Source: an optimization exercise on an open RTL-to-GDS flow (aim: small area and a short achievable clock period). Production flows keep margins and buffers that such runs may drop.
At most, simulation tests tie the RTL to the original design; equivalence was not proved.
The series may have gaps, and a smaller design here may also do less where the tests do not look.
No functional check of the RTL was part of runs 2 and 11 to 14.

===== flow/design.v =====
module mul_tree(a, neg, one, two, accs, accc, s, c);
  input [31:0] a;
  input [7:0] neg, one, two;
  input [47:0] accs, accc;
  output [63:0] s, c;
  wire pp1;
  wire pp2;
  wire pp3;
  wire pp4;
  wire pp5;
  wire pp6;
  wire pp7;
  wire pp8;
  wire pp9;
  wire pp10;
  wire pp11;
  wire pp12;
  wire pp13;
  wire pp14;
  wire pp15;
  wire pp16;
  wire pp17;
  wire pp18;
  wire pp19;
  wire pp20;
  wire pp21;
  wire pp22;
  wire pp23;
  wire pp24;
  wire pp25;
  wire pp26;
  wire pp27;
  wire pp28;
  wire pp29;
  wire pp30;
  wire pp31;
  wire pp32;
  wire pp33;
  wire pp34;
  wire pp35;
  wire pp36;
  wire pp37;
  wire pp38;
  wire pp39;
  wire pp40;
  wire pp41;
  wire pp42;
  wire pp43;
  wire pp44;
  wire pp45;
  wire pp46;
  wire pp47;
  wire pp48;
  wire pp49;
  wire pp50;
  wire pp51;
  wire pp52;
  wire pp53;
  wire pp54;
  wire pp55;
  wire pp56;
  wire pp57;
  wire pp58;
  wire pp59;
  wire pp60;
  wire pp61;
  wire pp62;
  wire pp63;
  wire pp64;
  wire pp65;
  wire pp66;
  wire pp67;
  wire pp68;
  wire pp69;
  wire pp70;
  wire pp71;
  wire pp72;
  wire pp73;
  wire pp74;
  wire pp75;
  wire pp76;
  wire pp77;
  wire pp78;
  wire pp79;
  wire pp80;
  wire pp81;
  wire pp82;
  wire pp83;
  wire pp84;
  wire pp85;
  wire pp86;
  wire pp87;
  wire pp88;
  wire pp89;
  wire pp90;
  wire pp91;
  wire pp92;
  wire pp93;
  wire pp94;
  wire pp95;
  wire pp96;
  wire pp97;
  wire pp98;
  wire pp99;
  wire pp100;
  wire pp101;
  wire pp102;
  wire pp103;
  wire pp104;
  wire pp105;
  wire pp106;
  wire pp107;
  wire pp108;
  wire pp109;
  wire pp110;
  wire pp111;
  wire pp112;
  wire pp113;
  wire pp114;
  wire pp115;
  wire pp116;
  wire pp117;
  wire pp118;
  wire pp119;
  wire pp120;
  wire pp121;
  wire pp122;
  wire pp123;
  wire pp124;
  wire pp125;
  wire pp126;
  wire pp127;
  wire pp128;
  wire pp129;
  wire pp130;
  wire pp131;
  wire pp132;
  wire pp133;
  wire pp134;
  wire pp135;
  wire pp136;
  wire pp137;
  wire pp138;
  wire pp139;
  wire pp140;
  wire pp141;
  wire pp142;
  wire pp143;
  wire pp144;
  wire pp145;
  wire pp146;
  wire pp147;
  wire pp148;
  wire pp149;
  wire pp150;
  wire pp151;
  wire pp152;
  wire pp153;
  wire pp154;
  wire pp155;
  wire pp156;
  wire pp157;
  wire pp158;
  wire pp159;
  wire pp160;
  wire pp161;
  wire pp162;
  wire pp163;
  wire pp164;
  wire pp165;
  wire pp166;
  wire pp167;
  wire pp168;
  wire pp169;
  wire pp170;
  wire pp171;
  wire pp172;
  wire pp173;
  wire pp174;
  wire pp175;
  wire pp176;
  wire pp177;
  wire pp178;
  wire pp179;
  wire pp180;
  wire pp181;
  wire pp182;
  wire pp183;
  wire pp184;
  wire pp185;
  wire pp186;
  wire pp187;
  wire pp188;
  wire pp189;
  wire pp190;
  wire pp191;
  wire pp192;
  wire pp193;
  wire pp194;
  wire pp195;
  wire pp196;
  wire pp197;
  wire pp198;
  wire pp199;
  wire pp200;
  wire pp201;
  wire pp202;
  wire pp203;
  wire pp204;
  wire pp205;
  wire pp206;
  wire pp207;
  wire pp208;
  wire pp209;
  wire pp210;
  wire pp211;
  wire pp212;
  wire pp213;
  wire pp214;
  wire pp215;
  wire pp216;
  wire pp217;
  wire pp218;
  wire pp219;
  wire pp220;
  wire pp221;
  wire pp222;
  wire pp223;
  wire pp224;
  wire pp225;
  wire pp226;
  wire pp227;
  wire pp228;
  wire pp229;
  wire pp230;
  wire pp231;
  wire pp232;
  wire pp233;
  wire pp234;
  wire pp235;
  wire pp236;
  wire pp237;
  wire pp238;
  wire pp239;
  wire pp240;
  wire pp241;
  wire pp242;
  wire pp243;
  wire pp244;
  wire pp245;
  wire pp246;
  wire pp247;
  wire pp248;
  wire pp249;
  wire pp250;
  wire pp251;
  wire pp252;
  wire pp253;
  wire pp254;
  wire pp255;
  wire pp256;
  wire pp257;
  wire pp258;
  wire pp259;
  wire pp260;
  wire pp261;
  wire pp262;
  wire pp263;
  wire pp264;
  wire s265;
  wire c266;
  wire s267;
  wire c268;
  wire s269;
  wire c270;
  wire s271;
  wire c272;
  wire s273;
  wire c274;
  wire s275;
  wire c276;
  wire s277;
  wire c278;
  wire s279;
  wire c280;
  wire s281;
  wire c282;
  wire s283;
  wire c284;
  wire s285;
  wire c286;
  wire s287;
  wire c288;
  wire s289;
  wire c290;
  wire s291;
  wire c292;
  wire s293;
  wire c294;
  wire s295;
  wire c296;
  wire s297;
  wire c298;
  wire s299;
  wire c300;
  wire s301;
  wire c302;
  wire s303;
  wire c304;
  wire s305;
  wire c306;
  wire s307;
  wire c308;
  wire s309;
  wire c310;
  wire s311;
  wire c312;
  wire s313;
  wire c314;
  wire s315;
  wire c316;
  wire s317;
  wire c318;
  wire s319;
  wire c320;
  wire s321;
  wire c322;
  wire s323;
  wire c324;
  wire s325;
  wire c326;
  wire s327;
  wire c328;
  wire s329;
  wire c330;
  wire s331;
  wire c332;
  wire s333;
  wire c334;
  wire s335;
  wire c336;
  wire s337;
  wire c338;
  wire s339;
  wire c340;
  wire s341;
  wire c342;
  wire s343;
  wire c344;
  wire s345;
  wire c346;
  wire s347;
  wire c348;
  wire s349;
  wire c350;
  wire s351;
  wire c352;
  wire s353;
  wire c354;
  wire s355;
  wire c356;
  wire s357;
  wire c358;
  wire s359;
  wire c360;
  wire s361;
  wire c362;
  wire s363;
  wire c364;
  wire s365;
  wire c366;
  wire s367;
  wire c368;
  wire s369;
  wire c370;
  wire s371;
  wire c372;
  wire s373;
  wire c374;
  wire s375;
  wire c376;
  wire s377;
  wire c378;
  wire s379;
  wire c380;
  wire s381;
  wire c382;
  wire s383;
  wire c384;
  wire s385;
  wire c386;
  wire s387;
  wire c388;
  wire s389;
  wire c390;
  wire s391;
  wire c392;
  wire s393;
  wire c394;
  wire s395;
  wire c396;
  wire s397;
  wire c398;
  wire s399;
  wire c400;
  wire s401;
  wire c402;
  wire s403;
  wire c404;
  wire s405;
  wire c406;
  wire s407;
  wire c408;
  wire s409;
  wire c410;
  wire s411;
  wire c412;
  wire s413;
  wire c414;
  wire s415;
  wire c416;
  wire s417;
  wire c418;
  wire s419;
  wire c420;
  wire s421;
  wire c422;
  wire s423;
  wire c424;
  wire s425;
  wire c426;
  wire s427;
  wire c428;
  wire s429;
  wire c430;
  wire s431;
  wire c432;
  wire s433;
  wire c434;
  wire s435;
  wire c436;
  wire s437;
  wire c438;
  wire s439;
  wire c440;
  wire s441;
  wire c442;
  wire s443;
  wire c444;
  wire s445;
  wire c446;
  wire s447;
  wire c448;
  wire s449;
  wire c450;
  wire s451;
  wire c452;
  wire s453;
  wire c454;
  wire s455;
  wire c456;
  wire s457;
  wire c458;
  wire s459;
  wire c460;
  wire s461;
  wire c462;
  wire s463;
  wire c464;
  wire s465;
  wire c466;
  wire s467;
  wire c468;
  wire s469;
  wire c470;
  wire s471;
  wire c472;
  wire s473;
  wire c474;
  wire s475;
  wire c476;
  wire s477;
  wire c478;
  wire s479;
  wire c480;
  wire s481;
  wire c482;
  wire s483;
  wire c484;
  wire s485;
  wire c486;
  wire s487;
  wire c488;
  wire s489;
  wire c490;
  wire s491;
  wire c492;
  wire s493;
  wire c494;
  wire s495;
  wire c496;
  wire s497;
  wire c498;
  wire s499;
  wire c500;
  wire s501;
  wire c502;
  wire s503;
  wire c504;
  wire s505;
  wire c506;
  wire s507;
  wire c508;
  wire s509;
  wire c510;
  wire s511;
  wire c512;
  wire s513;
  wire c514;
  wire s515;
  wire c516;
  wire s517;
  wire c518;
  wire s519;
  wire c520;
  wire s521;
  wire c522;
  wire s523;
  wire c524;
  wire s525;
  wire c526;
  wire s527;
  wire c528;
  wire s529;
  wire c530;
  wire s531;
  wire c532;
  wire s533;
  wire c534;
  wire s535;
  wire c536;
  wire s537;
  wire c538;
  wire s539;
  wire c540;
  wire s541;
  wire c542;
  wire s543;
  wire c544;
  wire s545;
  wire c546;
  wire s547;
  wire c548;
  wire s549;
  wire c550;
  wire s551;
  wire c552;
  wire s553;
  wire c554;
  wire s555;
  wire c556;
  wire s557;
  wire c558;
  wire s559;
  wire c560;
  wire s561;
  wire c562;
  wire s563;
  wire c564;
  wire s565;
  wire c566;
  wire s567;
  wire c568;
  wire s569;
  wire c570;
  wire s571;
  wire c572;
  wire s573;
  wire c574;
  wire s575;
  wire c576;
  wire s577;
  wire c578;
  wire s579;
  wire c580;
  wire s581;
  wire c582;
  wire s583;
  wire c584;
  wire s585;
  wire c586;
  wire s587;
  wire c588;
  wire s589;
  wire c590;
  wire s591;
  wire c592;
  wire s593;
  wire c594;
  wire s595;
  wire c596;
  wire s597;
  wire c598;
  wire s599;
  wire c600;
  wire s601;
  wire c602;
  wire s603;
  wire c604;
  wire s605;
  wire c606;
  wire s607;
  wire c608;
  wire s609;
  wire c610;
  wire s611;
  wire c612;
  wire s613;
  wire c614;
  wire s615;
  wire c616;
  wire s617;
  wire c618;
  wire s619;
  wire c620;
  wire s621;
  wire c622;
  wire s623;
  wire c624;
  wire s625;
  wire c626;
  wire s627;
  wire c628;
  wire s629;
  wire c630;
  wire s631;
  wire c632;
  wire s633;
  wire c634;
  wire s635;
  wire c636;
  wire s637;
  wire c638;
  wire s639;
  wire c640;
  wire s641;
  wire c642;
  wire s643;
  wire c644;
  wire s645;
  wire c646;
  wire s647;
  wire c648;
  wire s649;
  wire c650;
  wire s651;
  wire c652;
  wire s653;
  wire c654;
  wire s655;
  wire c656;
  wire s657;
  wire c658;
  wire s659;
  wire c660;
  wire s661;
  wire c662;
  wire s663;
  wire c664;
  wire s665;
  wire c666;
  wire s667;
  wire c668;
  wire s669;
  wire c670;
  wire s671;
  wire c672;
  wire s673;
  wire c674;
  wire s675;
  wire c676;
  wire s677;
  wire c678;
  wire s679;
  wire c680;
  wire s681;
  wire c682;
  wire s683;
  wire c684;
  wire s685;
  wire c686;
  wire s687;
  wire c688;
  wire s689;
  wire c690;
  wire s691;
  wire c692;
  wire s693;
  wire c694;
  wire s695;
  wire c696;
  wire s697;
  wire c698;
  wire s699;
  wire c700;
  wire s701;
  wire c702;
  wire s703;
  wire c704;
  wire s705;
  wire c706;
  wire s707;
  wire c708;
  wire s709;
  wire c710;
  wire s711;
  wire c712;
  wire s713;
  wire c714;
  wire s715;
  wire c716;
  wire s717;
  wire c718;
  wire s719;
  wire c720;
  wire s721;
  wire c722;
  wire s723;
  wire c724;
  wire s725;
  wire c726;
  wire s727;
  wire c728;
  wire s729;
  wire c730;
  wire s731;
  wire c732;
  wire s733;
  wire c734;
  wire s735;
  wire c736;
  wire s737;
  wire c738;
  wire s739;
  wire c740;
  wire s741;
  wire c742;
  wire s743;
  wire c744;
  wire s745;
  wire c746;
  wire s747;
  wire c748;
  wire s749;
  wire c750;
  wire s751;
  wire c752;
  wire s753;
  wire c754;
  wire s755;
  wire c756;
  wire s757;
  wire c758;
  wire s759;
  wire c760;
  wire s761;
  wire c762;
  wire s763;
  wire c764;
  wire s765;
  wire c766;
  wire s767;
  wire c768;
  wire s769;
  wire c770;
  wire s771;
  wire c772;
  wire s773;
  wire c774;
  wire s775;
  wire c776;
  wire s777;
  wire c778;
  wire s779;
  wire c780;
  wire s781;
  wire c782;
  wire s783;
  wire c784;
  wire s785;
  wire c786;
  wire s787;
  wire c788;
  wire s789;
  wire c790;
  wire s791;
  wire c792;
  wire s793;
  wire c794;
  wire s795;
  wire c796;
  wire s797;
  wire c798;
  wire s799;
  wire c800;
  wire s801;
  wire c802;
  wire s803;
  wire c804;
  wire s805;
  wire c806;
  wire s807;
  wire c808;
  wire s809;
  wire c810;
  wire s811;
  wire c812;
  wire s813;
  wire c814;
  wire s815;
  wire c816;
  wire s817;
  wire c818;
  wire s819;
  wire c820;
  wire s821;
  wire c822;
  wire s823;
  wire c824;
  wire s825;
  wire c826;
  wire s827;
  wire c828;
  wire s829;
  wire c830;
  wire s831;
  wire c832;
  wire s833;
  wire c834;
  wire s835;
  wire c836;
  wire s837;
  wire c838;
  wire s839;
  wire c840;
  wire s841;
  wire c842;
  wire s843;
  wire c844;
  wire s845;
  wire c846;
  wire s847;
  wire c848;
  wire s849;
  wire c850;
  wire s851;
  wire c852;
  wire s853;
  wire c854;
  wire s855;
  wire c856;
  wire s857;
  wire c858;
  wire s859;
  wire c860;
  wire s861;
  wire c862;
  wire s863;
  wire c864;
  wire s865;
  wire c866;
  wire s867;
  wire c868;
  wire s869;
  wire c870;
  wire s871;
  wire c872;
  assign pp1 = (one[0] & a[0]) ^ neg[0];
  assign pp2 = ((one[0] & a[1]) | (two[0] & a[0])) ^ neg[0];
  assign pp3 = ((one[0] & a[2]) | (two[0] & a[1])) ^ neg[0];
  assign pp4 = ((one[0] & a[3]) | (two[0] & a[2])) ^ neg[0];
  assign pp5 = ((one[0] & a[4]) | (two[0] & a[3])) ^ neg[0];
  assign pp6 = ((one[0] & a[5]) | (two[0] & a[4])) ^ neg[0];
  assign pp7 = ((one[0] & a[6]) | (two[0] & a[5])) ^ neg[0];
  assign pp8 = ((one[0] & a[7]) | (two[0] & a[6])) ^ neg[0];
  assign pp9 = ((one[0] & a[8]) | (two[0] & a[7])) ^ neg[0];
  assign pp10 = ((one[0] & a[9]) | (two[0] & a[8])) ^ neg[0];
  assign pp11 = ((one[0] & a[10]) | (two[0] & a[9])) ^ neg[0];
  assign pp12 = ((one[0] & a[11]) | (two[0] & a[10])) ^ neg[0];
  assign pp13 = ((one[0] & a[12]) | (two[0] & a[11])) ^ neg[0];
  assign pp14 = ((one[0] & a[13]) | (two[0] & a[12])) ^ neg[0];
  assign pp15 = ((one[0] & a[14]) | (two[0] & a[13])) ^ neg[0];
  assign pp16 = ((one[0] & a[15]) | (two[0] & a[14])) ^ neg[0];
  assign pp17 = ((one[0] & a[16]) | (two[0] & a[15])) ^ neg[0];
  assign pp18 = ((one[0] & a[17]) | (two[0] & a[16])) ^ neg[0];
  assign pp19 = ((one[0] & a[18]) | (two[0] & a[17])) ^ neg[0];
  assign pp20 = ((one[0] & a[19]) | (two[0] & a[18])) ^ neg[0];
  assign pp21 = ((one[0] & a[20]) | (two[0] & a[19])) ^ neg[0];
  assign pp22 = ((one[0] & a[21]) | (two[0] & a[20])) ^ neg[0];
  assign pp23 = ((one[0] & a[22]) | (two[0] & a[21])) ^ neg[0];
  assign pp24 = ((one[0] & a[23]) | (two[0] & a[22])) ^ neg[0];
  assign pp25 = ((one[0] & a[24]) | (two[0] & a[23])) ^ neg[0];
  assign pp26 = ((one[0] & a[25]) | (two[0] & a[24])) ^ neg[0];
  assign pp27 = ((one[0] & a[26]) | (two[0] & a[25])) ^ neg[0];
  assign pp28 = ((one[0] & a[27]) | (two[0] & a[26])) ^ neg[0];
  assign pp29 = ((one[0] & a[28]) | (two[0] & a[27])) ^ neg[0];
  assign pp30 = ((one[0] & a[29]) | (two[0] & a[28])) ^ neg[0];
  assign pp31 = ((one[0] & a[30]) | (two[0] & a[29])) ^ neg[0];
  assign pp32 = ((one[0] & a[31]) | (two[0] & a[30])) ^ neg[0];
  assign pp33 = ~(((one[0] & a[31]) | (two[0] & a[31])) ^ neg[0]);
  assign pp34 = (one[1] & a[0]) ^ neg[1];
  assign pp35 = ((one[1] & a[1]) | (two[1] & a[0])) ^ neg[1];
  assign pp36 = ((one[1] & a[2]) | (two[1] & a[1])) ^ neg[1];
  assign pp37 = ((one[1] & a[3]) | (two[1] & a[2])) ^ neg[1];
  assign pp38 = ((one[1] & a[4]) | (two[1] & a[3])) ^ neg[1];
  assign pp39 = ((one[1] & a[5]) | (two[1] & a[4])) ^ neg[1];
  assign pp40 = ((one[1] & a[6]) | (two[1] & a[5])) ^ neg[1];
  assign pp41 = ((one[1] & a[7]) | (two[1] & a[6])) ^ neg[1];
  assign pp42 = ((one[1] & a[8]) | (two[1] & a[7])) ^ neg[1];
  assign pp43 = ((one[1] & a[9]) | (two[1] & a[8])) ^ neg[1];
  assign pp44 = ((one[1] & a[10]) | (two[1] & a[9])) ^ neg[1];
  assign pp45 = ((one[1] & a[11]) | (two[1] & a[10])) ^ neg[1];
  assign pp46 = ((one[1] & a[12]) | (two[1] & a[11])) ^ neg[1];
  assign pp47 = ((one[1] & a[13]) | (two[1] & a[12])) ^ neg[1];
  assign pp48 = ((one[1] & a[14]) | (two[1] & a[13])) ^ neg[1];
  assign pp49 = ((one[1] & a[15]) | (two[1] & a[14])) ^ neg[1];
  assign pp50 = ((one[1] & a[16]) | (two[1] & a[15])) ^ neg[1];
  assign pp51 = ((one[1] & a[17]) | (two[1] & a[16])) ^ neg[1];
  assign pp52 = ((one[1] & a[18]) | (two[1] & a[17])) ^ neg[1];
  assign pp53 = ((one[1] & a[19]) | (two[1] & a[18])) ^ neg[1];
  assign pp54 = ((one[1] & a[20]) | (two[1] & a[19])) ^ neg[1];
  assign pp55 = ((one[1] & a[21]) | (two[1] & a[20])) ^ neg[1];
  assign pp56 = ((one[1] & a[22]) | (two[1] & a[21])) ^ neg[1];
  assign pp57 = ((one[1] & a[23]) | (two[1] & a[22])) ^ neg[1];
  assign pp58 = ((one[1] & a[24]) | (two[1] & a[23])) ^ neg[1];
  assign pp59 = ((one[1] & a[25]) | (two[1] & a[24])) ^ neg[1];
  assign pp60 = ((one[1] & a[26]) | (two[1] & a[25])) ^ neg[1];
  assign pp61 = ((one[1] & a[27]) | (two[1] & a[26])) ^ neg[1];
  assign pp62 = ((one[1] & a[28]) | (two[1] & a[27])) ^ neg[1];
  assign pp63 = ((one[1] & a[29]) | (two[1] & a[28])) ^ neg[1];
  assign pp64 = ((one[1] & a[30]) | (two[1] & a[29])) ^ neg[1];
  assign pp65 = ((one[1] & a[31]) | (two[1] & a[30])) ^ neg[1];
  assign pp66 = ~(((one[1] & a[31]) | (two[1] & a[31])) ^ neg[1]);
  assign pp67 = (one[2] & a[0]) ^ neg[2];
  assign pp68 = ((one[2] & a[1]) | (two[2] & a[0])) ^ neg[2];
  assign pp69 = ((one[2] & a[2]) | (two[2] & a[1])) ^ neg[2];
  assign pp70 = ((one[2] & a[3]) | (two[2] & a[2])) ^ neg[2];
  assign pp71 = ((one[2] & a[4]) | (two[2] & a[3])) ^ neg[2];
  assign pp72 = ((one[2] & a[5]) | (two[2] & a[4])) ^ neg[2];
  assign pp73 = ((one[2] & a[6]) | (two[2] & a[5])) ^ neg[2];
  assign pp74 = ((one[2] & a[7]) | (two[2] & a[6])) ^ neg[2];
  assign pp75 = ((one[2] & a[8]) | (two[2] & a[7])) ^ neg[2];
  assign pp76 = ((one[2] & a[9]) | (two[2] & a[8])) ^ neg[2];
  assign pp77 = ((one[2] & a[10]) | (two[2] & a[9])) ^ neg[2];
  assign pp78 = ((one[2] & a[11]) | (two[2] & a[10])) ^ neg[2];
  assign pp79 = ((one[2] & a[12]) | (two[2] & a[11])) ^ neg[2];
  assign pp80 = ((one[2] & a[13]) | (two[2] & a[12])) ^ neg[2];
  assign pp81 = ((one[2] & a[14]) | (two[2] & a[13])) ^ neg[2];
  assign pp82 = ((one[2] & a[15]) | (two[2] & a[14])) ^ neg[2];
  assign pp83 = ((one[2] & a[16]) | (two[2] & a[15])) ^ neg[2];
  assign pp84 = ((one[2] & a[17]) | (two[2] & a[16])) ^ neg[2];
  assign pp85 = ((one[2] & a[18]) | (two[2] & a[17])) ^ neg[2];
  assign pp86 = ((one[2] & a[19]) | (two[2] & a[18])) ^ neg[2];
  assign pp87 = ((one[2] & a[20]) | (two[2] & a[19])) ^ neg[2];
  assign pp88 = ((one[2] & a[21]) | (two[2] & a[20])) ^ neg[2];
  assign pp89 = ((one[2] & a[22]) | (two[2] & a[21])) ^ neg[2];
  assign pp90 = ((one[2] & a[23]) | (two[2] & a[22])) ^ neg[2];
  assign pp91 = ((one[2] & a[24]) | (two[2] & a[23])) ^ neg[2];
  assign pp92 = ((one[2] & a[25]) | (two[2] & a[24])) ^ neg[2];
  assign pp93 = ((one[2] & a[26]) | (two[2] & a[25])) ^ neg[2];
  assign pp94 = ((one[2] & a[27]) | (two[2] & a[26])) ^ neg[2];
  assign pp95 = ((one[2] & a[28]) | (two[2] & a[27])) ^ neg[2];
  assign pp96 = ((one[2] & a[29]) | (two[2] & a[28])) ^ neg[2];
  assign pp97 = ((one[2] & a[30]) | (two[2] & a[29])) ^ neg[2];
  assign pp98 = ((one[2] & a[31]) | (two[2] & a[30])) ^ neg[2];
  assign pp99 = ~(((one[2] & a[31]) | (two[2] & a[31])) ^ neg[2]);
  assign pp100 = (one[3] & a[0]) ^ neg[3];
  assign pp101 = ((one[3] & a[1]) | (two[3] & a[0])) ^ neg[3];
  assign pp102 = ((one[3] & a[2]) | (two[3] & a[1])) ^ neg[3];
  assign pp103 = ((one[3] & a[3]) | (two[3] & a[2])) ^ neg[3];
  assign pp104 = ((one[3] & a[4]) | (two[3] & a[3])) ^ neg[3];
  assign pp105 = ((one[3] & a[5]) | (two[3] & a[4])) ^ neg[3];
  assign pp106 = ((one[3] & a[6]) | (two[3] & a[5])) ^ neg[3];
  assign pp107 = ((one[3] & a[7]) | (two[3] & a[6])) ^ neg[3];
  assign pp108 = ((one[3] & a[8]) | (two[3] & a[7])) ^ neg[3];
  assign pp109 = ((one[3] & a[9]) | (two[3] & a[8])) ^ neg[3];
  assign pp110 = ((one[3] & a[10]) | (two[3] & a[9])) ^ neg[3];
  assign pp111 = ((one[3] & a[11]) | (two[3] & a[10])) ^ neg[3];
  assign pp112 = ((one[3] & a[12]) | (two[3] & a[11])) ^ neg[3];
  assign pp113 = ((one[3] & a[13]) | (two[3] & a[12])) ^ neg[3];
  assign pp114 = ((one[3] & a[14]) | (two[3] & a[13])) ^ neg[3];
  assign pp115 = ((one[3] & a[15]) | (two[3] & a[14])) ^ neg[3];
  assign pp116 = ((one[3] & a[16]) | (two[3] & a[15])) ^ neg[3];
  assign pp117 = ((one[3] & a[17]) | (two[3] & a[16])) ^ neg[3];
  assign pp118 = ((one[3] & a[18]) | (two[3] & a[17])) ^ neg[3];
  assign pp119 = ((one[3] & a[19]) | (two[3] & a[18])) ^ neg[3];
  assign pp120 = ((one[3] & a[20]) | (two[3] & a[19])) ^ neg[3];
  assign pp121 = ((one[3] & a[21]) | (two[3] & a[20])) ^ neg[3];
  assign pp122 = ((one[3] & a[22]) | (two[3] & a[21])) ^ neg[3];
  assign pp123 = ((one[3] & a[23]) | (two[3] & a[22])) ^ neg[3];
  assign pp124 = ((one[3] & a[24]) | (two[3] & a[23])) ^ neg[3];
  assign pp125 = ((one[3] & a[25]) | (two[3] & a[24])) ^ neg[3];
  assign pp126 = ((one[3] & a[26]) | (two[3] & a[25])) ^ neg[3];
  assign pp127 = ((one[3] & a[27]) | (two[3] & a[26])) ^ neg[3];
  assign pp128 = ((one[3] & a[28]) | (two[3] & a[27])) ^ neg[3];
  assign pp129 = ((one[3] & a[29]) | (two[3] & a[28])) ^ neg[3];
  assign pp130 = ((one[3] & a[30]) | (two[3] & a[29])) ^ neg[3];
  assign pp131 = ((one[3] & a[31]) | (two[3] & a[30])) ^ neg[3];
  assign pp132 = ~(((one[3] & a[31]) | (two[3] & a[31])) ^ neg[3]);
  assign pp133 = (one[4] & a[0]) ^ neg[4];
  assign pp134 = ((one[4] & a[1]) | (two[4] & a[0])) ^ neg[4];
  assign pp135 = ((one[4] & a[2]) | (two[4] & a[1])) ^ neg[4];
  assign pp136 = ((one[4] & a[3]) | (two[4] & a[2])) ^ neg[4];
  assign pp137 = ((one[4] & a[4]) | (two[4] & a[3])) ^ neg[4];
  assign pp138 = ((one[4] & a[5]) | (two[4] & a[4])) ^ neg[4];
  assign pp139 = ((one[4] & a[6]) | (two[4] & a[5])) ^ neg[4];
  assign pp140 = ((one[4] & a[7]) | (two[4] & a[6])) ^ neg[4];
  assign pp141 = ((one[4] & a[8]) | (two[4] & a[7])) ^ neg[4];
  assign pp142 = ((one[4] & a[9]) | (two[4] & a[8])) ^ neg[4];
  assign pp143 = ((one[4] & a[10]) | (two[4] & a[9])) ^ neg[4];
  assign pp144 = ((one[4] & a[11]) | (two[4] & a[10])) ^ neg[4];
  assign pp145 = ((one[4] & a[12]) | (two[4] & a[11])) ^ neg[4];
  assign pp146 = ((one[4] & a[13]) | (two[4] & a[12])) ^ neg[4];
  assign pp147 = ((one[4] & a[14]) | (two[4] & a[13])) ^ neg[4];
  assign pp148 = ((one[4] & a[15]) | (two[4] & a[14])) ^ neg[4];
  assign pp149 = ((one[4] & a[16]) | (two[4] & a[15])) ^ neg[4];
  assign pp150 = ((one[4] & a[17]) | (two[4] & a[16])) ^ neg[4];
  assign pp151 = ((one[4] & a[18]) | (two[4] & a[17])) ^ neg[4];
  assign pp152 = ((one[4] & a[19]) | (two[4] & a[18])) ^ neg[4];
  assign pp153 = ((one[4] & a[20]) | (two[4] & a[19])) ^ neg[4];
  assign pp154 = ((one[4] & a[21]) | (two[4] & a[20])) ^ neg[4];
  assign pp155 = ((one[4] & a[22]) | (two[4] & a[21])) ^ neg[4];
  assign pp156 = ((one[4] & a[23]) | (two[4] & a[22])) ^ neg[4];
  assign pp157 = ((one[4] & a[24]) | (two[4] & a[23])) ^ neg[4];
  assign pp158 = ((one[4] & a[25]) | (two[4] & a[24])) ^ neg[4];
  assign pp159 = ((one[4] & a[26]) | (two[4] & a[25])) ^ neg[4];
  assign pp160 = ((one[4] & a[27]) | (two[4] & a[26])) ^ neg[4];
  assign pp161 = ((one[4] & a[28]) | (two[4] & a[27])) ^ neg[4];
  assign pp162 = ((one[4] & a[29]) | (two[4] & a[28])) ^ neg[4];
  assign pp163 = ((one[4] & a[30]) | (two[4] & a[29])) ^ neg[4];
  assign pp164 = ((one[4] & a[31]) | (two[4] & a[30])) ^ neg[4];
  assign pp165 = ~(((one[4] & a[31]) | (two[4] & a[31])) ^ neg[4]);
  assign pp166 = (one[5] & a[0]) ^ neg[5];
  assign pp167 = ((one[5] & a[1]) | (two[5] & a[0])) ^ neg[5];
  assign pp168 = ((one[5] & a[2]) | (two[5] & a[1])) ^ neg[5];
  assign pp169 = ((one[5] & a[3]) | (two[5] & a[2])) ^ neg[5];
  assign pp170 = ((one[5] & a[4]) | (two[5] & a[3])) ^ neg[5];
  assign pp171 = ((one[5] & a[5]) | (two[5] & a[4])) ^ neg[5];
  assign pp172 = ((one[5] & a[6]) | (two[5] & a[5])) ^ neg[5];
  assign pp173 = ((one[5] & a[7]) | (two[5] & a[6])) ^ neg[5];
  assign pp174 = ((one[5] & a[8]) | (two[5] & a[7])) ^ neg[5];
  assign pp175 = ((one[5] & a[9]) | (two[5] & a[8])) ^ neg[5];
  assign pp176 = ((one[5] & a[10]) | (two[5] & a[9])) ^ neg[5];
  assign pp177 = ((one[5] & a[11]) | (two[5] & a[10])) ^ neg[5];
  assign pp178 = ((one[5] & a[12]) | (two[5] & a[11])) ^ neg[5];
  assign pp179 = ((one[5] & a[13]) | (two[5] & a[12])) ^ neg[5];
  assign pp180 = ((one[5] & a[14]) | (two[5] & a[13])) ^ neg[5];
  assign pp181 = ((one[5] & a[15]) | (two[5] & a[14])) ^ neg[5];
  assign pp182 = ((one[5] & a[16]) | (two[5] & a[15])) ^ neg[5];
  assign pp183 = ((one[5] & a[17]) | (two[5] & a[16])) ^ neg[5];
  assign pp184 = ((one[5] & a[18]) | (two[5] & a[17])) ^ neg[5];
  assign pp185 = ((one[5] & a[19]) | (two[5] & a[18])) ^ neg[5];
  assign pp186 = ((one[5] & a[20]) | (two[5] & a[19])) ^ neg[5];
  assign pp187 = ((one[5] & a[21]) | (two[5] & a[20])) ^ neg[5];
  assign pp188 = ((one[5] & a[22]) | (two[5] & a[21])) ^ neg[5];
  assign pp189 = ((one[5] & a[23]) | (two[5] & a[22])) ^ neg[5];
  assign pp190 = ((one[5] & a[24]) | (two[5] & a[23])) ^ neg[5];
  assign pp191 = ((one[5] & a[25]) | (two[5] & a[24])) ^ neg[5];
  assign pp192 = ((one[5] & a[26]) | (two[5] & a[25])) ^ neg[5];
  assign pp193 = ((one[5] & a[27]) | (two[5] & a[26])) ^ neg[5];
  assign pp194 = ((one[5] & a[28]) | (two[5] & a[27])) ^ neg[5];
  assign pp195 = ((one[5] & a[29]) | (two[5] & a[28])) ^ neg[5];
  assign pp196 = ((one[5] & a[30]) | (two[5] & a[29])) ^ neg[5];
  assign pp197 = ((one[5] & a[31]) | (two[5] & a[30])) ^ neg[5];
  assign pp198 = ~(((one[5] & a[31]) | (two[5] & a[31])) ^ neg[5]);
  assign pp199 = (one[6] & a[0]) ^ neg[6];
  assign pp200 = ((one[6] & a[1]) | (two[6] & a[0])) ^ neg[6];
  assign pp201 = ((one[6] & a[2]) | (two[6] & a[1])) ^ neg[6];
  assign pp202 = ((one[6] & a[3]) | (two[6] & a[2])) ^ neg[6];
  assign pp203 = ((one[6] & a[4]) | (two[6] & a[3])) ^ neg[6];
  assign pp204 = ((one[6] & a[5]) | (two[6] & a[4])) ^ neg[6];
  assign pp205 = ((one[6] & a[6]) | (two[6] & a[5])) ^ neg[6];
  assign pp206 = ((one[6] & a[7]) | (two[6] & a[6])) ^ neg[6];
  assign pp207 = ((one[6] & a[8]) | (two[6] & a[7])) ^ neg[6];
  assign pp208 = ((one[6] & a[9]) | (two[6] & a[8])) ^ neg[6];
  assign pp209 = ((one[6] & a[10]) | (two[6] & a[9])) ^ neg[6];
  assign pp210 = ((one[6] & a[11]) | (two[6] & a[10])) ^ neg[6];
  assign pp211 = ((one[6] & a[12]) | (two[6] & a[11])) ^ neg[6];
  assign pp212 = ((one[6] & a[13]) | (two[6] & a[12])) ^ neg[6];
  assign pp213 = ((one[6] & a[14]) | (two[6] & a[13])) ^ neg[6];
  assign pp214 = ((one[6] & a[15]) | (two[6] & a[14])) ^ neg[6];
  assign pp215 = ((one[6] & a[16]) | (two[6] & a[15])) ^ neg[6];
  assign pp216 = ((one[6] & a[17]) | (two[6] & a[16])) ^ neg[6];
  assign pp217 = ((one[6] & a[18]) | (two[6] & a[17])) ^ neg[6];
  assign pp218 = ((one[6] & a[19]) | (two[6] & a[18])) ^ neg[6];
  assign pp219 = ((one[6] & a[20]) | (two[6] & a[19])) ^ neg[6];
  assign pp220 = ((one[6] & a[21]) | (two[6] & a[20])) ^ neg[6];
  assign pp221 = ((one[6] & a[22]) | (two[6] & a[21])) ^ neg[6];
  assign pp222 = ((one[6] & a[23]) | (two[6] & a[22])) ^ neg[6];
  assign pp223 = ((one[6] & a[24]) | (two[6] & a[23])) ^ neg[6];
  assign pp224 = ((one[6] & a[25]) | (two[6] & a[24])) ^ neg[6];
  assign pp225 = ((one[6] & a[26]) | (two[6] & a[25])) ^ neg[6];
  assign pp226 = ((one[6] & a[27]) | (two[6] & a[26])) ^ neg[6];
  assign pp227 = ((one[6] & a[28]) | (two[6] & a[27])) ^ neg[6];
  assign pp228 = ((one[6] & a[29]) | (two[6] & a[28])) ^ neg[6];
  assign pp229 = ((one[6] & a[30]) | (two[6] & a[29])) ^ neg[6];
  assign pp230 = ((one[6] & a[31]) | (two[6] & a[30])) ^ neg[6];
  assign pp231 = ~(((one[6] & a[31]) | (two[6] & a[31])) ^ neg[6]);
  assign pp232 = (one[7] & a[0]) ^ neg[7];
  assign pp233 = ((one[7] & a[1]) | (two[7] & a[0])) ^ neg[7];
  assign pp234 = ((one[7] & a[2]) | (two[7] & a[1])) ^ neg[7];
  assign pp235 = ((one[7] & a[3]) | (two[7] & a[2])) ^ neg[7];
  assign pp236 = ((one[7] & a[4]) | (two[7] & a[3])) ^ neg[7];
  assign pp237 = ((one[7] & a[5]) | (two[7] & a[4])) ^ neg[7];
  assign pp238 = ((one[7] & a[6]) | (two[7] & a[5])) ^ neg[7];
  assign pp239 = ((one[7] & a[7]) | (two[7] & a[6])) ^ neg[7];
  assign pp240 = ((one[7] & a[8]) | (two[7] & a[7])) ^ neg[7];
  assign pp241 = ((one[7] & a[9]) | (two[7] & a[8])) ^ neg[7];
  assign pp242 = ((one[7] & a[10]) | (two[7] & a[9])) ^ neg[7];
  assign pp243 = ((one[7] & a[11]) | (two[7] & a[10])) ^ neg[7];
  assign pp244 = ((one[7] & a[12]) | (two[7] & a[11])) ^ neg[7];
  assign pp245 = ((one[7] & a[13]) | (two[7] & a[12])) ^ neg[7];
  assign pp246 = ((one[7] & a[14]) | (two[7] & a[13])) ^ neg[7];
  assign pp247 = ((one[7] & a[15]) | (two[7] & a[14])) ^ neg[7];
  assign pp248 = ((one[7] & a[16]) | (two[7] & a[15])) ^ neg[7];
  assign pp249 = ((one[7] & a[17]) | (two[7] & a[16])) ^ neg[7];
  assign pp250 = ((one[7] & a[18]) | (two[7] & a[17])) ^ neg[7];
  assign pp251 = ((one[7] & a[19]) | (two[7] & a[18])) ^ neg[7];
  assign pp252 = ((one[7] & a[20]) | (two[7] & a[19])) ^ neg[7];
  assign pp253 = ((one[7] & a[21]) | (two[7] & a[20])) ^ neg[7];
  assign pp254 = ((one[7] & a[22]) | (two[7] & a[21])) ^ neg[7];
  assign pp255 = ((one[7] & a[23]) | (two[7] & a[22])) ^ neg[7];
  assign pp256 = ((one[7] & a[24]) | (two[7] & a[23])) ^ neg[7];
  assign pp257 = ((one[7] & a[25]) | (two[7] & a[24])) ^ neg[7];
  assign pp258 = ((one[7] & a[26]) | (two[7] & a[25])) ^ neg[7];
  assign pp259 = ((one[7] & a[27]) | (two[7] & a[26])) ^ neg[7];
  assign pp260 = ((one[7] & a[28]) | (two[7] & a[27])) ^ neg[7];
  assign pp261 = ((one[7] & a[29]) | (two[7] & a[28])) ^ neg[7];
  assign pp262 = ((one[7] & a[30]) | (two[7] & a[29])) ^ neg[7];
  assign pp263 = ((one[7] & a[31]) | (two[7] & a[30])) ^ neg[7];
  assign pp264 = ~(((one[7] & a[31]) | (two[7] & a[31])) ^ neg[7]);
  assign s265 = accs[0] ^ accc[0];
  assign c266 = accs[0] & accc[0];
  assign s267 = accs[1] ^ accc[1] ^ pp18;
  assign c268 = (accs[1] & accc[1]) | (pp18 & (accs[1] ^ accc[1]));
  assign s269 = accs[2] ^ accc[2] ^ pp19;
  assign c270 = (accs[2] & accc[2]) | (pp19 & (accs[2] ^ accc[2]));
  assign s271 = accs[3] ^ accc[3] ^ pp20;
  assign c272 = (accs[3] & accc[3]) | (pp20 & (accs[3] ^ accc[3]));
  assign s273 = accs[4] ^ accc[4] ^ pp21;
  assign c274 = (accs[4] & accc[4]) | (pp21 & (accs[4] ^ accc[4]));
  assign s275 = accs[5] ^ accc[5] ^ pp22;
  assign c276 = (accs[5] & accc[5]) | (pp22 & (accs[5] ^ accc[5]));
  assign s277 = accs[6] ^ accc[6] ^ pp23;
  assign c278 = (accs[6] & accc[6]) | (pp23 & (accs[6] ^ accc[6]));
  assign s279 = accs[7] ^ accc[7] ^ pp24;
  assign c280 = (accs[7] & accc[7]) | (pp24 & (accs[7] ^ accc[7]));
  assign s281 = accs[8] ^ accc[8] ^ pp25;
  assign c282 = (accs[8] & accc[8]) | (pp25 & (accs[8] ^ accc[8]));
  assign s283 = accs[9] ^ accc[9] ^ pp26;
  assign c284 = (accs[9] & accc[9]) | (pp26 & (accs[9] ^ accc[9]));
  assign s285 = accs[10] ^ accc[10] ^ pp27;
  assign c286 = (accs[10] & accc[10]) | (pp27 & (accs[10] ^ accc[10]));
  assign s287 = accs[11] ^ accc[11] ^ pp28;
  assign c288 = (accs[11] & accc[11]) | (pp28 & (accs[11] ^ accc[11]));
  assign s289 = accs[12] ^ accc[12] ^ pp29;
  assign c290 = (accs[12] & accc[12]) | (pp29 & (accs[12] ^ accc[12]));
  assign s291 = accs[13] ^ accc[13] ^ pp30;
  assign c292 = (accs[13] & accc[13]) | (pp30 & (accs[13] ^ accc[13]));
  assign s293 = accs[14] ^ accc[14] ^ pp31;
  assign c294 = (accs[14] & accc[14]) | (pp31 & (accs[14] ^ accc[14]));
  assign s295 = accs[15] ^ accc[15] ^ pp32;
  assign c296 = (accs[15] & accc[15]) | (pp32 & (accs[15] ^ accc[15]));
  assign s297 = 1'b1 ^ accs[16] ^ accc[16];
  assign c298 = (1'b1 & accs[16]) | (accc[16] & (1'b1 ^ accs[16]));
  assign s299 = pp33 ^ pp64;
  assign c300 = pp33 & pp64;
  assign s301 = 1'b1 ^ accs[17] ^ accc[17];
  assign c302 = (1'b1 & accs[17]) | (accc[17] & (1'b1 ^ accs[17]));
  assign s303 = pp65 ^ pp96;
  assign c304 = pp65 & pp96;
  assign s305 = accs[18] ^ accc[18] ^ pp66;
  assign c306 = (accs[18] & accc[18]) | (pp66 & (accs[18] ^ accc[18]));
  assign s307 = 1'b1 ^ accs[19];
  assign c308 = 1'b1 & accs[19];
  assign s309 = neg[5] ^ pp11;
  assign c310 = neg[5] & pp11;
  assign s311 = pp12 ^ pp43;
  assign c312 = pp12 & pp43;
  assign s313 = neg[6] ^ pp13 ^ pp44;
  assign c314 = (neg[6] & pp13) | (pp44 & (neg[6] ^ pp13));
  assign s315 = pp75 ^ pp106;
  assign c316 = pp75 & pp106;
  assign s317 = pp14 ^ pp45 ^ pp76;
  assign c318 = (pp14 & pp45) | (pp76 & (pp14 ^ pp45));
  assign s319 = pp107 ^ pp138;
  assign c320 = pp107 & pp138;
  assign s321 = neg[7] ^ pp15 ^ pp46;
  assign c322 = (neg[7] & pp15) | (pp46 & (neg[7] ^ pp15));
  assign s323 = pp77 ^ pp108 ^ pp139;
  assign c324 = (pp77 & pp108) | (pp139 & (pp77 ^ pp108));
  assign s325 = pp170 ^ pp201;
  assign c326 = pp170 & pp201;
  assign s327 = pp16 ^ pp47 ^ pp78;
  assign c328 = (pp16 & pp47) | (pp78 & (pp16 ^ pp47));
  assign s329 = pp109 ^ pp140 ^ pp171;
  assign c330 = (pp109 & pp140) | (pp171 & (pp109 ^ pp140));
  assign s331 = pp202 ^ pp233;
  assign c332 = pp202 & pp233;
  assign s333 = s265 ^ pp17 ^ pp48;
  assign c334 = (s265 & pp17) | (pp48 & (s265 ^ pp17));
  assign s335 = pp79 ^ pp110 ^ pp141;
  assign c336 = (pp79 & pp110) | (pp141 & (pp79 ^ pp110));
  assign s337 = pp172 ^ pp203 ^ pp234;
  assign c338 = (pp172 & pp203) | (pp234 & (pp172 ^ pp203));
  assign s339 = c266 ^ pp49 ^ pp80;
  assign c340 = (c266 & pp49) | (pp80 & (c266 ^ pp49));
  assign s341 = pp111 ^ pp142 ^ pp173;
  assign c342 = (pp111 & pp142) | (pp173 & (pp111 ^ pp142));
  assign s343 = pp204 ^ pp235 ^ s267;
  assign c344 = (pp204 & pp235) | (s267 & (pp204 ^ pp235));
  assign s345 = pp50 ^ pp81 ^ pp112;
  assign c346 = (pp50 & pp81) | (pp112 & (pp50 ^ pp81));
  assign s347 = pp143 ^ pp174 ^ pp205;
  assign c348 = (pp143 & pp174) | (pp205 & (pp143 ^ pp174));
  assign s349 = pp236 ^ c268 ^ s269;
  assign c350 = (pp236 & c268) | (s269 & (pp236 ^ c268));
  assign s351 = pp51 ^ pp82 ^ pp113;
  assign c352 = (pp51 & pp82) | (pp113 & (pp51 ^ pp82));
  assign s353 = pp144 ^ pp175 ^ pp206;
  assign c354 = (pp144 & pp175) | (pp206 & (pp144 ^ pp175));
  assign s355 = pp237 ^ c270 ^ s271;
  assign c356 = (pp237 & c270) | (s271 & (pp237 ^ c270));
  assign s357 = pp52 ^ pp83 ^ pp114;
  assign c358 = (pp52 & pp83) | (pp114 & (pp52 ^ pp83));
  assign s359 = pp145 ^ pp176 ^ pp207;
  assign c360 = (pp145 & pp176) | (pp207 & (pp145 ^ pp176));
  assign s361 = pp238 ^ c272 ^ s273;
  assign c362 = (pp238 & c272) | (s273 & (pp238 ^ c272));
  assign s363 = pp53 ^ pp84 ^ pp115;
  assign c364 = (pp53 & pp84) | (pp115 & (pp53 ^ pp84));
  assign s365 = pp146 ^ pp177 ^ pp208;
  assign c366 = (pp146 & pp177) | (pp208 & (pp146 ^ pp177));
  assign s367 = pp239 ^ c274 ^ s275;
  assign c368 = (pp239 & c274) | (s275 & (pp239 ^ c274));
  assign s369 = pp54 ^ pp85 ^ pp116;
  assign c370 = (pp54 & pp85) | (pp116 & (pp54 ^ pp85));
  assign s371 = pp147 ^ pp178 ^ pp209;
  assign c372 = (pp147 & pp178) | (pp209 & (pp147 ^ pp178));
  assign s373 = pp240 ^ c276 ^ s277;
  assign c374 = (pp240 & c276) | (s277 & (pp240 ^ c276));
  assign s375 = pp55 ^ pp86 ^ pp117;
  assign c376 = (pp55 & pp86) | (pp117 & (pp55 ^ pp86));
  assign s377 = pp148 ^ pp179 ^ pp210;
  assign c378 = (pp148 & pp179) | (pp210 & (pp148 ^ pp179));
  assign s379 = pp241 ^ c278 ^ s279;
  assign c380 = (pp241 & c278) | (s279 & (pp241 ^ c278));
  assign s381 = pp56 ^ pp87 ^ pp118;
  assign c382 = (pp56 & pp87) | (pp118 & (pp56 ^ pp87));
  assign s383 = pp149 ^ pp180 ^ pp211;
  assign c384 = (pp149 & pp180) | (pp211 & (pp149 ^ pp180));
  assign s385 = pp242 ^ c280 ^ s281;
  assign c386 = (pp242 & c280) | (s281 & (pp242 ^ c280));
  assign s387 = pp57 ^ pp88 ^ pp119;
  assign c388 = (pp57 & pp88) | (pp119 & (pp57 ^ pp88));
  assign s389 = pp150 ^ pp181 ^ pp212;
  assign c390 = (pp150 & pp181) | (pp212 & (pp150 ^ pp181));
  assign s391 = pp243 ^ c282 ^ s283;
  assign c392 = (pp243 & c282) | (s283 & (pp243 ^ c282));
  assign s393 = pp58 ^ pp89 ^ pp120;
  assign c394 = (pp58 & pp89) | (pp120 & (pp58 ^ pp89));
  assign s395 = pp151 ^ pp182 ^ pp213;
  assign c396 = (pp151 & pp182) | (pp213 & (pp151 ^ pp182));
  assign s397 = pp244 ^ c284 ^ s285;
  assign c398 = (pp244 & c284) | (s285 & (pp244 ^ c284));
  assign s399 = pp59 ^ pp90 ^ pp121;
  assign c400 = (pp59 & pp90) | (pp121 & (pp59 ^ pp90));
  assign s401 = pp152 ^ pp183 ^ pp214;
  assign c402 = (pp152 & pp183) | (pp214 & (pp152 ^ pp183));
  assign s403 = pp245 ^ c286 ^ s287;
  assign c404 = (pp245 & c286) | (s287 & (pp245 ^ c286));
  assign s405 = pp60 ^ pp91 ^ pp122;
  assign c406 = (pp60 & pp91) | (pp122 & (pp60 ^ pp91));
  assign s407 = pp153 ^ pp184 ^ pp215;
  assign c408 = (pp153 & pp184) | (pp215 & (pp153 ^ pp184));
  assign s409 = pp246 ^ c288 ^ s289;
  assign c410 = (pp246 & c288) | (s289 & (pp246 ^ c288));
  assign s411 = pp61 ^ pp92 ^ pp123;
  assign c412 = (pp61 & pp92) | (pp123 & (pp61 ^ pp92));
  assign s413 = pp154 ^ pp185 ^ pp216;
  assign c414 = (pp154 & pp185) | (pp216 & (pp154 ^ pp185));
  assign s415 = pp247 ^ c290 ^ s291;
  assign c416 = (pp247 & c290) | (s291 & (pp247 ^ c290));
  assign s417 = pp62 ^ pp93 ^ pp124;
  assign c418 = (pp62 & pp93) | (pp124 & (pp62 ^ pp93));
  assign s419 = pp155 ^ pp186 ^ pp217;
  assign c420 = (pp155 & pp186) | (pp217 & (pp155 ^ pp186));
  assign s421 = pp248 ^ c292 ^ s293;
  assign c422 = (pp248 & c292) | (s293 & (pp248 ^ c292));
  assign s423 = pp63 ^ pp94 ^ pp125;
  assign c424 = (pp63 & pp94) | (pp125 & (pp63 ^ pp94));
  assign s425 = pp156 ^ pp187 ^ pp218;
  assign c426 = (pp156 & pp187) | (pp218 & (pp156 ^ pp187));
  assign s427 = pp249 ^ c294 ^ s295;
  assign c428 = (pp249 & c294) | (s295 & (pp249 ^ c294));
  assign s429 = s297 ^ pp95 ^ pp126;
  assign c430 = (s297 & pp95) | (pp126 & (s297 ^ pp95));
  assign s431 = pp157 ^ pp188 ^ pp219;
  assign c432 = (pp157 & pp188) | (pp219 & (pp157 ^ pp188));
  assign s433 = pp250 ^ s299 ^ c296;
  assign c434 = (pp250 & s299) | (c296 & (pp250 ^ s299));
  assign s435 = c298 ^ s301 ^ pp127;
  assign c436 = (c298 & s301) | (pp127 & (c298 ^ s301));
  assign s437 = pp158 ^ pp189 ^ pp220;
  assign c438 = (pp158 & pp189) | (pp220 & (pp158 ^ pp189));
  assign s439 = pp251 ^ c300 ^ s303;
  assign c440 = (pp251 & c300) | (s303 & (pp251 ^ c300));
  assign s441 = c302 ^ pp97 ^ pp128;
  assign c442 = (c302 & pp97) | (pp128 & (c302 ^ pp97));
  assign s443 = pp159 ^ pp190 ^ pp221;
  assign c444 = (pp159 & pp190) | (pp221 & (pp159 ^ pp190));
  assign s445 = pp252 ^ c304 ^ s305;
  assign c446 = (pp252 & c304) | (s305 & (pp252 ^ c304));
  assign s447 = accc[19] ^ s307 ^ pp98;
  assign c448 = (accc[19] & s307) | (pp98 & (accc[19] ^ s307));
  assign s449 = pp129 ^ pp160 ^ pp191;
  assign c450 = (pp129 & pp160) | (pp191 & (pp129 ^ pp160));
  assign s451 = pp222 ^ pp253 ^ c306;
  assign c452 = (pp222 & pp253) | (c306 & (pp222 ^ pp253));
  assign s453 = accs[20] ^ accc[20] ^ c308;
  assign c454 = (accs[20] & accc[20]) | (c308 & (accs[20] ^ accc[20]));
  assign s455 = pp99 ^ pp130 ^ pp161;
  assign c456 = (pp99 & pp130) | (pp161 & (pp99 ^ pp130));
  assign s457 = pp192 ^ pp223 ^ pp254;
  assign c458 = (pp192 & pp223) | (pp254 & (pp192 ^ pp223));
  assign s459 = 1'b1 ^ accs[21] ^ accc[21];
  assign c460 = (1'b1 & accs[21]) | (accc[21] & (1'b1 ^ accs[21]));
  assign s461 = pp131 ^ pp162 ^ pp193;
  assign c462 = (pp131 & pp162) | (pp193 & (pp131 ^ pp162));
  assign s463 = pp224 ^ pp255;
  assign c464 = pp224 & pp255;
  assign s465 = accs[22] ^ accc[22] ^ pp132;
  assign c466 = (accs[22] & accc[22]) | (pp132 & (accs[22] ^ accc[22]));
  assign s467 = pp163 ^ pp194 ^ pp225;
  assign c468 = (pp163 & pp194) | (pp225 & (pp163 ^ pp194));
  assign s469 = 1'b1 ^ accs[23] ^ accc[23];
  assign c470 = (1'b1 & accs[23]) | (accc[23] & (1'b1 ^ accs[23]));
  assign s471 = pp164 ^ pp195;
  assign c472 = pp164 & pp195;
  assign s473 = accs[24] ^ accc[24] ^ pp165;
  assign c474 = (accs[24] & accc[24]) | (pp165 & (accs[24] ^ accc[24]));
  assign s475 = 1'b1 ^ accs[25];
  assign c476 = 1'b1 & accs[25];
  assign s477 = neg[3] ^ pp7;
  assign c478 = neg[3] & pp7;
  assign s479 = pp8 ^ pp39;
  assign c480 = pp8 & pp39;
  assign s481 = neg[4] ^ pp9 ^ pp40;
  assign c482 = (neg[4] & pp9) | (pp40 & (neg[4] ^ pp9));
  assign s483 = pp71 ^ pp102;
  assign c484 = pp71 & pp102;
  assign s485 = pp10 ^ pp41 ^ pp72;
  assign c486 = (pp10 & pp41) | (pp72 & (pp10 ^ pp41));
  assign s487 = pp103 ^ pp134;
  assign c488 = pp103 & pp134;
  assign s489 = pp42 ^ pp73 ^ pp104;
  assign c490 = (pp42 & pp73) | (pp104 & (pp42 ^ pp73));
  assign s491 = pp135 ^ pp166 ^ s309;
  assign c492 = (pp135 & pp166) | (s309 & (pp135 ^ pp166));
  assign s493 = pp74 ^ pp105 ^ pp136;
  assign c494 = (pp74 & pp105) | (pp136 & (pp74 ^ pp105));
  assign s495 = pp167 ^ c310 ^ s311;
  assign c496 = (pp167 & c310) | (s311 & (pp167 ^ c310));
  assign s497 = pp137 ^ pp168 ^ pp199;
  assign c498 = (pp137 & pp168) | (pp199 & (pp137 ^ pp168));
  assign s499 = c312 ^ s315 ^ s313;
  assign c500 = (c312 & s315) | (s313 & (c312 ^ s315));
  assign s501 = pp169 ^ pp200 ^ c316;
  assign c502 = (pp169 & pp200) | (c316 & (pp169 ^ pp200));
  assign s503 = s319 ^ c314 ^ s317;
  assign c504 = (s319 & c314) | (s317 & (s319 ^ c314));
  assign s505 = pp232 ^ c320 ^ s325;
  assign c506 = (pp232 & c320) | (s325 & (pp232 ^ c320));
  assign s507 = c318 ^ s321 ^ s323;
  assign c508 = (c318 & s321) | (s323 & (c318 ^ s321));
  assign s509 = c326 ^ s331 ^ c322;
  assign c510 = (c326 & s331) | (c322 & (c326 ^ s331));
  assign s511 = c324 ^ s327 ^ s329;
  assign c512 = (c324 & s327) | (s329 & (c324 ^ s327));
  assign s513 = c332 ^ c328 ^ c330;
  assign c514 = (c332 & c328) | (c330 & (c332 ^ c328));
  assign s515 = s333 ^ s335 ^ s337;
  assign c516 = (s333 & s335) | (s337 & (s333 ^ s335));
  assign s517 = c334 ^ c336 ^ c338;
  assign c518 = (c334 & c336) | (c338 & (c334 ^ c336));
  assign s519 = s339 ^ s341 ^ s343;
  assign c520 = (s339 & s341) | (s343 & (s339 ^ s341));
  assign s521 = c340 ^ c342 ^ s345;
  assign c522 = (c340 & c342) | (s345 & (c340 ^ c342));
  assign s523 = s347 ^ c344 ^ s349;
  assign c524 = (s347 & c344) | (s349 & (s347 ^ c344));
  assign s525 = c346 ^ c348 ^ s351;
  assign c526 = (c346 & c348) | (s351 & (c346 ^ c348));
  assign s527 = s353 ^ c350 ^ s355;
  assign c528 = (s353 & c350) | (s355 & (s353 ^ c350));
  assign s529 = c352 ^ c354 ^ s357;
  assign c530 = (c352 & c354) | (s357 & (c352 ^ c354));
  assign s531 = s359 ^ c356 ^ s361;
  assign c532 = (s359 & c356) | (s361 & (s359 ^ c356));
  assign s533 = c358 ^ c360 ^ s363;
  assign c534 = (c358 & c360) | (s363 & (c358 ^ c360));
  assign s535 = s365 ^ c362 ^ s367;
  assign c536 = (s365 & c362) | (s367 & (s365 ^ c362));
  assign s537 = c364 ^ c366 ^ s369;
  assign c538 = (c364 & c366) | (s369 & (c364 ^ c366));
  assign s539 = s371 ^ c368 ^ s373;
  assign c540 = (s371 & c368) | (s373 & (s371 ^ c368));
  assign s541 = c370 ^ c372 ^ s375;
  assign c542 = (c370 & c372) | (s375 & (c370 ^ c372));
  assign s543 = s377 ^ c374 ^ s379;
  assign c544 = (s377 & c374) | (s379 & (s377 ^ c374));
  assign s545 = c376 ^ c378 ^ s381;
  assign c546 = (c376 & c378) | (s381 & (c376 ^ c378));
  assign s547 = s383 ^ c380 ^ s385;
  assign c548 = (s383 & c380) | (s385 & (s383 ^ c380));
  assign s549 = c382 ^ c384 ^ s387;
  assign c550 = (c382 & c384) | (s387 & (c382 ^ c384));
  assign s551 = s389 ^ c386 ^ s391;
  assign c552 = (s389 & c386) | (s391 & (s389 ^ c386));
  assign s553 = c388 ^ c390 ^ s393;
  assign c554 = (c388 & c390) | (s393 & (c388 ^ c390));
  assign s555 = s395 ^ c392 ^ s397;
  assign c556 = (s395 & c392) | (s397 & (s395 ^ c392));
  assign s557 = c394 ^ c396 ^ s399;
  assign c558 = (c394 & c396) | (s399 & (c394 ^ c396));
  assign s559 = s401 ^ c398 ^ s403;
  assign c560 = (s401 & c398) | (s403 & (s401 ^ c398));
  assign s561 = c400 ^ c402 ^ s405;
  assign c562 = (c400 & c402) | (s405 & (c400 ^ c402));
  assign s563 = s407 ^ c404 ^ s409;
  assign c564 = (s407 & c404) | (s409 & (s407 ^ c404));
  assign s565 = c406 ^ c408 ^ s411;
  assign c566 = (c406 & c408) | (s411 & (c406 ^ c408));
  assign s567 = s413 ^ c410 ^ s415;
  assign c568 = (s413 & c410) | (s415 & (s413 ^ c410));
  assign s569 = c412 ^ c414 ^ s417;
  assign c570 = (c412 & c414) | (s417 & (c412 ^ c414));
  assign s571 = s419 ^ c416 ^ s421;
  assign c572 = (s419 & c416) | (s421 & (s419 ^ c416));
  assign s573 = c418 ^ c420 ^ s423;
  assign c574 = (c418 & c420) | (s423 & (c418 ^ c420));
  assign s575 = s425 ^ c422 ^ s427;
  assign c576 = (s425 & c422) | (s427 & (s425 ^ c422));
  assign s577 = c424 ^ c426 ^ s429;
  assign c578 = (c424 & c426) | (s429 & (c424 ^ c426));
  assign s579 = s431 ^ c428 ^ s433;
  assign c580 = (s431 & c428) | (s433 & (s431 ^ c428));
  assign s581 = c430 ^ c432 ^ s435;
  assign c582 = (c430 & c432) | (s435 & (c430 ^ c432));
  assign s583 = s437 ^ c434 ^ s439;
  assign c584 = (s437 & c434) | (s439 & (s437 ^ c434));
  assign s585 = c436 ^ c438 ^ s441;
  assign c586 = (c436 & c438) | (s441 & (c436 ^ c438));
  assign s587 = s443 ^ c440 ^ s445;
  assign c588 = (s443 & c440) | (s445 & (s443 ^ c440));
  assign s589 = c442 ^ c444 ^ s447;
  assign c590 = (c442 & c444) | (s447 & (c442 ^ c444));
  assign s591 = s449 ^ c446 ^ s451;
  assign c592 = (s449 & c446) | (s451 & (s449 ^ c446));
  assign s593 = s453 ^ c448 ^ c450;
  assign c594 = (s453 & c448) | (c450 & (s453 ^ c448));
  assign s595 = s455 ^ s457 ^ c452;
  assign c596 = (s455 & s457) | (c452 & (s455 ^ s457));
  assign s597 = s459 ^ c454 ^ s463;
  assign c598 = (s459 & c454) | (s463 & (s459 ^ c454));
  assign s599 = c456 ^ c458 ^ s461;
  assign c600 = (c456 & c458) | (s461 & (c456 ^ c458));
  assign s601 = c460 ^ pp256 ^ c464;
  assign c602 = (c460 & pp256) | (c464 & (c460 ^ pp256));
  assign s603 = c462 ^ s465 ^ s467;
  assign c604 = (c462 & s465) | (s467 & (c462 ^ s465));
  assign s605 = s469 ^ pp226 ^ pp257;
  assign c606 = (s469 & pp226) | (pp257 & (s469 ^ pp226));
  assign s607 = s471 ^ c466 ^ c468;
  assign c608 = (s471 & c466) | (c468 & (s471 ^ c466));
  assign s609 = c470 ^ pp196 ^ pp227;
  assign c610 = (c470 & pp196) | (pp227 & (c470 ^ pp196));
  assign s611 = pp258 ^ c472 ^ s473;
  assign c612 = (pp258 & c472) | (s473 & (pp258 ^ c472));
  assign s613 = accc[25] ^ s475 ^ pp197;
  assign c614 = (accc[25] & s475) | (pp197 & (accc[25] ^ s475));
  assign s615 = pp228 ^ pp259 ^ c474;
  assign c616 = (pp228 & pp259) | (c474 & (pp228 ^ pp259));
  assign s617 = accs[26] ^ accc[26] ^ c476;
  assign c618 = (accs[26] & accc[26]) | (c476 & (accs[26] ^ accc[26]));
  assign s619 = pp198 ^ pp229 ^ pp260;
  assign c620 = (pp198 & pp229) | (pp260 & (pp198 ^ pp229));
  assign s621 = 1'b1 ^ accs[27] ^ accc[27];
  assign c622 = (1'b1 & accs[27]) | (accc[27] & (1'b1 ^ accs[27]));
  assign s623 = pp230 ^ pp261;
  assign c624 = pp230 & pp261;
  assign s625 = accs[28] ^ accc[28] ^ pp231;
  assign c626 = (accs[28] & accc[28]) | (pp231 & (accs[28] ^ accc[28]));
  assign s627 = 1'b1 ^ accs[29];
  assign c628 = 1'b1 & accs[29];
  assign s629 = neg[2] ^ pp5;
  assign c630 = neg[2] & pp5;
  assign s631 = pp6 ^ pp37;
  assign c632 = pp6 & pp37;
  assign s633 = pp38 ^ pp69 ^ pp100;
  assign c634 = (pp38 & pp69) | (pp100 & (pp38 ^ pp69));
  assign s635 = pp70 ^ pp101 ^ c478;
  assign c636 = (pp70 & pp101) | (c478 & (pp70 ^ pp101));
  assign s637 = pp133 ^ c480 ^ s483;
  assign c638 = (pp133 & c480) | (s483 & (pp133 ^ c480));
  assign s639 = c484 ^ s487 ^ c482;
  assign c640 = (c484 & s487) | (c482 & (c484 ^ s487));
  assign s641 = c488 ^ c486 ^ s489;
  assign c642 = (c488 & c486) | (s489 & (c488 ^ c486));
  assign s643 = c490 ^ s493 ^ c492;
  assign c644 = (c490 & s493) | (c492 & (c490 ^ s493));
  assign s645 = c494 ^ s497 ^ c496;
  assign c646 = (c494 & s497) | (c496 & (c494 ^ s497));
  assign s647 = c498 ^ s501 ^ c500;
  assign c648 = (c498 & s501) | (c500 & (c498 ^ s501));
  assign s649 = c502 ^ s505 ^ c504;
  assign c650 = (c502 & s505) | (c504 & (c502 ^ s505));
  assign s651 = c506 ^ c508 ^ s509;
  assign c652 = (c506 & c508) | (s509 & (c506 ^ c508));
  assign s653 = c510 ^ c512 ^ s513;
  assign c654 = (c510 & c512) | (s513 & (c510 ^ c512));
  assign s655 = c514 ^ c516 ^ s517;
  assign c656 = (c514 & c516) | (s517 & (c514 ^ c516));
  assign s657 = c518 ^ s521 ^ c520;
  assign c658 = (c518 & s521) | (c520 & (c518 ^ s521));
  assign s659 = c522 ^ s525 ^ c524;
  assign c660 = (c522 & s525) | (c524 & (c522 ^ s525));
  assign s661 = c526 ^ s529 ^ c528;
  assign c662 = (c526 & s529) | (c528 & (c526 ^ s529));
  assign s663 = c530 ^ s533 ^ c532;
  assign c664 = (c530 & s533) | (c532 & (c530 ^ s533));
  assign s665 = c534 ^ s537 ^ c536;
  assign c666 = (c534 & s537) | (c536 & (c534 ^ s537));
  assign s667 = c538 ^ s541 ^ c540;
  assign c668 = (c538 & s541) | (c540 & (c538 ^ s541));
  assign s669 = c542 ^ s545 ^ c544;
  assign c670 = (c542 & s545) | (c544 & (c542 ^ s545));
  assign s671 = c546 ^ s549 ^ c548;
  assign c672 = (c546 & s549) | (c548 & (c546 ^ s549));
  assign s673 = c550 ^ s553 ^ c552;
  assign c674 = (c550 & s553) | (c552 & (c550 ^ s553));
  assign s675 = c554 ^ s557 ^ c556;
  assign c676 = (c554 & s557) | (c556 & (c554 ^ s557));
  assign s677 = c558 ^ s561 ^ c560;
  assign c678 = (c558 & s561) | (c560 & (c558 ^ s561));
  assign s679 = c562 ^ s565 ^ c564;
  assign c680 = (c562 & s565) | (c564 & (c562 ^ s565));
  assign s681 = c566 ^ s569 ^ c568;
  assign c682 = (c566 & s569) | (c568 & (c566 ^ s569));
  assign s683 = c570 ^ s573 ^ c572;
  assign c684 = (c570 & s573) | (c572 & (c570 ^ s573));
  assign s685 = c574 ^ s577 ^ c576;
  assign c686 = (c574 & s577) | (c576 & (c574 ^ s577));
  assign s687 = c578 ^ s581 ^ c580;
  assign c688 = (c578 & s581) | (c580 & (c578 ^ s581));
  assign s689 = c582 ^ s585 ^ c584;
  assign c690 = (c582 & s585) | (c584 & (c582 ^ s585));
  assign s691 = c586 ^ s589 ^ c588;
  assign c692 = (c586 & s589) | (c588 & (c586 ^ s589));
  assign s693 = c590 ^ s593 ^ c592;
  assign c694 = (c590 & s593) | (c592 & (c590 ^ s593));
  assign s695 = c594 ^ s597 ^ s599;
  assign c696 = (c594 & s597) | (s599 & (c594 ^ s597));
  assign s697 = s601 ^ c598 ^ c600;
  assign c698 = (s601 & c598) | (c600 & (s601 ^ c598));
  assign s699 = s605 ^ c602 ^ c604;
  assign c700 = (s605 & c602) | (c604 & (s605 ^ c602));
  assign s701 = c606 ^ s609 ^ c608;
  assign c702 = (c606 & s609) | (c608 & (c606 ^ s609));
  assign s703 = c610 ^ s613 ^ c612;
  assign c704 = (c610 & s613) | (c612 & (c610 ^ s613));
  assign s705 = s617 ^ c614 ^ s619;
  assign c706 = (s617 & c614) | (s619 & (s617 ^ c614));
  assign s707 = s621 ^ c618 ^ s623;
  assign c708 = (s621 & c618) | (s623 & (s621 ^ c618));
  assign s709 = c622 ^ pp262 ^ c624;
  assign c710 = (c622 & pp262) | (c624 & (c622 ^ pp262));
  assign s711 = accc[29] ^ s627 ^ pp263;
  assign c712 = (accc[29] & s627) | (pp263 & (accc[29] ^ s627));
  assign s713 = accs[30] ^ accc[30] ^ c628;
  assign c714 = (accs[30] & accc[30]) | (c628 & (accs[30] ^ accc[30]));
  assign s715 = 1'b1 ^ accs[31];
  assign c716 = 1'b1 & accs[31];
  assign s717 = 1'b1 ^ accs[32];
  assign c718 = 1'b1 & accs[32];
  assign s719 = 1'b1 ^ accs[33];
  assign c720 = 1'b1 & accs[33];
  assign s721 = 1'b1 ^ accs[34];
  assign c722 = 1'b1 & accs[34];
  assign s723 = 1'b1 ^ accs[35];
  assign c724 = 1'b1 & accs[35];
  assign s725 = 1'b1 ^ accs[36];
  assign c726 = 1'b1 & accs[36];
  assign s727 = 1'b1 ^ accs[37];
  assign c728 = 1'b1 & accs[37];
  assign s729 = 1'b1 ^ accs[38];
  assign c730 = 1'b1 & accs[38];
  assign s731 = 1'b1 ^ accs[39];
  assign c732 = 1'b1 & accs[39];
  assign s733 = 1'b1 ^ accs[40];
  assign c734 = 1'b1 & accs[40];
  assign s735 = 1'b1 ^ accs[41];
  assign c736 = 1'b1 & accs[41];
  assign s737 = 1'b1 ^ accs[42];
  assign c738 = 1'b1 & accs[42];
  assign s739 = 1'b1 ^ accs[43];
  assign c740 = 1'b1 & accs[43];
  assign s741 = 1'b1 ^ accs[44];
  assign c742 = 1'b1 & accs[44];
  assign s743 = 1'b1 ^ accs[45];
  assign c744 = 1'b1 & accs[45];
  assign s745 = 1'b1 ^ accs[46];
  assign c746 = 1'b1 & accs[46];
  assign s747 = 1'b1 ^ accs[47];
  assign c748 = 1'b1 & accs[47];
  assign s749 = neg[1] ^ pp3;
  assign c750 = neg[1] & pp3;
  assign s751 = pp4 ^ pp35;
  assign c752 = pp4 & pp35;
  assign s753 = pp36 ^ pp67 ^ s629;
  assign c754 = (pp36 & pp67) | (s629 & (pp36 ^ pp67));
  assign s755 = pp68 ^ c630 ^ s631;
  assign c756 = (pp68 & c630) | (s631 & (pp68 ^ c630));
  assign s757 = c632 ^ s477 ^ s633;
  assign c758 = (c632 & s477) | (s633 & (c632 ^ s477));
  assign s759 = s479 ^ c634 ^ s635;
  assign c760 = (s479 & c634) | (s635 & (s479 ^ c634));
  assign s761 = s481 ^ c636 ^ s637;
  assign c762 = (s481 & c636) | (s637 & (s481 ^ c636));
  assign s763 = s485 ^ c638 ^ s639;
  assign c764 = (s485 & c638) | (s639 & (s485 ^ c638));
  assign s765 = c640 ^ s491 ^ s641;
  assign c766 = (c640 & s491) | (s641 & (c640 ^ s491));
  assign s767 = s495 ^ c642 ^ s643;
  assign c768 = (s495 & c642) | (s643 & (s495 ^ c642));
  assign s769 = s499 ^ c644 ^ s645;
  assign c770 = (s499 & c644) | (s645 & (s499 ^ c644));
  assign s771 = s503 ^ c646 ^ s647;
  assign c772 = (s503 & c646) | (s647 & (s503 ^ c646));
  assign s773 = s507 ^ c648 ^ s649;
  assign c774 = (s507 & c648) | (s649 & (s507 ^ c648));
  assign s775 = s511 ^ c650 ^ s651;
  assign c776 = (s511 & c650) | (s651 & (s511 ^ c650));
  assign s777 = s515 ^ c652 ^ s653;
  assign c778 = (s515 & c652) | (s653 & (s515 ^ c652));
  assign s779 = c654 ^ s655 ^ s519;
  assign c780 = (c654 & s655) | (s519 & (c654 ^ s655));
  assign s781 = c656 ^ s523 ^ s657;
  assign c782 = (c656 & s523) | (s657 & (c656 ^ s523));
  assign s783 = s527 ^ c658 ^ s659;
  assign c784 = (s527 & c658) | (s659 & (s527 ^ c658));
  assign s785 = s531 ^ c660 ^ s661;
  assign c786 = (s531 & c660) | (s661 & (s531 ^ c660));
  assign s787 = s535 ^ c662 ^ s663;
  assign c788 = (s535 & c662) | (s663 & (s535 ^ c662));
  assign s789 = s539 ^ c664 ^ s665;
  assign c790 = (s539 & c664) | (s665 & (s539 ^ c664));
  assign s791 = s543 ^ c666 ^ s667;
  assign c792 = (s543 & c666) | (s667 & (s543 ^ c666));
  assign s793 = s547 ^ c668 ^ s669;
  assign c794 = (s547 & c668) | (s669 & (s547 ^ c668));
  assign s795 = s551 ^ c670 ^ s671;
  assign c796 = (s551 & c670) | (s671 & (s551 ^ c670));
  assign s797 = s555 ^ c672 ^ s673;
  assign c798 = (s555 & c672) | (s673 & (s555 ^ c672));
  assign s799 = s559 ^ c674 ^ s675;
  assign c800 = (s559 & c674) | (s675 & (s559 ^ c674));
  assign s801 = s563 ^ c676 ^ s677;
  assign c802 = (s563 & c676) | (s677 & (s563 ^ c676));
  assign s803 = s567 ^ c678 ^ s679;
  assign c804 = (s567 & c678) | (s679 & (s567 ^ c678));
  assign s805 = s571 ^ c680 ^ s681;
  assign c806 = (s571 & c680) | (s681 & (s571 ^ c680));
  assign s807 = s575 ^ c682 ^ s683;
  assign c808 = (s575 & c682) | (s683 & (s575 ^ c682));
  assign s809 = s579 ^ c684 ^ s685;
  assign c810 = (s579 & c684) | (s685 & (s579 ^ c684));
  assign s811 = s583 ^ c686 ^ s687;
  assign c812 = (s583 & c686) | (s687 & (s583 ^ c686));
  assign s813 = s587 ^ c688 ^ s689;
  assign c814 = (s587 & c688) | (s689 & (s587 ^ c688));
  assign s815 = s591 ^ c690 ^ s691;
  assign c816 = (s591 & c690) | (s691 & (s591 ^ c690));
  assign s817 = s595 ^ c692 ^ s693;
  assign c818 = (s595 & c692) | (s693 & (s595 ^ c692));
  assign s819 = c596 ^ s695 ^ c694;
  assign c820 = (c596 & s695) | (c694 & (c596 ^ s695));
  assign s821 = s603 ^ c696 ^ s697;
  assign c822 = (s603 & c696) | (s697 & (s603 ^ c696));
  assign s823 = s607 ^ c698 ^ s699;
  assign c824 = (s607 & c698) | (s699 & (s607 ^ c698));
  assign s825 = s611 ^ c700 ^ s701;
  assign c826 = (s611 & c700) | (s701 & (s611 ^ c700));
  assign s827 = s615 ^ c702 ^ s703;
  assign c828 = (s615 & c702) | (s703 & (s615 ^ c702));
  assign s829 = c616 ^ s705 ^ c704;
  assign c830 = (c616 & s705) | (c704 & (c616 ^ s705));
  assign s831 = c620 ^ s707 ^ c706;
  assign c832 = (c620 & s707) | (c706 & (c620 ^ s707));
  assign s833 = s625 ^ s709 ^ c708;
  assign c834 = (s625 & s709) | (c708 & (s625 ^ s709));
  assign s835 = c626 ^ s711 ^ c710;
  assign c836 = (c626 & s711) | (c710 & (c626 ^ s711));
  assign s837 = pp264 ^ s713 ^ c712;
  assign c838 = (pp264 & s713) | (c712 & (pp264 ^ s713));
  assign s839 = accc[31] ^ s715 ^ c714;
  assign c840 = (accc[31] & s715) | (c714 & (accc[31] ^ s715));
  assign s841 = accc[32] ^ c716 ^ s717;
  assign c842 = (accc[32] & c716) | (s717 & (accc[32] ^ c716));
  assign s843 = accc[33] ^ c718 ^ s719;
  assign c844 = (accc[33] & c718) | (s719 & (accc[33] ^ c718));
  assign s845 = accc[34] ^ c720 ^ s721;
  assign c846 = (accc[34] & c720) | (s721 & (accc[34] ^ c720));
  assign s847 = accc[35] ^ c722 ^ s723;
  assign c848 = (accc[35] & c722) | (s723 & (accc[35] ^ c722));
  assign s849 = accc[36] ^ c724 ^ s725;
  assign c850 = (accc[36] & c724) | (s725 & (accc[36] ^ c724));
  assign s851 = accc[37] ^ c726 ^ s727;
  assign c852 = (accc[37] & c726) | (s727 & (accc[37] ^ c726));
  assign s853 = accc[38] ^ c728 ^ s729;
  assign c854 = (accc[38] & c728) | (s729 & (accc[38] ^ c728));
  assign s855 = accc[39] ^ c730 ^ s731;
  assign c856 = (accc[39] & c730) | (s731 & (accc[39] ^ c730));
  assign s857 = accc[40] ^ c732 ^ s733;
  assign c858 = (accc[40] & c732) | (s733 & (accc[40] ^ c732));
  assign s859 = accc[41] ^ c734 ^ s735;
  assign c860 = (accc[41] & c734) | (s735 & (accc[41] ^ c734));
  assign s861 = accc[42] ^ c736 ^ s737;
  assign c862 = (accc[42] & c736) | (s737 & (accc[42] ^ c736));
  assign s863 = accc[43] ^ c738 ^ s739;
  assign c864 = (accc[43] & c738) | (s739 & (accc[43] ^ c738));
  assign s865 = accc[44] ^ c740 ^ s741;
  assign c866 = (accc[44] & c740) | (s741 & (accc[44] ^ c740));
  assign s867 = accc[45] ^ c742 ^ s743;
  assign c868 = (accc[45] & c742) | (s743 & (accc[45] ^ c742));
  assign s869 = accc[46] ^ c744 ^ s745;
  assign c870 = (accc[46] & c744) | (s745 & (accc[46] ^ c744));
  assign s871 = accc[47] ^ c746 ^ s747;
  assign c872 = (accc[47] & c746) | (s747 & (accc[47] ^ c746));
  assign s[0] = neg[0];
  assign c[0] = pp1;
  assign s[1] = pp2;
  assign c[1] = 1'b0;
  assign s[2] = s749;
  assign c[2] = pp34;
  assign s[3] = c750;
  assign c[3] = s751;
  assign s[4] = c752;
  assign c[4] = s753;
  assign s[5] = c754;
  assign c[5] = s755;
  assign s[6] = c756;
  assign c[6] = s757;
  assign s[7] = c758;
  assign c[7] = s759;
  assign s[8] = c760;
  assign c[8] = s761;
  assign s[9] = c762;
  assign c[9] = s763;
  assign s[10] = c764;
  assign c[10] = s765;
  assign s[11] = c766;
  assign c[11] = s767;
  assign s[12] = c768;
  assign c[12] = s769;
  assign s[13] = c770;
  assign c[13] = s771;
  assign s[14] = c772;
  assign c[14] = s773;
  assign s[15] = c774;
  assign c[15] = s775;
  assign s[16] = c776;
  assign c[16] = s777;
  assign s[17] = c778;
  assign c[17] = s779;
  assign s[18] = c780;
  assign c[18] = s781;
  assign s[19] = c782;
  assign c[19] = s783;
  assign s[20] = c784;
  assign c[20] = s785;
  assign s[21] = c786;
  assign c[21] = s787;
  assign s[22] = c788;
  assign c[22] = s789;
  assign s[23] = c790;
  assign c[23] = s791;
  assign s[24] = c792;
  assign c[24] = s793;
  assign s[25] = c794;
  assign c[25] = s795;
  assign s[26] = c796;
  assign c[26] = s797;
  assign s[27] = c798;
  assign c[27] = s799;
  assign s[28] = c800;
  assign c[28] = s801;
  assign s[29] = c802;
  assign c[29] = s803;
  assign s[30] = c804;
  assign c[30] = s805;
  assign s[31] = c806;
  assign c[31] = s807;
  assign s[32] = c808;
  assign c[32] = s809;
  assign s[33] = c810;
  assign c[33] = s811;
  assign s[34] = c812;
  assign c[34] = s813;
  assign s[35] = c814;
  assign c[35] = s815;
  assign s[36] = c816;
  assign c[36] = s817;
  assign s[37] = c818;
  assign c[37] = s819;
  assign s[38] = c820;
  assign c[38] = s821;
  assign s[39] = c822;
  assign c[39] = s823;
  assign s[40] = c824;
  assign c[40] = s825;
  assign s[41] = c826;
  assign c[41] = s827;
  assign s[42] = c828;
  assign c[42] = s829;
  assign s[43] = c830;
  assign c[43] = s831;
  assign s[44] = c832;
  assign c[44] = s833;
  assign s[45] = c834;
  assign c[45] = s835;
  assign s[46] = c836;
  assign c[46] = s837;
  assign s[47] = c838;
  assign c[47] = s839;
  assign s[48] = c840;
  assign c[48] = s841;
  assign s[49] = c842;
  assign c[49] = s843;
  assign s[50] = c844;
  assign c[50] = s845;
  assign s[51] = c846;
  assign c[51] = s847;
  assign s[52] = c848;
  assign c[52] = s849;
  assign s[53] = c850;
  assign c[53] = s851;
  assign s[54] = c852;
  assign c[54] = s853;
  assign s[55] = c854;
  assign c[55] = s855;
  assign s[56] = c856;
  assign c[56] = s857;
  assign s[57] = c858;
  assign c[57] = s859;
  assign s[58] = c860;
  assign c[58] = s861;
  assign s[59] = c862;
  assign c[59] = s863;
  assign s[60] = c864;
  assign c[60] = s865;
  assign s[61] = c866;
  assign c[61] = s867;
  assign s[62] = c868;
  assign c[62] = s869;
  assign s[63] = c870;
  assign c[63] = s871;
endmodule
module CPU(clk, Reset, imem_addr, imem_data, dmem_addr, dmem_wdata, dmem_we, dmem_re,
           dmem_rdata, wb_we, wb_dest, wb_data);
   input         Reset, clk;
   output [31:0] imem_addr;
   input [31:0]  imem_data;
   output [31:0] dmem_addr, dmem_wdata;
   output        dmem_we, dmem_re;
   input [31:0]  dmem_rdata;
   output        wb_we;
   output [4:0]  wb_dest;
   output [31:0] wb_data;
   integer       i;
   reg [31:0]    pc;
   reg [31:0]    ir;                  
   reg           idv;                 
   reg [31:1]    sa, sb;              
   reg           ba, bb;              
   reg           i_j, i_beq, i_bne;   
   reg [31:0]    e_a, e_b;            
   reg [15:0]    e_imm;
   reg [4:0]     e_sh, e_dest;
   reg           e_we, e_mr, e_mw, e_mult;
   reg           e_src, e_add, e_sub, e_and, e_or, e_slt, e_sll, e_srl, e_mfhi, e_mflo;
   reg [31:0]    m_res, m_sd;         
   reg [4:0]     m_dest;
   reg           m_we, m_mr, m_mw, m_mfhi, m_mflo;
   reg [31:0]    w_data;              
   reg [4:0]     w_dest;
   reg           w_we;
   reg           rclr;                
   reg [31:0]    ma;                  
   reg [7:0]     cneg, cone, ctwo;    
   reg [7:0]     lneg, lone, ltwo;    
   reg [63:0]    hs, hc;              
   reg           it2;                 
   reg           hz;                  
   reg [31:0]    rf [1:31];
   wire [4:0]    rs = ir[25:21];
   wire [4:0]    rt = ir[20:16];
   wire [4:0]    rd = ir[15:11];
   reg [31:0]    va, vb;
   always @(*) begin
      va = {32{ba}} & w_data;
      vb = {32{bb}} & w_data;
      for (i = 1; i < 32; i = i + 1) begin
         va = va | ({32{sa[i]}} & rf[i]);
         vb = vb | ({32{sb[i]}} & rf[i]);
      end
   end
   always @(posedge clk) begin
      for (i = 1; i < 32; i = i + 1)
        if (rclr || (w_we && w_dest == i))
          rf[i] <= rclr ? 32'd0 : w_data;
   end
   wire [5:0]    op = ir[31:26];
   wire [5:0]    fn = ir[5:0];
   wire          d_j    = op == 6'd2;
   wire          d_beq  = op == 6'd4;
   wire          d_bne  = op == 6'd5;
   wire          d_addi = op == 6'd8;
   wire          d_slti = op == 6'd10;
   wire          d_andi = op == 6'd12;
   wire          d_ori  = op == 6'd13;
   wire          d_lui  = op == 6'd15;
   wire          d_lw   = op == 6'd35;
   wire          d_sw   = op == 6'd43;
   wire          d_imm  = d_addi | d_slti | d_andi | d_ori | d_lui;
   wire          d_r    = ~(d_j | d_beq | d_bne | d_imm | d_lw | d_sw);
   wire          d_op0  = op == 6'd0;
   wire          f_add  = fn == 6'd32 || fn == 6'd33 || (!d_op0 && (fn == 6'd16 || fn == 6'd18));
   wire          f_sub  = fn == 6'd34 || fn == 6'd35;
   wire [4:0]    d_dest = d_r ? rd : rt;
   wire          d_we   = idv & (d_r | d_imm | d_lw) & (d_dest != 5'd0);
   wire          d_mult = idv & d_op0 & (fn == 6'd24);
   wire          eq     = va == vb;
   wire          jump   = idv & i_j;
   wire          br_eq  = idv & i_beq;    
   wire          br_ne  = idv & i_bne;    
   wire [31:0]   target = pc + {{16{ir[15]}}, ir[15:0]};
   wire [31:0]   seq    = jump ? {{6{ir[25]}}, ir[25:0]} : pc + 32'd1;
   wire [31:0]   pc_eq  = br_eq ? target : seq;
   wire [31:0]   pc_ne  = br_ne ? target : seq;
   wire [31:0]   pc_next = eq ? pc_eq : pc_ne;
   wire          redirect = eq ? (br_eq | jump) : (br_ne | jump);
   assign imem_addr = pc;
   wire [5:0]    f_op = imem_data[31:26];
   wire [4:0]    f_rs = imem_data[25:21];
   wire [4:0]    f_rt = imem_data[20:16];
   wire          f_wbe = ~Reset & m_we;      
   wire          f_ba = f_wbe && m_dest == f_rs;
   wire          f_bb = f_wbe && m_dest == f_rt;
   always @(posedge clk) begin
      ir <= imem_data;
      i_j <= f_op == 6'd2;
      i_beq <= f_op == 6'd4;
      i_bne <= f_op == 6'd5;
      ba <= f_ba;
      bb <= f_bb;
      for (i = 1; i < 32; i = i + 1) begin
         sa[i] <= ~f_ba && f_rs == i;
         sb[i] <= ~f_bb && f_rt == i;
      end
      if (Reset) begin
         pc <= 32'd0;
         idv <= 1'b0;
      end else begin
         pc <= pc_next;
         idv <= ~redirect;
      end
   end
   wire [32:0]   bx = {vb, 1'b0};
   reg [15:0]    bneg, bone, btwo;
   always @(*) begin
      for (i = 0; i < 16; i = i + 1) begin
         bone[i] = bx[2*i+1] ^ bx[2*i];
         btwo[i] = (bx[2*i+2] & ~bx[2*i+1] & ~bx[2*i]) | (~bx[2*i+2] & bx[2*i+1] & bx[2*i]);
         bneg[i] = bx[2*i+2] & ~(bx[2*i+1] & bx[2*i]);
      end
   end
   always @(posedge clk) begin
      e_a <= va;
      e_b <= vb;
      e_imm <= ir[15:0];
      e_sh <= d_lui ? 5'd16 : ir[10:6];
      e_dest <= d_dest;
      e_src <= ~d_r;
      e_add <= d_lw | d_sw | d_addi | (d_r & f_add);
      e_sub <= d_r & f_sub;
      e_and <= d_andi | (d_r & fn == 6'd36);
      e_or  <= d_ori | (d_r & fn == 6'd37);
      e_slt <= d_slti | (d_r & fn == 6'd42);
      e_sll <= d_lui | (d_r & fn == 6'd0);
      e_srl <= d_r & fn == 6'd2;
      e_mfhi <= d_op0 & fn == 6'd16;
      e_mflo <= d_op0 & fn == 6'd18;
      if (Reset) begin
         e_we <= 1'b0;
         e_mr <= 1'b0;
         e_mw <= 1'b0;
         e_mult <= 1'b0;
      end else begin
         e_we <= d_we;
         e_mr <= idv & d_lw;
         e_mw <= idv & d_sw;
         e_mult <= d_mult;
      end
   end
   wire [31:0]   b = e_src ? {{16{e_imm[15]}}, e_imm} : e_b;
   wire          sub = e_sub | e_slt;
   wire [31:0]   sum = e_a + (b ^ {32{sub}}) + {31'd0, sub};
   wire          lt = (e_a[31] ^ b[31]) ? e_a[31] : sum[31];
   reg [31:0]    brev, srev;
   wire [31:0]   sin = e_srl ? brev : b;
   wire [31:0]   sout = sin << e_sh;
   always @(*)
     for (i = 0; i < 32; i = i + 1) begin
        brev[i] = b[31-i];
        srev[i] = sout[31-i];
     end
   wire [31:0]   res = ({32{e_add | e_sub}} & sum)
                     | ({32{e_and}} & (e_a & b))
                     | ({32{e_or}} & (e_a | b))
                     | {31'd0, e_slt & lt}
                     | ({32{e_sll}} & sout)
                     | ({32{e_srl}} & srev);
   always @(posedge clk) begin
      m_res <= res;
      m_sd <= e_b;
      m_dest <= e_dest;
      m_mfhi <= e_mfhi;
      m_mflo <= e_mflo;
      if (Reset) begin
         m_we <= 1'b0;
         m_mr <= 1'b0;
         m_mw <= 1'b0;
      end else begin
         m_we <= e_we;
         m_mr <= e_mr;
         m_mw <= e_mw;
      end
   end
   wire [63:0]   ts, tc;
   mul_tree tree(.a(ma), .neg(cneg), .one(cone), .two(ctwo),
                 .accs(hs[47:0] & {48{it2}}), .accc(hc[47:0] & {48{it2}}),
                 .s(ts), .c(tc));
   always @(posedge clk) begin
      ma <= d_mult ? va : e_a;
      lneg <= bneg[7:0];
      lone <= bone[7:0];
      ltwo <= btwo[7:0];
      cneg <= d_mult ? bneg[15:8] : lneg;
      cone <= d_mult ? bone[15:8] : lone;
      ctwo <= d_mult ? btwo[15:8] : ltwo;
      if (e_mult | it2) begin
         hs <= ts;
         hc <= tc;
      end
      it2 <= ~Reset & e_mult & ~d_mult;
      if (Reset)
        hz <= 1'b1;
      else if (e_mult)
        hz <= 1'b0;
   end
   wire [63:0]   hilo = hs + hc;
   assign dmem_addr = m_res;
   assign dmem_wdata = m_sd;
   assign dmem_we = m_mw;
   assign dmem_re = m_mr;
   always @(posedge clk) begin
      rclr <= Reset;
      w_dest <= m_dest;
      w_we <= ~Reset & m_we;
      if (m_mr)
        w_data <= dmem_rdata;
      else if (m_mfhi)
        w_data <= hz ? 32'd0 : hilo[63:32];
      else if (m_mflo)
        w_data <= hz ? 32'd0 : hilo[31:0];
      else
        w_data <= m_res;
   end
   assign wb_we = w_we;
   assign wb_dest = w_dest;
   assign wb_data = w_data;
endmodule

===== flow/constraint.sdc =====
create_clock -name core_clock -period 11.0 [get_ports {clk}]
set_input_delay 2.2000 -clock core_clock [delete_from_list [all_inputs] [get_ports {clk}]]
set_output_delay 2.2000 -clock core_clock [all_outputs]
set_load 0.01 [all_outputs]

===== flow/flow/run.sh =====
#!/bin/bash
# Standard ORFS layout with stronger timing repair: repair_timing aims for
# extra setup slack and may swap cells across footprints; ports get buf_2
# buffers instead of the default delay-cell buffers; clock tree leaves drive
# sink clusters of up to 20 and no dummy loads are added.
set -uo pipefail
bash standard.sh \
  SETUP_SLACK_MARGIN=7.4 \
  MATCH_CELL_FOOTPRINT=0 \
  "BUFFER_PORTS_ARGS=-buffer_cell sky130_fd_sc_hd__buf_2" \
  "CTS_ARGS=-sink_clustering_enable -repair_clock_nets -dont_use_dummy_load -sink_clustering_size 20 -sink_clustering_max_diameter 60" \
  finish > standard.log 2>&1

===== flow/standard.sh =====
#!/bin/bash
# synth_recipe.tcl (not shown) runs the flow's synth.tcl, then flattens the netlist and writes it again
# the make line also repeats each setting of config.mk as NAME=value (left out here)
make -C /OpenROAD-flow-scripts/flow DESIGN_CONFIG=/design/flow/config.mk WORK_HOME=/design/flow/orfs CLKGATE_MAP_FILE= SYNTH_SCRIPT=/design/flow/synth_recipe.tcl "${@:-finish}"

===== flow/config.mk =====
export PLATFORM = sky130hd
export DESIGN_NAME = CPU
export DESIGN_NICKNAME = CPU
export VERILOG_FILES = /design/flow/design.v
export SDC_FILE = /design/flow/constraint.sdc
export NUM_CORES = 8
export LEC_CHECK = 0
export CAP_MARGIN = 20
export CORE_MARGIN = 2
export CORE_UTILIZATION = 40
export SLEW_MARGIN = 20

### Placed standard cells, run 1

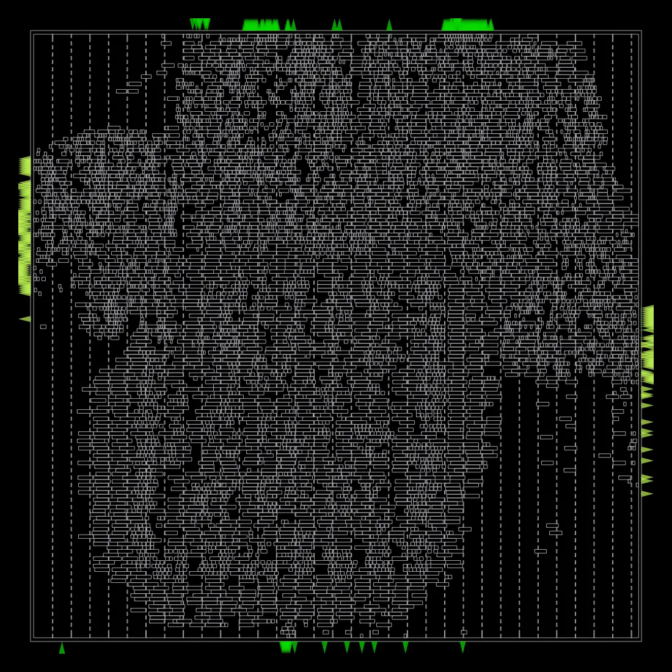
number of cell rows: 164
fraction of standard cell area that is sequential: 0.455

### Metal 3, run 1

The bar under the picture is 100 microns long.
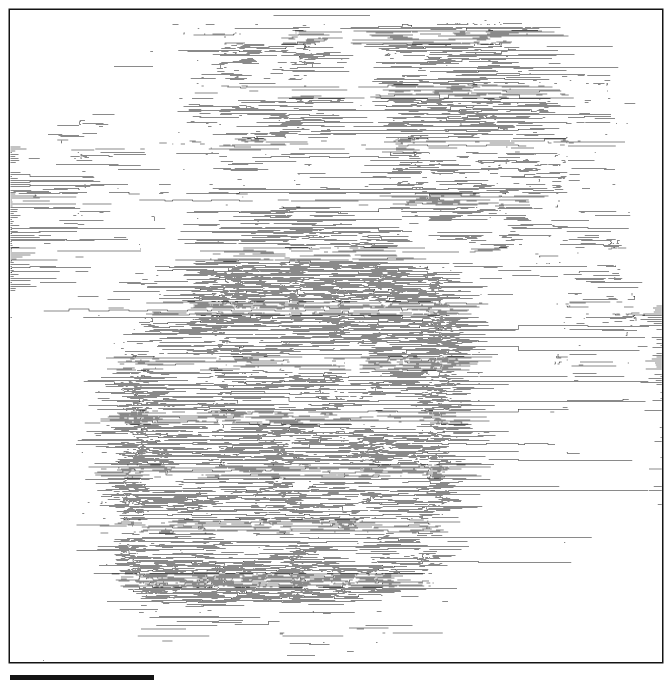
longest straight run: 200 microns
wire length on this layer: 64.7 mm
nets with wire on the layer: 1517
share of all routed wire: 17%
routed vias: 69.3k
M3 GR Usage: 0.159
Final Routed Wirelength: 379000 microns

### Register map, names as in the netlist, run 1

The bar under the picture is 100 microns long. Other sequential cells in the stronger grey, the rest of the logic in the fainter grey.
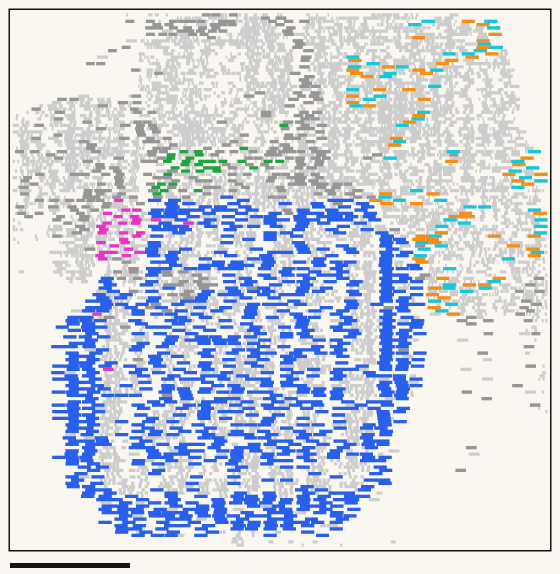
[`hc`] cyan | placed flops: 63
[`rf`] blue | placed flops: 992
[`hs`] orange | placed flops: 64
[`sb`] magenta | placed flops: 31 | where: west
[`e_b`] green | placed flops: 32
not coloured: 366
Sequential Area: 0.0428 sq mm

==> results.txt, run 1 <==
Floorplanning
The count of boundary I/O pins is between 200 and 250. The initial utilization of the core area, before any placement, comes to 0.402. The area of the core region is about 0.2 sq mm. The die covers a little over 0.2 sq mm. The die span in x is ~450 microns. The well-tap cell count is 2656. The vertical extent of the die is 452 microns.

Synthesis
By count the netlist is led by a22oi_1, edfxtp_1, dfxtp_1. The count of mapped cells out of synthesis is 6849. The number of nets handed over by synthesis was approximately 7.3k. Yosys mapped a number of flops with a built-in enable equal to ~1.1k. The synthesized area is roughly 0.080 sq mm. The number of distinct library cell variants in the gate-level netlist after synthesis is 100.

Measured against the total synthesized area, the mux share comes to 0.0176. By area the synthesized netlist is led by edfxtp_1, a22oi_1, dfxtp_1, fa_1, ha_1. Of the synthesized area, sequential elements account for 0.527.

The most frequent cell after synthesis is a22oi_1. The fraction of synthesis flops using an asynchronous set or reset pin is 0. The synthesized-area fraction occupied by adder cells is 0.0910. The most used flip-flop cell after synthesis is edfxtp_1. After synthesis, the largest family of logic cells by area is compound AO/OA/AOI/OAI gates. Counting flops and latches in the post-synthesis netlist gives 1548. The total of warnings raised by yosys is 2. The cell type contributing the most total cell area after synthesis is edfxtp_1. The average instance in the mapped netlist occupies 11.7 sq um. The complex-gate fraction of the synthesized area was 0.185. The share of Yosys cell area claimed by the top area cell type is 0.419. Of the total synthesized cell area, the portion taken by AND, OR, NAND and NOR gates is 0.0847. Of the total synthesized cell area, the portion taken by XOR and XNOR cells is 0.0516.

CTS
Counting the buffers created by CTS gives roughly 130. The post-cts gate resize count is ~700. Post-CTS timing repair inserted 181 buffers for setup.

The number of sinks driven by the clock tree is about 1.5k. Buffers inserted to repair hold after CTS numbered 0. Clock-pin slew was measured on the worst setup and hold paths at 0.07 ns. CTS placed an instance of clkbuf_16 at the clock tree root. The number of levels the H-tree was split into is 4.

No sink is reached through more buffers than the 3 on the longest clock path. TritonCTS built the clock tree. The latest clock arrival within the worst-skew pair is 0.85 ns.

Finish
4424 cells are multi-input combinational gates. After the flow finishes, the layout carries non-filler instances totaling roughly 10k. The fraction of final cell area spent on non-clock buffers in this run is 0.0688. In the final layout, the registers with the most flip-flops are rf (992), hs (64), hc (63). The post-route core utilization is 0.471. The biggest cell category by area in the final layout is sequential cells. The count of non-CTS buffers in the layout is a little over 700.

In the final layout, the share of cells above drive strength 1 is 0.212. The total area of multi-input combinational cells is ~0.037 sq mm. The layout clock buffer count is about 130. The layout has roughly 380 inverters outside the clock class. Sequential cells placed in the final layout were counted as ~1.5k.

After filler insertion, the fill cell instance count of the layout stands at about 18k. Leaving out fill and tap cells, the most frequent cell in the layout is a22oi_1. At the end of the flow, the number of nets in the layout was 7692. The register with the most flip-flops in the layout has about 1000 of them. Leaving out fill and tap cells, the most frequent cells in the layout are a22oi_1, edfxtp_1, nand2_1. The register with the most flip-flops is rf. The final instance area is 0.0940 sq mm. The number of antenna diodes is 11. The fraction of area in multi-input gates is 0.390.

The layout overhead on the synthesized area is 17.3%. The fraction of final cell area spent on clock buffers and inverters in this run is 0.0357.

Global route
The number of antenna violations at the first check in global routing is 22. The wire length of the first global-routing pass is between 500000 and 600000 microns. The total overflow left after global routing is 0. The total track usage is 0.358.

The met2 demand-to-capacity share in global routing is 0.490. The via count of the first global-routing pass is approximately 65k. Entering global routing, the biggest net connects roughly 110 pins. For this run, global-route usage on met1 was measured as 0.459. The highest-utilization routing layer at the global route stage is met2.

Placed design
The instance area after placement is about 0.085 sq mm. The final weighted congestion in routability-driven placement is roughly 1. The wire-length estimate of the detail-placed layout is roughly 220000 microns. Input and output buffers added on the ports amount to 201.

The number of cells after detailed placement is roughly 9.4k. The pre-CTS worst setup slack is between 6 and 7 ns.

Drt
For this run, design rule violations remaining after detail routing come to 0. The met3 routed wirelength is between 60000 and 70000 microns. The met1 routed wirelength after detailed routing is 133000 microns.

Dividing the detail-routed wire length by the instance count gives slightly below 40 microns. The pre-antenna-repair detailed-routing pass consisted of 16 iterations. The detail route stage leaves a number of antenna-violating nets equal to 0. The met2 wirelength from detailed routing is around 150000 microns. The highest metal layer with signal wires is met5. The detail-routed via count per cell is approximately 7. The detailed router finished its first iteration with roughly 15k violations.

STA
Setup violations remaining at the end of the flow were counted as 0. Once routing completed, OpenROAD measured the worst setup slack at 7.20 ns. At the pin with the least slew margin, the transition time is approximately 1.1 ns. The clock period could shrink to about 3.8 ns. Dividing the final minimum period by the clock period gives 0.346. The number of pins with negative max-slew slack in the final report came to 0. Across the routed clock network, the largest skew measured is around 0.13 ns. The relative slew slack is 0.252.

Setup repair after global routing could not meet its margin everywhere. The achievable frequency is about 0.26 GHz. The post-route setup TNS is 0 ns. The hold violation count in the final report is 0.

The worst hold margin is roughly 0.33 ns.

Worst setup path
The number of buffers and inverters on the critical path is 5. The classification of the worst setup path is reg2reg. Tracing the worst setup path back leads to its startpoint at cone[0]$_DFF_P_. Of all nets on the critical path, the largest fanout is 5. In this run the critical register-to-register path is captured at hc[23]$_DFFE_PP_. The data required time at the worst endpoint is 11.49 ns.

For flop-to-flop paths, the worst setup slack is just over 7 ns. The most critical setup path has its endpoint at hc[23]$_DFFE_PP_. The cell with the biggest individual delay on the critical path is fa_2. The delay of the slowest cell on the worst path is about 0.56 ns. Traced cell by cell, the critical path runs through clkbuf_16, buf_12, a22oi_2, xor2_1, fa_2, fa_2, inv_2, fa_2, inv_2, fa_1, inv_2, fa_2. Counting buffers and inverters, the worst setup path is 12 cells deep. The worst setup path is launched from a register. The worst register-to-register path has a depth of 12.

The element type at the critical path end is a register. Among the stages of the critical path, the cell type that occurs most often is fa_2. The startpoint of the most critical register-to-register path is cone[0]$_DFF_P_.

Data arrives at the worst endpoint at about 4.3 ns. The kind of cell with the highest combined delay along the critical path is adder cells.

Worst hold path
The hold-critical path depth is 0. The class of the tightest hold or removal check is reg2reg. For hold timing, the worst endpoint is m_dest[1]$_DFF_P_.

The worst hold path begins at e_dest[1]$_DFF_P_.

Status
The run finished with no timing, DRC or antenna violations.

Run
The number of max-capacitance violations reported is 0.
==> run 2: changes to the inputs <==
--- a/flow/design.v
+++ b/flow/design.v
@@ -1912,3 +1912,3 @@
    reg [63:0]    hs, hc;              
-   reg           it2;                 
+   reg           p2;                  
    reg           hz;                  
@@ -2059,2 +2059,3 @@
    end
+   wire          it2 = p2 & ~e_mult;
    wire [63:0]   ts, tc;
@@ -2064,9 +2065,15 @@
    always @(posedge clk) begin
-      ma <= d_mult ? va : e_a;
-      lneg <= bneg[7:0];
-      lone <= bone[7:0];
-      ltwo <= btwo[7:0];
-      cneg <= d_mult ? bneg[15:8] : lneg;
-      cone <= d_mult ? bone[15:8] : lone;
-      ctwo <= d_mult ? btwo[15:8] : ltwo;
+      if (d_mult) begin
+         ma <= va;
+         cneg <= bneg[15:8];
+         cone <= bone[15:8];
+         ctwo <= btwo[15:8];
+         lneg <= bneg[7:0];
+         lone <= bone[7:0];
+         ltwo <= btwo[7:0];
+      end else if (e_mult) begin
+         cneg <= lneg;
+         cone <= lone;
+         ctwo <= ltwo;
+      end
       if (e_mult | it2) begin
@@ -2075,3 +2082,3 @@
       end
-      it2 <= ~Reset & e_mult & ~d_mult;
+      p2 <= ~Reset & e_mult;
       if (Reset)
### Placed standard cells, run 2

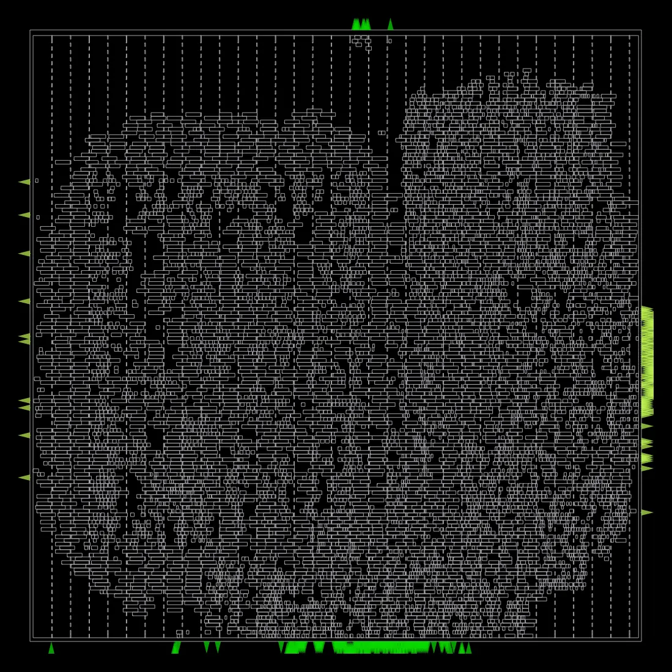
total number of tap cells: 2656
Filler Cell Count: 17.7k

==> results.txt, run 2 <==
Synthesis
The synthesized-area fraction occupied by adder cells is 0.0904 (was 0.0910). The fraction of synthesis flops using an asynchronous set or reset pin is 0 (unchanged). The number of storage elements in the synthesis netlist is 1550 (was 1548). The number of distinct library cell variants in the gate-level netlist after synthesis is 78 (was 100). The most frequent cell after synthesis is a22oi_1 (unchanged).

Synth top cells by count: a22oi_1, edfxtp_1, inv_1 (was a22oi_1, edfxtp_1, dfxtp_1). The synthesized area per cell was 11.9 sq um (was 11.7 sq um). The count of mapped cells out of synthesis is 6770 (was 6849). The cell type contributing the most total cell area after synthesis was edfxtp_1 (unchanged).

Floorplanning
The area of the core region is 0.200 sq mm (was 0.199 sq mm). The vertical extent of the die is 453 microns (was 452 microns).

STA
The pin slew with the least headroom to its limit came to 1.18 ns (was 1.12 ns). The final worst-path cycle share is 0.367 (was 0.346). The post-route setup TNS is 0 ns (unchanged). The clock skew came to 0.0958 ns (was 0.131 ns). The worst hold margin was 0.314 ns (was 0.333 ns). The setup-violating endpoint count in the final report is 0 (unchanged).

The minimum period implied by the final worst setup slack is 4.04 ns (was 3.80 ns). The number of pins with negative max-slew slack in the final report came to 0 (unchanged).

Finish
The non-clock buffer share of cell area is 0.0896 (was 0.0688). The final-stage net count was 7764 (was 7692). The number of flip-flops under the largest register name is 992 (unchanged). The share of layout cells above drive strength 1 is 0.228 (was 0.212). The sequential cell area is 0.0435 sq mm (was 0.0428 sq mm). The count of non-filler cells in the finished layout is 9947 (was 9864). The layout overhead on the synthesized area is 20.1% (was 17.3%). The total area of multi-input combinational cells is 0.0365 sq mm (was 0.0366 sq mm). The final instance area is 0.0969 sq mm (was 0.0940 sq mm). The number of ordinary inverters in the final layout is 368 (was 375). The biggest cell category by area in the final layout is sequential cells (unchanged). The layout clock buffer count is 136 (was 134).

Most frequent cells in the layout: a22oi_1, edfxtp_1, buf_4 (was a22oi_1, edfxtp_1, nand2_1). The register with the most flip-flops is rf (unchanged).

CTS
The post-cts gate resize count is 737 (was 697). The root cell of the clock tree is clkbuf_16 (unchanged). The post-CTS setup buffer count came to 269 (was 181). The latest clock arrival within the worst-skew pair is 0.84 ns (was 0.85 ns).

The buffer levels on the longest clock path is 3 (unchanged). The number of sinks driven by the clock tree came to 1550 (was 1548). The hold buffer count at CTS was 0 (unchanged). The clock-pin slew on the worst setup and hold paths is 0.08 ns (was 0.07 ns). The number of levels the H-tree was split into is 4 (unchanged).

Drt
The met1 routed wirelength after detailed routing was 141000 microns (was 133000 microns). The detail-routed via count per cell is 7.09 (was 7.02). The number of DRC markers in iteration 0 was 14.4k (was 14.6k).

The highest metal layer with signal wires is met5 (unchanged).

Worst setup path
The delay of the slowest cell on the worst path is 0.57 ns (was 0.56 ns). The worst setup path endpoint is pc[15]$_SDFF_PP0_ (was hc[23]$_DFFE_PP_). The cell with the biggest individual delay on the critical path is nor4b_4 (was fa_2). The data arrival time at the worst-slack endpoint came to 4.81 ns (was 4.29 ns). The classification of the worst setup path was reg2reg (unchanged). Series of cell instances along the critical path: buf_12, a22oi_1, nand4_1, nor4_4, buf_6, xnor2_1, nand4_1, nor4b_4, a21oi_2, a41o_4, buf_12, or3_1, a21oi_1 (was clkbuf_16, buf_12, a22oi_2, xor2_1, fa_2, fa_2, inv_2, fa_2, inv_2, fa_1, inv_2, fa_2).

The launching instance or port of the critical path was sb[16]$_DFF_P_ (was cone[0]$_DFF_P_). The reg2reg setup slack is 6.96 ns (was 7.20 ns). The logic depth of the worst path, buffers included is 13 (was 12). The largest fanout on the critical path came to 32 (was 5). The number of buffers and inverters on the critical path was 3 (was 5). The launching element type of the critical path is a register (unchanged).

Worst hold path
The end of the worst hold path is m_dest[4]$_DFF_P_ (was m_dest[1]$_DFF_P_). The hold-critical path depth is 0 (unchanged).

Run
The number of max-capacitance violations reported came to 0 (unchanged).

Global route
The met1 usage in global routing is 0.461 (was 0.459). The total congestion overflow after global routing is 0 (unchanged). The highest-utilization routing layer at the global route stage is met2 (unchanged).

Placed design
The instance area after placement was 0.0853 sq mm (was 0.0846 sq mm). The pre-CTS worst setup slack is 6.17 ns (was 6.50 ns). The HPWL reported at the end of detailed placement is 235000 microns (was 220000 microns).

The number of cells after detailed placement is 9366 (was 9425).

Status
Result of the run: finished clean (unchanged).
### Wiring by layer, run 2

The bar under the picture is 100 microns long. Only two layers are drawn.
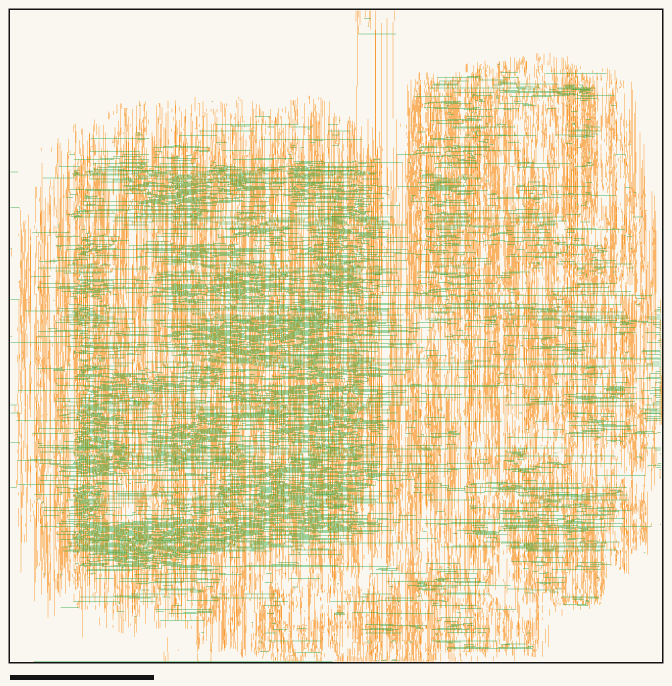
[metal 3] green | wire length: 58.0 mm
[metal 2] orange | wire length: 172 mm
routed vias: 70.5k
Final Routed Wirelength: 407000 microns
per-cell routed wire length: 40.9 microns
Total GRT Usage: 0.380

==> run 3: changes to the inputs <==
--- a/flow/design.v
+++ b/flow/design.v
@@ -1912,3 +1912,3 @@
    reg [63:0]    hs, hc;              
-   reg           p2;                  
+   reg           it2;                 
    reg           hz;                  
@@ -2059,3 +2059,2 @@
    end
-   wire          it2 = p2 & ~e_mult;
    wire [63:0]   ts, tc;
@@ -2065,15 +2064,9 @@
    always @(posedge clk) begin
-      if (d_mult) begin
-         ma <= va;
-         cneg <= bneg[15:8];
-         cone <= bone[15:8];
-         ctwo <= btwo[15:8];
-         lneg <= bneg[7:0];
-         lone <= bone[7:0];
-         ltwo <= btwo[7:0];
-      end else if (e_mult) begin
-         cneg <= lneg;
-         cone <= lone;
-         ctwo <= ltwo;
-      end
+      ma <= d_mult ? va : e_a;
+      lneg <= bneg[7:0];
+      lone <= bone[7:0];
+      ltwo <= btwo[7:0];
+      cneg <= d_mult ? bneg[15:8] : lneg;
+      cone <= d_mult ? bone[15:8] : lone;
+      ctwo <= d_mult ? btwo[15:8] : ltwo;
       if (e_mult | it2) begin
@@ -2082,3 +2075,3 @@
       end
-      p2 <= ~Reset & e_mult;
+      it2 <= ~Reset & e_mult & ~d_mult;
       if (Reset)
==> flow/flow/run.sh (replaced) <==
#!/bin/bash
# Standard ORFS layout with stronger timing repair: repair_timing aims for
# extra setup slack and may swap cells across footprints; ports get buf_2
# buffers instead of the default delay-cell buffers; clock tree leaves drive
# sink clusters of up to 25 and no dummy loads are added; design repair aims
# closer to the slew and capacitance limits.
set -uo pipefail
bash standard.sh \
  SETUP_SLACK_MARGIN=7.25 \
  MATCH_CELL_FOOTPRINT=0 \
  "BUFFER_PORTS_ARGS=-buffer_cell sky130_fd_sc_hd__buf_2" \
  CAP_MARGIN=10 \
  SLEW_MARGIN=10 \
  "CTS_ARGS=-sink_clustering_enable -repair_clock_nets -dont_use_dummy_load -sink_clustering_size 25 -sink_clustering_max_diameter 80" \
  finish > standard.log 2>&1
==> results.txt, run 3 <==
Status
Result of the run: finished clean (unchanged).

Worst setup path
Series of cell instances along the critical path: buf_6, a22oi_1, nand4_1, nor4_4, xnor2_1, nand4_1, nor4_2, nand2_2, mux2i_2, nor2b_4, buf_12, clkbuf_16, a211o_1, a21oi_1 (was buf_12, a22oi_1, nand4_1, nor4_4, buf_6, xnor2_1, nand4_1, nor4b_4, a21oi_2, a41o_4, buf_12, or3_1, a21oi_1). The launching instance or port of the critical path is sb[29]$_DFF_P_ (was sb[16]$_DFF_P_). The worst setup path endpoint is pc[4]$_SDFF_PP0_ (was pc[15]$_SDFF_PP0_).

The launching element type of the critical path is a register (unchanged). The startpoint of the most critical register-to-register path is sb[29]$_DFF_P_ (was sb[16]$_DFF_P_). The data arrival time at the worst-slack endpoint was 4.66 ns (was 4.81 ns). The cell with the biggest individual delay on the critical path is nor4_4 (was nor4b_4). The element type at the critical path end is a register (unchanged). The kind of cell adding the most delay to the critical path is simple AND/OR/NAND/NOR gates (unchanged). The reg2reg setup slack is 6.95 ns (was 6.96 ns). The logic depth of the worst path, buffers included is 14 (was 13).

The largest fanout on the critical path is 18 (was 32). The count of cells along the worst register-to-register path came to 14 (was 13). The most numerous cell type found on the critical path is nand4_1.

The classification of the worst setup path was reg2reg (unchanged). The delay of the slowest cell on the worst path is 0.77 ns (was 0.57 ns). The data required time at the worst endpoint is 11.61 ns (was 11.77 ns). The number of buffers and inverters on the critical path is 3 (unchanged). The endpoint of the worst register-to-register path is pc[4]$_SDFF_PP0_ (was pc[15]$_SDFF_PP0_).

Synthesis
Synth top cells by count: a22oi_1, edfxtp_1, dfxtp_1 (was a22oi_1, edfxtp_1, inv_1). The multiplexer fraction of the synthesized cell area is 0.0176 (was 0.0194). The cell type contributing the most total cell area after synthesis is edfxtp_1 (unchanged). The number of storage elements in the synthesis netlist came to 1548 (was 1550).

The count of mapped cells out of synthesis is 6849 (was 6770). The synthesized netlist net count came to 7342 (was 7263). The synthesized area per cell is 11.7 sq um (was 11.9 sq um). The number of distinct library cell variants in the gate-level netlist after synthesis is 100 (was 78).

The largest family of logic cells by synthesized area is compound AO/OA/AOI/OAI gates (unchanged). The share of Yosys cell area claimed by the top area cell type was 0.419 (was 0.447). The post-synthesis share of cell area spent on xor and xnor gates was 0.0516 (was 0.0503). The fraction of the mapped netlist area in simple logic gates is 0.0847 (was 0.0820). The most frequent cell after synthesis is a22oi_1 (unchanged). Cell types occupying the most area after synthesis: edfxtp_1, a22oi_1, dfxtp_1, fa_1, ha_1 (unchanged). The complex-gate fraction of the synthesized area is 0.185 (was 0.183). The number of enable-type register cells in the synthesized netlist came to 1119 (was 1199). The synthesized-area fraction occupied by adder cells is 0.0910 (was 0.0904). The fraction of synthesis flops using an asynchronous set or reset pin is 0 (unchanged). The most used flip-flop cell after synthesis is edfxtp_1 (unchanged). The synthesized area is 0.0801 sq mm (was 0.0806 sq mm). The total of warnings raised by yosys is 2 (unchanged). The sequential fraction of the synthesis area is 0.527 (was 0.534).

Finish
The layout clock buffer count was 97 (was 136). The number of antenna diodes came to 7 (was 22). The share of layout cells above drive strength 1 is 0.168 (was 0.228). Largest registers: rf (992), hs (64), hc (63) (unchanged). Most frequent cells in the layout: a22oi_1, edfxtp_1, nand2_1 (was a22oi_1, edfxtp_1, buf_4). The number of ordinary inverters in the final layout was 375 (was 368).

The sequential cell area is 0.0426 sq mm (was 0.0435 sq mm). The final instance area is 0.0904 sq mm (was 0.0969 sq mm). The commonest non-fill, non-tap cell in the layout was a22oi_1 (unchanged). The final-stage net count came to 7483 (was 7764).

The count of non-CTS buffers in the layout is 543 (was 843). The number of flip-flops under the largest register name was 992 (unchanged). The post-route core utilization was 0.453 (was 0.484). The number of multi-input combinational cells in the layout is 4425 (was 4372). The fraction of area in multi-input gates is 0.399 (was 0.377).

The biggest cell category by area in the final layout was sequential cells (unchanged). The total area of multi-input combinational cells was 0.0361 sq mm (was 0.0365 sq mm). The register with the most flip-flops is rf (unchanged). The layout overhead on the synthesized area is 12.9% (was 20.1%). The area fraction of clock buffers and clock inverters is 0.0268 (was 0.0351).

The non-clock buffer share of cell area was 0.0511 (was 0.0896).

Drt
The number of detailed-route iterations in the first pass is 22 (was 15). The highest metal layer with signal wires is met5 (unchanged). The met2 wirelength from detailed routing came to 155000 microns (was 172000 microns).

The met3 routed wirelength is 62000 microns (was 58000 microns). The number of DRC markers in iteration 0 is 14.4k (about the same). The met1 routed wirelength after detailed routing is 142000 microns (was 141000 microns). The DRC violations left is 0 (unchanged). The detail-routed net length per standard cell came to 40.3 microns (was 40.9 microns). The detail-routed via count per cell was 7.06 (was 7.09). The remaining antenna violation count is 0 (unchanged).

STA
The hold violation count in the final report is 0 (unchanged). The worst hold margin was 0.325 ns (was 0.314 ns). The final worst-path cycle share was 0.368 (was 0.367).

RSZ-0062 raised after global routing: yes (unchanged). The pin slew with the least headroom to its limit is 1.16 ns (was 1.18 ns). The relative slew slack came to 0.224 (was 0.213).

The number of pins with negative max-slew slack in the final report came to 0 (unchanged). The clock skew is 0.125 ns (was 0.0958 ns). The minimum period implied by the final worst setup slack came to 4.05 ns (was 4.04 ns). The final setup slack of the worst path is 6.95 ns (was 6.96 ns).

The achievable frequency is 0.247 GHz (was 0.248 GHz). The setup-violating endpoint count in the final report was 0 (unchanged). The post-route setup TNS came to 0 ns (unchanged).

Floorplanning
The die span in x is 452 microns (was 453 microns). The initial core utilization is 0.402 (was 0.403). The vertical extent of the die is 452 microns (was 453 microns).

The area of the die is 0.204 sq mm (was 0.205 sq mm). The number of standard-cell rows in the floorplan is 164 (unchanged). The well-tap cell count was 2656 (unchanged). The count of boundary I/O pins is 202 (unchanged).

The area of the core region is 0.199 sq mm (was 0.200 sq mm).

Placed design
The number of buffers inserted by port buffering is 201 (unchanged). The final weighted congestion in routability-driven placement is 1.03 (was 0.991). The number of cells after detailed placement is 9419 (was 9366). The instance area after placement came to 0.0846 sq mm (was 0.0853 sq mm). The HPWL reported at the end of detailed placement is 242000 microns (was 235000 microns).

The pre-CTS worst setup slack is 6.17 ns (about the same).

CTS
The TritonCTS clock tree was done (unchanged). The number of CTS-inserted buffers came to 97 (was 136). The latest clock arrival within the worst-skew pair is 0.81 ns (was 0.84 ns).

The hold buffer count at CTS was 0 (unchanged). The clock-pin slew on the worst setup and hold paths is 0.08 ns (about the same). The buffer levels on the longest clock path came to 3 (unchanged). The number of levels the H-tree was split into is 3 (was 4). The number of sinks driven by the clock tree is 1548 (was 1550). The root cell of the clock tree is clkbuf_16 (unchanged). The post-cts gate resize count is 408 (was 737). The post-CTS setup buffer count is 65 (was 269).

Worst hold path
The start point of the worst min-delay path was e_dest[0]$_DFF_P_ (was e_dest[4]$_DFF_P_). The end of the worst hold path is m_dest[0]$_DFF_P_ (was m_dest[4]$_DFF_P_). The class of the tightest hold or removal check is reg2reg (unchanged). The hold-critical path depth is 0 (unchanged).

Global route
The met1 usage in global routing is 0.480 (was 0.461). The number of antenna violations at the first check in global routing is 33 (was 16). The met2 demand-to-capacity share in global routing is 0.509 (was 0.561).

The total congestion overflow after global routing is 0 (unchanged). The total track usage was 0.367 (was 0.380). The wire length of the first global-routing pass is 524000 microns (was 541000 microns). The highest-utilization routing layer at the global route stage is met2 (unchanged). The via count of the first global-routing pass is 64.1k (was 65.8k). The global routing met3 resource utilization is 0.147 (was 0.146). The largest net degree at the start of global routing is 96 (was 76).

Run
The number of max-capacitance violations reported came to 0 (unchanged).
### Placed standard cells, run 3

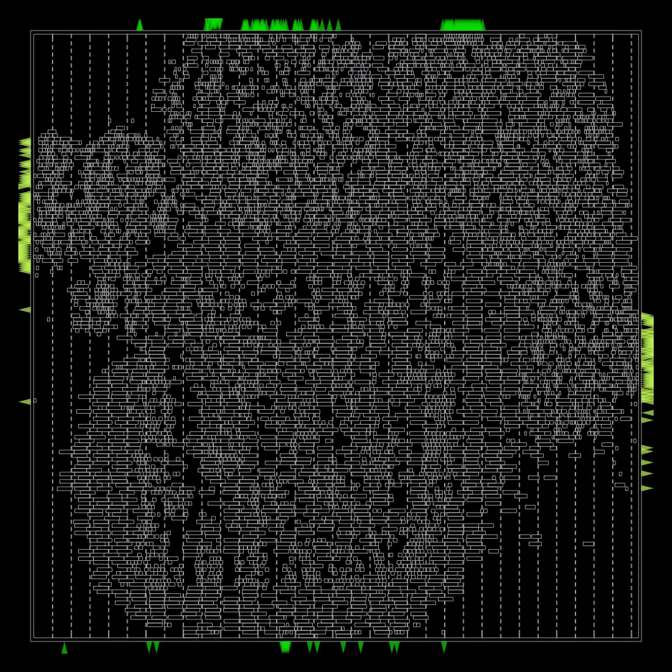
count of sequential standard cells: 1548
Filler Cell Count: 18.2k
fraction of standard cell area that is sequential: 0.471
Non-Filler Instances: 9651

### Metal 3, run 3

The bar under the picture is 100 microns long.
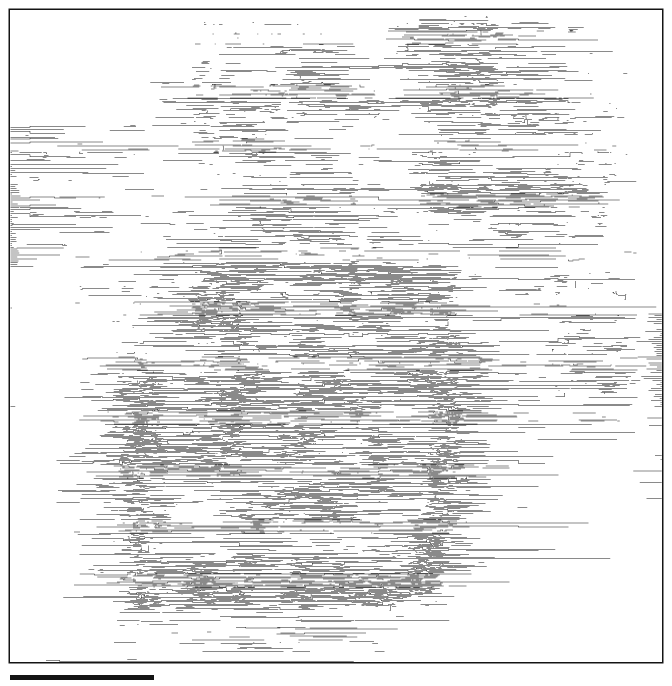
nets with wire on the layer: 1500
longest straight run: 287 microns
routed vias: 68.1k
Final Routed Wirelength: 389000 microns

==> run 4: changes to the inputs <==
--- a/flow/flow/run.sh
+++ b/flow/flow/run.sh
@@ -8,3 +8,3 @@
 bash standard.sh \
-  SETUP_SLACK_MARGIN=7.25 \
+  SETUP_SLACK_MARGIN=7.4 \
   MATCH_CELL_FOOTPRINT=0 \
@@ -12,2 +12,3 @@
   CAP_MARGIN=10 \
+  PLACE_DENSITY=0.70 \
   SLEW_MARGIN=10 \
### Register map, names as in the netlist, run 4

The bar under the picture is 100 microns long. Other sequential cells in the stronger grey, the rest of the logic in the fainter grey.
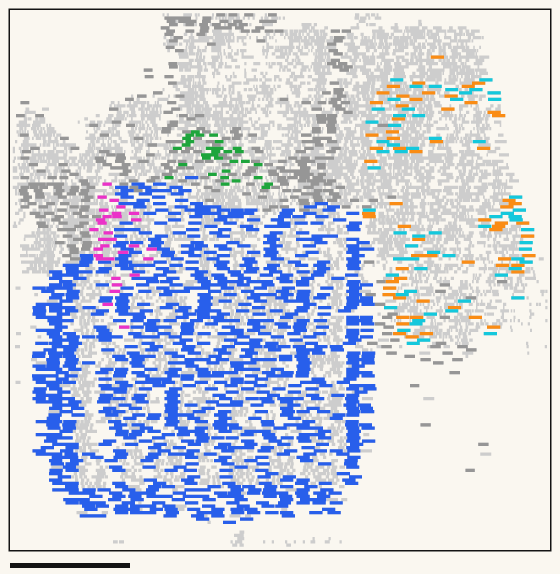
[`hc`] cyan | placed flops: 63
[`rf`] blue | placed flops: 992
[`e_b`] green | placed flops: 32 | where: north
[`sb`] magenta | placed flops: 31 | where: west
[`hs`] orange | placed flops: 64
not coloured: 366
final core utilization: 0.464
Sequential Area: 0.0427 sq mm

### The whole layout, all layers, run 4

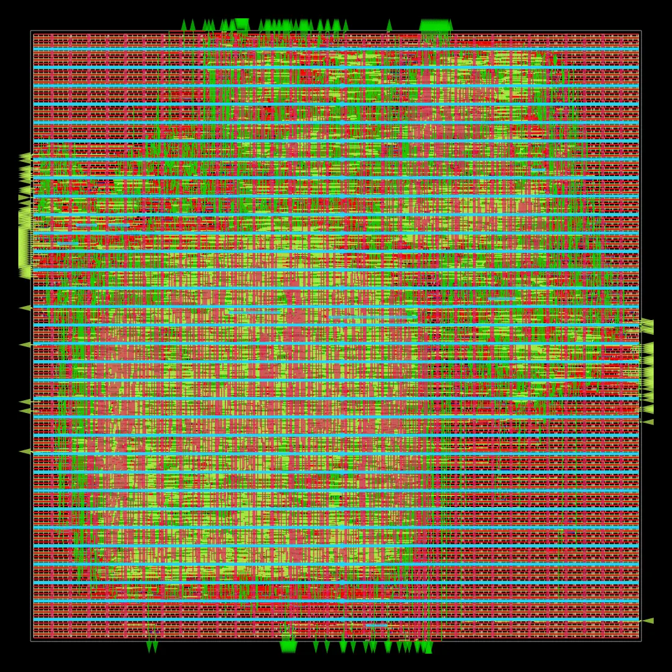
Final Routed Wirelength: 375000 microns
DIE HEIGHT: 452 microns
die area: 0.204 sq mm
area of all placed cells without fillers: 0.0926 sq mm

==> results.txt, run 4 <==
Floorplanning
The initial core utilization was 0.402 (unchanged). The number of standard-cell rows in the floorplan is 164 (unchanged). The well-tap cell count came to 2656 (unchanged). The area of the core region is 0.199 sq mm (unchanged).

Global route
The via count of the first global-routing pass is 64.6k (was 64.1k). The wire length of the first global-routing pass was 503000 microns (was 524000 microns). The highest-utilization routing layer at the global route stage was met2 (unchanged). The global routing met3 resource utilization is 0.148 (was 0.147).

The number of antenna violations at the first check in global routing came to 22 (was 33). The total track usage came to 0.348 (was 0.367).

Worst hold path
The start point of the worst min-delay path is e_mflo$_DFF_P_ (was e_dest[0]$_DFF_P_). The hold-critical path depth is 0 (unchanged). The class of the tightest hold or removal check is reg2reg (unchanged).

Synthesis
The share of Yosys cell area claimed by the top area cell type came to 0.419 (unchanged). The synthesized-area fraction occupied by adder cells is 0.0910 (unchanged). The total of warnings raised by yosys is 2 (unchanged).

The count of mapped cells out of synthesis came to 6849 (unchanged). The multiplexer fraction of the synthesized cell area is 0.0176 (unchanged). The most used flip-flop cell after synthesis is edfxtp_1 (unchanged). The complex-gate fraction of the synthesized area is 0.185 (unchanged). The number of enable-type register cells in the synthesized netlist is 1119 (unchanged). The number of storage elements in the synthesis netlist is 1548 (unchanged).

Worst setup path
The kind of cell adding the most delay to the critical path is adder cells (was simple AND/OR/NAND/NOR gates). Series of cell instances along the critical path: clkbuf_16, buf_4, a22oi_2, xor2_2, fa_1, fa_1, inv_2, fa_2, inv_2, fa_1, inv_2, fa_2 (was buf_6, a22oi_1, nand4_1, nor4_4, xnor2_1, nand4_1, nor4_2, nand2_2, mux2i_2, nor2b_4, buf_12, clkbuf_16, a211o_1, a21oi_1). The delay of the slowest cell on the worst path was 0.58 ns (was 0.77 ns). The classification of the worst setup path is reg2reg (unchanged).

The number of buffers and inverters on the critical path was 5 (was 3). The logic depth of the worst path, buffers included is 12 (was 14). The count of cells along the worst register-to-register path is 12 (was 14). The startpoint of the most critical register-to-register path is ctwo[0]$_DFF_P_ (was sb[29]$_DFF_P_). The launching instance or port of the critical path was ctwo[0]$_DFF_P_ (was sb[29]$_DFF_P_).

STA
The clock skew is 0.159 ns (was 0.125 ns). The final worst-path cycle share is 0.346 (was 0.368). The achievable frequency is 0.263 GHz (was 0.247 GHz). The hold violation count in the final report is 0 (unchanged). RSZ-0062 raised after global routing: yes (unchanged). The setup-violating endpoint count in the final report came to 0 (unchanged). The final setup slack of the worst path is 7.19 ns (was 6.95 ns).

CTS
The TritonCTS clock tree is done (unchanged). The number of CTS-inserted buffers is 96 (was 97). The hold buffer count at CTS was 0 (unchanged).

The clock-pin slew on the worst setup and hold paths was 0.09 ns (was 0.08 ns). The post-cts gate resize count is 535 (was 408). The number of sinks driven by the clock tree was 1548 (unchanged). The latest clock arrival within the worst-skew pair is 0.84 ns (was 0.81 ns).

Finish
The fraction of area in registers is 0.461 (was 0.471). The total area of multi-input combinational cells came to 0.0368 sq mm (was 0.0361 sq mm). The number of multi-input combinational cells in the layout came to 4424 (was 4425).

The count of non-CTS buffers in the layout is 642 (was 543). Largest registers: rf (992), hs (64), hc (63) (unchanged). The area fraction of clock buffers and clock inverters is 0.0260 (was 0.0268). The non-clock buffer share of cell area is 0.0639 (was 0.0511). The final-stage net count was 7579 (was 7483).

The biggest cell category by area in the final layout is sequential cells (unchanged). The fraction of area in multi-input gates is 0.398 (was 0.399). The count of non-filler cells in the finished layout is 9749 (was 9651).

Most frequent cells in the layout: a22oi_1, edfxtp_1, nand2_1 (unchanged). The number of antenna diodes is 9 (was 7). The number of sequential cells in the layout is 1548 (unchanged). The layout overhead on the synthesized area is 15.5% (was 12.9%).

Drt
The met2 wirelength from detailed routing was 148000 microns (was 155000 microns). The detail-routed via count per cell is 7.13 (was 7.06). The detail-routed net length per standard cell is 38.5 microns (was 40.3 microns). The DRC violations left is 0 (unchanged).

The highest metal layer with signal wires is met5 (unchanged). The number of DRC markers in iteration 0 came to 14.6k (was 14.4k). The met1 routed wirelength after detailed routing was 126000 microns (was 142000 microns). The remaining antenna violation count is 0 (unchanged).

The total number of vias is 69.5k (was 68.1k).

Placed design
The HPWL reported at the end of detailed placement is 215000 microns (was 242000 microns). The pre-CTS worst setup slack is 6.43 ns (was 6.17 ns). The instance area after placement is 0.0845 sq mm (was 0.0846 sq mm). The number of cells after detailed placement is 9409 (was 9419).

Status
Result of the run: finished clean (unchanged).
==> run 5: changes to the inputs <==
--- a/flow/flow/run.sh
+++ b/flow/flow/run.sh
@@ -8,3 +8,3 @@
 bash standard.sh \
-  SETUP_SLACK_MARGIN=7.4 \
+  SETUP_SLACK_MARGIN=7.5 \
   MATCH_CELL_FOOTPRINT=0 \
@@ -12,3 +12,2 @@
   CAP_MARGIN=10 \
-  PLACE_DENSITY=0.70 \
   SLEW_MARGIN=10 \
==> results.txt, run 5 <==
Status
Result of the run: finished clean (unchanged).

Floorplanning
The initial core utilization came to 0.402 (unchanged). The area of the die is 0.204 sq mm (unchanged). The area of the core region is 0.199 sq mm (unchanged). The number of standard-cell rows in the floorplan is 164 (unchanged). The vertical extent of the die is 452 microns (unchanged). The die span in x was 452 microns (unchanged). The well-tap cell count is 2656 (unchanged).

Placed design
The HPWL reported at the end of detailed placement is 221000 microns (was 215000 microns). The final weighted congestion in routability-driven placement is 0.996 (was 1.02). The number of cells after detailed placement is 9420 (was 9409). The pre-CTS worst setup slack is 6.46 ns (was 6.43 ns).

Global route
The via count of the first global-routing pass is 65.0k (was 64.6k). The highest-utilization routing layer at the global route stage is met2 (unchanged). The wire length of the first global-routing pass was 520000 microns (was 503000 microns). The met1 usage in global routing is 0.468 (was 0.438). The number of antenna violations at the first check in global routing was 26 (was 22). The largest net degree at the start of global routing is 106 (was 107). The met2 demand-to-capacity share in global routing is 0.503 (was 0.486).

The total congestion overflow after global routing is 0 (unchanged).

Drt
The routed wire length came to 385000 microns (was 375000 microns). The detail-routed net length per standard cell is 39.1 microns (was 38.5 microns). The number of DRC markers in iteration 0 is 14.3k (was 14.6k). The highest metal layer with signal wires is met5 (unchanged).

The remaining antenna violation count is 0 (unchanged). The DRC violations left is 0 (unchanged). The number of detailed-route iterations in the first pass is 12 (was 10). The met3 routed wirelength came to 65500 microns (was 65900 microns). The met1 routed wirelength after detailed routing is 137000 microns (was 126000 microns). The met2 wirelength from detailed routing is 152000 microns (was 148000 microns).

The total number of vias is 69.0k (was 69.5k). The detail-routed via count per cell is 7.00 (was 7.13).

Worst setup path
The data required time at the worst endpoint is 11.62 ns (was 11.49 ns). The logic depth of the worst path, buffers included came to 15 (was 12). The launching instance or port of the critical path is sa[24]$_DFF_P_ (was ctwo[0]$_DFF_P_). The kind of cell adding the most delay to the critical path is simple AND/OR/NAND/NOR gates (was adder cells).

The count of cells along the worst register-to-register path is 15 (was 12). The reg2reg setup slack was 7.13 ns (was 7.19 ns). The launching element type of the critical path is a register (unchanged).

The delay of the slowest cell on the worst path is 0.34 ns (was 0.58 ns). Series of cell instances along the critical path: buf_8, a22oi_1, nand4_1, nor4_4, buf_6, xnor2_4, nand4_1, nor4_2, nand2_2, mux2i_2, nor2b_4, buf_12, buf_12, a211o_1, a21oi_2 (was clkbuf_16, buf_4, a22oi_2, xor2_2, fa_1, fa_1, inv_2, fa_2, inv_2, fa_1, inv_2, fa_2). The data arrival time at the worst-slack endpoint is 4.49 ns (was 4.30 ns). The largest fanout on the critical path is 32 (was 8).

The classification of the worst setup path is reg2reg (unchanged). The endpoint of the worst register-to-register path was pc[12]$_SDFF_PP0_ (was hc[24]$_DFFE_PP_). The cell with the biggest individual delay on the critical path is dfxtp_2 (was fa_1). The startpoint of the most critical register-to-register path was sa[24]$_DFF_P_ (was ctwo[0]$_DFF_P_).

The worst setup path endpoint is pc[12]$_SDFF_PP0_ (was hc[24]$_DFFE_PP_). The element type at the critical path end is a register (unchanged).

Synthesis
The cell type contributing the most total cell area after synthesis was edfxtp_1 (unchanged). The synthesized netlist net count was 7342 (unchanged). The most frequent cell after synthesis is a22oi_1 (unchanged).

The number of enable-type register cells in the synthesized netlist is 1119 (unchanged). Synth top cells by count: a22oi_1, edfxtp_1, dfxtp_1 (unchanged). The multiplexer fraction of the synthesized cell area is 0.0176 (unchanged). The fraction of the mapped netlist area in simple logic gates is 0.0847 (unchanged). The total of warnings raised by yosys is 2 (unchanged).

The share of Yosys cell area claimed by the top area cell type is 0.419 (unchanged). The synthesized area is 0.0801 sq mm (unchanged). The largest family of logic cells by synthesized area is compound AO/OA/AOI/OAI gates (unchanged). The most used flip-flop cell after synthesis was edfxtp_1 (unchanged). The synthesized area per cell is 11.7 sq um (unchanged). The fraction of synthesis flops using an asynchronous set or reset pin is 0 (unchanged). The count of mapped cells out of synthesis was 6849 (unchanged).

The synthesized-area fraction occupied by adder cells was 0.0910 (unchanged). The number of distinct library cell variants in the gate-level netlist after synthesis is 100 (unchanged). The number of storage elements in the synthesis netlist came to 1548 (unchanged).

The post-synthesis share of cell area spent on xor and xnor gates came to 0.0516 (unchanged). Cell types occupying the most area after synthesis: edfxtp_1, a22oi_1, dfxtp_1, fa_1, ha_1 (unchanged). The sequential fraction of the synthesis area was 0.527 (unchanged).

STA
The setup-violating endpoint count in the final report is 0 (unchanged). The worst hold margin is 0.333 ns (was 0.337 ns). The achievable frequency is 0.258 GHz (was 0.263 GHz).

RSZ-0062 raised after global routing: yes (unchanged). The post-route setup TNS is 0 ns (unchanged). The pin slew with the least headroom to its limit is 1.22 ns (was 1.16 ns). The clock skew came to 0.107 ns (was 0.159 ns). The number of pins with negative max-slew slack in the final report is 0 (unchanged).

The minimum period implied by the final worst setup slack is 3.87 ns (was 3.81 ns). The hold violation count in the final report is 0 (unchanged).

Finish
Most frequent cells in the layout: a22oi_1, edfxtp_1, nand2_1 (unchanged). The number of antenna diodes came to 6 (was 9). The sequential cell area is 0.0428 sq mm (was 0.0427 sq mm).

The number of flip-flops under the largest register name is 992 (unchanged). The non-clock buffer share of cell area came to 0.0732 (was 0.0639). The post-route core utilization is 0.471 (was 0.464). The number of sequential cells in the layout came to 1548 (unchanged). The total area of multi-input combinational cells is 0.0370 sq mm (was 0.0368 sq mm). The final-stage net count is 7680 (was 7579). The commonest non-fill, non-tap cell in the layout was a22oi_1 (unchanged). The share of layout cells above drive strength 1 is 0.221 (was 0.204).

The fraction of area in multi-input gates came to 0.393 (was 0.398). The area fraction of clock buffers and clock inverters is 0.0272 (was 0.0260). The layout overhead on the synthesized area is 17.3% (was 15.5%). The final instance area came to 0.0940 sq mm (was 0.0926 sq mm). The number of ordinary inverters in the final layout came to 376 (was 374).

Largest registers: rf (992), hs (64), hc (63) (unchanged). The fraction of area in registers is 0.456 (was 0.461). The layout clock buffer count came to 102 (was 96). The count of non-CTS buffers in the layout is 735 (was 642).

The number of multi-input combinational cells in the layout is 4424 (unchanged). The register with the most flip-flops is rf (unchanged).

CTS
The TritonCTS clock tree is done (unchanged). The clock-pin slew on the worst setup and hold paths came to 0.10 ns (was 0.09 ns). The buffer levels on the longest clock path is 3 (unchanged).

The number of levels the H-tree was split into was 3 (unchanged). The number of CTS-inserted buffers is 102 (was 96). The hold buffer count at CTS was 0 (unchanged). The number of sinks driven by the clock tree came to 1548 (unchanged). The latest clock arrival within the worst-skew pair is 0.80 ns (was 0.84 ns). The post-cts gate resize count came to 854 (was 535). The root cell of the clock tree is clkbuf_16 (unchanged). The post-CTS setup buffer count is 208 (was 94).

Worst hold path
The class of the tightest hold or removal check is reg2reg (unchanged). The end of the worst hold path is m_dest[3]$_DFF_P_ (was m_mflo$_DFF_P_). The hold-critical path depth is 0 (unchanged). The start point of the worst min-delay path was e_dest[3]$_DFF_P_ (was e_mflo$_DFF_P_).

Run
The number of max-capacitance violations reported came to 0 (unchanged).
### Placed standard cells, run 5

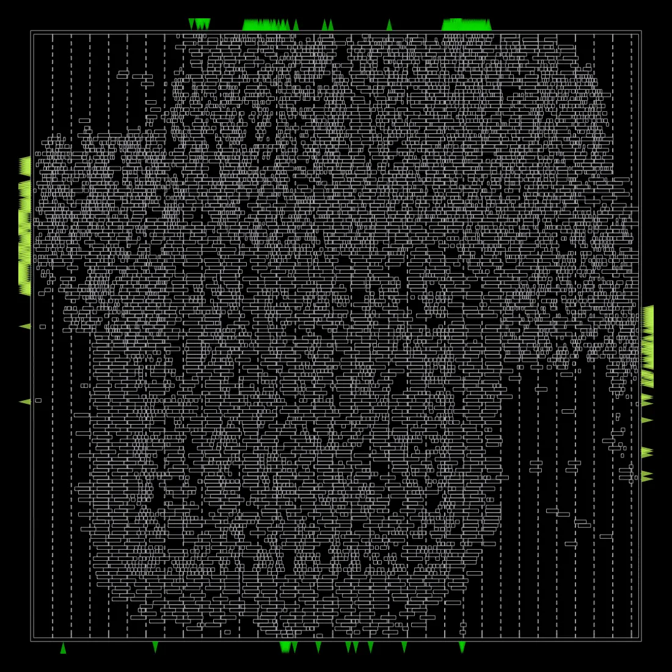
Non-Filler Instances: 9847
Filler Cell Count: 17.8k

### I/O nets highlighted, run 5

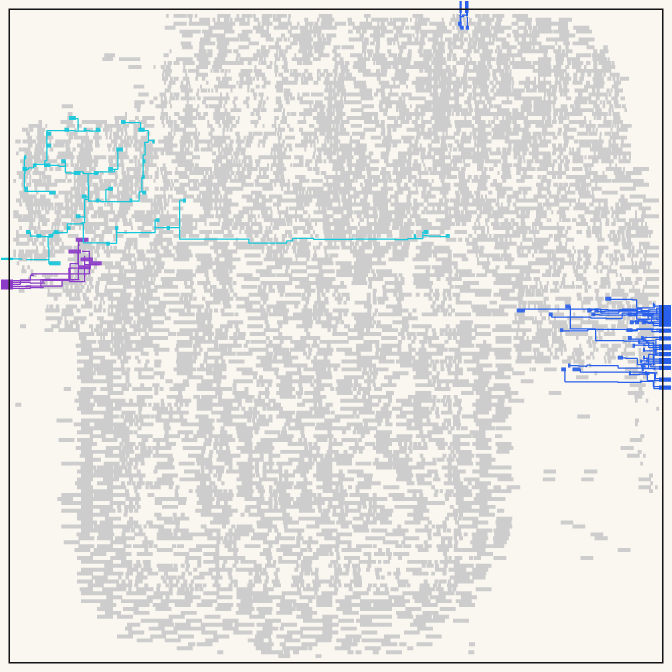
[`dmem_rdata`] blue | bits: 32 | direction: input | edge: 29 east, 3 north | end cells: 32 | buffers: 32 | wire: 1230 microns
[`Reset`] cyan | bits: 1 | direction: input | edge: west | end cells: 42 | buffers: 2 | wire: 831 microns
[`wb_dest`] purple | bits: 5 | direction: output | edge: west | end cells: 5 | buffers: 5 | wire: 398 microns
number of primary I/O pins: 202
Buffers on Ports: 201

==> run 6: changes to the inputs <==
--- a/flow/flow/run.sh
+++ b/flow/flow/run.sh
@@ -8,3 +8,3 @@
 bash standard.sh \
-  SETUP_SLACK_MARGIN=7.5 \
+  SETUP_SLACK_MARGIN=7.35 \
   MATCH_CELL_FOOTPRINT=0 \
==> results.txt, run 6 <==
Global route
The met1 usage in global routing came to 0.465 (was 0.468). The number of antenna violations at the first check in global routing was 19 (was 26). The wire length of the first global-routing pass came to 511000 microns (was 520000 microns).

Finish
The count of non-CTS buffers in the layout is 667 (was 735). The number of ordinary inverters in the final layout came to 374 (was 376). The final-stage net count is 7609 (was 7680). The area fraction of clock buffers and clock inverters is 0.0273 (was 0.0272). The layout overhead on the synthesized area is 15.7% (was 17.3%). The register with the most flip-flops is rf (unchanged).

Most frequent cells in the layout: a22oi_1, edfxtp_1, nand2_1 (unchanged). The non-clock buffer share of cell area is 0.0686 (was 0.0732). The share of layout cells above drive strength 1 is 0.196 (was 0.221). The count of non-filler cells in the finished layout is 9786 (was 9847).

The number of flip-flops under the largest register name is 992 (unchanged). The number of multi-input combinational cells in the layout is 4424 (unchanged). The fraction of area in multi-input gates came to 0.392 (was 0.393). The total area of multi-input combinational cells is 0.0364 sq mm (was 0.0370 sq mm). The final instance area came to 0.0927 sq mm (was 0.0940 sq mm). The layout clock buffer count is 101 (was 102). The biggest cell category by area in the final layout is sequential cells (unchanged). The fraction of area in registers was 0.460 (was 0.456).

Worst hold path
The hold-critical path depth came to 0 (unchanged). The class of the tightest hold or removal check is reg2reg (unchanged). The start point of the worst min-delay path is e_dest[1]$_DFF_P_ (was e_dest[3]$_DFF_P_).

Synthesis
The most used flip-flop cell after synthesis is edfxtp_1 (unchanged). Cell types occupying the most area after synthesis: edfxtp_1, a22oi_1, dfxtp_1, fa_1, ha_1 (unchanged). The number of enable-type register cells in the synthesized netlist is 1119 (unchanged).

The synthesized area was 0.0801 sq mm (unchanged). The fraction of synthesis flops using an asynchronous set or reset pin was 0 (unchanged). The post-synthesis share of cell area spent on xor and xnor gates was 0.0516 (unchanged).

The count of mapped cells out of synthesis was 6849 (unchanged). The total of warnings raised by yosys is 2 (unchanged). The synthesized-area fraction occupied by adder cells is 0.0910 (unchanged).

The multiplexer fraction of the synthesized cell area is 0.0176 (unchanged). The most frequent cell after synthesis was a22oi_1 (unchanged). The cell type contributing the most total cell area after synthesis is edfxtp_1 (unchanged). The synthesized netlist net count is 7342 (unchanged).

Drt
The DRC violations left is 0 (unchanged). The remaining antenna violation count came to 0 (unchanged). The met2 wirelength from detailed routing was 154000 microns (was 152000 microns). The number of DRC markers in iteration 0 came to 15.4k (was 14.3k). The met3 routed wirelength is 64100 microns (was 65500 microns). The number of detailed-route iterations in the first pass is 12 (unchanged).

CTS
The post-cts gate resize count is 522 (was 854). The number of levels the H-tree was split into came to 3 (unchanged). The number of sinks driven by the clock tree is 1548 (unchanged).

The post-CTS setup buffer count is 97 (was 208). The latest clock arrival within the worst-skew pair was 0.81 ns (was 0.80 ns). The TritonCTS clock tree is done (unchanged).

The root cell of the clock tree was clkbuf_16 (unchanged). The hold buffer count at CTS is 0 (unchanged). The buffer levels on the longest clock path is 3 (unchanged).

Floorplanning
The initial core utilization is 0.402 (unchanged). The count of boundary I/O pins came to 202 (unchanged). The vertical extent of the die came to 452 microns (unchanged).

The number of standard-cell rows in the floorplan is 164 (unchanged). The area of the die is 0.204 sq mm (unchanged). The area of the core region is 0.199 sq mm (unchanged).

Worst setup path
The launching instance or port of the critical path is sb[24]$_DFF_P_ (was sa[24]$_DFF_P_). The logic depth of the worst path, buffers included came to 15 (unchanged). The worst setup path endpoint is pc[17]$_SDFF_PP0_ (was pc[12]$_SDFF_PP0_).

The classification of the worst setup path is reg2reg (unchanged). The kind of cell adding the most delay to the critical path is simple AND/OR/NAND/NOR gates (unchanged). The launching element type of the critical path is a register (unchanged). Series of cell instances along the critical path: buf_6, a22oi_1, nand4_1, nor4_4, buf_6, xnor2_1, nand4_1, nor4_2, nand2_2, mux2i_2, nor2b_4, buf_12, clkbuf_16, a211o_1, a21oi_2 (was buf_8, a22oi_1, nand4_1, nor4_4, buf_6, xnor2_4, nand4_1, nor4_2, nand2_2, mux2i_2, nor2b_4, buf_12, buf_12, a211o_1, a21oi_2). The cell with the biggest individual delay on the critical path was a22oi_1 (was dfxtp_2). The startpoint of the most critical register-to-register path is sb[24]$_DFF_P_ (was sa[24]$_DFF_P_).

The number of buffers and inverters on the critical path is 4 (unchanged). The reg2reg setup slack came to 7.18 ns (was 7.13 ns).

Placed design
The pre-CTS worst setup slack was 6.37 ns (was 6.46 ns). The final weighted congestion in routability-driven placement is 0.988 (was 0.996). The instance area after placement is 0.0847 sq mm (about the same). The number of buffers inserted by port buffering was 201 (unchanged). The HPWL reported at the end of detailed placement is 226000 microns (was 221000 microns).

STA
The number of pins with negative max-slew slack in the final report is 0 (unchanged). The pin slew with the least headroom to its limit came to 1.14 ns (was 1.22 ns). The hold violation count in the final report was 0 (unchanged). The minimum period implied by the final worst setup slack is 3.82 ns (was 3.87 ns). The post-route setup TNS came to 0 ns (unchanged). The achievable frequency came to 0.262 GHz (was 0.258 GHz). The relative slew slack is 0.237 (was 0.185). The final worst-path cycle share was 0.347 (was 0.352). The worst hold margin is 0.321 ns (was 0.333 ns).

Status
Result of the run: finished clean (unchanged).
### Placed standard cells, run 6

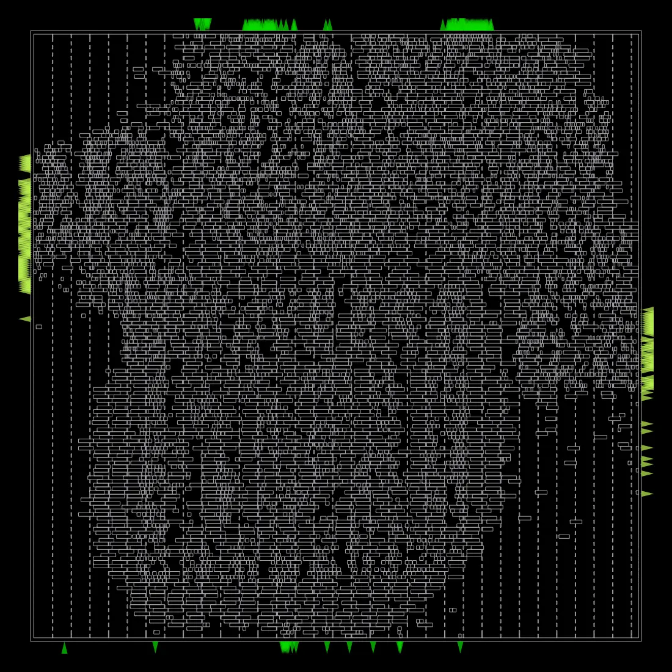
Filler Cell Count: 18.0k
final core utilization: 0.465

### Wiring by layer, run 6

The bar under the picture is 100 microns long. Only two layers are drawn.
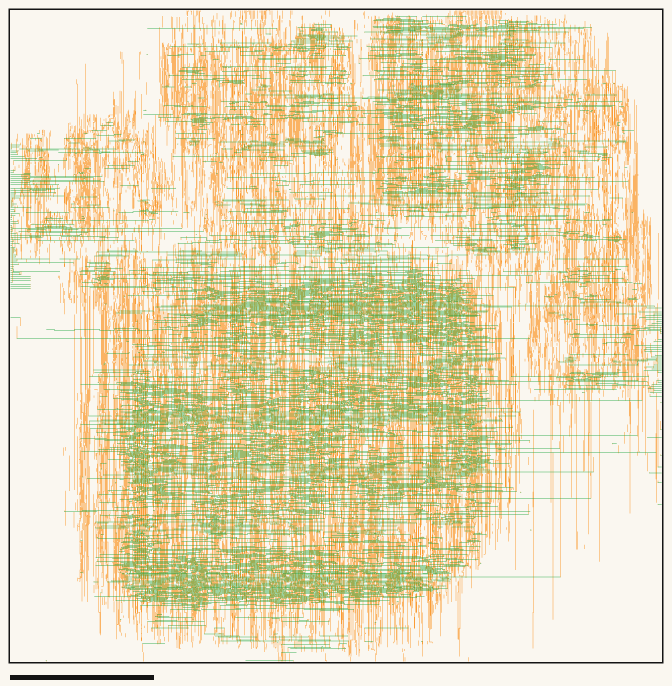
[metal 2] orange | wire length: 154 mm
[metal 3] green | wire length: 64.1 mm
per-cell routed wire length: 39.3 microns
routed vias: 69.1k
Total GRT Usage: 0.357
Final Routed Wirelength: 385000 microns

==> run 7: changes to the inputs <==
--- a/flow/flow/run.sh
+++ b/flow/flow/run.sh
@@ -8,3 +8,3 @@
 bash standard.sh \
-  SETUP_SLACK_MARGIN=7.35 \
+  SETUP_SLACK_MARGIN=7.45 \
   MATCH_CELL_FOOTPRINT=0 \
### I/O nets highlighted, run 7

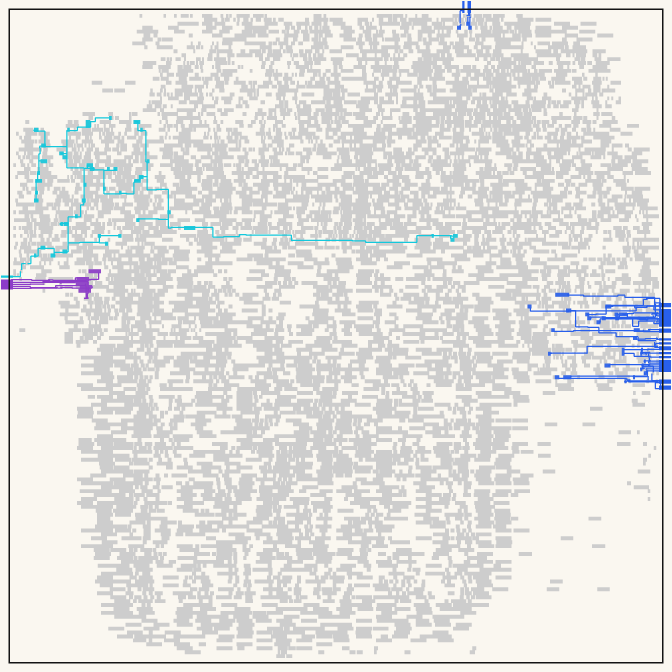
[`Reset`] cyan | bits: 1 | direction: input | edge: west | end cells: 42 | buffers: 2 | wire: 776 microns
[`dmem_rdata`] blue | bits: 32 | direction: input | edge: 29 east, 3 north | end cells: 32 | buffers: 32 | wire: 1330 microns
[`wb_dest`] purple | bits: 5 | direction: output | edge: west | end cells: 5 | buffers: 5 | wire: 323 microns

==> results.txt, run 7 <==
STA
The achievable frequency was 0.262 GHz (about the same). The worst hold margin is 0.318 ns (was 0.321 ns). The minimum period implied by the final worst setup slack came to 3.82 ns (about the same). The final worst-path cycle share is 0.347 (about the same).

Global route
The wire length of the first global-routing pass is 528000 microns (was 511000 microns). The total congestion overflow after global routing is 0 (unchanged). The met1 usage in global routing was 0.475 (was 0.465). The total track usage is 0.369 (was 0.357).

Finish
The total area of multi-input combinational cells is 0.0370 sq mm (was 0.0364 sq mm). The register with the most flip-flops is rf (unchanged). The commonest non-fill, non-tap cell in the layout is a22oi_1 (unchanged).

The fraction of area in multi-input gates is 0.392 (about the same). The sequential cell area came to 0.0428 sq mm (was 0.0427 sq mm). The final-stage net count is 7685 (was 7609). Most frequent cells in the layout: a22oi_1, edfxtp_1, nand2_1 (unchanged).

The layout clock buffer count came to 103 (was 101). The count of non-CTS buffers in the layout is 740 (was 667). The final instance area is 0.0944 sq mm (was 0.0927 sq mm). The biggest cell category by area in the final layout is sequential cells (unchanged). The area fraction of clock buffers and clock inverters is 0.0273 (about the same).

Worst setup path
The delay of the slowest cell on the worst path is 0.46 ns (was 0.37 ns). The endpoint of the worst register-to-register path is pc[11]$_SDFF_PP0_ (was pc[17]$_SDFF_PP0_). The number of buffers and inverters on the critical path is 4 (unchanged). The kind of cell adding the most delay to the critical path is simple AND/OR/NAND/NOR gates (unchanged). The reg2reg setup slack came to 7.18 ns (about the same).

The element type at the critical path end is a register (unchanged). The worst setup path endpoint is pc[11]$_SDFF_PP0_ (was pc[17]$_SDFF_PP0_). The largest fanout on the critical path is 32 (unchanged). The logic depth of the worst path, buffers included is 15 (unchanged). The launching element type of the critical path is a register (unchanged).

The cell with the biggest individual delay on the critical path is nor4_4 (was a22oi_1). The data arrival time at the worst-slack endpoint came to 4.48 ns (was 4.46 ns).

Floorplanning
The well-tap cell count is 2656 (unchanged). The number of standard-cell rows in the floorplan was 164 (unchanged). The die span in x was 452 microns (unchanged). The initial core utilization came to 0.402 (unchanged).

Drt
The total number of vias is 69.5k (was 69.1k). The detail-routed net length per standard cell came to 39.8 microns (was 39.3 microns). The met2 wirelength from detailed routing was 155000 microns (was 154000 microns). The met3 routed wirelength is 66300 microns (was 64100 microns). The routed wire length is 393000 microns (was 385000 microns). The highest metal layer with signal wires is met5 (unchanged). The number of detailed-route iterations in the first pass is 14 (was 12).

Placed design
The number of cells after detailed placement is 9419 (was 9430). The instance area after placement is 0.0846 sq mm (was 0.0847 sq mm). The number of buffers inserted by port buffering is 201 (unchanged).

CTS
The root cell of the clock tree is clkbuf_16 (unchanged). The number of sinks driven by the clock tree is 1548 (unchanged). The buffer levels on the longest clock path came to 3 (unchanged). The hold buffer count at CTS came to 0 (unchanged).

Synthesis
The synthesized netlist net count came to 7342 (unchanged). The most used flip-flop cell after synthesis is edfxtp_1 (unchanged). The fraction of the mapped netlist area in simple logic gates is 0.0847 (unchanged). The fraction of synthesis flops using an asynchronous set or reset pin is 0 (unchanged). The total of warnings raised by yosys is 2 (unchanged). The number of storage elements in the synthesis netlist is 1548 (unchanged). The synthesized area per cell is 11.7 sq um (unchanged). The synthesized-area fraction occupied by adder cells is 0.0910 (unchanged). The complex-gate fraction of the synthesized area is 0.185 (unchanged). Synth top cells by count: a22oi_1, edfxtp_1, dfxtp_1 (unchanged). The share of Yosys cell area claimed by the top area cell type was 0.419 (unchanged).

Worst hold path
The start point of the worst min-delay path is e_mfhi$_DFF_P_ (was e_dest[1]$_DFF_P_).

Run
The number of max-capacitance violations reported is 0 (unchanged).

Status
Result of the run: finished clean (unchanged).
### Placed standard cells, run 7

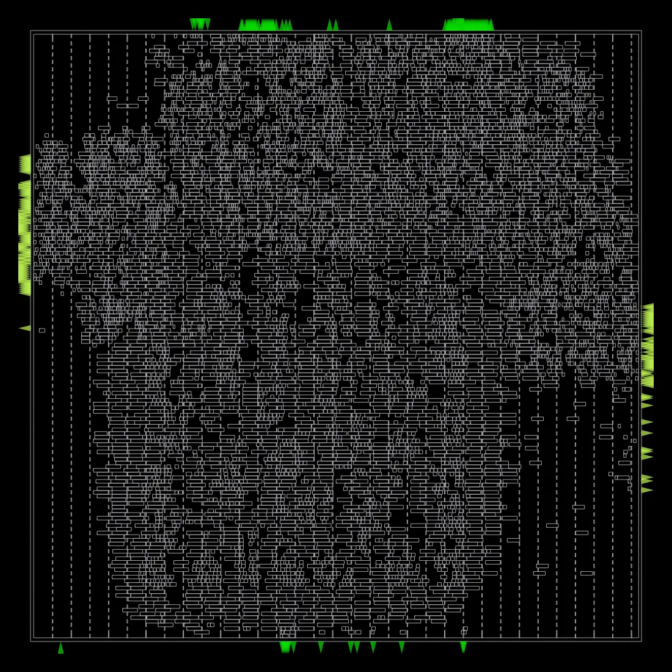
Filler Cell Count: 17.8k
final core utilization: 0.473

### Metal 3, run 7

The bar under the picture is 100 microns long.
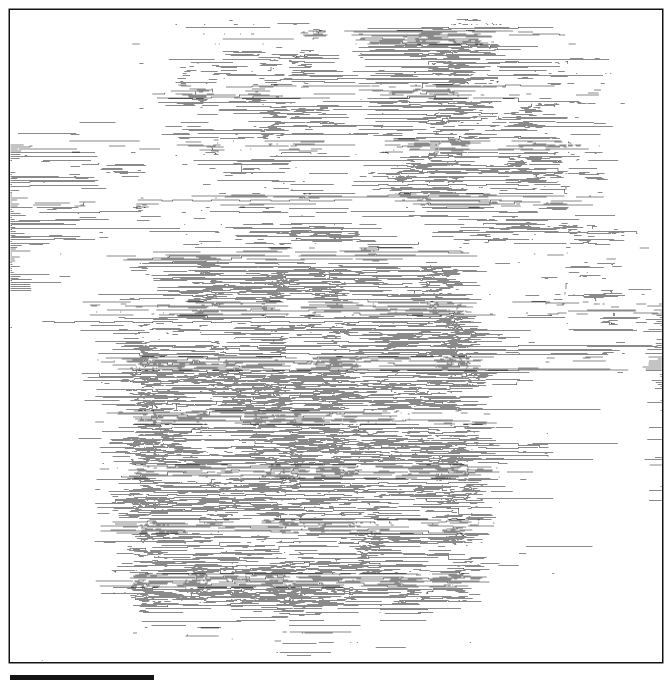

==> run 8: changes to the inputs <==
--- a/flow/flow/run.sh
+++ b/flow/flow/run.sh
@@ -8,3 +8,3 @@
 bash standard.sh \
-  SETUP_SLACK_MARGIN=7.45 \
+  SETUP_SLACK_MARGIN=7.4 \
   MATCH_CELL_FOOTPRINT=0 \
### Metal 3, run 8

The bar under the picture is 100 microns long.
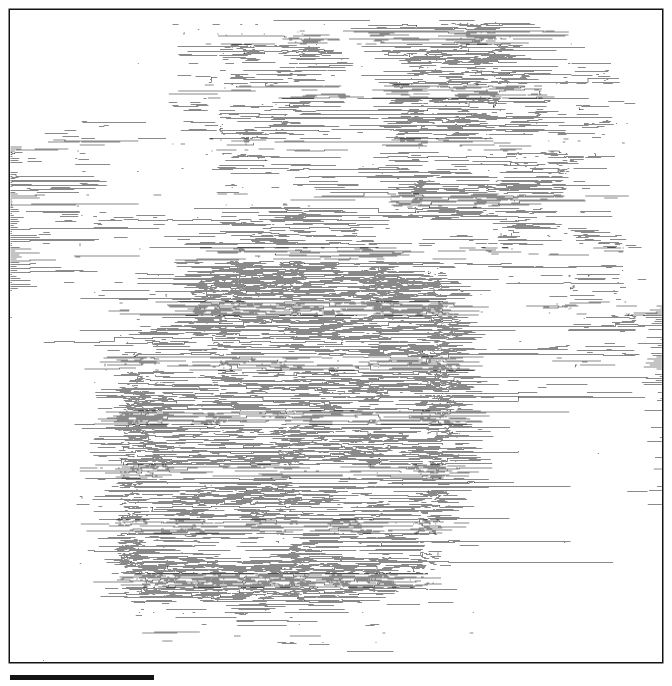
longest straight run: 248 microns
nets with wire on the layer: 1586
share of all routed wire: 17%
wire length on this layer: 65.7 mm
main direction: horizontal
M3 GR Usage: 0.153
routed vias: 69.2k
Final Routed Wirelength: 380000 microns

==> results.txt, run 8 <==
Status
Result of the run: finished clean (unchanged).

STA
The clock skew came to 0.124 ns (was 0.147 ns). RSZ-0062 raised after global routing: yes (unchanged). The final setup slack of the worst path came to 7.25 ns (was 7.18 ns). The achievable frequency is 0.266 GHz (was 0.262 GHz). The number of pins with negative max-slew slack in the final report is 0 (unchanged). The pin slew with the least headroom to its limit is 1.13 ns (was 1.18 ns). The worst hold margin is 0.332 ns (was 0.318 ns). The post-route setup TNS is 0 ns (unchanged).

The hold violation count in the final report came to 0 (unchanged). The relative slew slack is 0.243 (was 0.216). The final worst-path cycle share is 0.341 (was 0.347). The minimum period implied by the final worst setup slack came to 3.75 ns (was 3.82 ns). The setup-violating endpoint count in the final report came to 0 (unchanged).

Global route
The total track usage is 0.356 (was 0.369). The number of antenna violations at the first check in global routing was 30 (was 24). The met1 usage in global routing came to 0.461 (was 0.475). The highest-utilization routing layer at the global route stage is met2 (unchanged). The met2 demand-to-capacity share in global routing is 0.489 (was 0.506).

The via count of the first global-routing pass is 64.5k (was 65.2k). The wire length of the first global-routing pass is 512000 microns (was 528000 microns). The largest net degree at the start of global routing is 107 (unchanged).

The total congestion overflow after global routing came to 0 (unchanged).

Finish
The number of antenna diodes is 14 (was 20). Largest registers: rf (992), hs (64), hc (63) (unchanged). The number of ordinary inverters in the final layout is 375 (unchanged).

The total area of multi-input combinational cells came to 0.0369 sq mm (was 0.0370 sq mm). The register with the most flip-flops is rf (unchanged). The layout overhead on the synthesized area is 16.2% (was 17.8%). The biggest cell category by area in the final layout is sequential cells (unchanged). The count of non-CTS buffers in the layout was 690 (was 740). The fraction of area in multi-input gates is 0.396 (was 0.392). The sequential cell area is 0.0427 sq mm (was 0.0428 sq mm). The non-clock buffer share of cell area came to 0.0675 (was 0.0766). The number of sequential cells in the layout was 1548 (unchanged). The commonest non-fill, non-tap cell in the layout is a22oi_1 (unchanged). The count of non-filler cells in the finished layout is 9804 (was 9866).

The share of layout cells above drive strength 1 is 0.208 (was 0.218). The final-stage net count is 7629 (was 7685). The number of multi-input combinational cells in the layout is 4424 (unchanged). The final instance area was 0.0931 sq mm (was 0.0944 sq mm). The layout clock buffer count was 97 (was 103). Most frequent cells in the layout: a22oi_1, edfxtp_1, nand2_1 (unchanged). The number of flip-flops under the largest register name is 992 (unchanged). The area fraction of clock buffers and clock inverters is 0.0261 (was 0.0273).

Worst hold path
The start point of the worst min-delay path is e_mfhi$_DFF_P_ (unchanged). The hold-critical path depth is 0 (unchanged). The end of the worst hold path is m_mfhi$_DFF_P_ (unchanged).

The class of the tightest hold or removal check was reg2reg (unchanged).

Synthesis
The number of enable-type register cells in the synthesized netlist is 1119 (unchanged). The synthesized area per cell came to 11.7 sq um (unchanged). The fraction of synthesis flops using an asynchronous set or reset pin came to 0 (unchanged). The most used flip-flop cell after synthesis is edfxtp_1 (unchanged). The fraction of the mapped netlist area in simple logic gates is 0.0847 (unchanged). The most frequent cell after synthesis is a22oi_1 (unchanged).

The post-synthesis share of cell area spent on xor and xnor gates was 0.0516 (unchanged). The sequential fraction of the synthesis area was 0.527 (unchanged). The synthesized-area fraction occupied by adder cells is 0.0910 (unchanged).

The synthesized area is 0.0801 sq mm (unchanged). The count of mapped cells out of synthesis is 6849 (unchanged). The multiplexer fraction of the synthesized cell area is 0.0176 (unchanged). The total of warnings raised by yosys was 2 (unchanged).

The complex-gate fraction of the synthesized area is 0.185 (unchanged). The number of storage elements in the synthesis netlist is 1548 (unchanged). The cell type contributing the most total cell area after synthesis is edfxtp_1 (unchanged). Cell types occupying the most area after synthesis: edfxtp_1, a22oi_1, dfxtp_1, fa_1, ha_1 (unchanged). The share of Yosys cell area claimed by the top area cell type came to 0.419 (unchanged). Synth top cells by count: a22oi_1, edfxtp_1, dfxtp_1 (unchanged).

The largest family of logic cells by synthesized area is compound AO/OA/AOI/OAI gates (unchanged). The synthesized netlist net count is 7342 (unchanged). The number of distinct library cell variants in the gate-level netlist after synthesis is 100 (unchanged).

Run
The number of max-capacitance violations reported is 0 (unchanged).

Worst setup path
The count of cells along the worst register-to-register path was 15 (unchanged). The cell with the biggest individual delay on the critical path was nor4_4 (unchanged). The launching instance or port of the critical path was sb[14]$_DFF_P_ (was sb[7]$_DFF_P_). The classification of the worst setup path is reg2reg (unchanged).

The logic depth of the worst path, buffers included is 15 (unchanged). The worst setup path endpoint is pc[27]$_SDFF_PP0_ (was pc[11]$_SDFF_PP0_). The data required time at the worst endpoint is 11.68 ns (was 11.66 ns). The delay of the slowest cell on the worst path was 0.48 ns (was 0.46 ns).

The startpoint of the most critical register-to-register path was sb[14]$_DFF_P_ (was sb[7]$_DFF_P_). The data arrival time at the worst-slack endpoint was 4.44 ns (was 4.48 ns). The kind of cell adding the most delay to the critical path is simple AND/OR/NAND/NOR gates (unchanged). The reg2reg setup slack is 7.25 ns (was 7.18 ns). The element type at the critical path end is a register (unchanged). The most repeated library cell on the critical path is nand4_1. The largest fanout on the critical path came to 32 (unchanged).

Series of cell instances along the critical path: buf_12, a22oi_1, nand4_1, nor4_4, buf_6, xnor2_4, nand4_1, nor4_2, nand2_2, mux2i_2, nor2b_4, buf_8, clkbuf_16, a211o_1, a21oi_2 (was buf_12, a22oi_1, nand4_1, nor4_4, buf_6, xnor2_2, nand4_1, nor4_2, nand2_2, mux2i_2, nor2b_4, buf_12, clkbuf_16, a211o_1, a21oi_2). The number of buffers and inverters on the critical path is 4 (unchanged). The endpoint of the worst register-to-register path is pc[27]$_SDFF_PP0_ (was pc[11]$_SDFF_PP0_). The launching element type of the critical path is a register (unchanged).

Floorplanning
The die span in x was 452 microns (unchanged). The number of standard-cell rows in the floorplan came to 164 (unchanged). The area of the die was 0.204 sq mm (unchanged). The initial core utilization is 0.402 (unchanged). The vertical extent of the die came to 452 microns (unchanged).

The count of boundary I/O pins is 202 (unchanged). The well-tap cell count is 2656 (unchanged).

Drt
The detail-routed net length per standard cell is 38.7 microns (was 39.8 microns). The DRC violations left was 0 (unchanged). The remaining antenna violation count came to 0 (unchanged). The number of detailed-route iterations in the first pass is 14 (unchanged). The highest metal layer with signal wires is met5 (unchanged).

The number of DRC markers in iteration 0 is 15.1k (was 14.5k). The detail-routed via count per cell is 7.06 (was 7.04). The met2 wirelength from detailed routing is 149000 microns (was 155000 microns). The met3 routed wirelength is 65700 microns (was 66300 microns).

The met1 routed wirelength after detailed routing came to 133000 microns (was 138000 microns).

CTS
The root cell of the clock tree is clkbuf_16 (unchanged). The buffer levels on the longest clock path is 3 (unchanged). The number of CTS-inserted buffers is 97 (was 103). The hold buffer count at CTS is 0 (unchanged). The latest clock arrival within the worst-skew pair was 0.82 ns (was 0.85 ns). The post-cts gate resize count is 674 (was 821). The number of sinks driven by the clock tree is 1548 (unchanged). The number of levels the H-tree was split into is 3 (unchanged). The TritonCTS clock tree is done (unchanged).

The clock-pin slew on the worst setup and hold paths is 0.10 ns (was 0.09 ns). The post-CTS setup buffer count is 180 (was 223).

Placed design
The pre-CTS worst setup slack is 6.48 ns (was 6.37 ns). The HPWL reported at the end of detailed placement came to 220000 microns (was 221000 microns). The final weighted congestion in routability-driven placement is 0.996 (was 0.987). The instance area after placement is 0.0846 sq mm (about the same). The number of cells after detailed placement is 9425 (was 9419). The number of buffers inserted by port buffering was 201 (unchanged).
### Placed standard cells, run 8

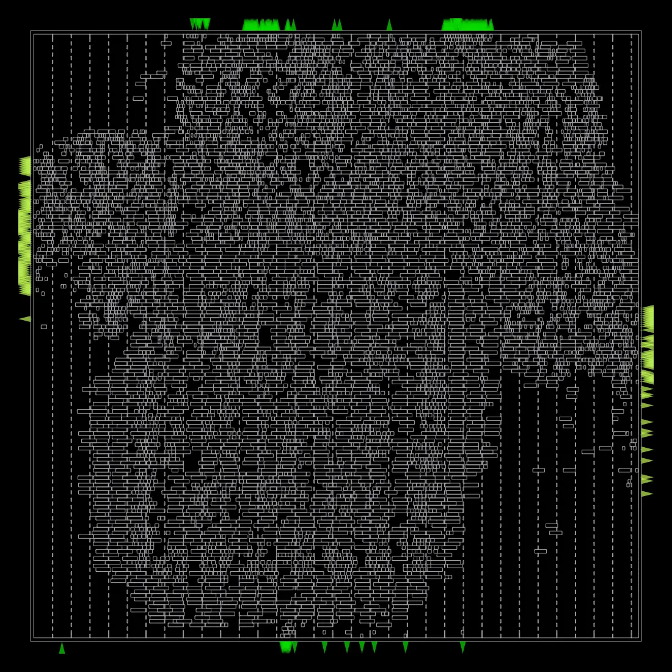
final core utilization: 0.467
Std-Cell Core Area: 0.199 sq mm
Filler Cell Count: 17.9k
fraction of standard cell area that is sequential: 0.459

==> run 9: changes to the inputs <==
--- a/flow/flow/run.sh
+++ b/flow/flow/run.sh
@@ -2,3 +2,3 @@
 # Standard ORFS layout with stronger timing repair: repair_timing aims for
-# extra setup slack and may swap cells across footprints; ports get buf_2
+# extra setup slack and may swap cells across footprints; ports get buf_1
 # buffers instead of the default delay-cell buffers; clock tree leaves drive
@@ -10,3 +10,3 @@
   MATCH_CELL_FOOTPRINT=0 \
-  "BUFFER_PORTS_ARGS=-buffer_cell sky130_fd_sc_hd__buf_2" \
+  "BUFFER_PORTS_ARGS=-buffer_cell sky130_fd_sc_hd__buf_1" \
   CAP_MARGIN=10 \
==> results.txt, run 9 <==
Status
Result of the run: finished clean (unchanged).

Floorplanning
The vertical extent of the die is 452 microns (unchanged). The count of boundary I/O pins is 202 (unchanged). The number of standard-cell rows in the floorplan came to 164 (unchanged).

Drt
The met3 routed wirelength was 65600 microns (was 65700 microns). The highest metal layer with signal wires is met5 (unchanged). The met2 wirelength from detailed routing is 153000 microns (was 149000 microns). The number of detailed-route iterations in the first pass is 17 (was 14). The remaining antenna violation count is 0 (unchanged). The DRC violations left is 0 (unchanged).

Finish
The non-clock buffer share of cell area is 0.0672 (was 0.0675). The final-stage net count is 7632 (was 7629). The register with the most flip-flops is rf (unchanged). The number of ordinary inverters in the final layout is 373 (was 375).

The number of sequential cells in the layout was 1548 (unchanged). The final instance area is 0.0929 sq mm (was 0.0931 sq mm). The number of multi-input combinational cells in the layout was 4424 (unchanged). The biggest cell category by area in the final layout is sequential cells (unchanged). The total area of multi-input combinational cells is 0.0367 sq mm (was 0.0369 sq mm). The number of flip-flops under the largest register name was 992 (unchanged). The commonest non-fill, non-tap cell in the layout was a22oi_1 (unchanged).

Worst hold path
The start point of the worst min-delay path is e_dest[4]$_DFF_P_ (was e_mfhi$_DFF_P_). The end of the worst hold path is m_dest[4]$_DFF_P_ (was m_mfhi$_DFF_P_).

Synthesis
The most used flip-flop cell after synthesis was edfxtp_1 (unchanged). The number of storage elements in the synthesis netlist came to 1548 (unchanged). The largest family of logic cells by synthesized area is compound AO/OA/AOI/OAI gates (unchanged).

The post-synthesis share of cell area spent on xor and xnor gates came to 0.0516 (unchanged). The fraction of synthesis flops using an asynchronous set or reset pin is 0 (unchanged). The cell type contributing the most total cell area after synthesis was edfxtp_1 (unchanged). The synthesized netlist net count is 7342 (unchanged). The number of distinct library cell variants in the gate-level netlist after synthesis was 100 (unchanged).

Worst setup path
The classification of the worst setup path is reg2reg (unchanged). The data arrival time at the worst-slack endpoint is 4.50 ns (was 4.44 ns). The logic depth of the worst path, buffers included is 15 (unchanged). The cell with the biggest individual delay on the critical path is nor4_4 (unchanged).

The startpoint of the most critical register-to-register path was sb[28]$_DFF_P_ (was sb[14]$_DFF_P_). The launching instance or port of the critical path is sb[28]$_DFF_P_ (was sb[14]$_DFF_P_). The launching element type of the critical path was a register (unchanged). The reg2reg setup slack was 7.19 ns (was 7.25 ns). The endpoint of the worst register-to-register path is pc[2]$_SDFF_PP0_ (was pc[27]$_SDFF_PP0_). The count of cells along the worst register-to-register path is 15 (unchanged).

CTS
The hold buffer count at CTS is 0 (unchanged). The number of sinks driven by the clock tree is 1548 (unchanged). The clock-pin slew on the worst setup and hold paths is 0.09 ns (was 0.10 ns). The TritonCTS clock tree is done (unchanged). The number of CTS-inserted buffers is 101 (was 97). The latest clock arrival within the worst-skew pair is 0.84 ns (was 0.82 ns).

Global route
The via count of the first global-routing pass is 65.0k (was 64.5k). The number of antenna violations at the first check in global routing came to 24 (was 30). The total congestion overflow after global routing is 0 (unchanged).

STA
The achievable frequency is 0.262 GHz (was 0.266 GHz). The final worst-path cycle share is 0.347 (was 0.341). The post-route setup TNS was 0 ns (unchanged).

The minimum period implied by the final worst setup slack is 3.81 ns (was 3.75 ns). RSZ-0062 raised after global routing: yes (unchanged). The hold violation count in the final report is 0 (unchanged). The worst hold margin is 0.322 ns (was 0.332 ns).

Placed design
The pre-CTS worst setup slack is 6.34 ns (was 6.48 ns). The final weighted congestion in routability-driven placement came to 0.982 (was 0.996).
### Wiring by layer, run 9

The bar under the picture is 100 microns long. Only two layers are drawn.
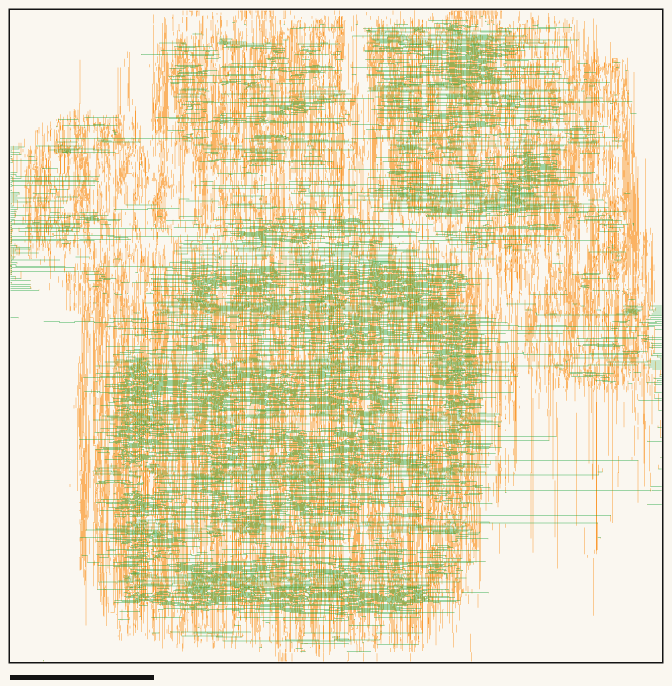
[metal 2] orange | wire length: 153 mm
[metal 3] green | wire length: 65.6 mm
Final Routed Wirelength: 389000 microns
routed vias: 69.1k
per-cell routed wire length: 39.7 microns
Total GRT Usage: 0.366

### I/O nets highlighted, run 9

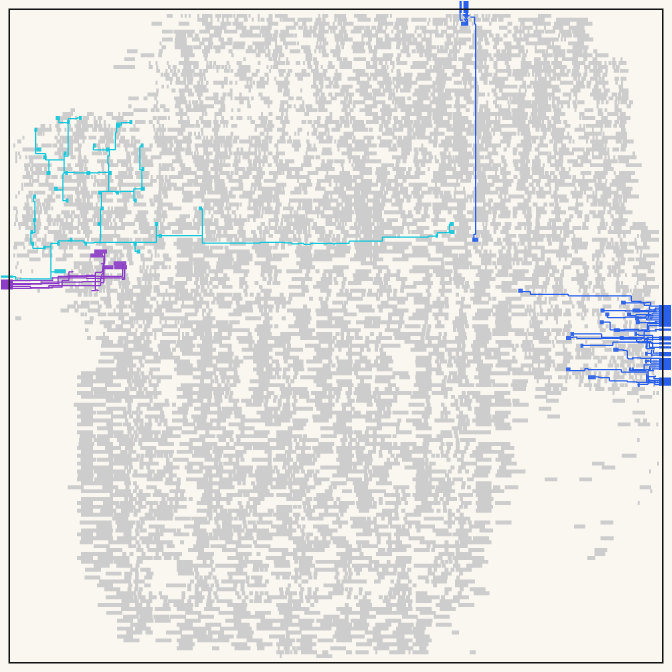
[`Reset`] cyan | bits: 1 | direction: input | edge: west | end cells: 42 | buffers: 2 | wire: 823 microns
[`wb_dest`] purple | bits: 5 | direction: output | edge: west | end cells: 5 | buffers: 5 | wire: 468 microns
[`dmem_rdata`] blue | bits: 32 | direction: input | edge: 28 east, 4 north | end cells: 32 | buffers: 32 | wire: 1210 microns

### Metal 3, run 9

The bar under the picture is 100 microns long.
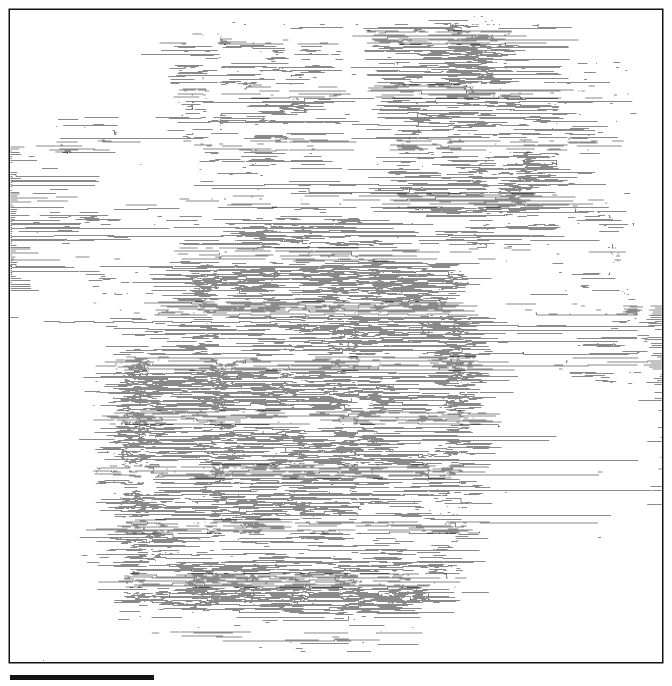

==> run 10: changes to the inputs <==
--- a/flow/flow/run.sh
+++ b/flow/flow/run.sh
@@ -4,3 +4,3 @@
 # buffers instead of the default delay-cell buffers; clock tree leaves drive
-# sink clusters of up to 25 and no dummy loads are added; design repair aims
+# sink clusters of up to 27 and no dummy loads are added; design repair aims
 # closer to the slew and capacitance limits.
@@ -13,3 +13,3 @@
   SLEW_MARGIN=10 \
-  "CTS_ARGS=-sink_clustering_enable -repair_clock_nets -dont_use_dummy_load -sink_clustering_size 25 -sink_clustering_max_diameter 80" \
+  "CTS_ARGS=-sink_clustering_enable -repair_clock_nets -dont_use_dummy_load -sink_clustering_size 27 -sink_clustering_max_diameter 80" \
   finish > standard.log 2>&1
### Metal 3, run 10

The bar under the picture is 100 microns long.
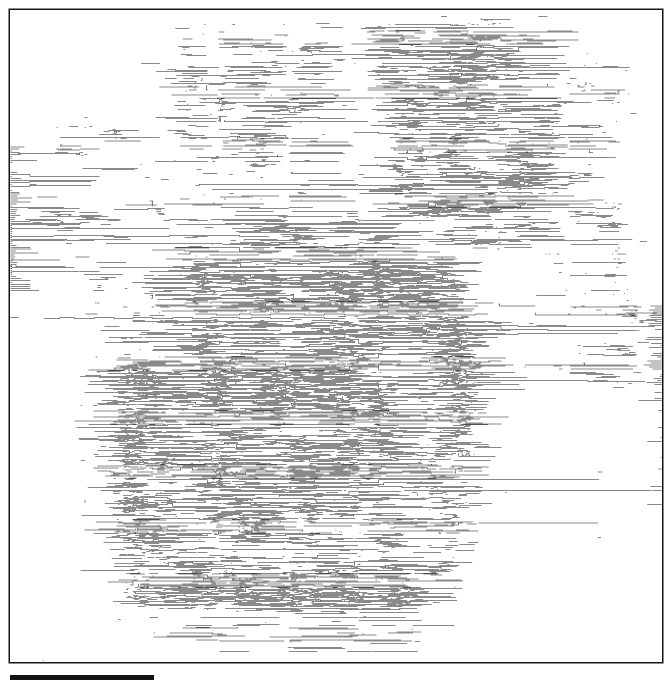
main direction: horizontal
nets with wire on the layer: 1473
M3 GR Usage: 0.155
routed vias: 68.8k

### The whole layout, all layers, run 10

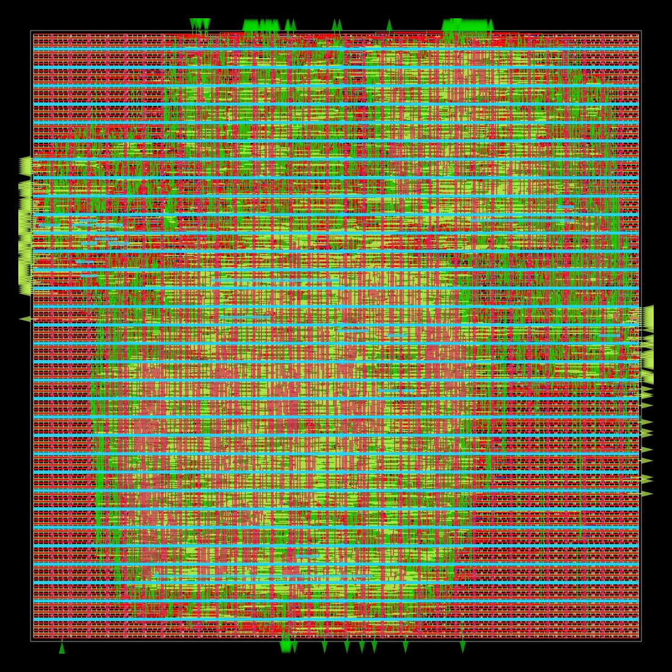
Final Routed Wirelength: 388000 microns
final core utilization: 0.464
area of all placed cells without fillers: 0.0925 sq mm

==> results.txt, run 10 <==
Status
Result of the run: finished clean (unchanged).

CTS
The post-CTS setup buffer count is 140 (was 157). The TritonCTS clock tree is done (unchanged). The number of sinks driven by the clock tree is 1548 (unchanged).

The post-cts gate resize count is 704 (was 736). The number of levels the H-tree was split into is 3 (unchanged). The clock-pin slew on the worst setup and hold paths was 0.10 ns (was 0.09 ns). The hold buffer count at CTS is 0 (unchanged). The root cell of the clock tree is clkbuf_16 (unchanged). The buffer levels on the longest clock path was 3 (unchanged). The number of CTS-inserted buffers is 98 (was 101). The latest clock arrival within the worst-skew pair is 0.83 ns (was 0.84 ns).

Global route
The total track usage is 0.365 (was 0.366). The largest net degree at the start of global routing is 107 (unchanged). The total congestion overflow after global routing came to 0 (unchanged).

The met1 usage in global routing was 0.476 (was 0.474). The via count of the first global-routing pass was 64.8k (was 65.0k). The number of antenna violations at the first check in global routing is 29 (was 24). The wire length of the first global-routing pass is 524000 microns (about the same).

The highest-utilization routing layer at the global route stage was met2 (unchanged).

Synthesis
The post-synthesis share of cell area spent on xor and xnor gates was 0.0516 (unchanged). The fraction of the mapped netlist area in simple logic gates is 0.0847 (unchanged). The synthesized netlist net count is 7342 (unchanged). The count of mapped cells out of synthesis was 6849 (unchanged). The complex-gate fraction of the synthesized area is 0.185 (unchanged). The number of storage elements in the synthesis netlist is 1548 (unchanged). The sequential fraction of the synthesis area is 0.527 (unchanged).

The multiplexer fraction of the synthesized cell area was 0.0176 (unchanged). The share of Yosys cell area claimed by the top area cell type was 0.419 (unchanged). The number of enable-type register cells in the synthesized netlist is 1119 (unchanged).

The fraction of synthesis flops using an asynchronous set or reset pin is 0 (unchanged). The most frequent cell after synthesis is a22oi_1 (unchanged). Cell types occupying the most area after synthesis: edfxtp_1, a22oi_1, dfxtp_1, fa_1, ha_1 (unchanged). The synthesized area was 0.0801 sq mm (unchanged). The synthesized area per cell came to 11.7 sq um (unchanged). The total of warnings raised by yosys is 2 (unchanged). The synthesized-area fraction occupied by adder cells is 0.0910 (unchanged). Synth top cells by count: a22oi_1, edfxtp_1, dfxtp_1 (unchanged). The most used flip-flop cell after synthesis is edfxtp_1 (unchanged).

STA
The number of pins with negative max-slew slack in the final report was 0 (unchanged). The final setup slack of the worst path is 7.21 ns (was 7.19 ns). The final worst-path cycle share is 0.345 (was 0.347).

RSZ-0062 raised after global routing: yes (unchanged). The setup-violating endpoint count in the final report is 0 (unchanged). The worst hold margin is 0.315 ns (was 0.322 ns). The clock skew is 0.140 ns (was 0.166 ns).

The minimum period implied by the final worst setup slack is 3.79 ns (was 3.81 ns). The hold violation count in the final report came to 0 (unchanged). The achievable frequency is 0.264 GHz (was 0.262 GHz). The post-route setup TNS was 0 ns (unchanged). The relative slew slack was 0.216 (was 0.225).

Finish
The share of layout cells above drive strength 1 is 0.176 (was 0.179). The sequential cell area is 0.0427 sq mm (was 0.0428 sq mm). The number of antenna diodes is 9 (was 8).

The number of flip-flops under the largest register name is 992 (unchanged). The register with the most flip-flops is rf (unchanged). The filler cell count is 18.0k (was 17.9k).

The biggest cell category by area in the final layout is sequential cells (unchanged). The layout clock buffer count is 98 (was 101). The number of multi-input combinational cells in the layout was 4424 (unchanged).

The count of non-CTS buffers in the layout is 669 (was 691). The non-clock buffer share of cell area is 0.0638 (was 0.0672). The layout overhead on the synthesized area is 15.5% (was 16.0%).

The final-stage net count is 7607 (was 7632). The total area of multi-input combinational cells is 0.0367 sq mm (about the same). The commonest non-fill, non-tap cell in the layout was a22oi_1 (unchanged).

Most frequent cells in the layout: a22oi_1, edfxtp_1, nand2_1 (unchanged). The number of sequential cells in the layout is 1548 (unchanged). Largest registers: rf (992), hs (64), hc (63) (unchanged). The fraction of area in multi-input gates was 0.396 (was 0.395).

The count of non-filler cells in the finished layout is 9777 (was 9801).

Floorplanning
The vertical extent of the die was 452 microns (unchanged). The area of the core region came to 0.199 sq mm (unchanged). The well-tap cell count is 2656 (unchanged).

The initial core utilization is 0.402 (unchanged). The die span in x is 452 microns (unchanged). The area of the die is 0.204 sq mm (unchanged). The number of standard-cell rows in the floorplan is 164 (unchanged).

Worst setup path
The reg2reg setup slack was 7.21 ns (was 7.19 ns). The startpoint of the most critical register-to-register path is sb[26]$_DFF_P_ (was sb[28]$_DFF_P_). Series of cell instances along the critical path: buf_8, a22oi_1, nand4_1, nor4_4, buf_6, xnor2_1, nand4_1, nor4_4, nand2_2, mux2i_2, nor2b_4, buf_12, clkbuf_16, a211o_1, a21oi_2 (was buf_6, a22oi_1, nand4_1, nor4_4, buf_4, xnor2_1, nand4_1, nor4_4, nand2_2, mux2i_2, nor2b_4, buf_12, clkbuf_16, a211o_1, a21oi_1). The cell with the biggest individual delay on the critical path is dfxtp_4 (was nor4_4). The worst setup path endpoint is pc[2]$_SDFF_PP0_ (unchanged). The data required time at the worst endpoint was 11.67 ns (was 11.68 ns). The delay of the slowest cell on the worst path came to 0.49 ns (was 0.42 ns). The logic depth of the worst path, buffers included came to 15 (unchanged).

The element type at the critical path end is a register (unchanged). The number of buffers and inverters on the critical path is 4 (unchanged). The endpoint of the worst register-to-register path is pc[2]$_SDFF_PP0_ (unchanged). The launching element type of the critical path is a register (unchanged). The launching instance or port of the critical path is sb[26]$_DFF_P_ (was sb[28]$_DFF_P_). The classification of the worst setup path is reg2reg (unchanged).

The data arrival time at the worst-slack endpoint came to 4.46 ns (was 4.50 ns).

Drt
The met1 routed wirelength after detailed routing is 137000 microns (was 138000 microns). The number of detailed-route iterations in the first pass came to 12 (was 17). The detail-routed via count per cell came to 7.04 (was 7.05).

The highest metal layer with signal wires is met5 (unchanged). The detail-routed net length per standard cell is 39.7 microns (about the same). The remaining antenna violation count is 0 (unchanged).

The met3 routed wirelength is 66100 microns (was 65600 microns). The DRC violations left is 0 (unchanged).

Placed design
The number of cells after detailed placement is 9433 (unchanged). The pre-CTS worst setup slack is 6.34 ns (unchanged). The number of buffers inserted by port buffering is 201 (unchanged). The instance area after placement is 0.0844 sq mm (unchanged).

The HPWL reported at the end of detailed placement is 228000 microns (unchanged). The final weighted congestion in routability-driven placement is 0.982 (unchanged).

Worst hold path
The end of the worst hold path is m_dest[4]$_DFF_P_ (unchanged). The start point of the worst min-delay path is e_dest[4]$_DFF_P_ (unchanged). The class of the tightest hold or removal check is reg2reg (unchanged). The hold-critical path depth is 0 (unchanged).

Run
The number of max-capacitance violations reported is 0 (unchanged).
==> run 11: changes to the inputs <==
--- a/flow/design.v
+++ b/flow/design.v
@@ -1897,6 +1897,6 @@
    reg [31:0]    e_a, e_b;            
-   reg [15:0]    e_imm;
+   reg [31:0]    e_sd;                
    reg [4:0]     e_sh, e_dest;
    reg           e_we, e_mr, e_mw, e_mult;
-   reg           e_src, e_add, e_sub, e_and, e_or, e_slt, e_sll, e_srl, e_mfhi, e_mflo;
+   reg           e_add, e_sub, e_and, e_or, e_slt, e_sll, e_srl, e_mfhi, e_mflo;
    reg [31:0]    m_res, m_sd;         
@@ -1949,2 +1949,3 @@
    wire          f_sub  = fn == 6'd34 || fn == 6'd35;
+   wire          d_subm = (d_r & (f_sub | fn == 6'd42)) | d_slti;
    wire [4:0]    d_dest = d_r ? rd : rt;
@@ -1999,7 +2000,6 @@
       e_a <= va;
-      e_b <= vb;
-      e_imm <= ir[15:0];
+      e_b <= (d_r ? vb : {{16{ir[15]}}, ir[15:0]}) ^ {32{d_subm}};
+      e_sd <= vb;
       e_sh <= d_lui ? 5'd16 : ir[10:6];
       e_dest <= d_dest;
-      e_src <= ~d_r;
       e_add <= d_lw | d_sw | d_addi | (d_r & f_add);
@@ -2025,6 +2025,6 @@
    end
-   wire [31:0]   b = e_src ? {{16{e_imm[15]}}, e_imm} : e_b;
+   wire [31:0]   b = e_b;
    wire          sub = e_sub | e_slt;
-   wire [31:0]   sum = e_a + (b ^ {32{sub}}) + {31'd0, sub};
-   wire          lt = (e_a[31] ^ b[31]) ? e_a[31] : sum[31];
+   wire [31:0]   sum = e_a + b + {31'd0, sub};
+   wire          lt = (e_a[31] ^ ~b[31]) ? e_a[31] : sum[31];
    reg [31:0]    brev, srev;
@@ -2045,3 +2045,3 @@
       m_res <= res;
-      m_sd <= e_b;
+      m_sd <= e_sd;
       m_dest <= e_dest;
==> flow/flow/run.sh (replaced) <==
#!/bin/bash
# Standard ORFS layout with stronger timing repair: repair_timing aims for
# extra setup slack and may swap cells across footprints; ports get buf_2
# buffers instead of the default delay-cell buffers; clock tree leaves drive
# sink clusters of up to 20 and no dummy loads are added.
set -uo pipefail
bash standard.sh \
  SETUP_SLACK_MARGIN=7.4 \
  MATCH_CELL_FOOTPRINT=0 \
  "BUFFER_PORTS_ARGS=-buffer_cell sky130_fd_sc_hd__buf_2" \
  "CTS_ARGS=-sink_clustering_enable -repair_clock_nets -dont_use_dummy_load -sink_clustering_size 20 -sink_clustering_max_diameter 60" \
  finish > standard.log 2>&1
### Wiring by layer, run 11

The bar under the picture is 100 microns long. Only two layers are drawn.
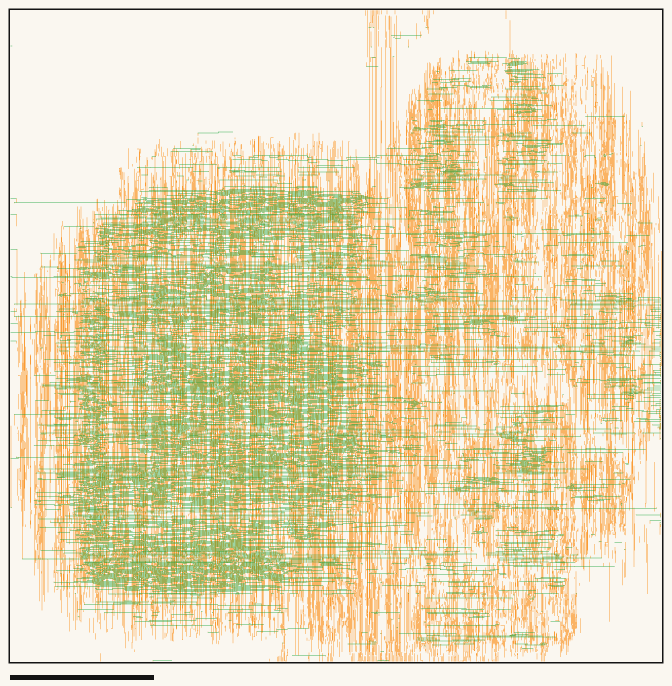
[metal 3] green | wire length: 63.8 mm
[metal 2] orange | wire length: 165 mm
Total GRT Usage: 0.375
per-cell routed wire length: 40.1 microns
Final Routed Wirelength: 401000 microns

### Register map, names as in the netlist, run 11

The bar under the picture is 100 microns long. Other sequential cells in the stronger grey, the rest of the logic in the fainter grey.
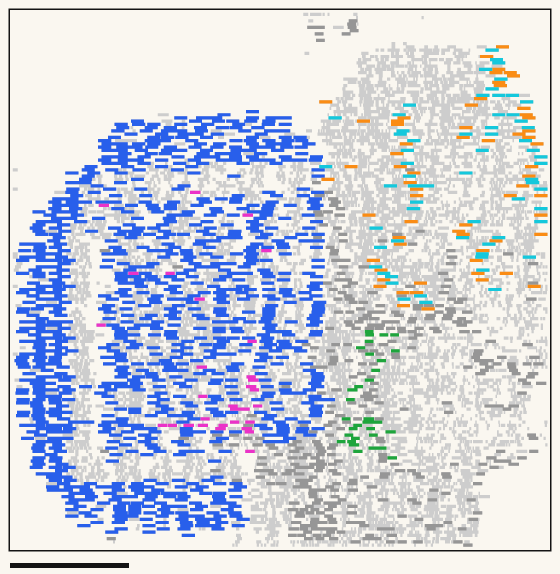
[`hc`] cyan | placed flops: 63
[`hs`] orange | placed flops: 64
[`rf`] blue | placed flops: 992
[`e_b`] green | placed flops: 32
[`sb`] magenta | placed flops: 31
not coloured: 381
fraction of standard cell area that is sequential: 0.450
Sequential Area: 0.0430 sq mm
final core utilization: 0.474

==> results.txt, run 11 <==
Status
Result of the run: finished clean (unchanged).

Floorplanning
The area of the core region was 0.202 sq mm (was 0.199 sq mm). The area of the die came to 0.206 sq mm (was 0.204 sq mm). The number of standard-cell rows in the floorplan is 165 (was 164).

The die span in x is 454 microns (was 452 microns). The count of boundary I/O pins is 202 (unchanged).

Global route
The total congestion overflow after global routing was 0 (unchanged). The global routing met3 resource utilization is 0.172 (was 0.155). The highest-utilization routing layer at the global route stage is met2 (unchanged).

The via count of the first global-routing pass is 65.9k (was 64.8k). The met1 usage in global routing came to 0.440 (was 0.476). The met2 demand-to-capacity share in global routing came to 0.541 (was 0.502).

The number of antenna violations at the first check in global routing is 25 (was 29).

Synthesis
The cell type contributing the most total cell area after synthesis was edfxtp_1 (unchanged). The multiplexer fraction of the synthesized cell area came to 0.0164 (was 0.0176). The share of Yosys cell area claimed by the top area cell type is 0.415 (was 0.419). The number of enable-type register cells in the synthesized netlist came to 1119 (unchanged). The synthesized netlist net count came to 7447 (was 7342). The post-synthesis share of cell area spent on xor and xnor gates is 0.0512 (was 0.0516).

The count of mapped cells out of synthesis was 6920 (was 6849). Cell types occupying the most area after synthesis: edfxtp_1, dfxtp_1, a22oi_1, fa_1, ha_1 (was edfxtp_1, a22oi_1, dfxtp_1, fa_1, ha_1). The complex-gate fraction of the synthesized area is 0.183 (was 0.185). The total of warnings raised by yosys is 2 (unchanged). The synthesized area is 0.0810 sq mm (was 0.0801 sq mm).

Synth top cells by count: edfxtp_1, a22oi_1, dfxtp_1 (was a22oi_1, edfxtp_1, dfxtp_1).

STA
The pin slew with the least headroom to its limit is 1.20 ns (was 1.18 ns). The clock skew was 0.147 ns (was 0.140 ns). The relative slew slack is 0.191 (was 0.216). The worst hold margin is 0.313 ns (was 0.315 ns).

The number of pins with negative max-slew slack in the final report is 0 (unchanged). The setup-violating endpoint count in the final report came to 0 (unchanged). The achievable frequency is 0.250 GHz (was 0.264 GHz).

Worst setup path
The data required time at the worst endpoint is 11.70 ns (was 11.67 ns). The element type at the critical path end is a register (unchanged). The worst setup path endpoint is pc[10]$_SDFF_PP0_ (was pc[2]$_SDFF_PP0_). The reg2reg setup slack is 7.00 ns (was 7.21 ns). The count of cells along the worst register-to-register path is 15 (unchanged). The number of buffers and inverters on the critical path is 3 (was 4). The logic depth of the worst path, buffers included is 15 (unchanged).

The data arrival time at the worst-slack endpoint is 4.70 ns (was 4.46 ns). The launching element type of the critical path is a register (unchanged). The largest fanout on the critical path is 32 (was 22).

Finish
The non-clock buffer share of cell area is 0.0786 (was 0.0638). The final instance area is 0.0956 sq mm (was 0.0925 sq mm). Largest registers: rf (992), hs (64), hc (63) (unchanged). The share of layout cells above drive strength 1 came to 0.215 (was 0.176).

The number of ordinary inverters in the final layout is 400 (was 373). The final-stage net count is 7813 (was 7607). The filler cell count is 17.9k (was 18.0k). The biggest cell category by area in the final layout is sequential cells (unchanged). The number of antenna diodes is 25 (was 9). The area fraction of clock buffers and clock inverters was 0.0353 (was 0.0265). The count of non-filler cells in the finished layout is 9981 (was 9777). Most frequent cells in the layout: edfxtp_1, a22oi_1, nand2_1 (was a22oi_1, edfxtp_1, nand2_1). The total area of multi-input combinational cells came to 0.0367 sq mm (about the same). The count of non-CTS buffers in the layout is 739 (was 669). The layout clock buffer count was 135 (was 98). The number of sequential cells in the layout is 1563 (was 1548). The fraction of area in multi-input gates is 0.384 (was 0.396).

The number of flip-flops under the largest register name was 992 (unchanged).

Placed design
The final weighted congestion in routability-driven placement is 1.01 (was 0.982). The pre-CTS worst setup slack was 6.03 ns (was 6.34 ns). The number of cells after detailed placement is 9484 (was 9433).

The instance area after placement is 0.0851 sq mm (was 0.0844 sq mm).

Drt
The met1 routed wirelength after detailed routing is 133000 microns (was 137000 microns). The detail-routed via count per cell came to 7.07 (was 7.04). The total number of vias is 70.6k (was 68.8k). The met3 routed wirelength is 63800 microns (was 66100 microns).

The number of DRC markers in iteration 0 is 14.8k (was 14.2k). The number of detailed-route iterations in the first pass was 17 (was 12).

CTS
The post-CTS setup buffer count was 239 (was 140). The post-cts gate resize count is 847 (was 704). The number of levels the H-tree was split into was 4 (was 3). The number of sinks driven by the clock tree is 1563 (was 1548).

The buffer levels on the longest clock path came to 3 (unchanged).

Worst hold path
The end of the worst hold path is m_mfhi$_DFF_P_ (was m_dest[4]$_DFF_P_). The start point of the worst min-delay path is e_mfhi$_DFF_P_ (was e_dest[4]$_DFF_P_).

Run
The number of max-capacitance violations reported is 0 (unchanged).
==> run 12: changes to the inputs <==
--- a/flow/design.v
+++ b/flow/design.v
@@ -1897,6 +1897,6 @@
    reg [31:0]    e_a, e_b;            
-   reg [31:0]    e_sd;                
+   reg [15:0]    e_imm;
    reg [4:0]     e_sh, e_dest;
    reg           e_we, e_mr, e_mw, e_mult;
-   reg           e_add, e_sub, e_and, e_or, e_slt, e_sll, e_srl, e_mfhi, e_mflo;
+   reg           e_src, e_add, e_sub, e_and, e_or, e_slt, e_sll, e_srl, e_mfhi, e_mflo;
    reg [31:0]    m_res, m_sd;         
@@ -1904,3 +1904,5 @@
    reg           m_we, m_mr, m_mw, m_mfhi, m_mflo;
+   reg           m_ld;                
    reg [31:0]    w_data;              
+   reg [31:0]    w_rfd;               
    reg [4:0]     w_dest;
@@ -1920,4 +1922,4 @@
    always @(*) begin
-      va = {32{ba}} & w_data;
-      vb = {32{bb}} & w_data;
+      va = {32{ba}} & w_rfd;
+      vb = {32{bb}} & w_rfd;
       for (i = 1; i < 32; i = i + 1) begin
@@ -1930,3 +1932,3 @@
         if (rclr || (w_we && w_dest == i))
-          rf[i] <= rclr ? 32'd0 : w_data;
+          rf[i] <= w_rfd;
    end
@@ -1949,3 +1951,2 @@
    wire          f_sub  = fn == 6'd34 || fn == 6'd35;
-   wire          d_subm = (d_r & (f_sub | fn == 6'd42)) | d_slti;
    wire [4:0]    d_dest = d_r ? rd : rt;
@@ -2000,6 +2001,7 @@
       e_a <= va;
-      e_b <= (d_r ? vb : {{16{ir[15]}}, ir[15:0]}) ^ {32{d_subm}};
-      e_sd <= vb;
+      e_b <= vb;
+      e_imm <= ir[15:0];
       e_sh <= d_lui ? 5'd16 : ir[10:6];
       e_dest <= d_dest;
+      e_src <= ~d_r;
       e_add <= d_lw | d_sw | d_addi | (d_r & f_add);
@@ -2025,6 +2027,6 @@
    end
-   wire [31:0]   b = e_b;
+   wire [31:0]   b = e_src ? {{16{e_imm[15]}}, e_imm} : e_b;
    wire          sub = e_sub | e_slt;
-   wire [31:0]   sum = e_a + b + {31'd0, sub};
-   wire          lt = (e_a[31] ^ ~b[31]) ? e_a[31] : sum[31];
+   wire [31:0]   sum = e_a + (b ^ {32{sub}}) + {31'd0, sub};
+   wire          lt = (e_a[31] ^ b[31]) ? e_a[31] : sum[31];
    reg [31:0]    brev, srev;
@@ -2045,5 +2047,6 @@
       m_res <= res;
-      m_sd <= e_sd;
+      m_sd <= e_b;
       m_dest <= e_dest;
       m_mfhi <= e_mfhi;
+      m_ld <= e_mr;
       m_mflo <= e_mflo;
@@ -2086,2 +2089,6 @@
    assign dmem_re = m_mr;
+   wire [31:0]   wsel = m_ld ? dmem_rdata
+                      : m_mfhi ? (hz ? 32'd0 : hilo[63:32])
+                      : m_mflo ? (hz ? 32'd0 : hilo[31:0])
+                      : m_res;
    always @(posedge clk) begin
@@ -2090,10 +2097,4 @@
       w_we <= ~Reset & m_we;
-      if (m_mr)
-        w_data <= dmem_rdata;
-      else if (m_mfhi)
-        w_data <= hz ? 32'd0 : hilo[63:32];
-      else if (m_mflo)
-        w_data <= hz ? 32'd0 : hilo[31:0];
-      else
-        w_data <= m_res;
+      w_data <= wsel;
+      w_rfd <= Reset ? 32'd0 : wsel;
    end
==> flow/flow/run.sh (replaced) <==
#!/bin/bash
# Standard ORFS layout with stronger timing repair: repair_timing aims for
# extra setup slack and may swap cells across footprints; ports get buf_2
# buffers instead of the default delay-cell buffers; clock tree leaves drive
# sink clusters of up to 25 and no dummy loads are added; design repair aims
# closer to the slew and capacitance limits.
set -uo pipefail
bash standard.sh \
  SETUP_SLACK_MARGIN=7.4 \
  MATCH_CELL_FOOTPRINT=0 \
  "BUFFER_PORTS_ARGS=-buffer_cell sky130_fd_sc_hd__buf_2" \
  CAP_MARGIN=10 \
  SLEW_MARGIN=10 \
  "CTS_ARGS=-sink_clustering_enable -repair_clock_nets -dont_use_dummy_load -sink_clustering_size 25 -sink_clustering_max_diameter 80" \
  finish > standard.log 2>&1
### The whole layout, all layers, run 12

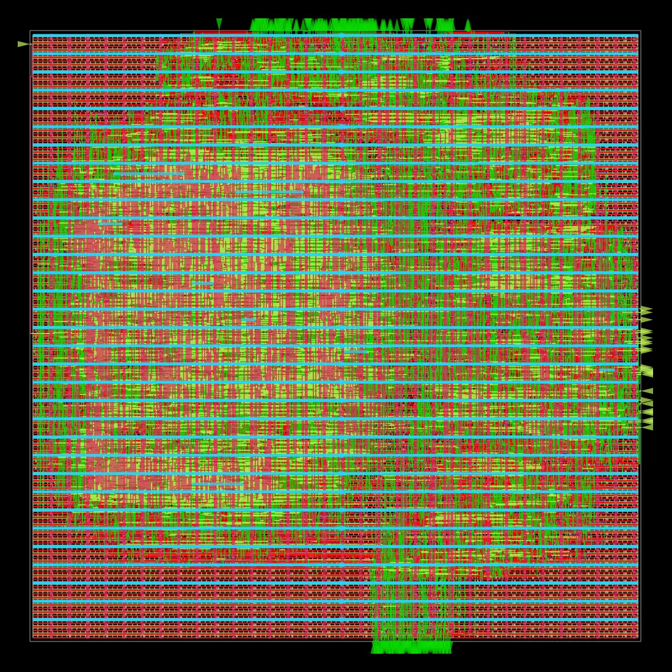
final core utilization: 0.470
number of cell rows: 165
Final Routed Wirelength: 401000 microns

### Register map, names as in the netlist, run 12

The bar under the picture is 100 microns long. Other sequential cells in the stronger grey, the rest of the logic in the fainter grey.
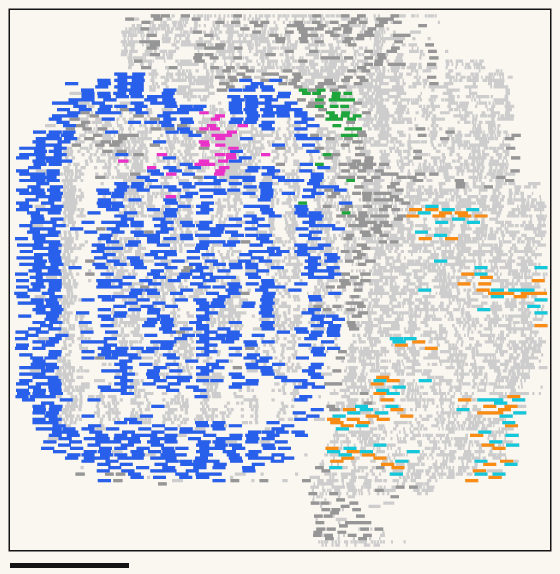
[`hs`] orange | placed flops: 64
[`hc`] cyan | placed flops: 63
[`sb`] magenta | placed flops: 31
[`e_b`] green | placed flops: 32 | where: north
[`rf`] blue | placed flops: 992
fraction of standard cell area that is sequential: 0.455

==> results.txt, run 12 <==
Synthesis
The number of storage elements in the synthesis netlist was 1581 (was 1563). The synthesized netlist net count is 7445 (was 7447). The largest family of logic cells by synthesized area is compound AO/OA/AOI/OAI gates (unchanged). The post-synthesis share of cell area spent on xor and xnor gates is 0.0496 (was 0.0512).

The most used flip-flop cell after synthesis is edfxtp_1 (unchanged). The fraction of synthesis flops using an asynchronous set or reset pin is 0 (unchanged). The complex-gate fraction of the synthesized area is 0.182 (was 0.183). The synthesized area is 0.0814 sq mm (was 0.0810 sq mm). The cell type contributing the most total cell area after synthesis is edfxtp_1 (unchanged). Synth top cells by count: a22oi_1, edfxtp_1, dfxtp_1 (was edfxtp_1, a22oi_1, dfxtp_1). The total of warnings raised by yosys is 2 (unchanged).

The synthesized-area fraction occupied by adder cells is 0.0895 (was 0.0955). The multiplexer fraction of the synthesized cell area is 0.0232 (was 0.0164). The number of enable-type register cells in the synthesized netlist came to 1119 (unchanged).

Finish
The number of multi-input combinational cells in the layout is 4486 (was 4447). The area fraction of clock buffers and clock inverters came to 0.0253 (was 0.0353). The share of layout cells above drive strength 1 was 0.211 (was 0.215). The fraction of area in multi-input gates is 0.396 (was 0.384). The total area of multi-input combinational cells is 0.0376 sq mm (was 0.0367 sq mm).

The final instance area is 0.0951 sq mm (was 0.0956 sq mm). The commonest non-fill, non-tap cell in the layout was a22oi_1 (was edfxtp_1). Largest registers: rf (992), hs (64), hc (63) (unchanged). The layout clock buffer count is 96 (was 135).

The number of sequential cells in the layout is 1581 (was 1563).

Worst setup path
The launching instance or port of the critical path is sa[4]$_DFF_P_ (was sa[9]$_DFF_P_). The classification of the worst setup path is reg2reg (unchanged). The element type at the critical path end is a register (unchanged). The cell with the biggest individual delay on the critical path is dfxtp_4 (was or4_4).

The data required time at the worst endpoint is 11.63 ns (was 11.70 ns). The reg2reg setup slack came to 7.15 ns (was 7.00 ns). The delay of the slowest cell on the worst path was 0.42 ns (was 0.60 ns). The endpoint of the worst register-to-register path is pc[4]$_SDFF_PP0_ (was pc[10]$_SDFF_PP0_). The data arrival time at the worst-slack endpoint is 4.47 ns (was 4.70 ns).

The kind of cell adding the most delay to the critical path is simple AND/OR/NAND/NOR gates (unchanged). The launching element type of the critical path is a register (unchanged).

STA
The number of pins with negative max-slew slack in the final report is 0 (unchanged). The minimum period implied by the final worst setup slack is 3.85 ns (was 4.00 ns). The worst hold margin is 0.321 ns (was 0.313 ns). The final worst-path cycle share is 0.350 (was 0.364). The final setup slack of the worst path was 7.15 ns (was 7.00 ns).

The achievable frequency is 0.260 GHz (was 0.250 GHz). The post-route setup TNS is 0 ns (unchanged). The hold violation count in the final report came to 0 (unchanged).

The pin slew with the least headroom to its limit is 1.22 ns (was 1.20 ns).

Global route
The largest net degree at the start of global routing is 107 (was 88). The met2 demand-to-capacity share in global routing came to 0.530 (was 0.541). The highest-utilization routing layer at the global route stage is met2 (unchanged).

Worst hold path
The start point of the worst min-delay path is e_mflo$_DFF_P_ (was e_mfhi$_DFF_P_). The hold-critical path depth is 0 (unchanged). The class of the tightest hold or removal check was reg2reg (unchanged).

Floorplanning
The initial core utilization is 0.402 (was 0.401). The well-tap cell count was 2672 (unchanged). The vertical extent of the die is 455 microns (was 454 microns).

The area of the core region is 0.202 sq mm (about the same).

CTS
The clock-pin slew on the worst setup and hold paths is 0.10 ns (was 0.06 ns). The buffer levels on the longest clock path was 3 (unchanged). The TritonCTS clock tree is done (unchanged). The hold buffer count at CTS is 0 (unchanged). The post-CTS setup buffer count was 157 (was 239).

Placed design
The number of buffers inserted by port buffering was 201 (unchanged). The number of cells after detailed placement is 9521 (was 9484).

Drt
The total number of vias was 70.3k (was 70.6k). The met3 routed wirelength is 58700 microns (was 63800 microns). The DRC violations left is 0 (unchanged). The number of DRC markers in iteration 0 came to 15.5k (was 14.8k). The detail-routed net length per standard cell was 40.3 microns (was 40.1 microns). The remaining antenna violation count is 0 (unchanged). The highest metal layer with signal wires is met5 (unchanged). The detail-routed via count per cell is 7.06 (was 7.07).

Run
The number of max-capacitance violations reported is 0 (unchanged).

Status
Result of the run: finished clean (unchanged).
==> run 13: changes to the inputs <==
--- a/flow/design.v
+++ b/flow/design.v
@@ -1909,3 +1909,3 @@
    reg           w_we;
-   reg           rclr;                
+   reg [31:1]    wen;                 
    reg [31:0]    ma;                  
@@ -1914,3 +1914,3 @@
    reg [63:0]    hs, hc;              
-   reg           it2;                 
+   reg           p2;                  
    reg           hz;                  
@@ -1920,14 +1920,11 @@
    wire [4:0]    rd = ir[15:11];
-   reg [31:0]    va, vb;
-   always @(*) begin
-      va = {32{ba}} & w_rfd;
-      vb = {32{bb}} & w_rfd;
-      for (i = 1; i < 32; i = i + 1) begin
-         va = va | ({32{sa[i]}} & rf[i]);
-         vb = vb | ({32{sb[i]}} & rf[i]);
-      end
-   end
+   reg [991:0]   rfv;                 
+   always @(*)
+     for (i = 1; i < 32; i = i + 1)
+       rfv[32*i-32 +: 32] = rf[i];
+   wire [31:0]   va, vb, pc_next;
+   wire          redirect;
    always @(posedge clk) begin
       for (i = 1; i < 32; i = i + 1)
-        if (rclr || (w_we && w_dest == i))
+        if (wen[i])
           rf[i] <= w_rfd;
@@ -1951,2 +1948,3 @@
    wire          f_sub  = fn == 6'd34 || fn == 6'd35;
+   wire          d_subm = (d_r & f_sub) | d_slti | (d_r & fn == 6'd42);
    wire [4:0]    d_dest = d_r ? rd : rt;
@@ -1954,12 +1952,5 @@
    wire          d_mult = idv & d_op0 & (fn == 6'd24);
-   wire          eq     = va == vb;
-   wire          jump   = idv & i_j;
-   wire          br_eq  = idv & i_beq;    
-   wire          br_ne  = idv & i_bne;    
-   wire [31:0]   target = pc + {{16{ir[15]}}, ir[15:0]};
-   wire [31:0]   seq    = jump ? {{6{ir[25]}}, ir[25:0]} : pc + 32'd1;
-   wire [31:0]   pc_eq  = br_eq ? target : seq;
-   wire [31:0]   pc_ne  = br_ne ? target : seq;
-   wire [31:0]   pc_next = eq ? pc_eq : pc_ne;
-   wire          redirect = eq ? (br_eq | jump) : (br_ne | jump);
+   idread idr(.rfv(rfv), .sa(sa), .sb(sb), .ba(ba), .bb(bb), .wd(w_rfd),
+              .pc(pc), .ir(ir[25:0]), .idv(idv), .i_beq(i_beq), .i_bne(i_bne), .i_j(i_j),
+              .va(va), .vb(vb), .pc_next(pc_next), .redirect(redirect));
    assign imem_addr = pc;
@@ -2001,4 +1992,4 @@
       e_a <= va;
-      e_b <= vb;
-      e_imm <= ir[15:0];
+      e_b <= vb ^ {32{d_subm}};       
+      e_imm <= ir[15:0] ^ {16{d_subm}};
       e_sh <= d_lui ? 5'd16 : ir[10:6];
@@ -2027,20 +2018,6 @@
    end
-   wire [31:0]   b = e_src ? {{16{e_imm[15]}}, e_imm} : e_b;
-   wire          sub = e_sub | e_slt;
-   wire [31:0]   sum = e_a + (b ^ {32{sub}}) + {31'd0, sub};
-   wire          lt = (e_a[31] ^ b[31]) ? e_a[31] : sum[31];
-   reg [31:0]    brev, srev;
-   wire [31:0]   sin = e_srl ? brev : b;
-   wire [31:0]   sout = sin << e_sh;
-   always @(*)
-     for (i = 0; i < 32; i = i + 1) begin
-        brev[i] = b[31-i];
-        srev[i] = sout[31-i];
-     end
-   wire [31:0]   res = ({32{e_add | e_sub}} & sum)
-                     | ({32{e_and}} & (e_a & b))
-                     | ({32{e_or}} & (e_a | b))
-                     | {31'd0, e_slt & lt}
-                     | ({32{e_sll}} & sout)
-                     | ({32{e_srl}} & srev);
+   wire [31:0]   res;
+   alu32 alu(.a(e_a), .bq(e_b), .imm(e_imm), .src(e_src), .sh(e_sh),
+             .op_add(e_add), .op_sub(e_sub), .op_and(e_and), .op_or(e_or),
+             .op_slt(e_slt), .op_sll(e_sll), .op_srl(e_srl), .res(res));
    always @(posedge clk) begin
@@ -2062,2 +2039,3 @@
    end
+   wire          it2 = p2 & ~e_mult;
    wire [63:0]   ts, tc;
@@ -2078,3 +2056,3 @@
       end
-      it2 <= ~Reset & e_mult & ~d_mult;
+      p2 <= ~Reset & e_mult;
       if (Reset)
@@ -2084,3 +2062,2 @@
    end
-   wire [63:0]   hilo = hs + hc;
    assign dmem_addr = m_res;
@@ -2089,8 +2066,8 @@
    assign dmem_re = m_mr;
-   wire [31:0]   wsel = m_ld ? dmem_rdata
-                      : m_mfhi ? (hz ? 32'd0 : hilo[63:32])
-                      : m_mflo ? (hz ? 32'd0 : hilo[31:0])
-                      : m_res;
+   wire [31:0]   wsel;
+   wbsel wbs(.hs(hs), .hc(hc), .hz(hz), .ld(m_ld), .mfhi(m_mfhi), .mflo(m_mflo),
+             .rdata(dmem_rdata), .res(m_res), .wsel(wsel));
    always @(posedge clk) begin
-      rclr <= Reset;
+      for (i = 1; i < 32; i = i + 1)
+        wen[i] <= Reset | (m_we && m_dest == i);
       w_dest <= m_dest;
@@ -2104 +2081,67 @@
 endmodule
+module idread(rfv, sa, sb, ba, bb, wd, pc, ir, idv, i_beq, i_bne, i_j,
+              va, vb, pc_next, redirect);
+   input [991:0] rfv;
+   input [31:1]  sa, sb;
+   input         ba, bb;
+   input [31:0]  wd, pc;
+   input [25:0]  ir;
+   input         idv, i_beq, i_bne, i_j;
+   output reg [31:0] va, vb;
+   output [31:0] pc_next;
+   output        redirect;
+   integer       i;
+   always @(*) begin
+      va = {32{ba}} & wd;
+      vb = {32{bb}} & wd;
+      for (i = 1; i < 32; i = i + 1) begin
+         va = va | ({32{sa[i]}} & rfv[32*i-32 +: 32]);
+         vb = vb | ({32{sb[i]}} & rfv[32*i-32 +: 32]);
+      end
+   end
+   wire          eq     = va == vb;
+   wire          taken  = idv & ((i_beq & eq) | (i_bne & ~eq));
+   wire          jump   = idv & i_j;
+   wire [31:0]   target = pc + {{16{ir[15]}}, ir[15:0]};
+   assign pc_next = taken ? target : jump ? {{6{ir[25]}}, ir[25:0]} : pc + 32'd1;
+   assign redirect = taken | jump;
+endmodule
+module alu32(a, bq, imm, src, sh, op_add, op_sub, op_and, op_or, op_slt, op_sll, op_srl, res);
+   input [31:0]  a, bq;
+   input [15:0]  imm;
+   input         src;
+   input [4:0]   sh;
+   input         op_add, op_sub, op_and, op_or, op_slt, op_sll, op_srl;
+   output [31:0] res;
+   integer       i;
+   wire [31:0]   b = src ? {{16{imm[15]}}, imm} : bq;
+   wire          sub = op_sub | op_slt;
+   wire [32:0]   sum1 = {a, 1'b1} + {b, sub};    
+   wire [31:0]   sum = sum1[32:1];
+   wire          lt = (a[31] ^ ~b[31]) ? a[31] : sum[31];
+   reg [31:0]    brev, srev;
+   wire [31:0]   sin = op_srl ? brev : b;
+   wire [31:0]   sout = sin << sh;
+   always @(*)
+     for (i = 0; i < 32; i = i + 1) begin
+        brev[i] = b[31-i];
+        srev[i] = sout[31-i];
+     end
+   assign res = ({32{op_add | op_sub}} & sum)
+              | ({32{op_and}} & (a & b))
+              | ({32{op_or}} & (a | b))
+              | {31'd0, op_slt & lt}
+              | ({32{op_sll}} & sout)
+              | ({32{op_srl}} & srev);
+endmodule
+module wbsel(hs, hc, hz, ld, mfhi, mflo, rdata, res, wsel);
+   input [63:0]  hs, hc;
+   input         hz, ld, mfhi, mflo;
+   input [31:0]  rdata, res;
+   output [31:0] wsel;
+   wire [63:0]   hilo = hs + hc;
+   assign wsel = ld ? rdata
+               : mfhi ? (hz ? 32'd0 : hilo[63:32])
+               : mflo ? (hz ? 32'd0 : hilo[31:0])
+               : res;
+endmodule
==> flow/flow/run.sh (replaced) <==
#!/bin/bash
# Standard ORFS layout with stronger timing repair: repair_timing aims for
# extra setup slack and may swap cells across footprints; ports get buf_2
# buffers instead of the default delay-cell buffers; clock tree leaves drive
# sink clusters of up to 20 and no dummy loads are added.
set -uo pipefail
bash standard.sh \
  SETUP_SLACK_MARGIN=7.3 \
  MATCH_CELL_FOOTPRINT=0 \
  SYNTH_HIERARCHICAL=1 \
  "BUFFER_PORTS_ARGS=-buffer_cell sky130_fd_sc_hd__buf_2" \
  CORE_UTILIZATION=45 \
  "CTS_ARGS=-sink_clustering_enable -repair_clock_nets -dont_use_dummy_load -sink_clustering_size 20 -sink_clustering_max_diameter 60" \
  finish > standard.log 2>&1
==> results.txt, run 13 <==
Synthesis
The number of distinct library cell variants in the gate-level netlist after synthesis was 112 (was 89). The synthesized area was 0.0866 sq mm (was 0.0814 sq mm). The synthesized-area fraction occupied by adder cells was 0.0893 (was 0.0895).

The complex-gate fraction of the synthesized area is 0.174 (was 0.182). The sequential fraction of the synthesis area came to 0.502 (was 0.526). The synthesized area per cell is 11.9 sq um (was 11.7 sq um). The multiplexer fraction of the synthesized cell area is 0.0399 (was 0.0232). The number of enable-type register cells in the synthesized netlist is 1120 (was 1119). The count of mapped cells out of synthesis came to 7270 (was 6952). The largest family of logic cells by synthesized area is compound AO/OA/AOI/OAI gates (unchanged). The fraction of synthesis flops using an asynchronous set or reset pin is 0 (unchanged). The fraction of the mapped netlist area in simple logic gates came to 0.0813 (was 0.0871). The cell type contributing the most total cell area after synthesis is edfxtp_1 (unchanged). The share of Yosys cell area claimed by the top area cell type is 0.388 (was 0.413).

Finish
Largest registers: rf (992), hc (64), hs (64) (was rf (992), hs (64), hc (63)). The fraction of area in multi-input gates is 0.408 (was 0.396). The number of ordinary inverters in the final layout came to 454 (was 375).

The layout clock buffer count is 139 (was 96). The register with the most flip-flops is rf (unchanged). Most frequent cells in the layout: a22oi_1, edfxtp_1, inv_1 (was a22oi_1, edfxtp_1, nand2_1). The number of sequential cells in the layout is 1614 (was 1581). The fraction of area in registers came to 0.451 (was 0.455).

The non-clock buffer share of cell area came to 0.0540 (was 0.0728). The total area of multi-input combinational cells is 0.0396 sq mm (was 0.0376 sq mm). The count of non-CTS buffers in the layout was 576 (was 720). The count of non-filler cells in the finished layout came to 9905 (was 9963).

The number of multi-input combinational cells in the layout is 4575 (was 4486). The final-stage net count was 7887 (was 7753). The area fraction of clock buffers and clock inverters is 0.0358 (was 0.0253).

The layout overhead on the synthesized area is 12.1% (was 16.8%). The number of antenna diodes is 21 (was 33).

Drt
The met1 routed wirelength after detailed routing came to 138000 microns (about the same). The met2 wirelength from detailed routing is 163000 microns (was 166000 microns). The detail-routed via count per cell is 7.17 (was 7.06). The remaining antenna violation count is 0 (unchanged).

The DRC violations left is 0 (unchanged).

STA
RSZ-0062 raised after global routing: yes (unchanged). The final setup slack of the worst path came to 6.97 ns (was 7.15 ns). The achievable frequency is 0.248 GHz (was 0.260 GHz). The number of pins with negative max-slew slack in the final report came to 0 (unchanged). The clock skew is 0.110 ns (was 0.129 ns).

The worst hold margin came to 0.331 ns (was 0.321 ns). The pin slew with the least headroom to its limit is 1.18 ns (was 1.22 ns).

Floorplanning
The die span in x is 443 microns (was 455 microns). The initial core utilization came to 0.451 (was 0.402). The count of boundary I/O pins is 202 (unchanged). The area of the core region is 0.192 sq mm (was 0.202 sq mm). The well-tap cell count is 2526 (was 2672).

Placed design
The instance area after placement is 0.0885 sq mm (was 0.0858 sq mm). The number of buffers inserted by port buffering is 201 (unchanged). The pre-CTS worst setup slack came to 6.05 ns (was 5.95 ns).

Worst setup path
The count of cells along the worst register-to-register path is 12 (was 15). Series of cell instances along the critical path: buf_6, a22oi_1, nand4_1, or4_4, xor2_1, nor4_1, nand4_1, nor2_4, mux2i_4, buf_12, mux2_4, nor2b_4 (was buf_8, a22oi_1, nand4_1, nor4_2, buf_4, xor2_1, nor4_2, nand4_1, nor2_4, mux2i_4, buf_6, buf_12, clkbuf_16, a211o_1, a21oi_1). The most repeated library cell on the critical path is nand4_1. The data arrival time at the worst-slack endpoint is 4.68 ns (was 4.47 ns). The classification of the worst setup path is reg2reg (unchanged). The worst setup path endpoint was pc[10]$_SDFF_PP0_ (was pc[4]$_SDFF_PP0_). The largest fanout on the critical path is 32 (was 18). The cell with the biggest individual delay on the critical path is or4_4 (was dfxtp_4). The launching instance or port of the critical path is sa[15]$_DFF_P_ (was sa[4]$_DFF_P_). The number of buffers and inverters on the critical path was 2 (was 5). The kind of cell adding the most delay to the critical path was simple AND/OR/NAND/NOR gates (unchanged).

CTS
The hold buffer count at CTS is 0 (unchanged). The number of levels the H-tree was split into is 4 (was 3). The clock-pin slew on the worst setup and hold paths came to 0.08 ns (was 0.10 ns). The post-cts gate resize count is 576 (was 671). The TritonCTS clock tree is done (unchanged).

The number of CTS-inserted buffers is 139 (was 96). The latest clock arrival within the worst-skew pair is 0.84 ns (was 0.82 ns).

Status
Result of the run: finished clean (unchanged).

Global route
The met2 demand-to-capacity share in global routing is 0.549 (was 0.530). The largest net degree at the start of global routing is 72 (was 107).

Worst hold path
The end of the worst hold path is m_dest[0]$_DFF_P_ (was m_mflo$_DFF_P_). The class of the tightest hold or removal check is reg2reg (unchanged).
### The whole layout, all layers, run 13

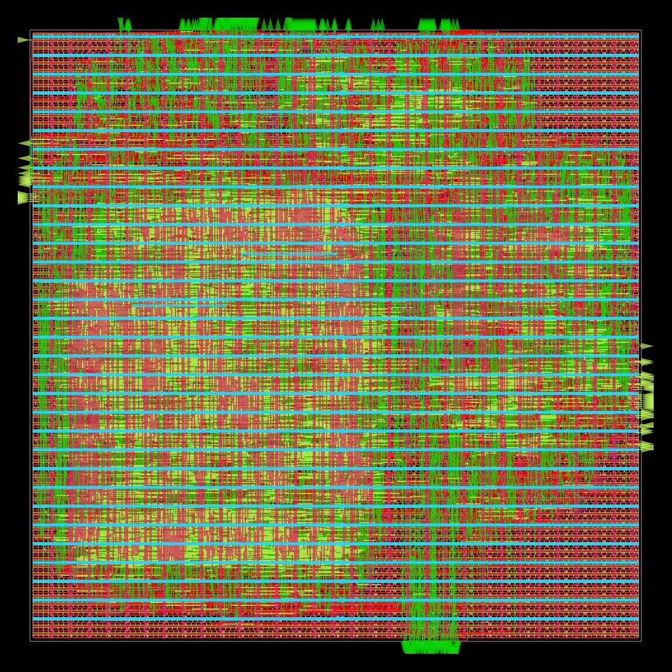
area of all placed cells without fillers: 0.0971 sq mm
final core utilization: 0.506
die area: 0.196 sq mm
DIE HEIGHT: 443 microns

### I/O nets highlighted, run 13

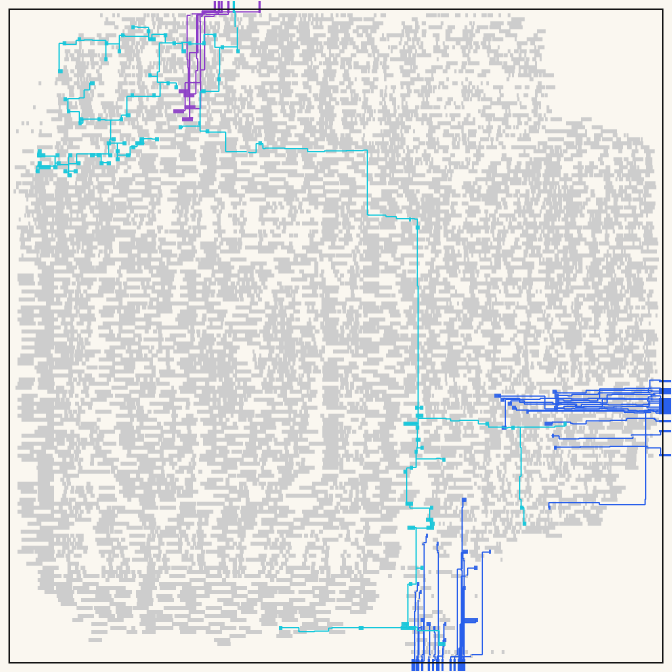
[`dmem_rdata`] blue | bits: 32 | direction: input | edge: 17 south, 15 east | end cells: 32 | buffers: 32 | wire: 2420 microns
[`Reset`] cyan | bits: 1 | direction: input | edge: north | end cells: 103 | buffers: 2 | wire: 1630 microns
[`wb_dest`] purple | bits: 5 | direction: output | edge: north | end cells: 5 | buffers: 5 | wire: 450 microns

### Metal 3, run 13

The bar under the picture is 100 microns long.
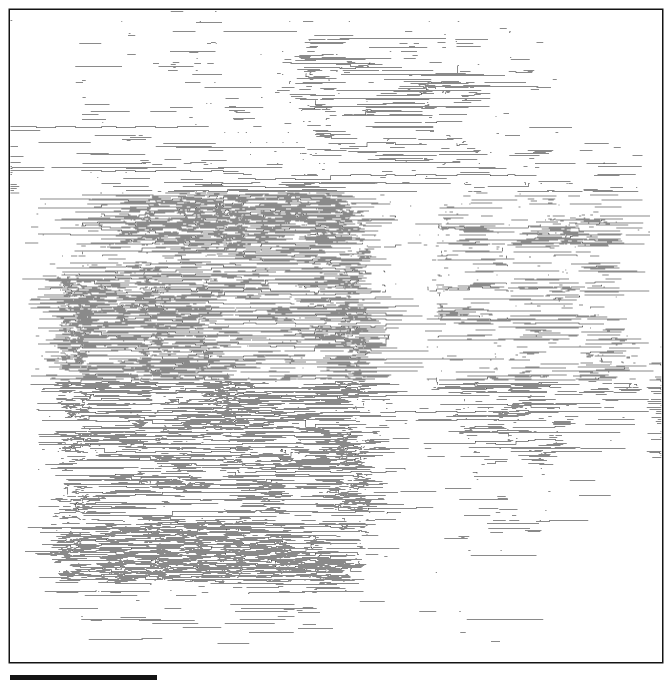

## Run 14: large edit since run 13, in outline
flow/design.v: 2147 -> 2467 lines; modules unchanged: 0
  mul_tree: edited, 1878 -> 2242 lines
  CPU: edited, 203 -> 225 lines
  removed: idread, alu32, wbsel
==> module CPU as of run 14 <==
module CPU(clk, Reset, imem_addr, imem_data, dmem_addr, dmem_wdata, dmem_we, dmem_re,
           dmem_rdata, wb_we, wb_dest, wb_data);
   input         Reset, clk;
   output [31:0] imem_addr;
   input [31:0]  imem_data;
   output [31:0] dmem_addr, dmem_wdata;
   output        dmem_we, dmem_re;
   input [31:0]  dmem_rdata;
   output        wb_we;
   output [4:0]  wb_dest;
   output [31:0] wb_data;
   integer       i;
   reg [31:0]    pc;
   reg [31:0]    ir;                  
   reg           idv;                 
   reg [31:1]    sa, sb;              
   reg           ba, bb;              
   reg           i_j, i_beq, i_bne;   
   reg [31:0]    e_a, e_b;            
   reg [15:0]    e_imm;
   reg [4:0]     e_sh, e_dest;
   reg           e_we, e_mr, e_mw, e_mult;
   reg           e_src, e_add, e_sub, e_and, e_or, e_slt, e_sll, e_srl, e_mfhi, e_mflo;
   reg [31:0]    m_res, m_sd;         
   reg [4:0]     m_dest;
   reg           m_we, m_mr, m_mw, m_mfhi, m_mflo;
   reg [31:0]    w_data;              
   reg [4:0]     w_dest;
   reg           w_we;
   reg           rclr;                
   reg [31:0]    ma;                  
   reg [7:0]     cneg, cone, ctwo;    
   reg [7:0]     lneg, lone, ltwo;    
   reg [63:0]    hs, hc;              
   reg           it2;                 
   reg           hz;                  
   reg [31:0]    rf [1:31];
   wire [4:0]    rs = ir[25:21];
   wire [4:0]    rt = ir[20:16];
   wire [4:0]    rd = ir[15:11];
   reg [31:0]    va, vb;
   always @(*) begin
      va = {32{ba}} & w_data;
      vb = {32{bb}} & w_data;
      for (i = 1; i < 32; i = i + 1) begin
         va = va | ({32{sa[i]}} & rf[i]);
         vb = vb | ({32{sb[i]}} & rf[i]);
      end
   end
   always @(posedge clk) begin
      for (i = 1; i < 32; i = i + 1)
        if (rclr || (w_we && w_dest == i))
          rf[i] <= rclr ? 32'd0 : w_data;
   end
   wire [5:0]    op = ir[31:26];
   wire [5:0]    fn = ir[5:0];
   wire          d_j    = op == 6'd2;
   wire          d_beq  = op == 6'd4;
   wire          d_bne  = op == 6'd5;
   wire          d_addi = op == 6'd8;
   wire          d_slti = op == 6'd10;
   wire          d_andi = op == 6'd12;
   wire          d_ori  = op == 6'd13;
   wire          d_lui  = op == 6'd15;
   wire          d_lw   = op == 6'd35;
   wire          d_sw   = op == 6'd43;
   wire          d_imm  = d_addi | d_slti | d_andi | d_ori | d_lui;
   wire          d_r    = ~(d_j | d_beq | d_bne | d_imm | d_lw | d_sw);
   wire          d_op0  = op == 6'd0;
   wire          f_add  = fn == 6'd32 || fn == 6'd33 || (!d_op0 && (fn == 6'd16 || fn == 6'd18));
   wire          f_sub  = fn == 6'd34 || fn == 6'd35;
   wire [4:0]    d_dest = d_r ? rd : rt;
   wire          d_we   = idv & (d_r | d_imm | d_lw) & (d_dest != 5'd0);
   wire          d_mult = idv & d_op0 & (fn == 6'd24);
   wire          eq     = va == vb;
   wire          jump   = idv & i_j;
   wire          br_eq  = idv & i_beq;    
   wire          br_ne  = idv & i_bne;    
   wire [31:0]   target = pc + {{16{ir[15]}}, ir[15:0]};
   wire [31:0]   seq    = jump ? {{6{ir[25]}}, ir[25:0]} : pc + 32'd1;
   wire [31:0]   pc_eq  = br_eq ? target : seq;
   wire [31:0]   pc_ne  = br_ne ? target : seq;
   wire [31:0]   pc_next = eq ? pc_eq : pc_ne;
   wire          redirect = eq ? (br_eq | jump) : (br_ne | jump);
   assign imem_addr = pc;
   wire [5:0]    f_op = imem_data[31:26];
   wire [4:0]    f_rs = imem_data[25:21];
   wire [4:0]    f_rt = imem_data[20:16];
   wire          f_wbe = ~Reset & m_we;      
   wire          f_ba = f_wbe && m_dest == f_rs;
   wire          f_bb = f_wbe && m_dest == f_rt;
   always @(posedge clk) begin
      ir <= imem_data;
      i_j <= f_op == 6'd2;
      i_beq <= f_op == 6'd4;
      i_bne <= f_op == 6'd5;
      ba <= f_ba;
      bb <= f_bb;
      for (i = 1; i < 32; i = i + 1) begin
         sa[i] <= ~f_ba && f_rs == i;
         sb[i] <= ~f_bb && f_rt == i;
      end
      if (Reset) begin
         pc <= 32'd0;
         idv <= 1'b0;
      end else begin
         pc <= pc_next;
         idv <= ~redirect;
      end
   end
   wire [32:0]   bx = {vb, 1'b0};
   reg [15:0]    bneg, bone, btwo;
   always @(*) begin
      for (i = 0; i < 16; i = i + 1) begin
         bone[i] = bx[2*i+1] ^ bx[2*i];
         btwo[i] = (bx[2*i+2] & ~bx[2*i+1] & ~bx[2*i]) | (~bx[2*i+2] & bx[2*i+1] & bx[2*i]);
         bneg[i] = bx[2*i+2] & ~(bx[2*i+1] & bx[2*i]);
      end
   end
   always @(posedge clk) begin
      e_a <= va;
      e_b <= vb;
      e_imm <= ir[15:0];
      e_sh <= d_lui ? 5'd16 : ir[10:6];
      e_dest <= d_dest;
      e_src <= ~d_r;
      e_add <= d_lw | d_sw | d_addi | (d_r & f_add);
      e_sub <= d_r & f_sub;
      e_and <= d_andi | (d_r & fn == 6'd36);
      e_or  <= d_ori | (d_r & fn == 6'd37);
      e_slt <= d_slti | (d_r & fn == 6'd42);
      e_sll <= d_lui | (d_r & fn == 6'd0);
      e_srl <= d_r & fn == 6'd2;
      e_mfhi <= d_op0 & fn == 6'd16;
      e_mflo <= d_op0 & fn == 6'd18;
      if (Reset) begin
         e_we <= 1'b0;
         e_mr <= 1'b0;
         e_mw <= 1'b0;
         e_mult <= 1'b0;
      end else begin
         e_we <= d_we;
         e_mr <= idv & d_lw;
         e_mw <= idv & d_sw;
         e_mult <= d_mult;
      end
   end
   wire [31:0]   b = e_src ? {{16{e_imm[15]}}, e_imm} : e_b;
   wire          sub = e_sub | e_slt;
   wire [31:0]   sum = e_a + (b ^ {32{sub}}) + {31'd0, sub};
   wire          lt = (e_a[31] ^ b[31]) ? e_a[31] : sum[31];
   reg [31:0]    brev, srev;
   wire [31:0]   sin = e_srl ? brev : b;
   wire [31:0]   sout = sin << e_sh;
   always @(*)
     for (i = 0; i < 32; i = i + 1) begin
        brev[i] = b[31-i];
        srev[i] = sout[31-i];
     end
   wire [31:0]   res = ({32{e_add | e_sub}} & sum)
                     | ({32{e_and}} & (e_a & b))
                     | ({32{e_or}} & (e_a | b))
                     | {31'd0, e_slt & lt}
                     | ({32{e_sll}} & sout)
                     | ({32{e_srl}} & srev);
   always @(posedge clk) begin
      m_res <= res;
      m_sd <= e_b;
      m_dest <= e_dest;
      m_mfhi <= e_mfhi;
      m_mflo <= e_mflo;
      if (Reset) begin
         m_we <= 1'b0;
         m_mr <= 1'b0;
         m_mw <= 1'b0;
      end else begin
         m_we <= e_we;
         m_mr <= e_mr;
         m_mw <= e_mw;
      end
   end
   wire [63:0]   ts, tc;
   mul_tree tree(.a(ma), .neg(cneg), .one(cone), .two(ctwo),
                 .accs(hs[47:0] & {48{it2}}), .accc(hc[47:0] & {48{it2}}),
                 .s(ts), .c(tc));
   always @(posedge clk) begin
      ma <= d_mult ? va : e_a;
      lneg <= bneg[7:0];
      lone <= bone[7:0];
      ltwo <= btwo[7:0];
      cneg <= d_mult ? bneg[15:8] : lneg;
      cone <= d_mult ? bone[15:8] : lone;
      ctwo <= d_mult ? btwo[15:8] : ltwo;
      if (e_mult | it2) begin
         hs <= ts;
         hc <= tc;
      end
      it2 <= ~Reset & e_mult & ~d_mult;
      if (Reset)
        hz <= 1'b1;
      else if (e_mult)
        hz <= 1'b0;
   end
   wire [63:0]   hilo = hs + hc;
   assign dmem_addr = m_res;
   assign dmem_wdata = m_sd;
   assign dmem_we = m_mw;
   assign dmem_re = m_mr;
   always @(posedge clk) begin
      rclr <= Reset;
      w_dest <= m_dest;
      w_we <= ~Reset & m_we;
      if (m_mr)
        w_data <= dmem_rdata;
      else if (m_mfhi)
        w_data <= hz ? 32'd0 : hilo[63:32];
      else if (m_mflo)
        w_data <= hz ? 32'd0 : hilo[31:0];
      else
        w_data <= m_res;
   end
   assign wb_we = w_we;
   assign wb_dest = w_dest;
   assign wb_data = w_data;
endmodule
==> flow/flow/run.sh (replaced) <==
#!/bin/bash
# Standard ORFS layout with stronger timing repair: repair_timing aims for
# extra setup slack and may swap cells across footprints; ports get buf_2
# buffers instead of the default delay-cell buffers; clock tree leaves drive
# sink clusters of up to 25 and no dummy loads are added; design repair aims
# closer to the slew and capacitance limits.
set -uo pipefail
bash standard.sh \
  SETUP_SLACK_MARGIN=7.4 \
  MATCH_CELL_FOOTPRINT=0 \
  "BUFFER_PORTS_ARGS=-buffer_cell sky130_fd_sc_hd__buf_2" \
  CAP_MARGIN=10 \
  SLEW_MARGIN=10 \
  "CTS_ARGS=-sink_clustering_enable -repair_clock_nets -dont_use_dummy_load -sink_clustering_size 25 -sink_clustering_max_diameter 80" \
  finish > standard.log 2>&1
### Metal 3, run 14

The bar under the picture is 100 microns long.
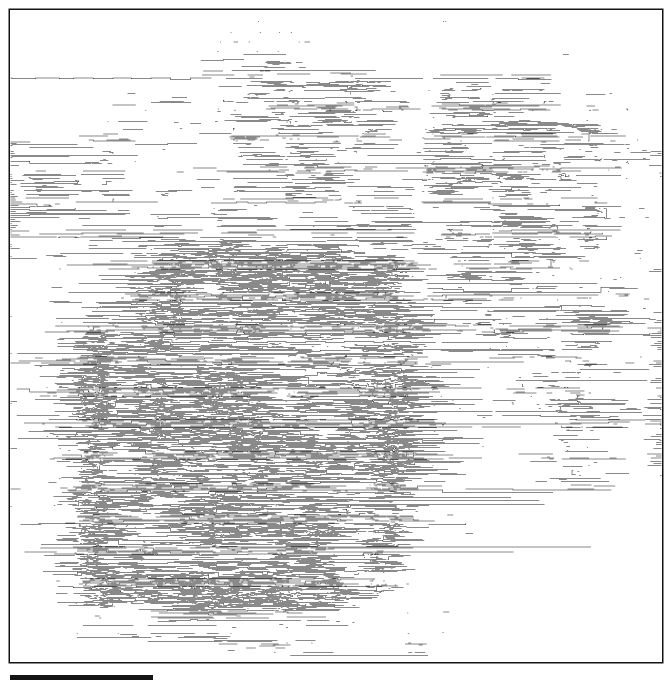
longest straight run: 211 microns
nets with wire on the layer: 1810
M3 GR Usage: 0.174
routed vias: 76.7k

==> results.txt, run 14 <==
Placed design
The number of buffers inserted by port buffering is 201 (unchanged). The final weighted congestion in routability-driven placement is 1.01 (was 0.969). The instance area after placement is 0.0864 sq mm (was 0.0885 sq mm). The number of cells after detailed placement is 9951 (was 9542).

The pre-CTS worst setup slack is 5.98 ns (was 6.05 ns). The HPWL reported at the end of detailed placement was 243000 microns (was 226000 microns).

Global route
The largest net degree at the start of global routing is 71 (was 72). The highest-utilization routing layer at the global route stage is met2 (unchanged). The via count of the first global-routing pass is 68.9k (was 66.4k). The met2 demand-to-capacity share in global routing was 0.526 (was 0.549). The total congestion overflow after global routing is 0 (unchanged). The met1 usage in global routing is 0.471 (was 0.482).

The wire length of the first global-routing pass is 561000 microns (was 528000 microns). The total track usage is 0.383 (was 0.385).

Finish
The count of non-CTS buffers in the layout came to 905 (was 576). Most frequent cells in the layout: edfxtp_1, a22oi_1, nand2_1 (was a22oi_1, edfxtp_1, inv_1). The share of layout cells above drive strength 1 is 0.222 (was 0.217). The number of antenna diodes is 38 (was 21).

The layout overhead on the synthesized area is 19.8% (was 12.1%). The final instance area is 0.0985 sq mm (was 0.0971 sq mm). The register with the most flip-flops is rf (unchanged). The number of multi-input combinational cells in the layout is 5117 (was 4575). The final-stage net count was 8186 (was 7887).

The number of sequential cells in the layout came to 1548 (was 1614). The number of flip-flops under the largest register name was 992 (unchanged). The filler cell count was 18.3k (was 16.7k). The number of ordinary inverters in the final layout is 195 (was 454). The fraction of area in multi-input gates is 0.405 (was 0.408). The layout clock buffer count is 99 (was 139).

The biggest cell category by area in the final layout was sequential cells (unchanged). The total area of multi-input combinational cells is 0.0399 sq mm (was 0.0396 sq mm). The non-clock buffer share of cell area is 0.0927 (was 0.0540). The sequential cell area is 0.0428 sq mm (was 0.0438 sq mm). The commonest non-fill, non-tap cell in the layout is edfxtp_1 (was a22oi_1).

The area fraction of clock buffers and clock inverters is 0.0252 (was 0.0358). Largest registers: rf (992), hs (64), hc (63) (was rf (992), hc (64), hs (64)).

Drt
The number of detailed-route iterations in the first pass is 21 (was 9). The routed wire length came to 428000 microns (was 397000 microns). The number of DRC markers in iteration 0 is 16.3k (was 15.2k). The highest metal layer with signal wires is met5 (unchanged). The detail-routed via count per cell is 7.24 (was 7.17).

The detail-routed net length per standard cell is 40.4 microns (was 40.1 microns). The met1 routed wirelength after detailed routing is 145000 microns (was 138000 microns). The remaining antenna violation count was 0 (unchanged). The DRC violations left is 0 (unchanged).

Synthesis
Cell types occupying the most area after synthesis: edfxtp_1, dfxtp_1, a22oi_1, xnor2_1, nand2_1 (was edfxtp_1, dfxtp_1, a22oi_1, fa_1, ha_1). The number of enable-type register cells in the synthesized netlist is 1119 (was 1120). Synth top cells by count: edfxtp_1, a22oi_1, xnor2_1 (was a22oi_1, edfxtp_1, dfxtp_1). The fraction of the mapped netlist area in simple logic gates came to 0.0970 (was 0.0813). The synthesized-area fraction occupied by adder cells is 0.0553 (was 0.0893).

The multiplexer fraction of the synthesized cell area is 0.0198 (was 0.0399). The most used flip-flop cell after synthesis is edfxtp_1 (unchanged). The number of distinct library cell variants in the gate-level netlist after synthesis is 89 (was 112). The synthesized area per cell came to 11.2 sq um (was 11.9 sq um). The synthesized area is 0.0822 sq mm (was 0.0866 sq mm). The largest family of logic cells by synthesized area is compound AO/OA/AOI/OAI gates (unchanged).

The most frequent cell after synthesis is edfxtp_1 (was a22oi_1). The share of Yosys cell area claimed by the top area cell type is 0.409 (was 0.388). The total of warnings raised by yosys is 2 (was 10). The number of storage elements in the synthesis netlist is 1548 (was 1614). The synthesized netlist net count is 7690 (was 7797). The complex-gate fraction of the synthesized area is 0.197 (was 0.174). The sequential fraction of the synthesis area is 0.513 (was 0.502).

Floorplanning
The area of the die is 0.209 sq mm (was 0.196 sq mm). The die span in x is 457 microns (was 443 microns). The vertical extent of the die is 457 microns (was 443 microns). The initial core utilization came to 0.402 (was 0.451). The area of the core region is 0.204 sq mm (was 0.192 sq mm). The count of boundary I/O pins is 202 (unchanged).

CTS
The post-cts gate resize count is 802 (was 576). The number of CTS-inserted buffers is 99 (was 139). The buffer levels on the longest clock path is 3 (unchanged).

The root cell of the clock tree is clkbuf_16 (unchanged). The post-CTS setup buffer count was 260 (was 70). The number of sinks driven by the clock tree is 1548 (was 1614).

The hold buffer count at CTS is 0 (unchanged). The number of levels the H-tree was split into is 3 (was 4). The TritonCTS clock tree is done (unchanged).

Worst setup path
The logic depth of the worst path, buffers included is 15 (was 12). The endpoint of the worst register-to-register path is pc[18]$_SDFF_PP0_ (was pc[10]$_SDFF_PP0_). The reg2reg setup slack is 7.03 ns (was 6.97 ns).

The delay of the slowest cell on the worst path is 0.68 ns (was 0.71 ns). The worst setup path endpoint is pc[18]$_SDFF_PP0_ (was pc[10]$_SDFF_PP0_). The element type at the critical path end is a register (unchanged).

The data required time at the worst endpoint is 11.62 ns (was 11.65 ns). The launching element type of the critical path was a register (unchanged). The cell with the biggest individual delay on the critical path was or4_4 (unchanged).

Series of cell instances along the critical path: buf_8, clkbuf_16, a221oi_2, nand3_1, or4_4, xnor2_2, nand4_1, nor4_4, buf_4, a21bo_1, a21boi_4, buf_12, buf_8, a211o_1, a21oi_2 (was buf_6, a22oi_1, nand4_1, or4_4, xor2_1, nor4_1, nand4_1, nor2_4, mux2i_4, buf_12, mux2_4, nor2b_4). The number of buffers and inverters on the critical path is 5 (was 2). The kind of cell adding the most delay to the critical path was simple AND/OR/NAND/NOR gates (unchanged). The launching instance or port of the critical path is sb[8]$_DFF_P_ (was sa[15]$_DFF_P_). The most repeated library cell on the critical path is buf_8 (was nand4_1).

The largest fanout on the critical path is 13 (was 32). The startpoint of the most critical register-to-register path was sb[8]$_DFF_P_ (was sa[15]$_DFF_P_).

STA
The setup-violating endpoint count in the final report is 0 (unchanged). The achievable frequency came to 0.252 GHz (was 0.248 GHz). The minimum period implied by the final worst setup slack was 3.97 ns (was 4.03 ns).

The post-route setup TNS was 0 ns (unchanged). The pin slew with the least headroom to its limit is 1.25 ns (was 1.18 ns). The worst hold margin is 0.334 ns (was 0.331 ns). The clock skew is 0.166 ns (was 0.110 ns). The number of pins with negative max-slew slack in the final report is 0 (unchanged).

The final worst-path cycle share came to 0.360 (was 0.366). RSZ-0062 raised after global routing: yes (unchanged).

Status
Result of the run: finished clean (unchanged).

Worst hold path
The start point of the worst min-delay path was e_dest[3]$_DFF_P_ (was e_dest[0]$_DFF_P_). The hold-critical path depth is 0 (unchanged). The class of the tightest hold or removal check is reg2reg (unchanged).

Run
The number of max-capacitance violations reported is 0 (unchanged).
### Placed standard cells, run 14

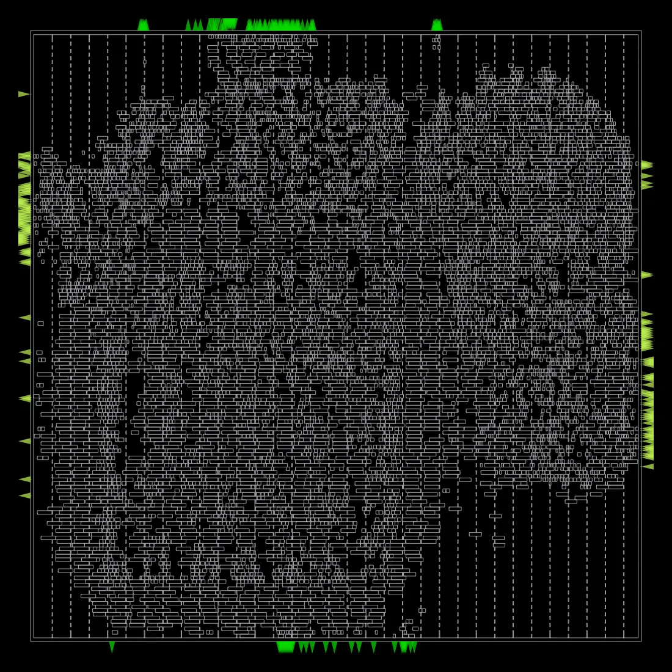
total number of tap cells: 2688
fraction of standard cell area that is sequential: 0.434
Non-Filler Instances: 10.6k
final core utilization: 0.482
number of cell rows: 166


==> notes/layouts.md <==
Pictures saved along the way, in no particular order.

I/O nets highlighted.
picture 1
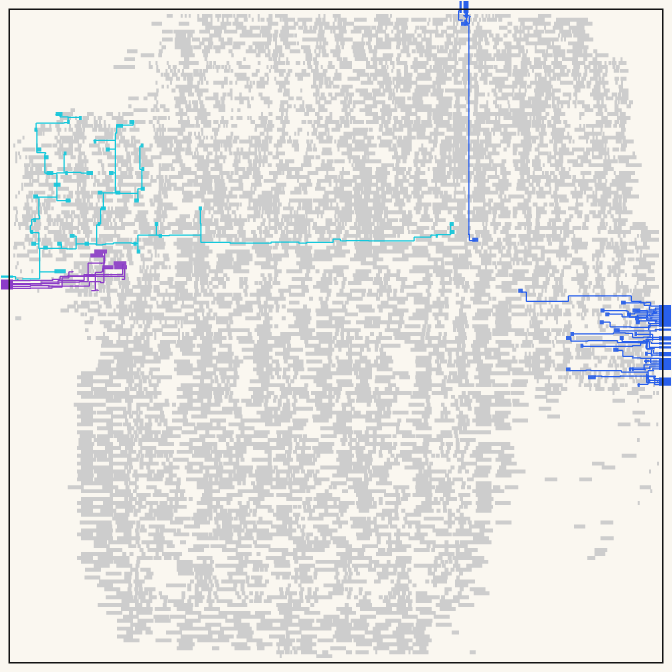
picture 2
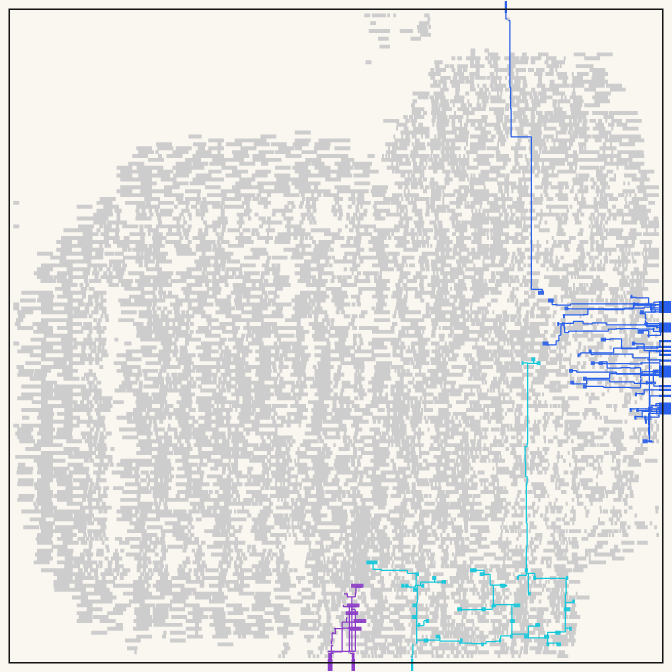
picture 3
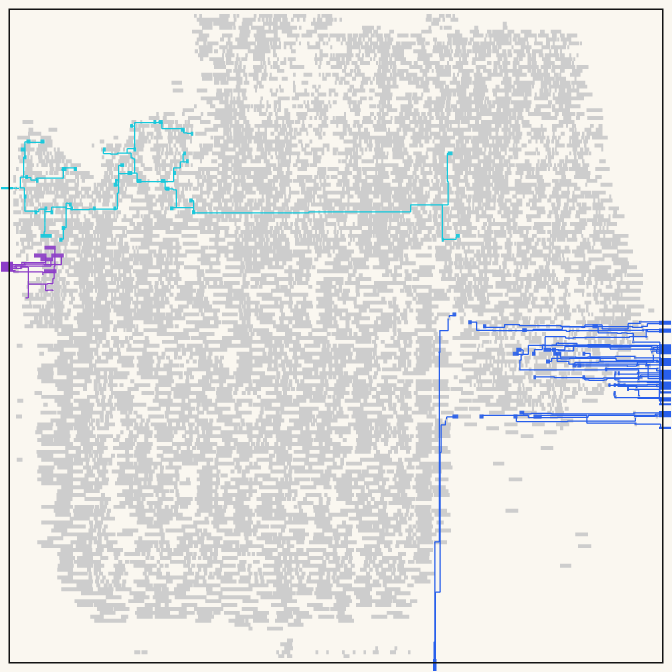
picture 4
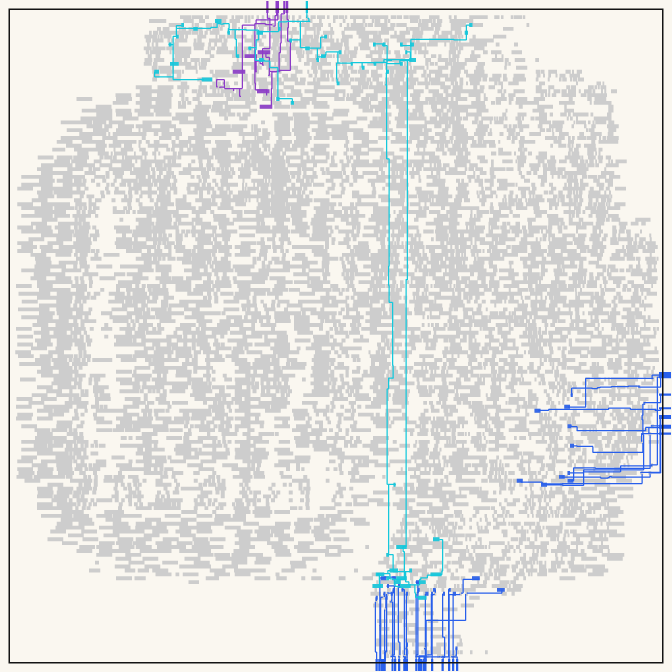
Run 12 is picture 4.
Run 4 is picture 3.
Run 11 is picture 2.
Run 10 is picture 1.

Key to picture 1:
[`dmem_rdata`] blue | bits: 32 | direction: input | edge: 28 east, 4 north | end cells: 32 | buffers: 32 | wire: 1220 microns
[`wb_dest`] purple | bits: 5 | direction: output | edge: west | end cells: 5 | buffers: 5 | wire: 467 microns
[`Reset`] cyan | bits: 1 | direction: input | edge: west | end cells: 42 | buffers: 2 | wire: 835 microns

==> separate check: timing with driven ports <==
Ports are ideal in the flow. The routed layouts listed here were re-timed in OpenROAD. Step 1 (the two cells are an assumption about what drives the block):
set clk [get_ports {clk}]
set_driving_cell -lib_cell sky130_fd_sc_hd__clkbuf_16 $clk
set_driving_cell -lib_cell sky130_fd_sc_hd__buf_2 [delete_from_list [all_inputs] $clk]
Step 2 adds t to the input delays and takes it off the output delays; t is the mean of the earliest and latest rising clock arrival at the registers after step 1. Input paths then give back, and output paths get back, about the clock's delay inside the block. Three values: ideal ports, drivers, drivers and shift; two values: the first two.
| run | t (ns) | slack for setup (ns) | worst register clock-pin slew, ns |
|---|---|---|---|
| run 1 | 0.890 | 7.198 / 7.198 / 6.763 | 0.09 / 0.09 |
| run 2 | 0.890 | 6.962 / 6.962 / 6.962 | 0.09 / 0.09 |
| run 3 | 0.835 | 6.950 / 6.950 / 6.605 | 0.11 / 0.11 |
| run 4 | 0.850 | 7.191 / 7.191 / 6.901 | 0.10 / 0.10 |
| run 5 | 0.841 | 7.128 / 7.128 / 6.873 | 0.10 / 0.10 |
| run 6 | 0.851 | 7.183 / 7.183 / 6.638 | 0.10 / 0.10 |
| run 7 | 0.873 | 7.180 / 7.180 / 6.687 | 0.10 / 0.10 |
| run 8 | 0.858 | 7.246 / 7.246 / 6.769 | 0.10 / 0.10 |
| run 9 | 0.853 | 7.186 / 7.186 / 6.674 | 0.10 / 0.10 |
| run 10 | 0.849 | 7.210 / 7.210 / 6.778 | 0.11 / 0.11 |
| run 11 | 0.901 | 6.997 / 6.997 / 6.432 | 0.09 / 0.09 |
| run 12 | 0.841 | 7.154 / 7.154 / 6.634 | 0.11 / 0.11 |
| run 13 | 0.879 | 6.973 / 6.973 / 6.695 | 0.09 / 0.09 |
| run 14 | 0.861 | 7.035 / 7.035 / 6.629 | 0.10 / 0.10 |
After both steps setup and hold are still met in every run listed. For run 11, which loses most, drivers alone change the setup slack by 0.000 ns; drivers and shift together by -0.565 ns.
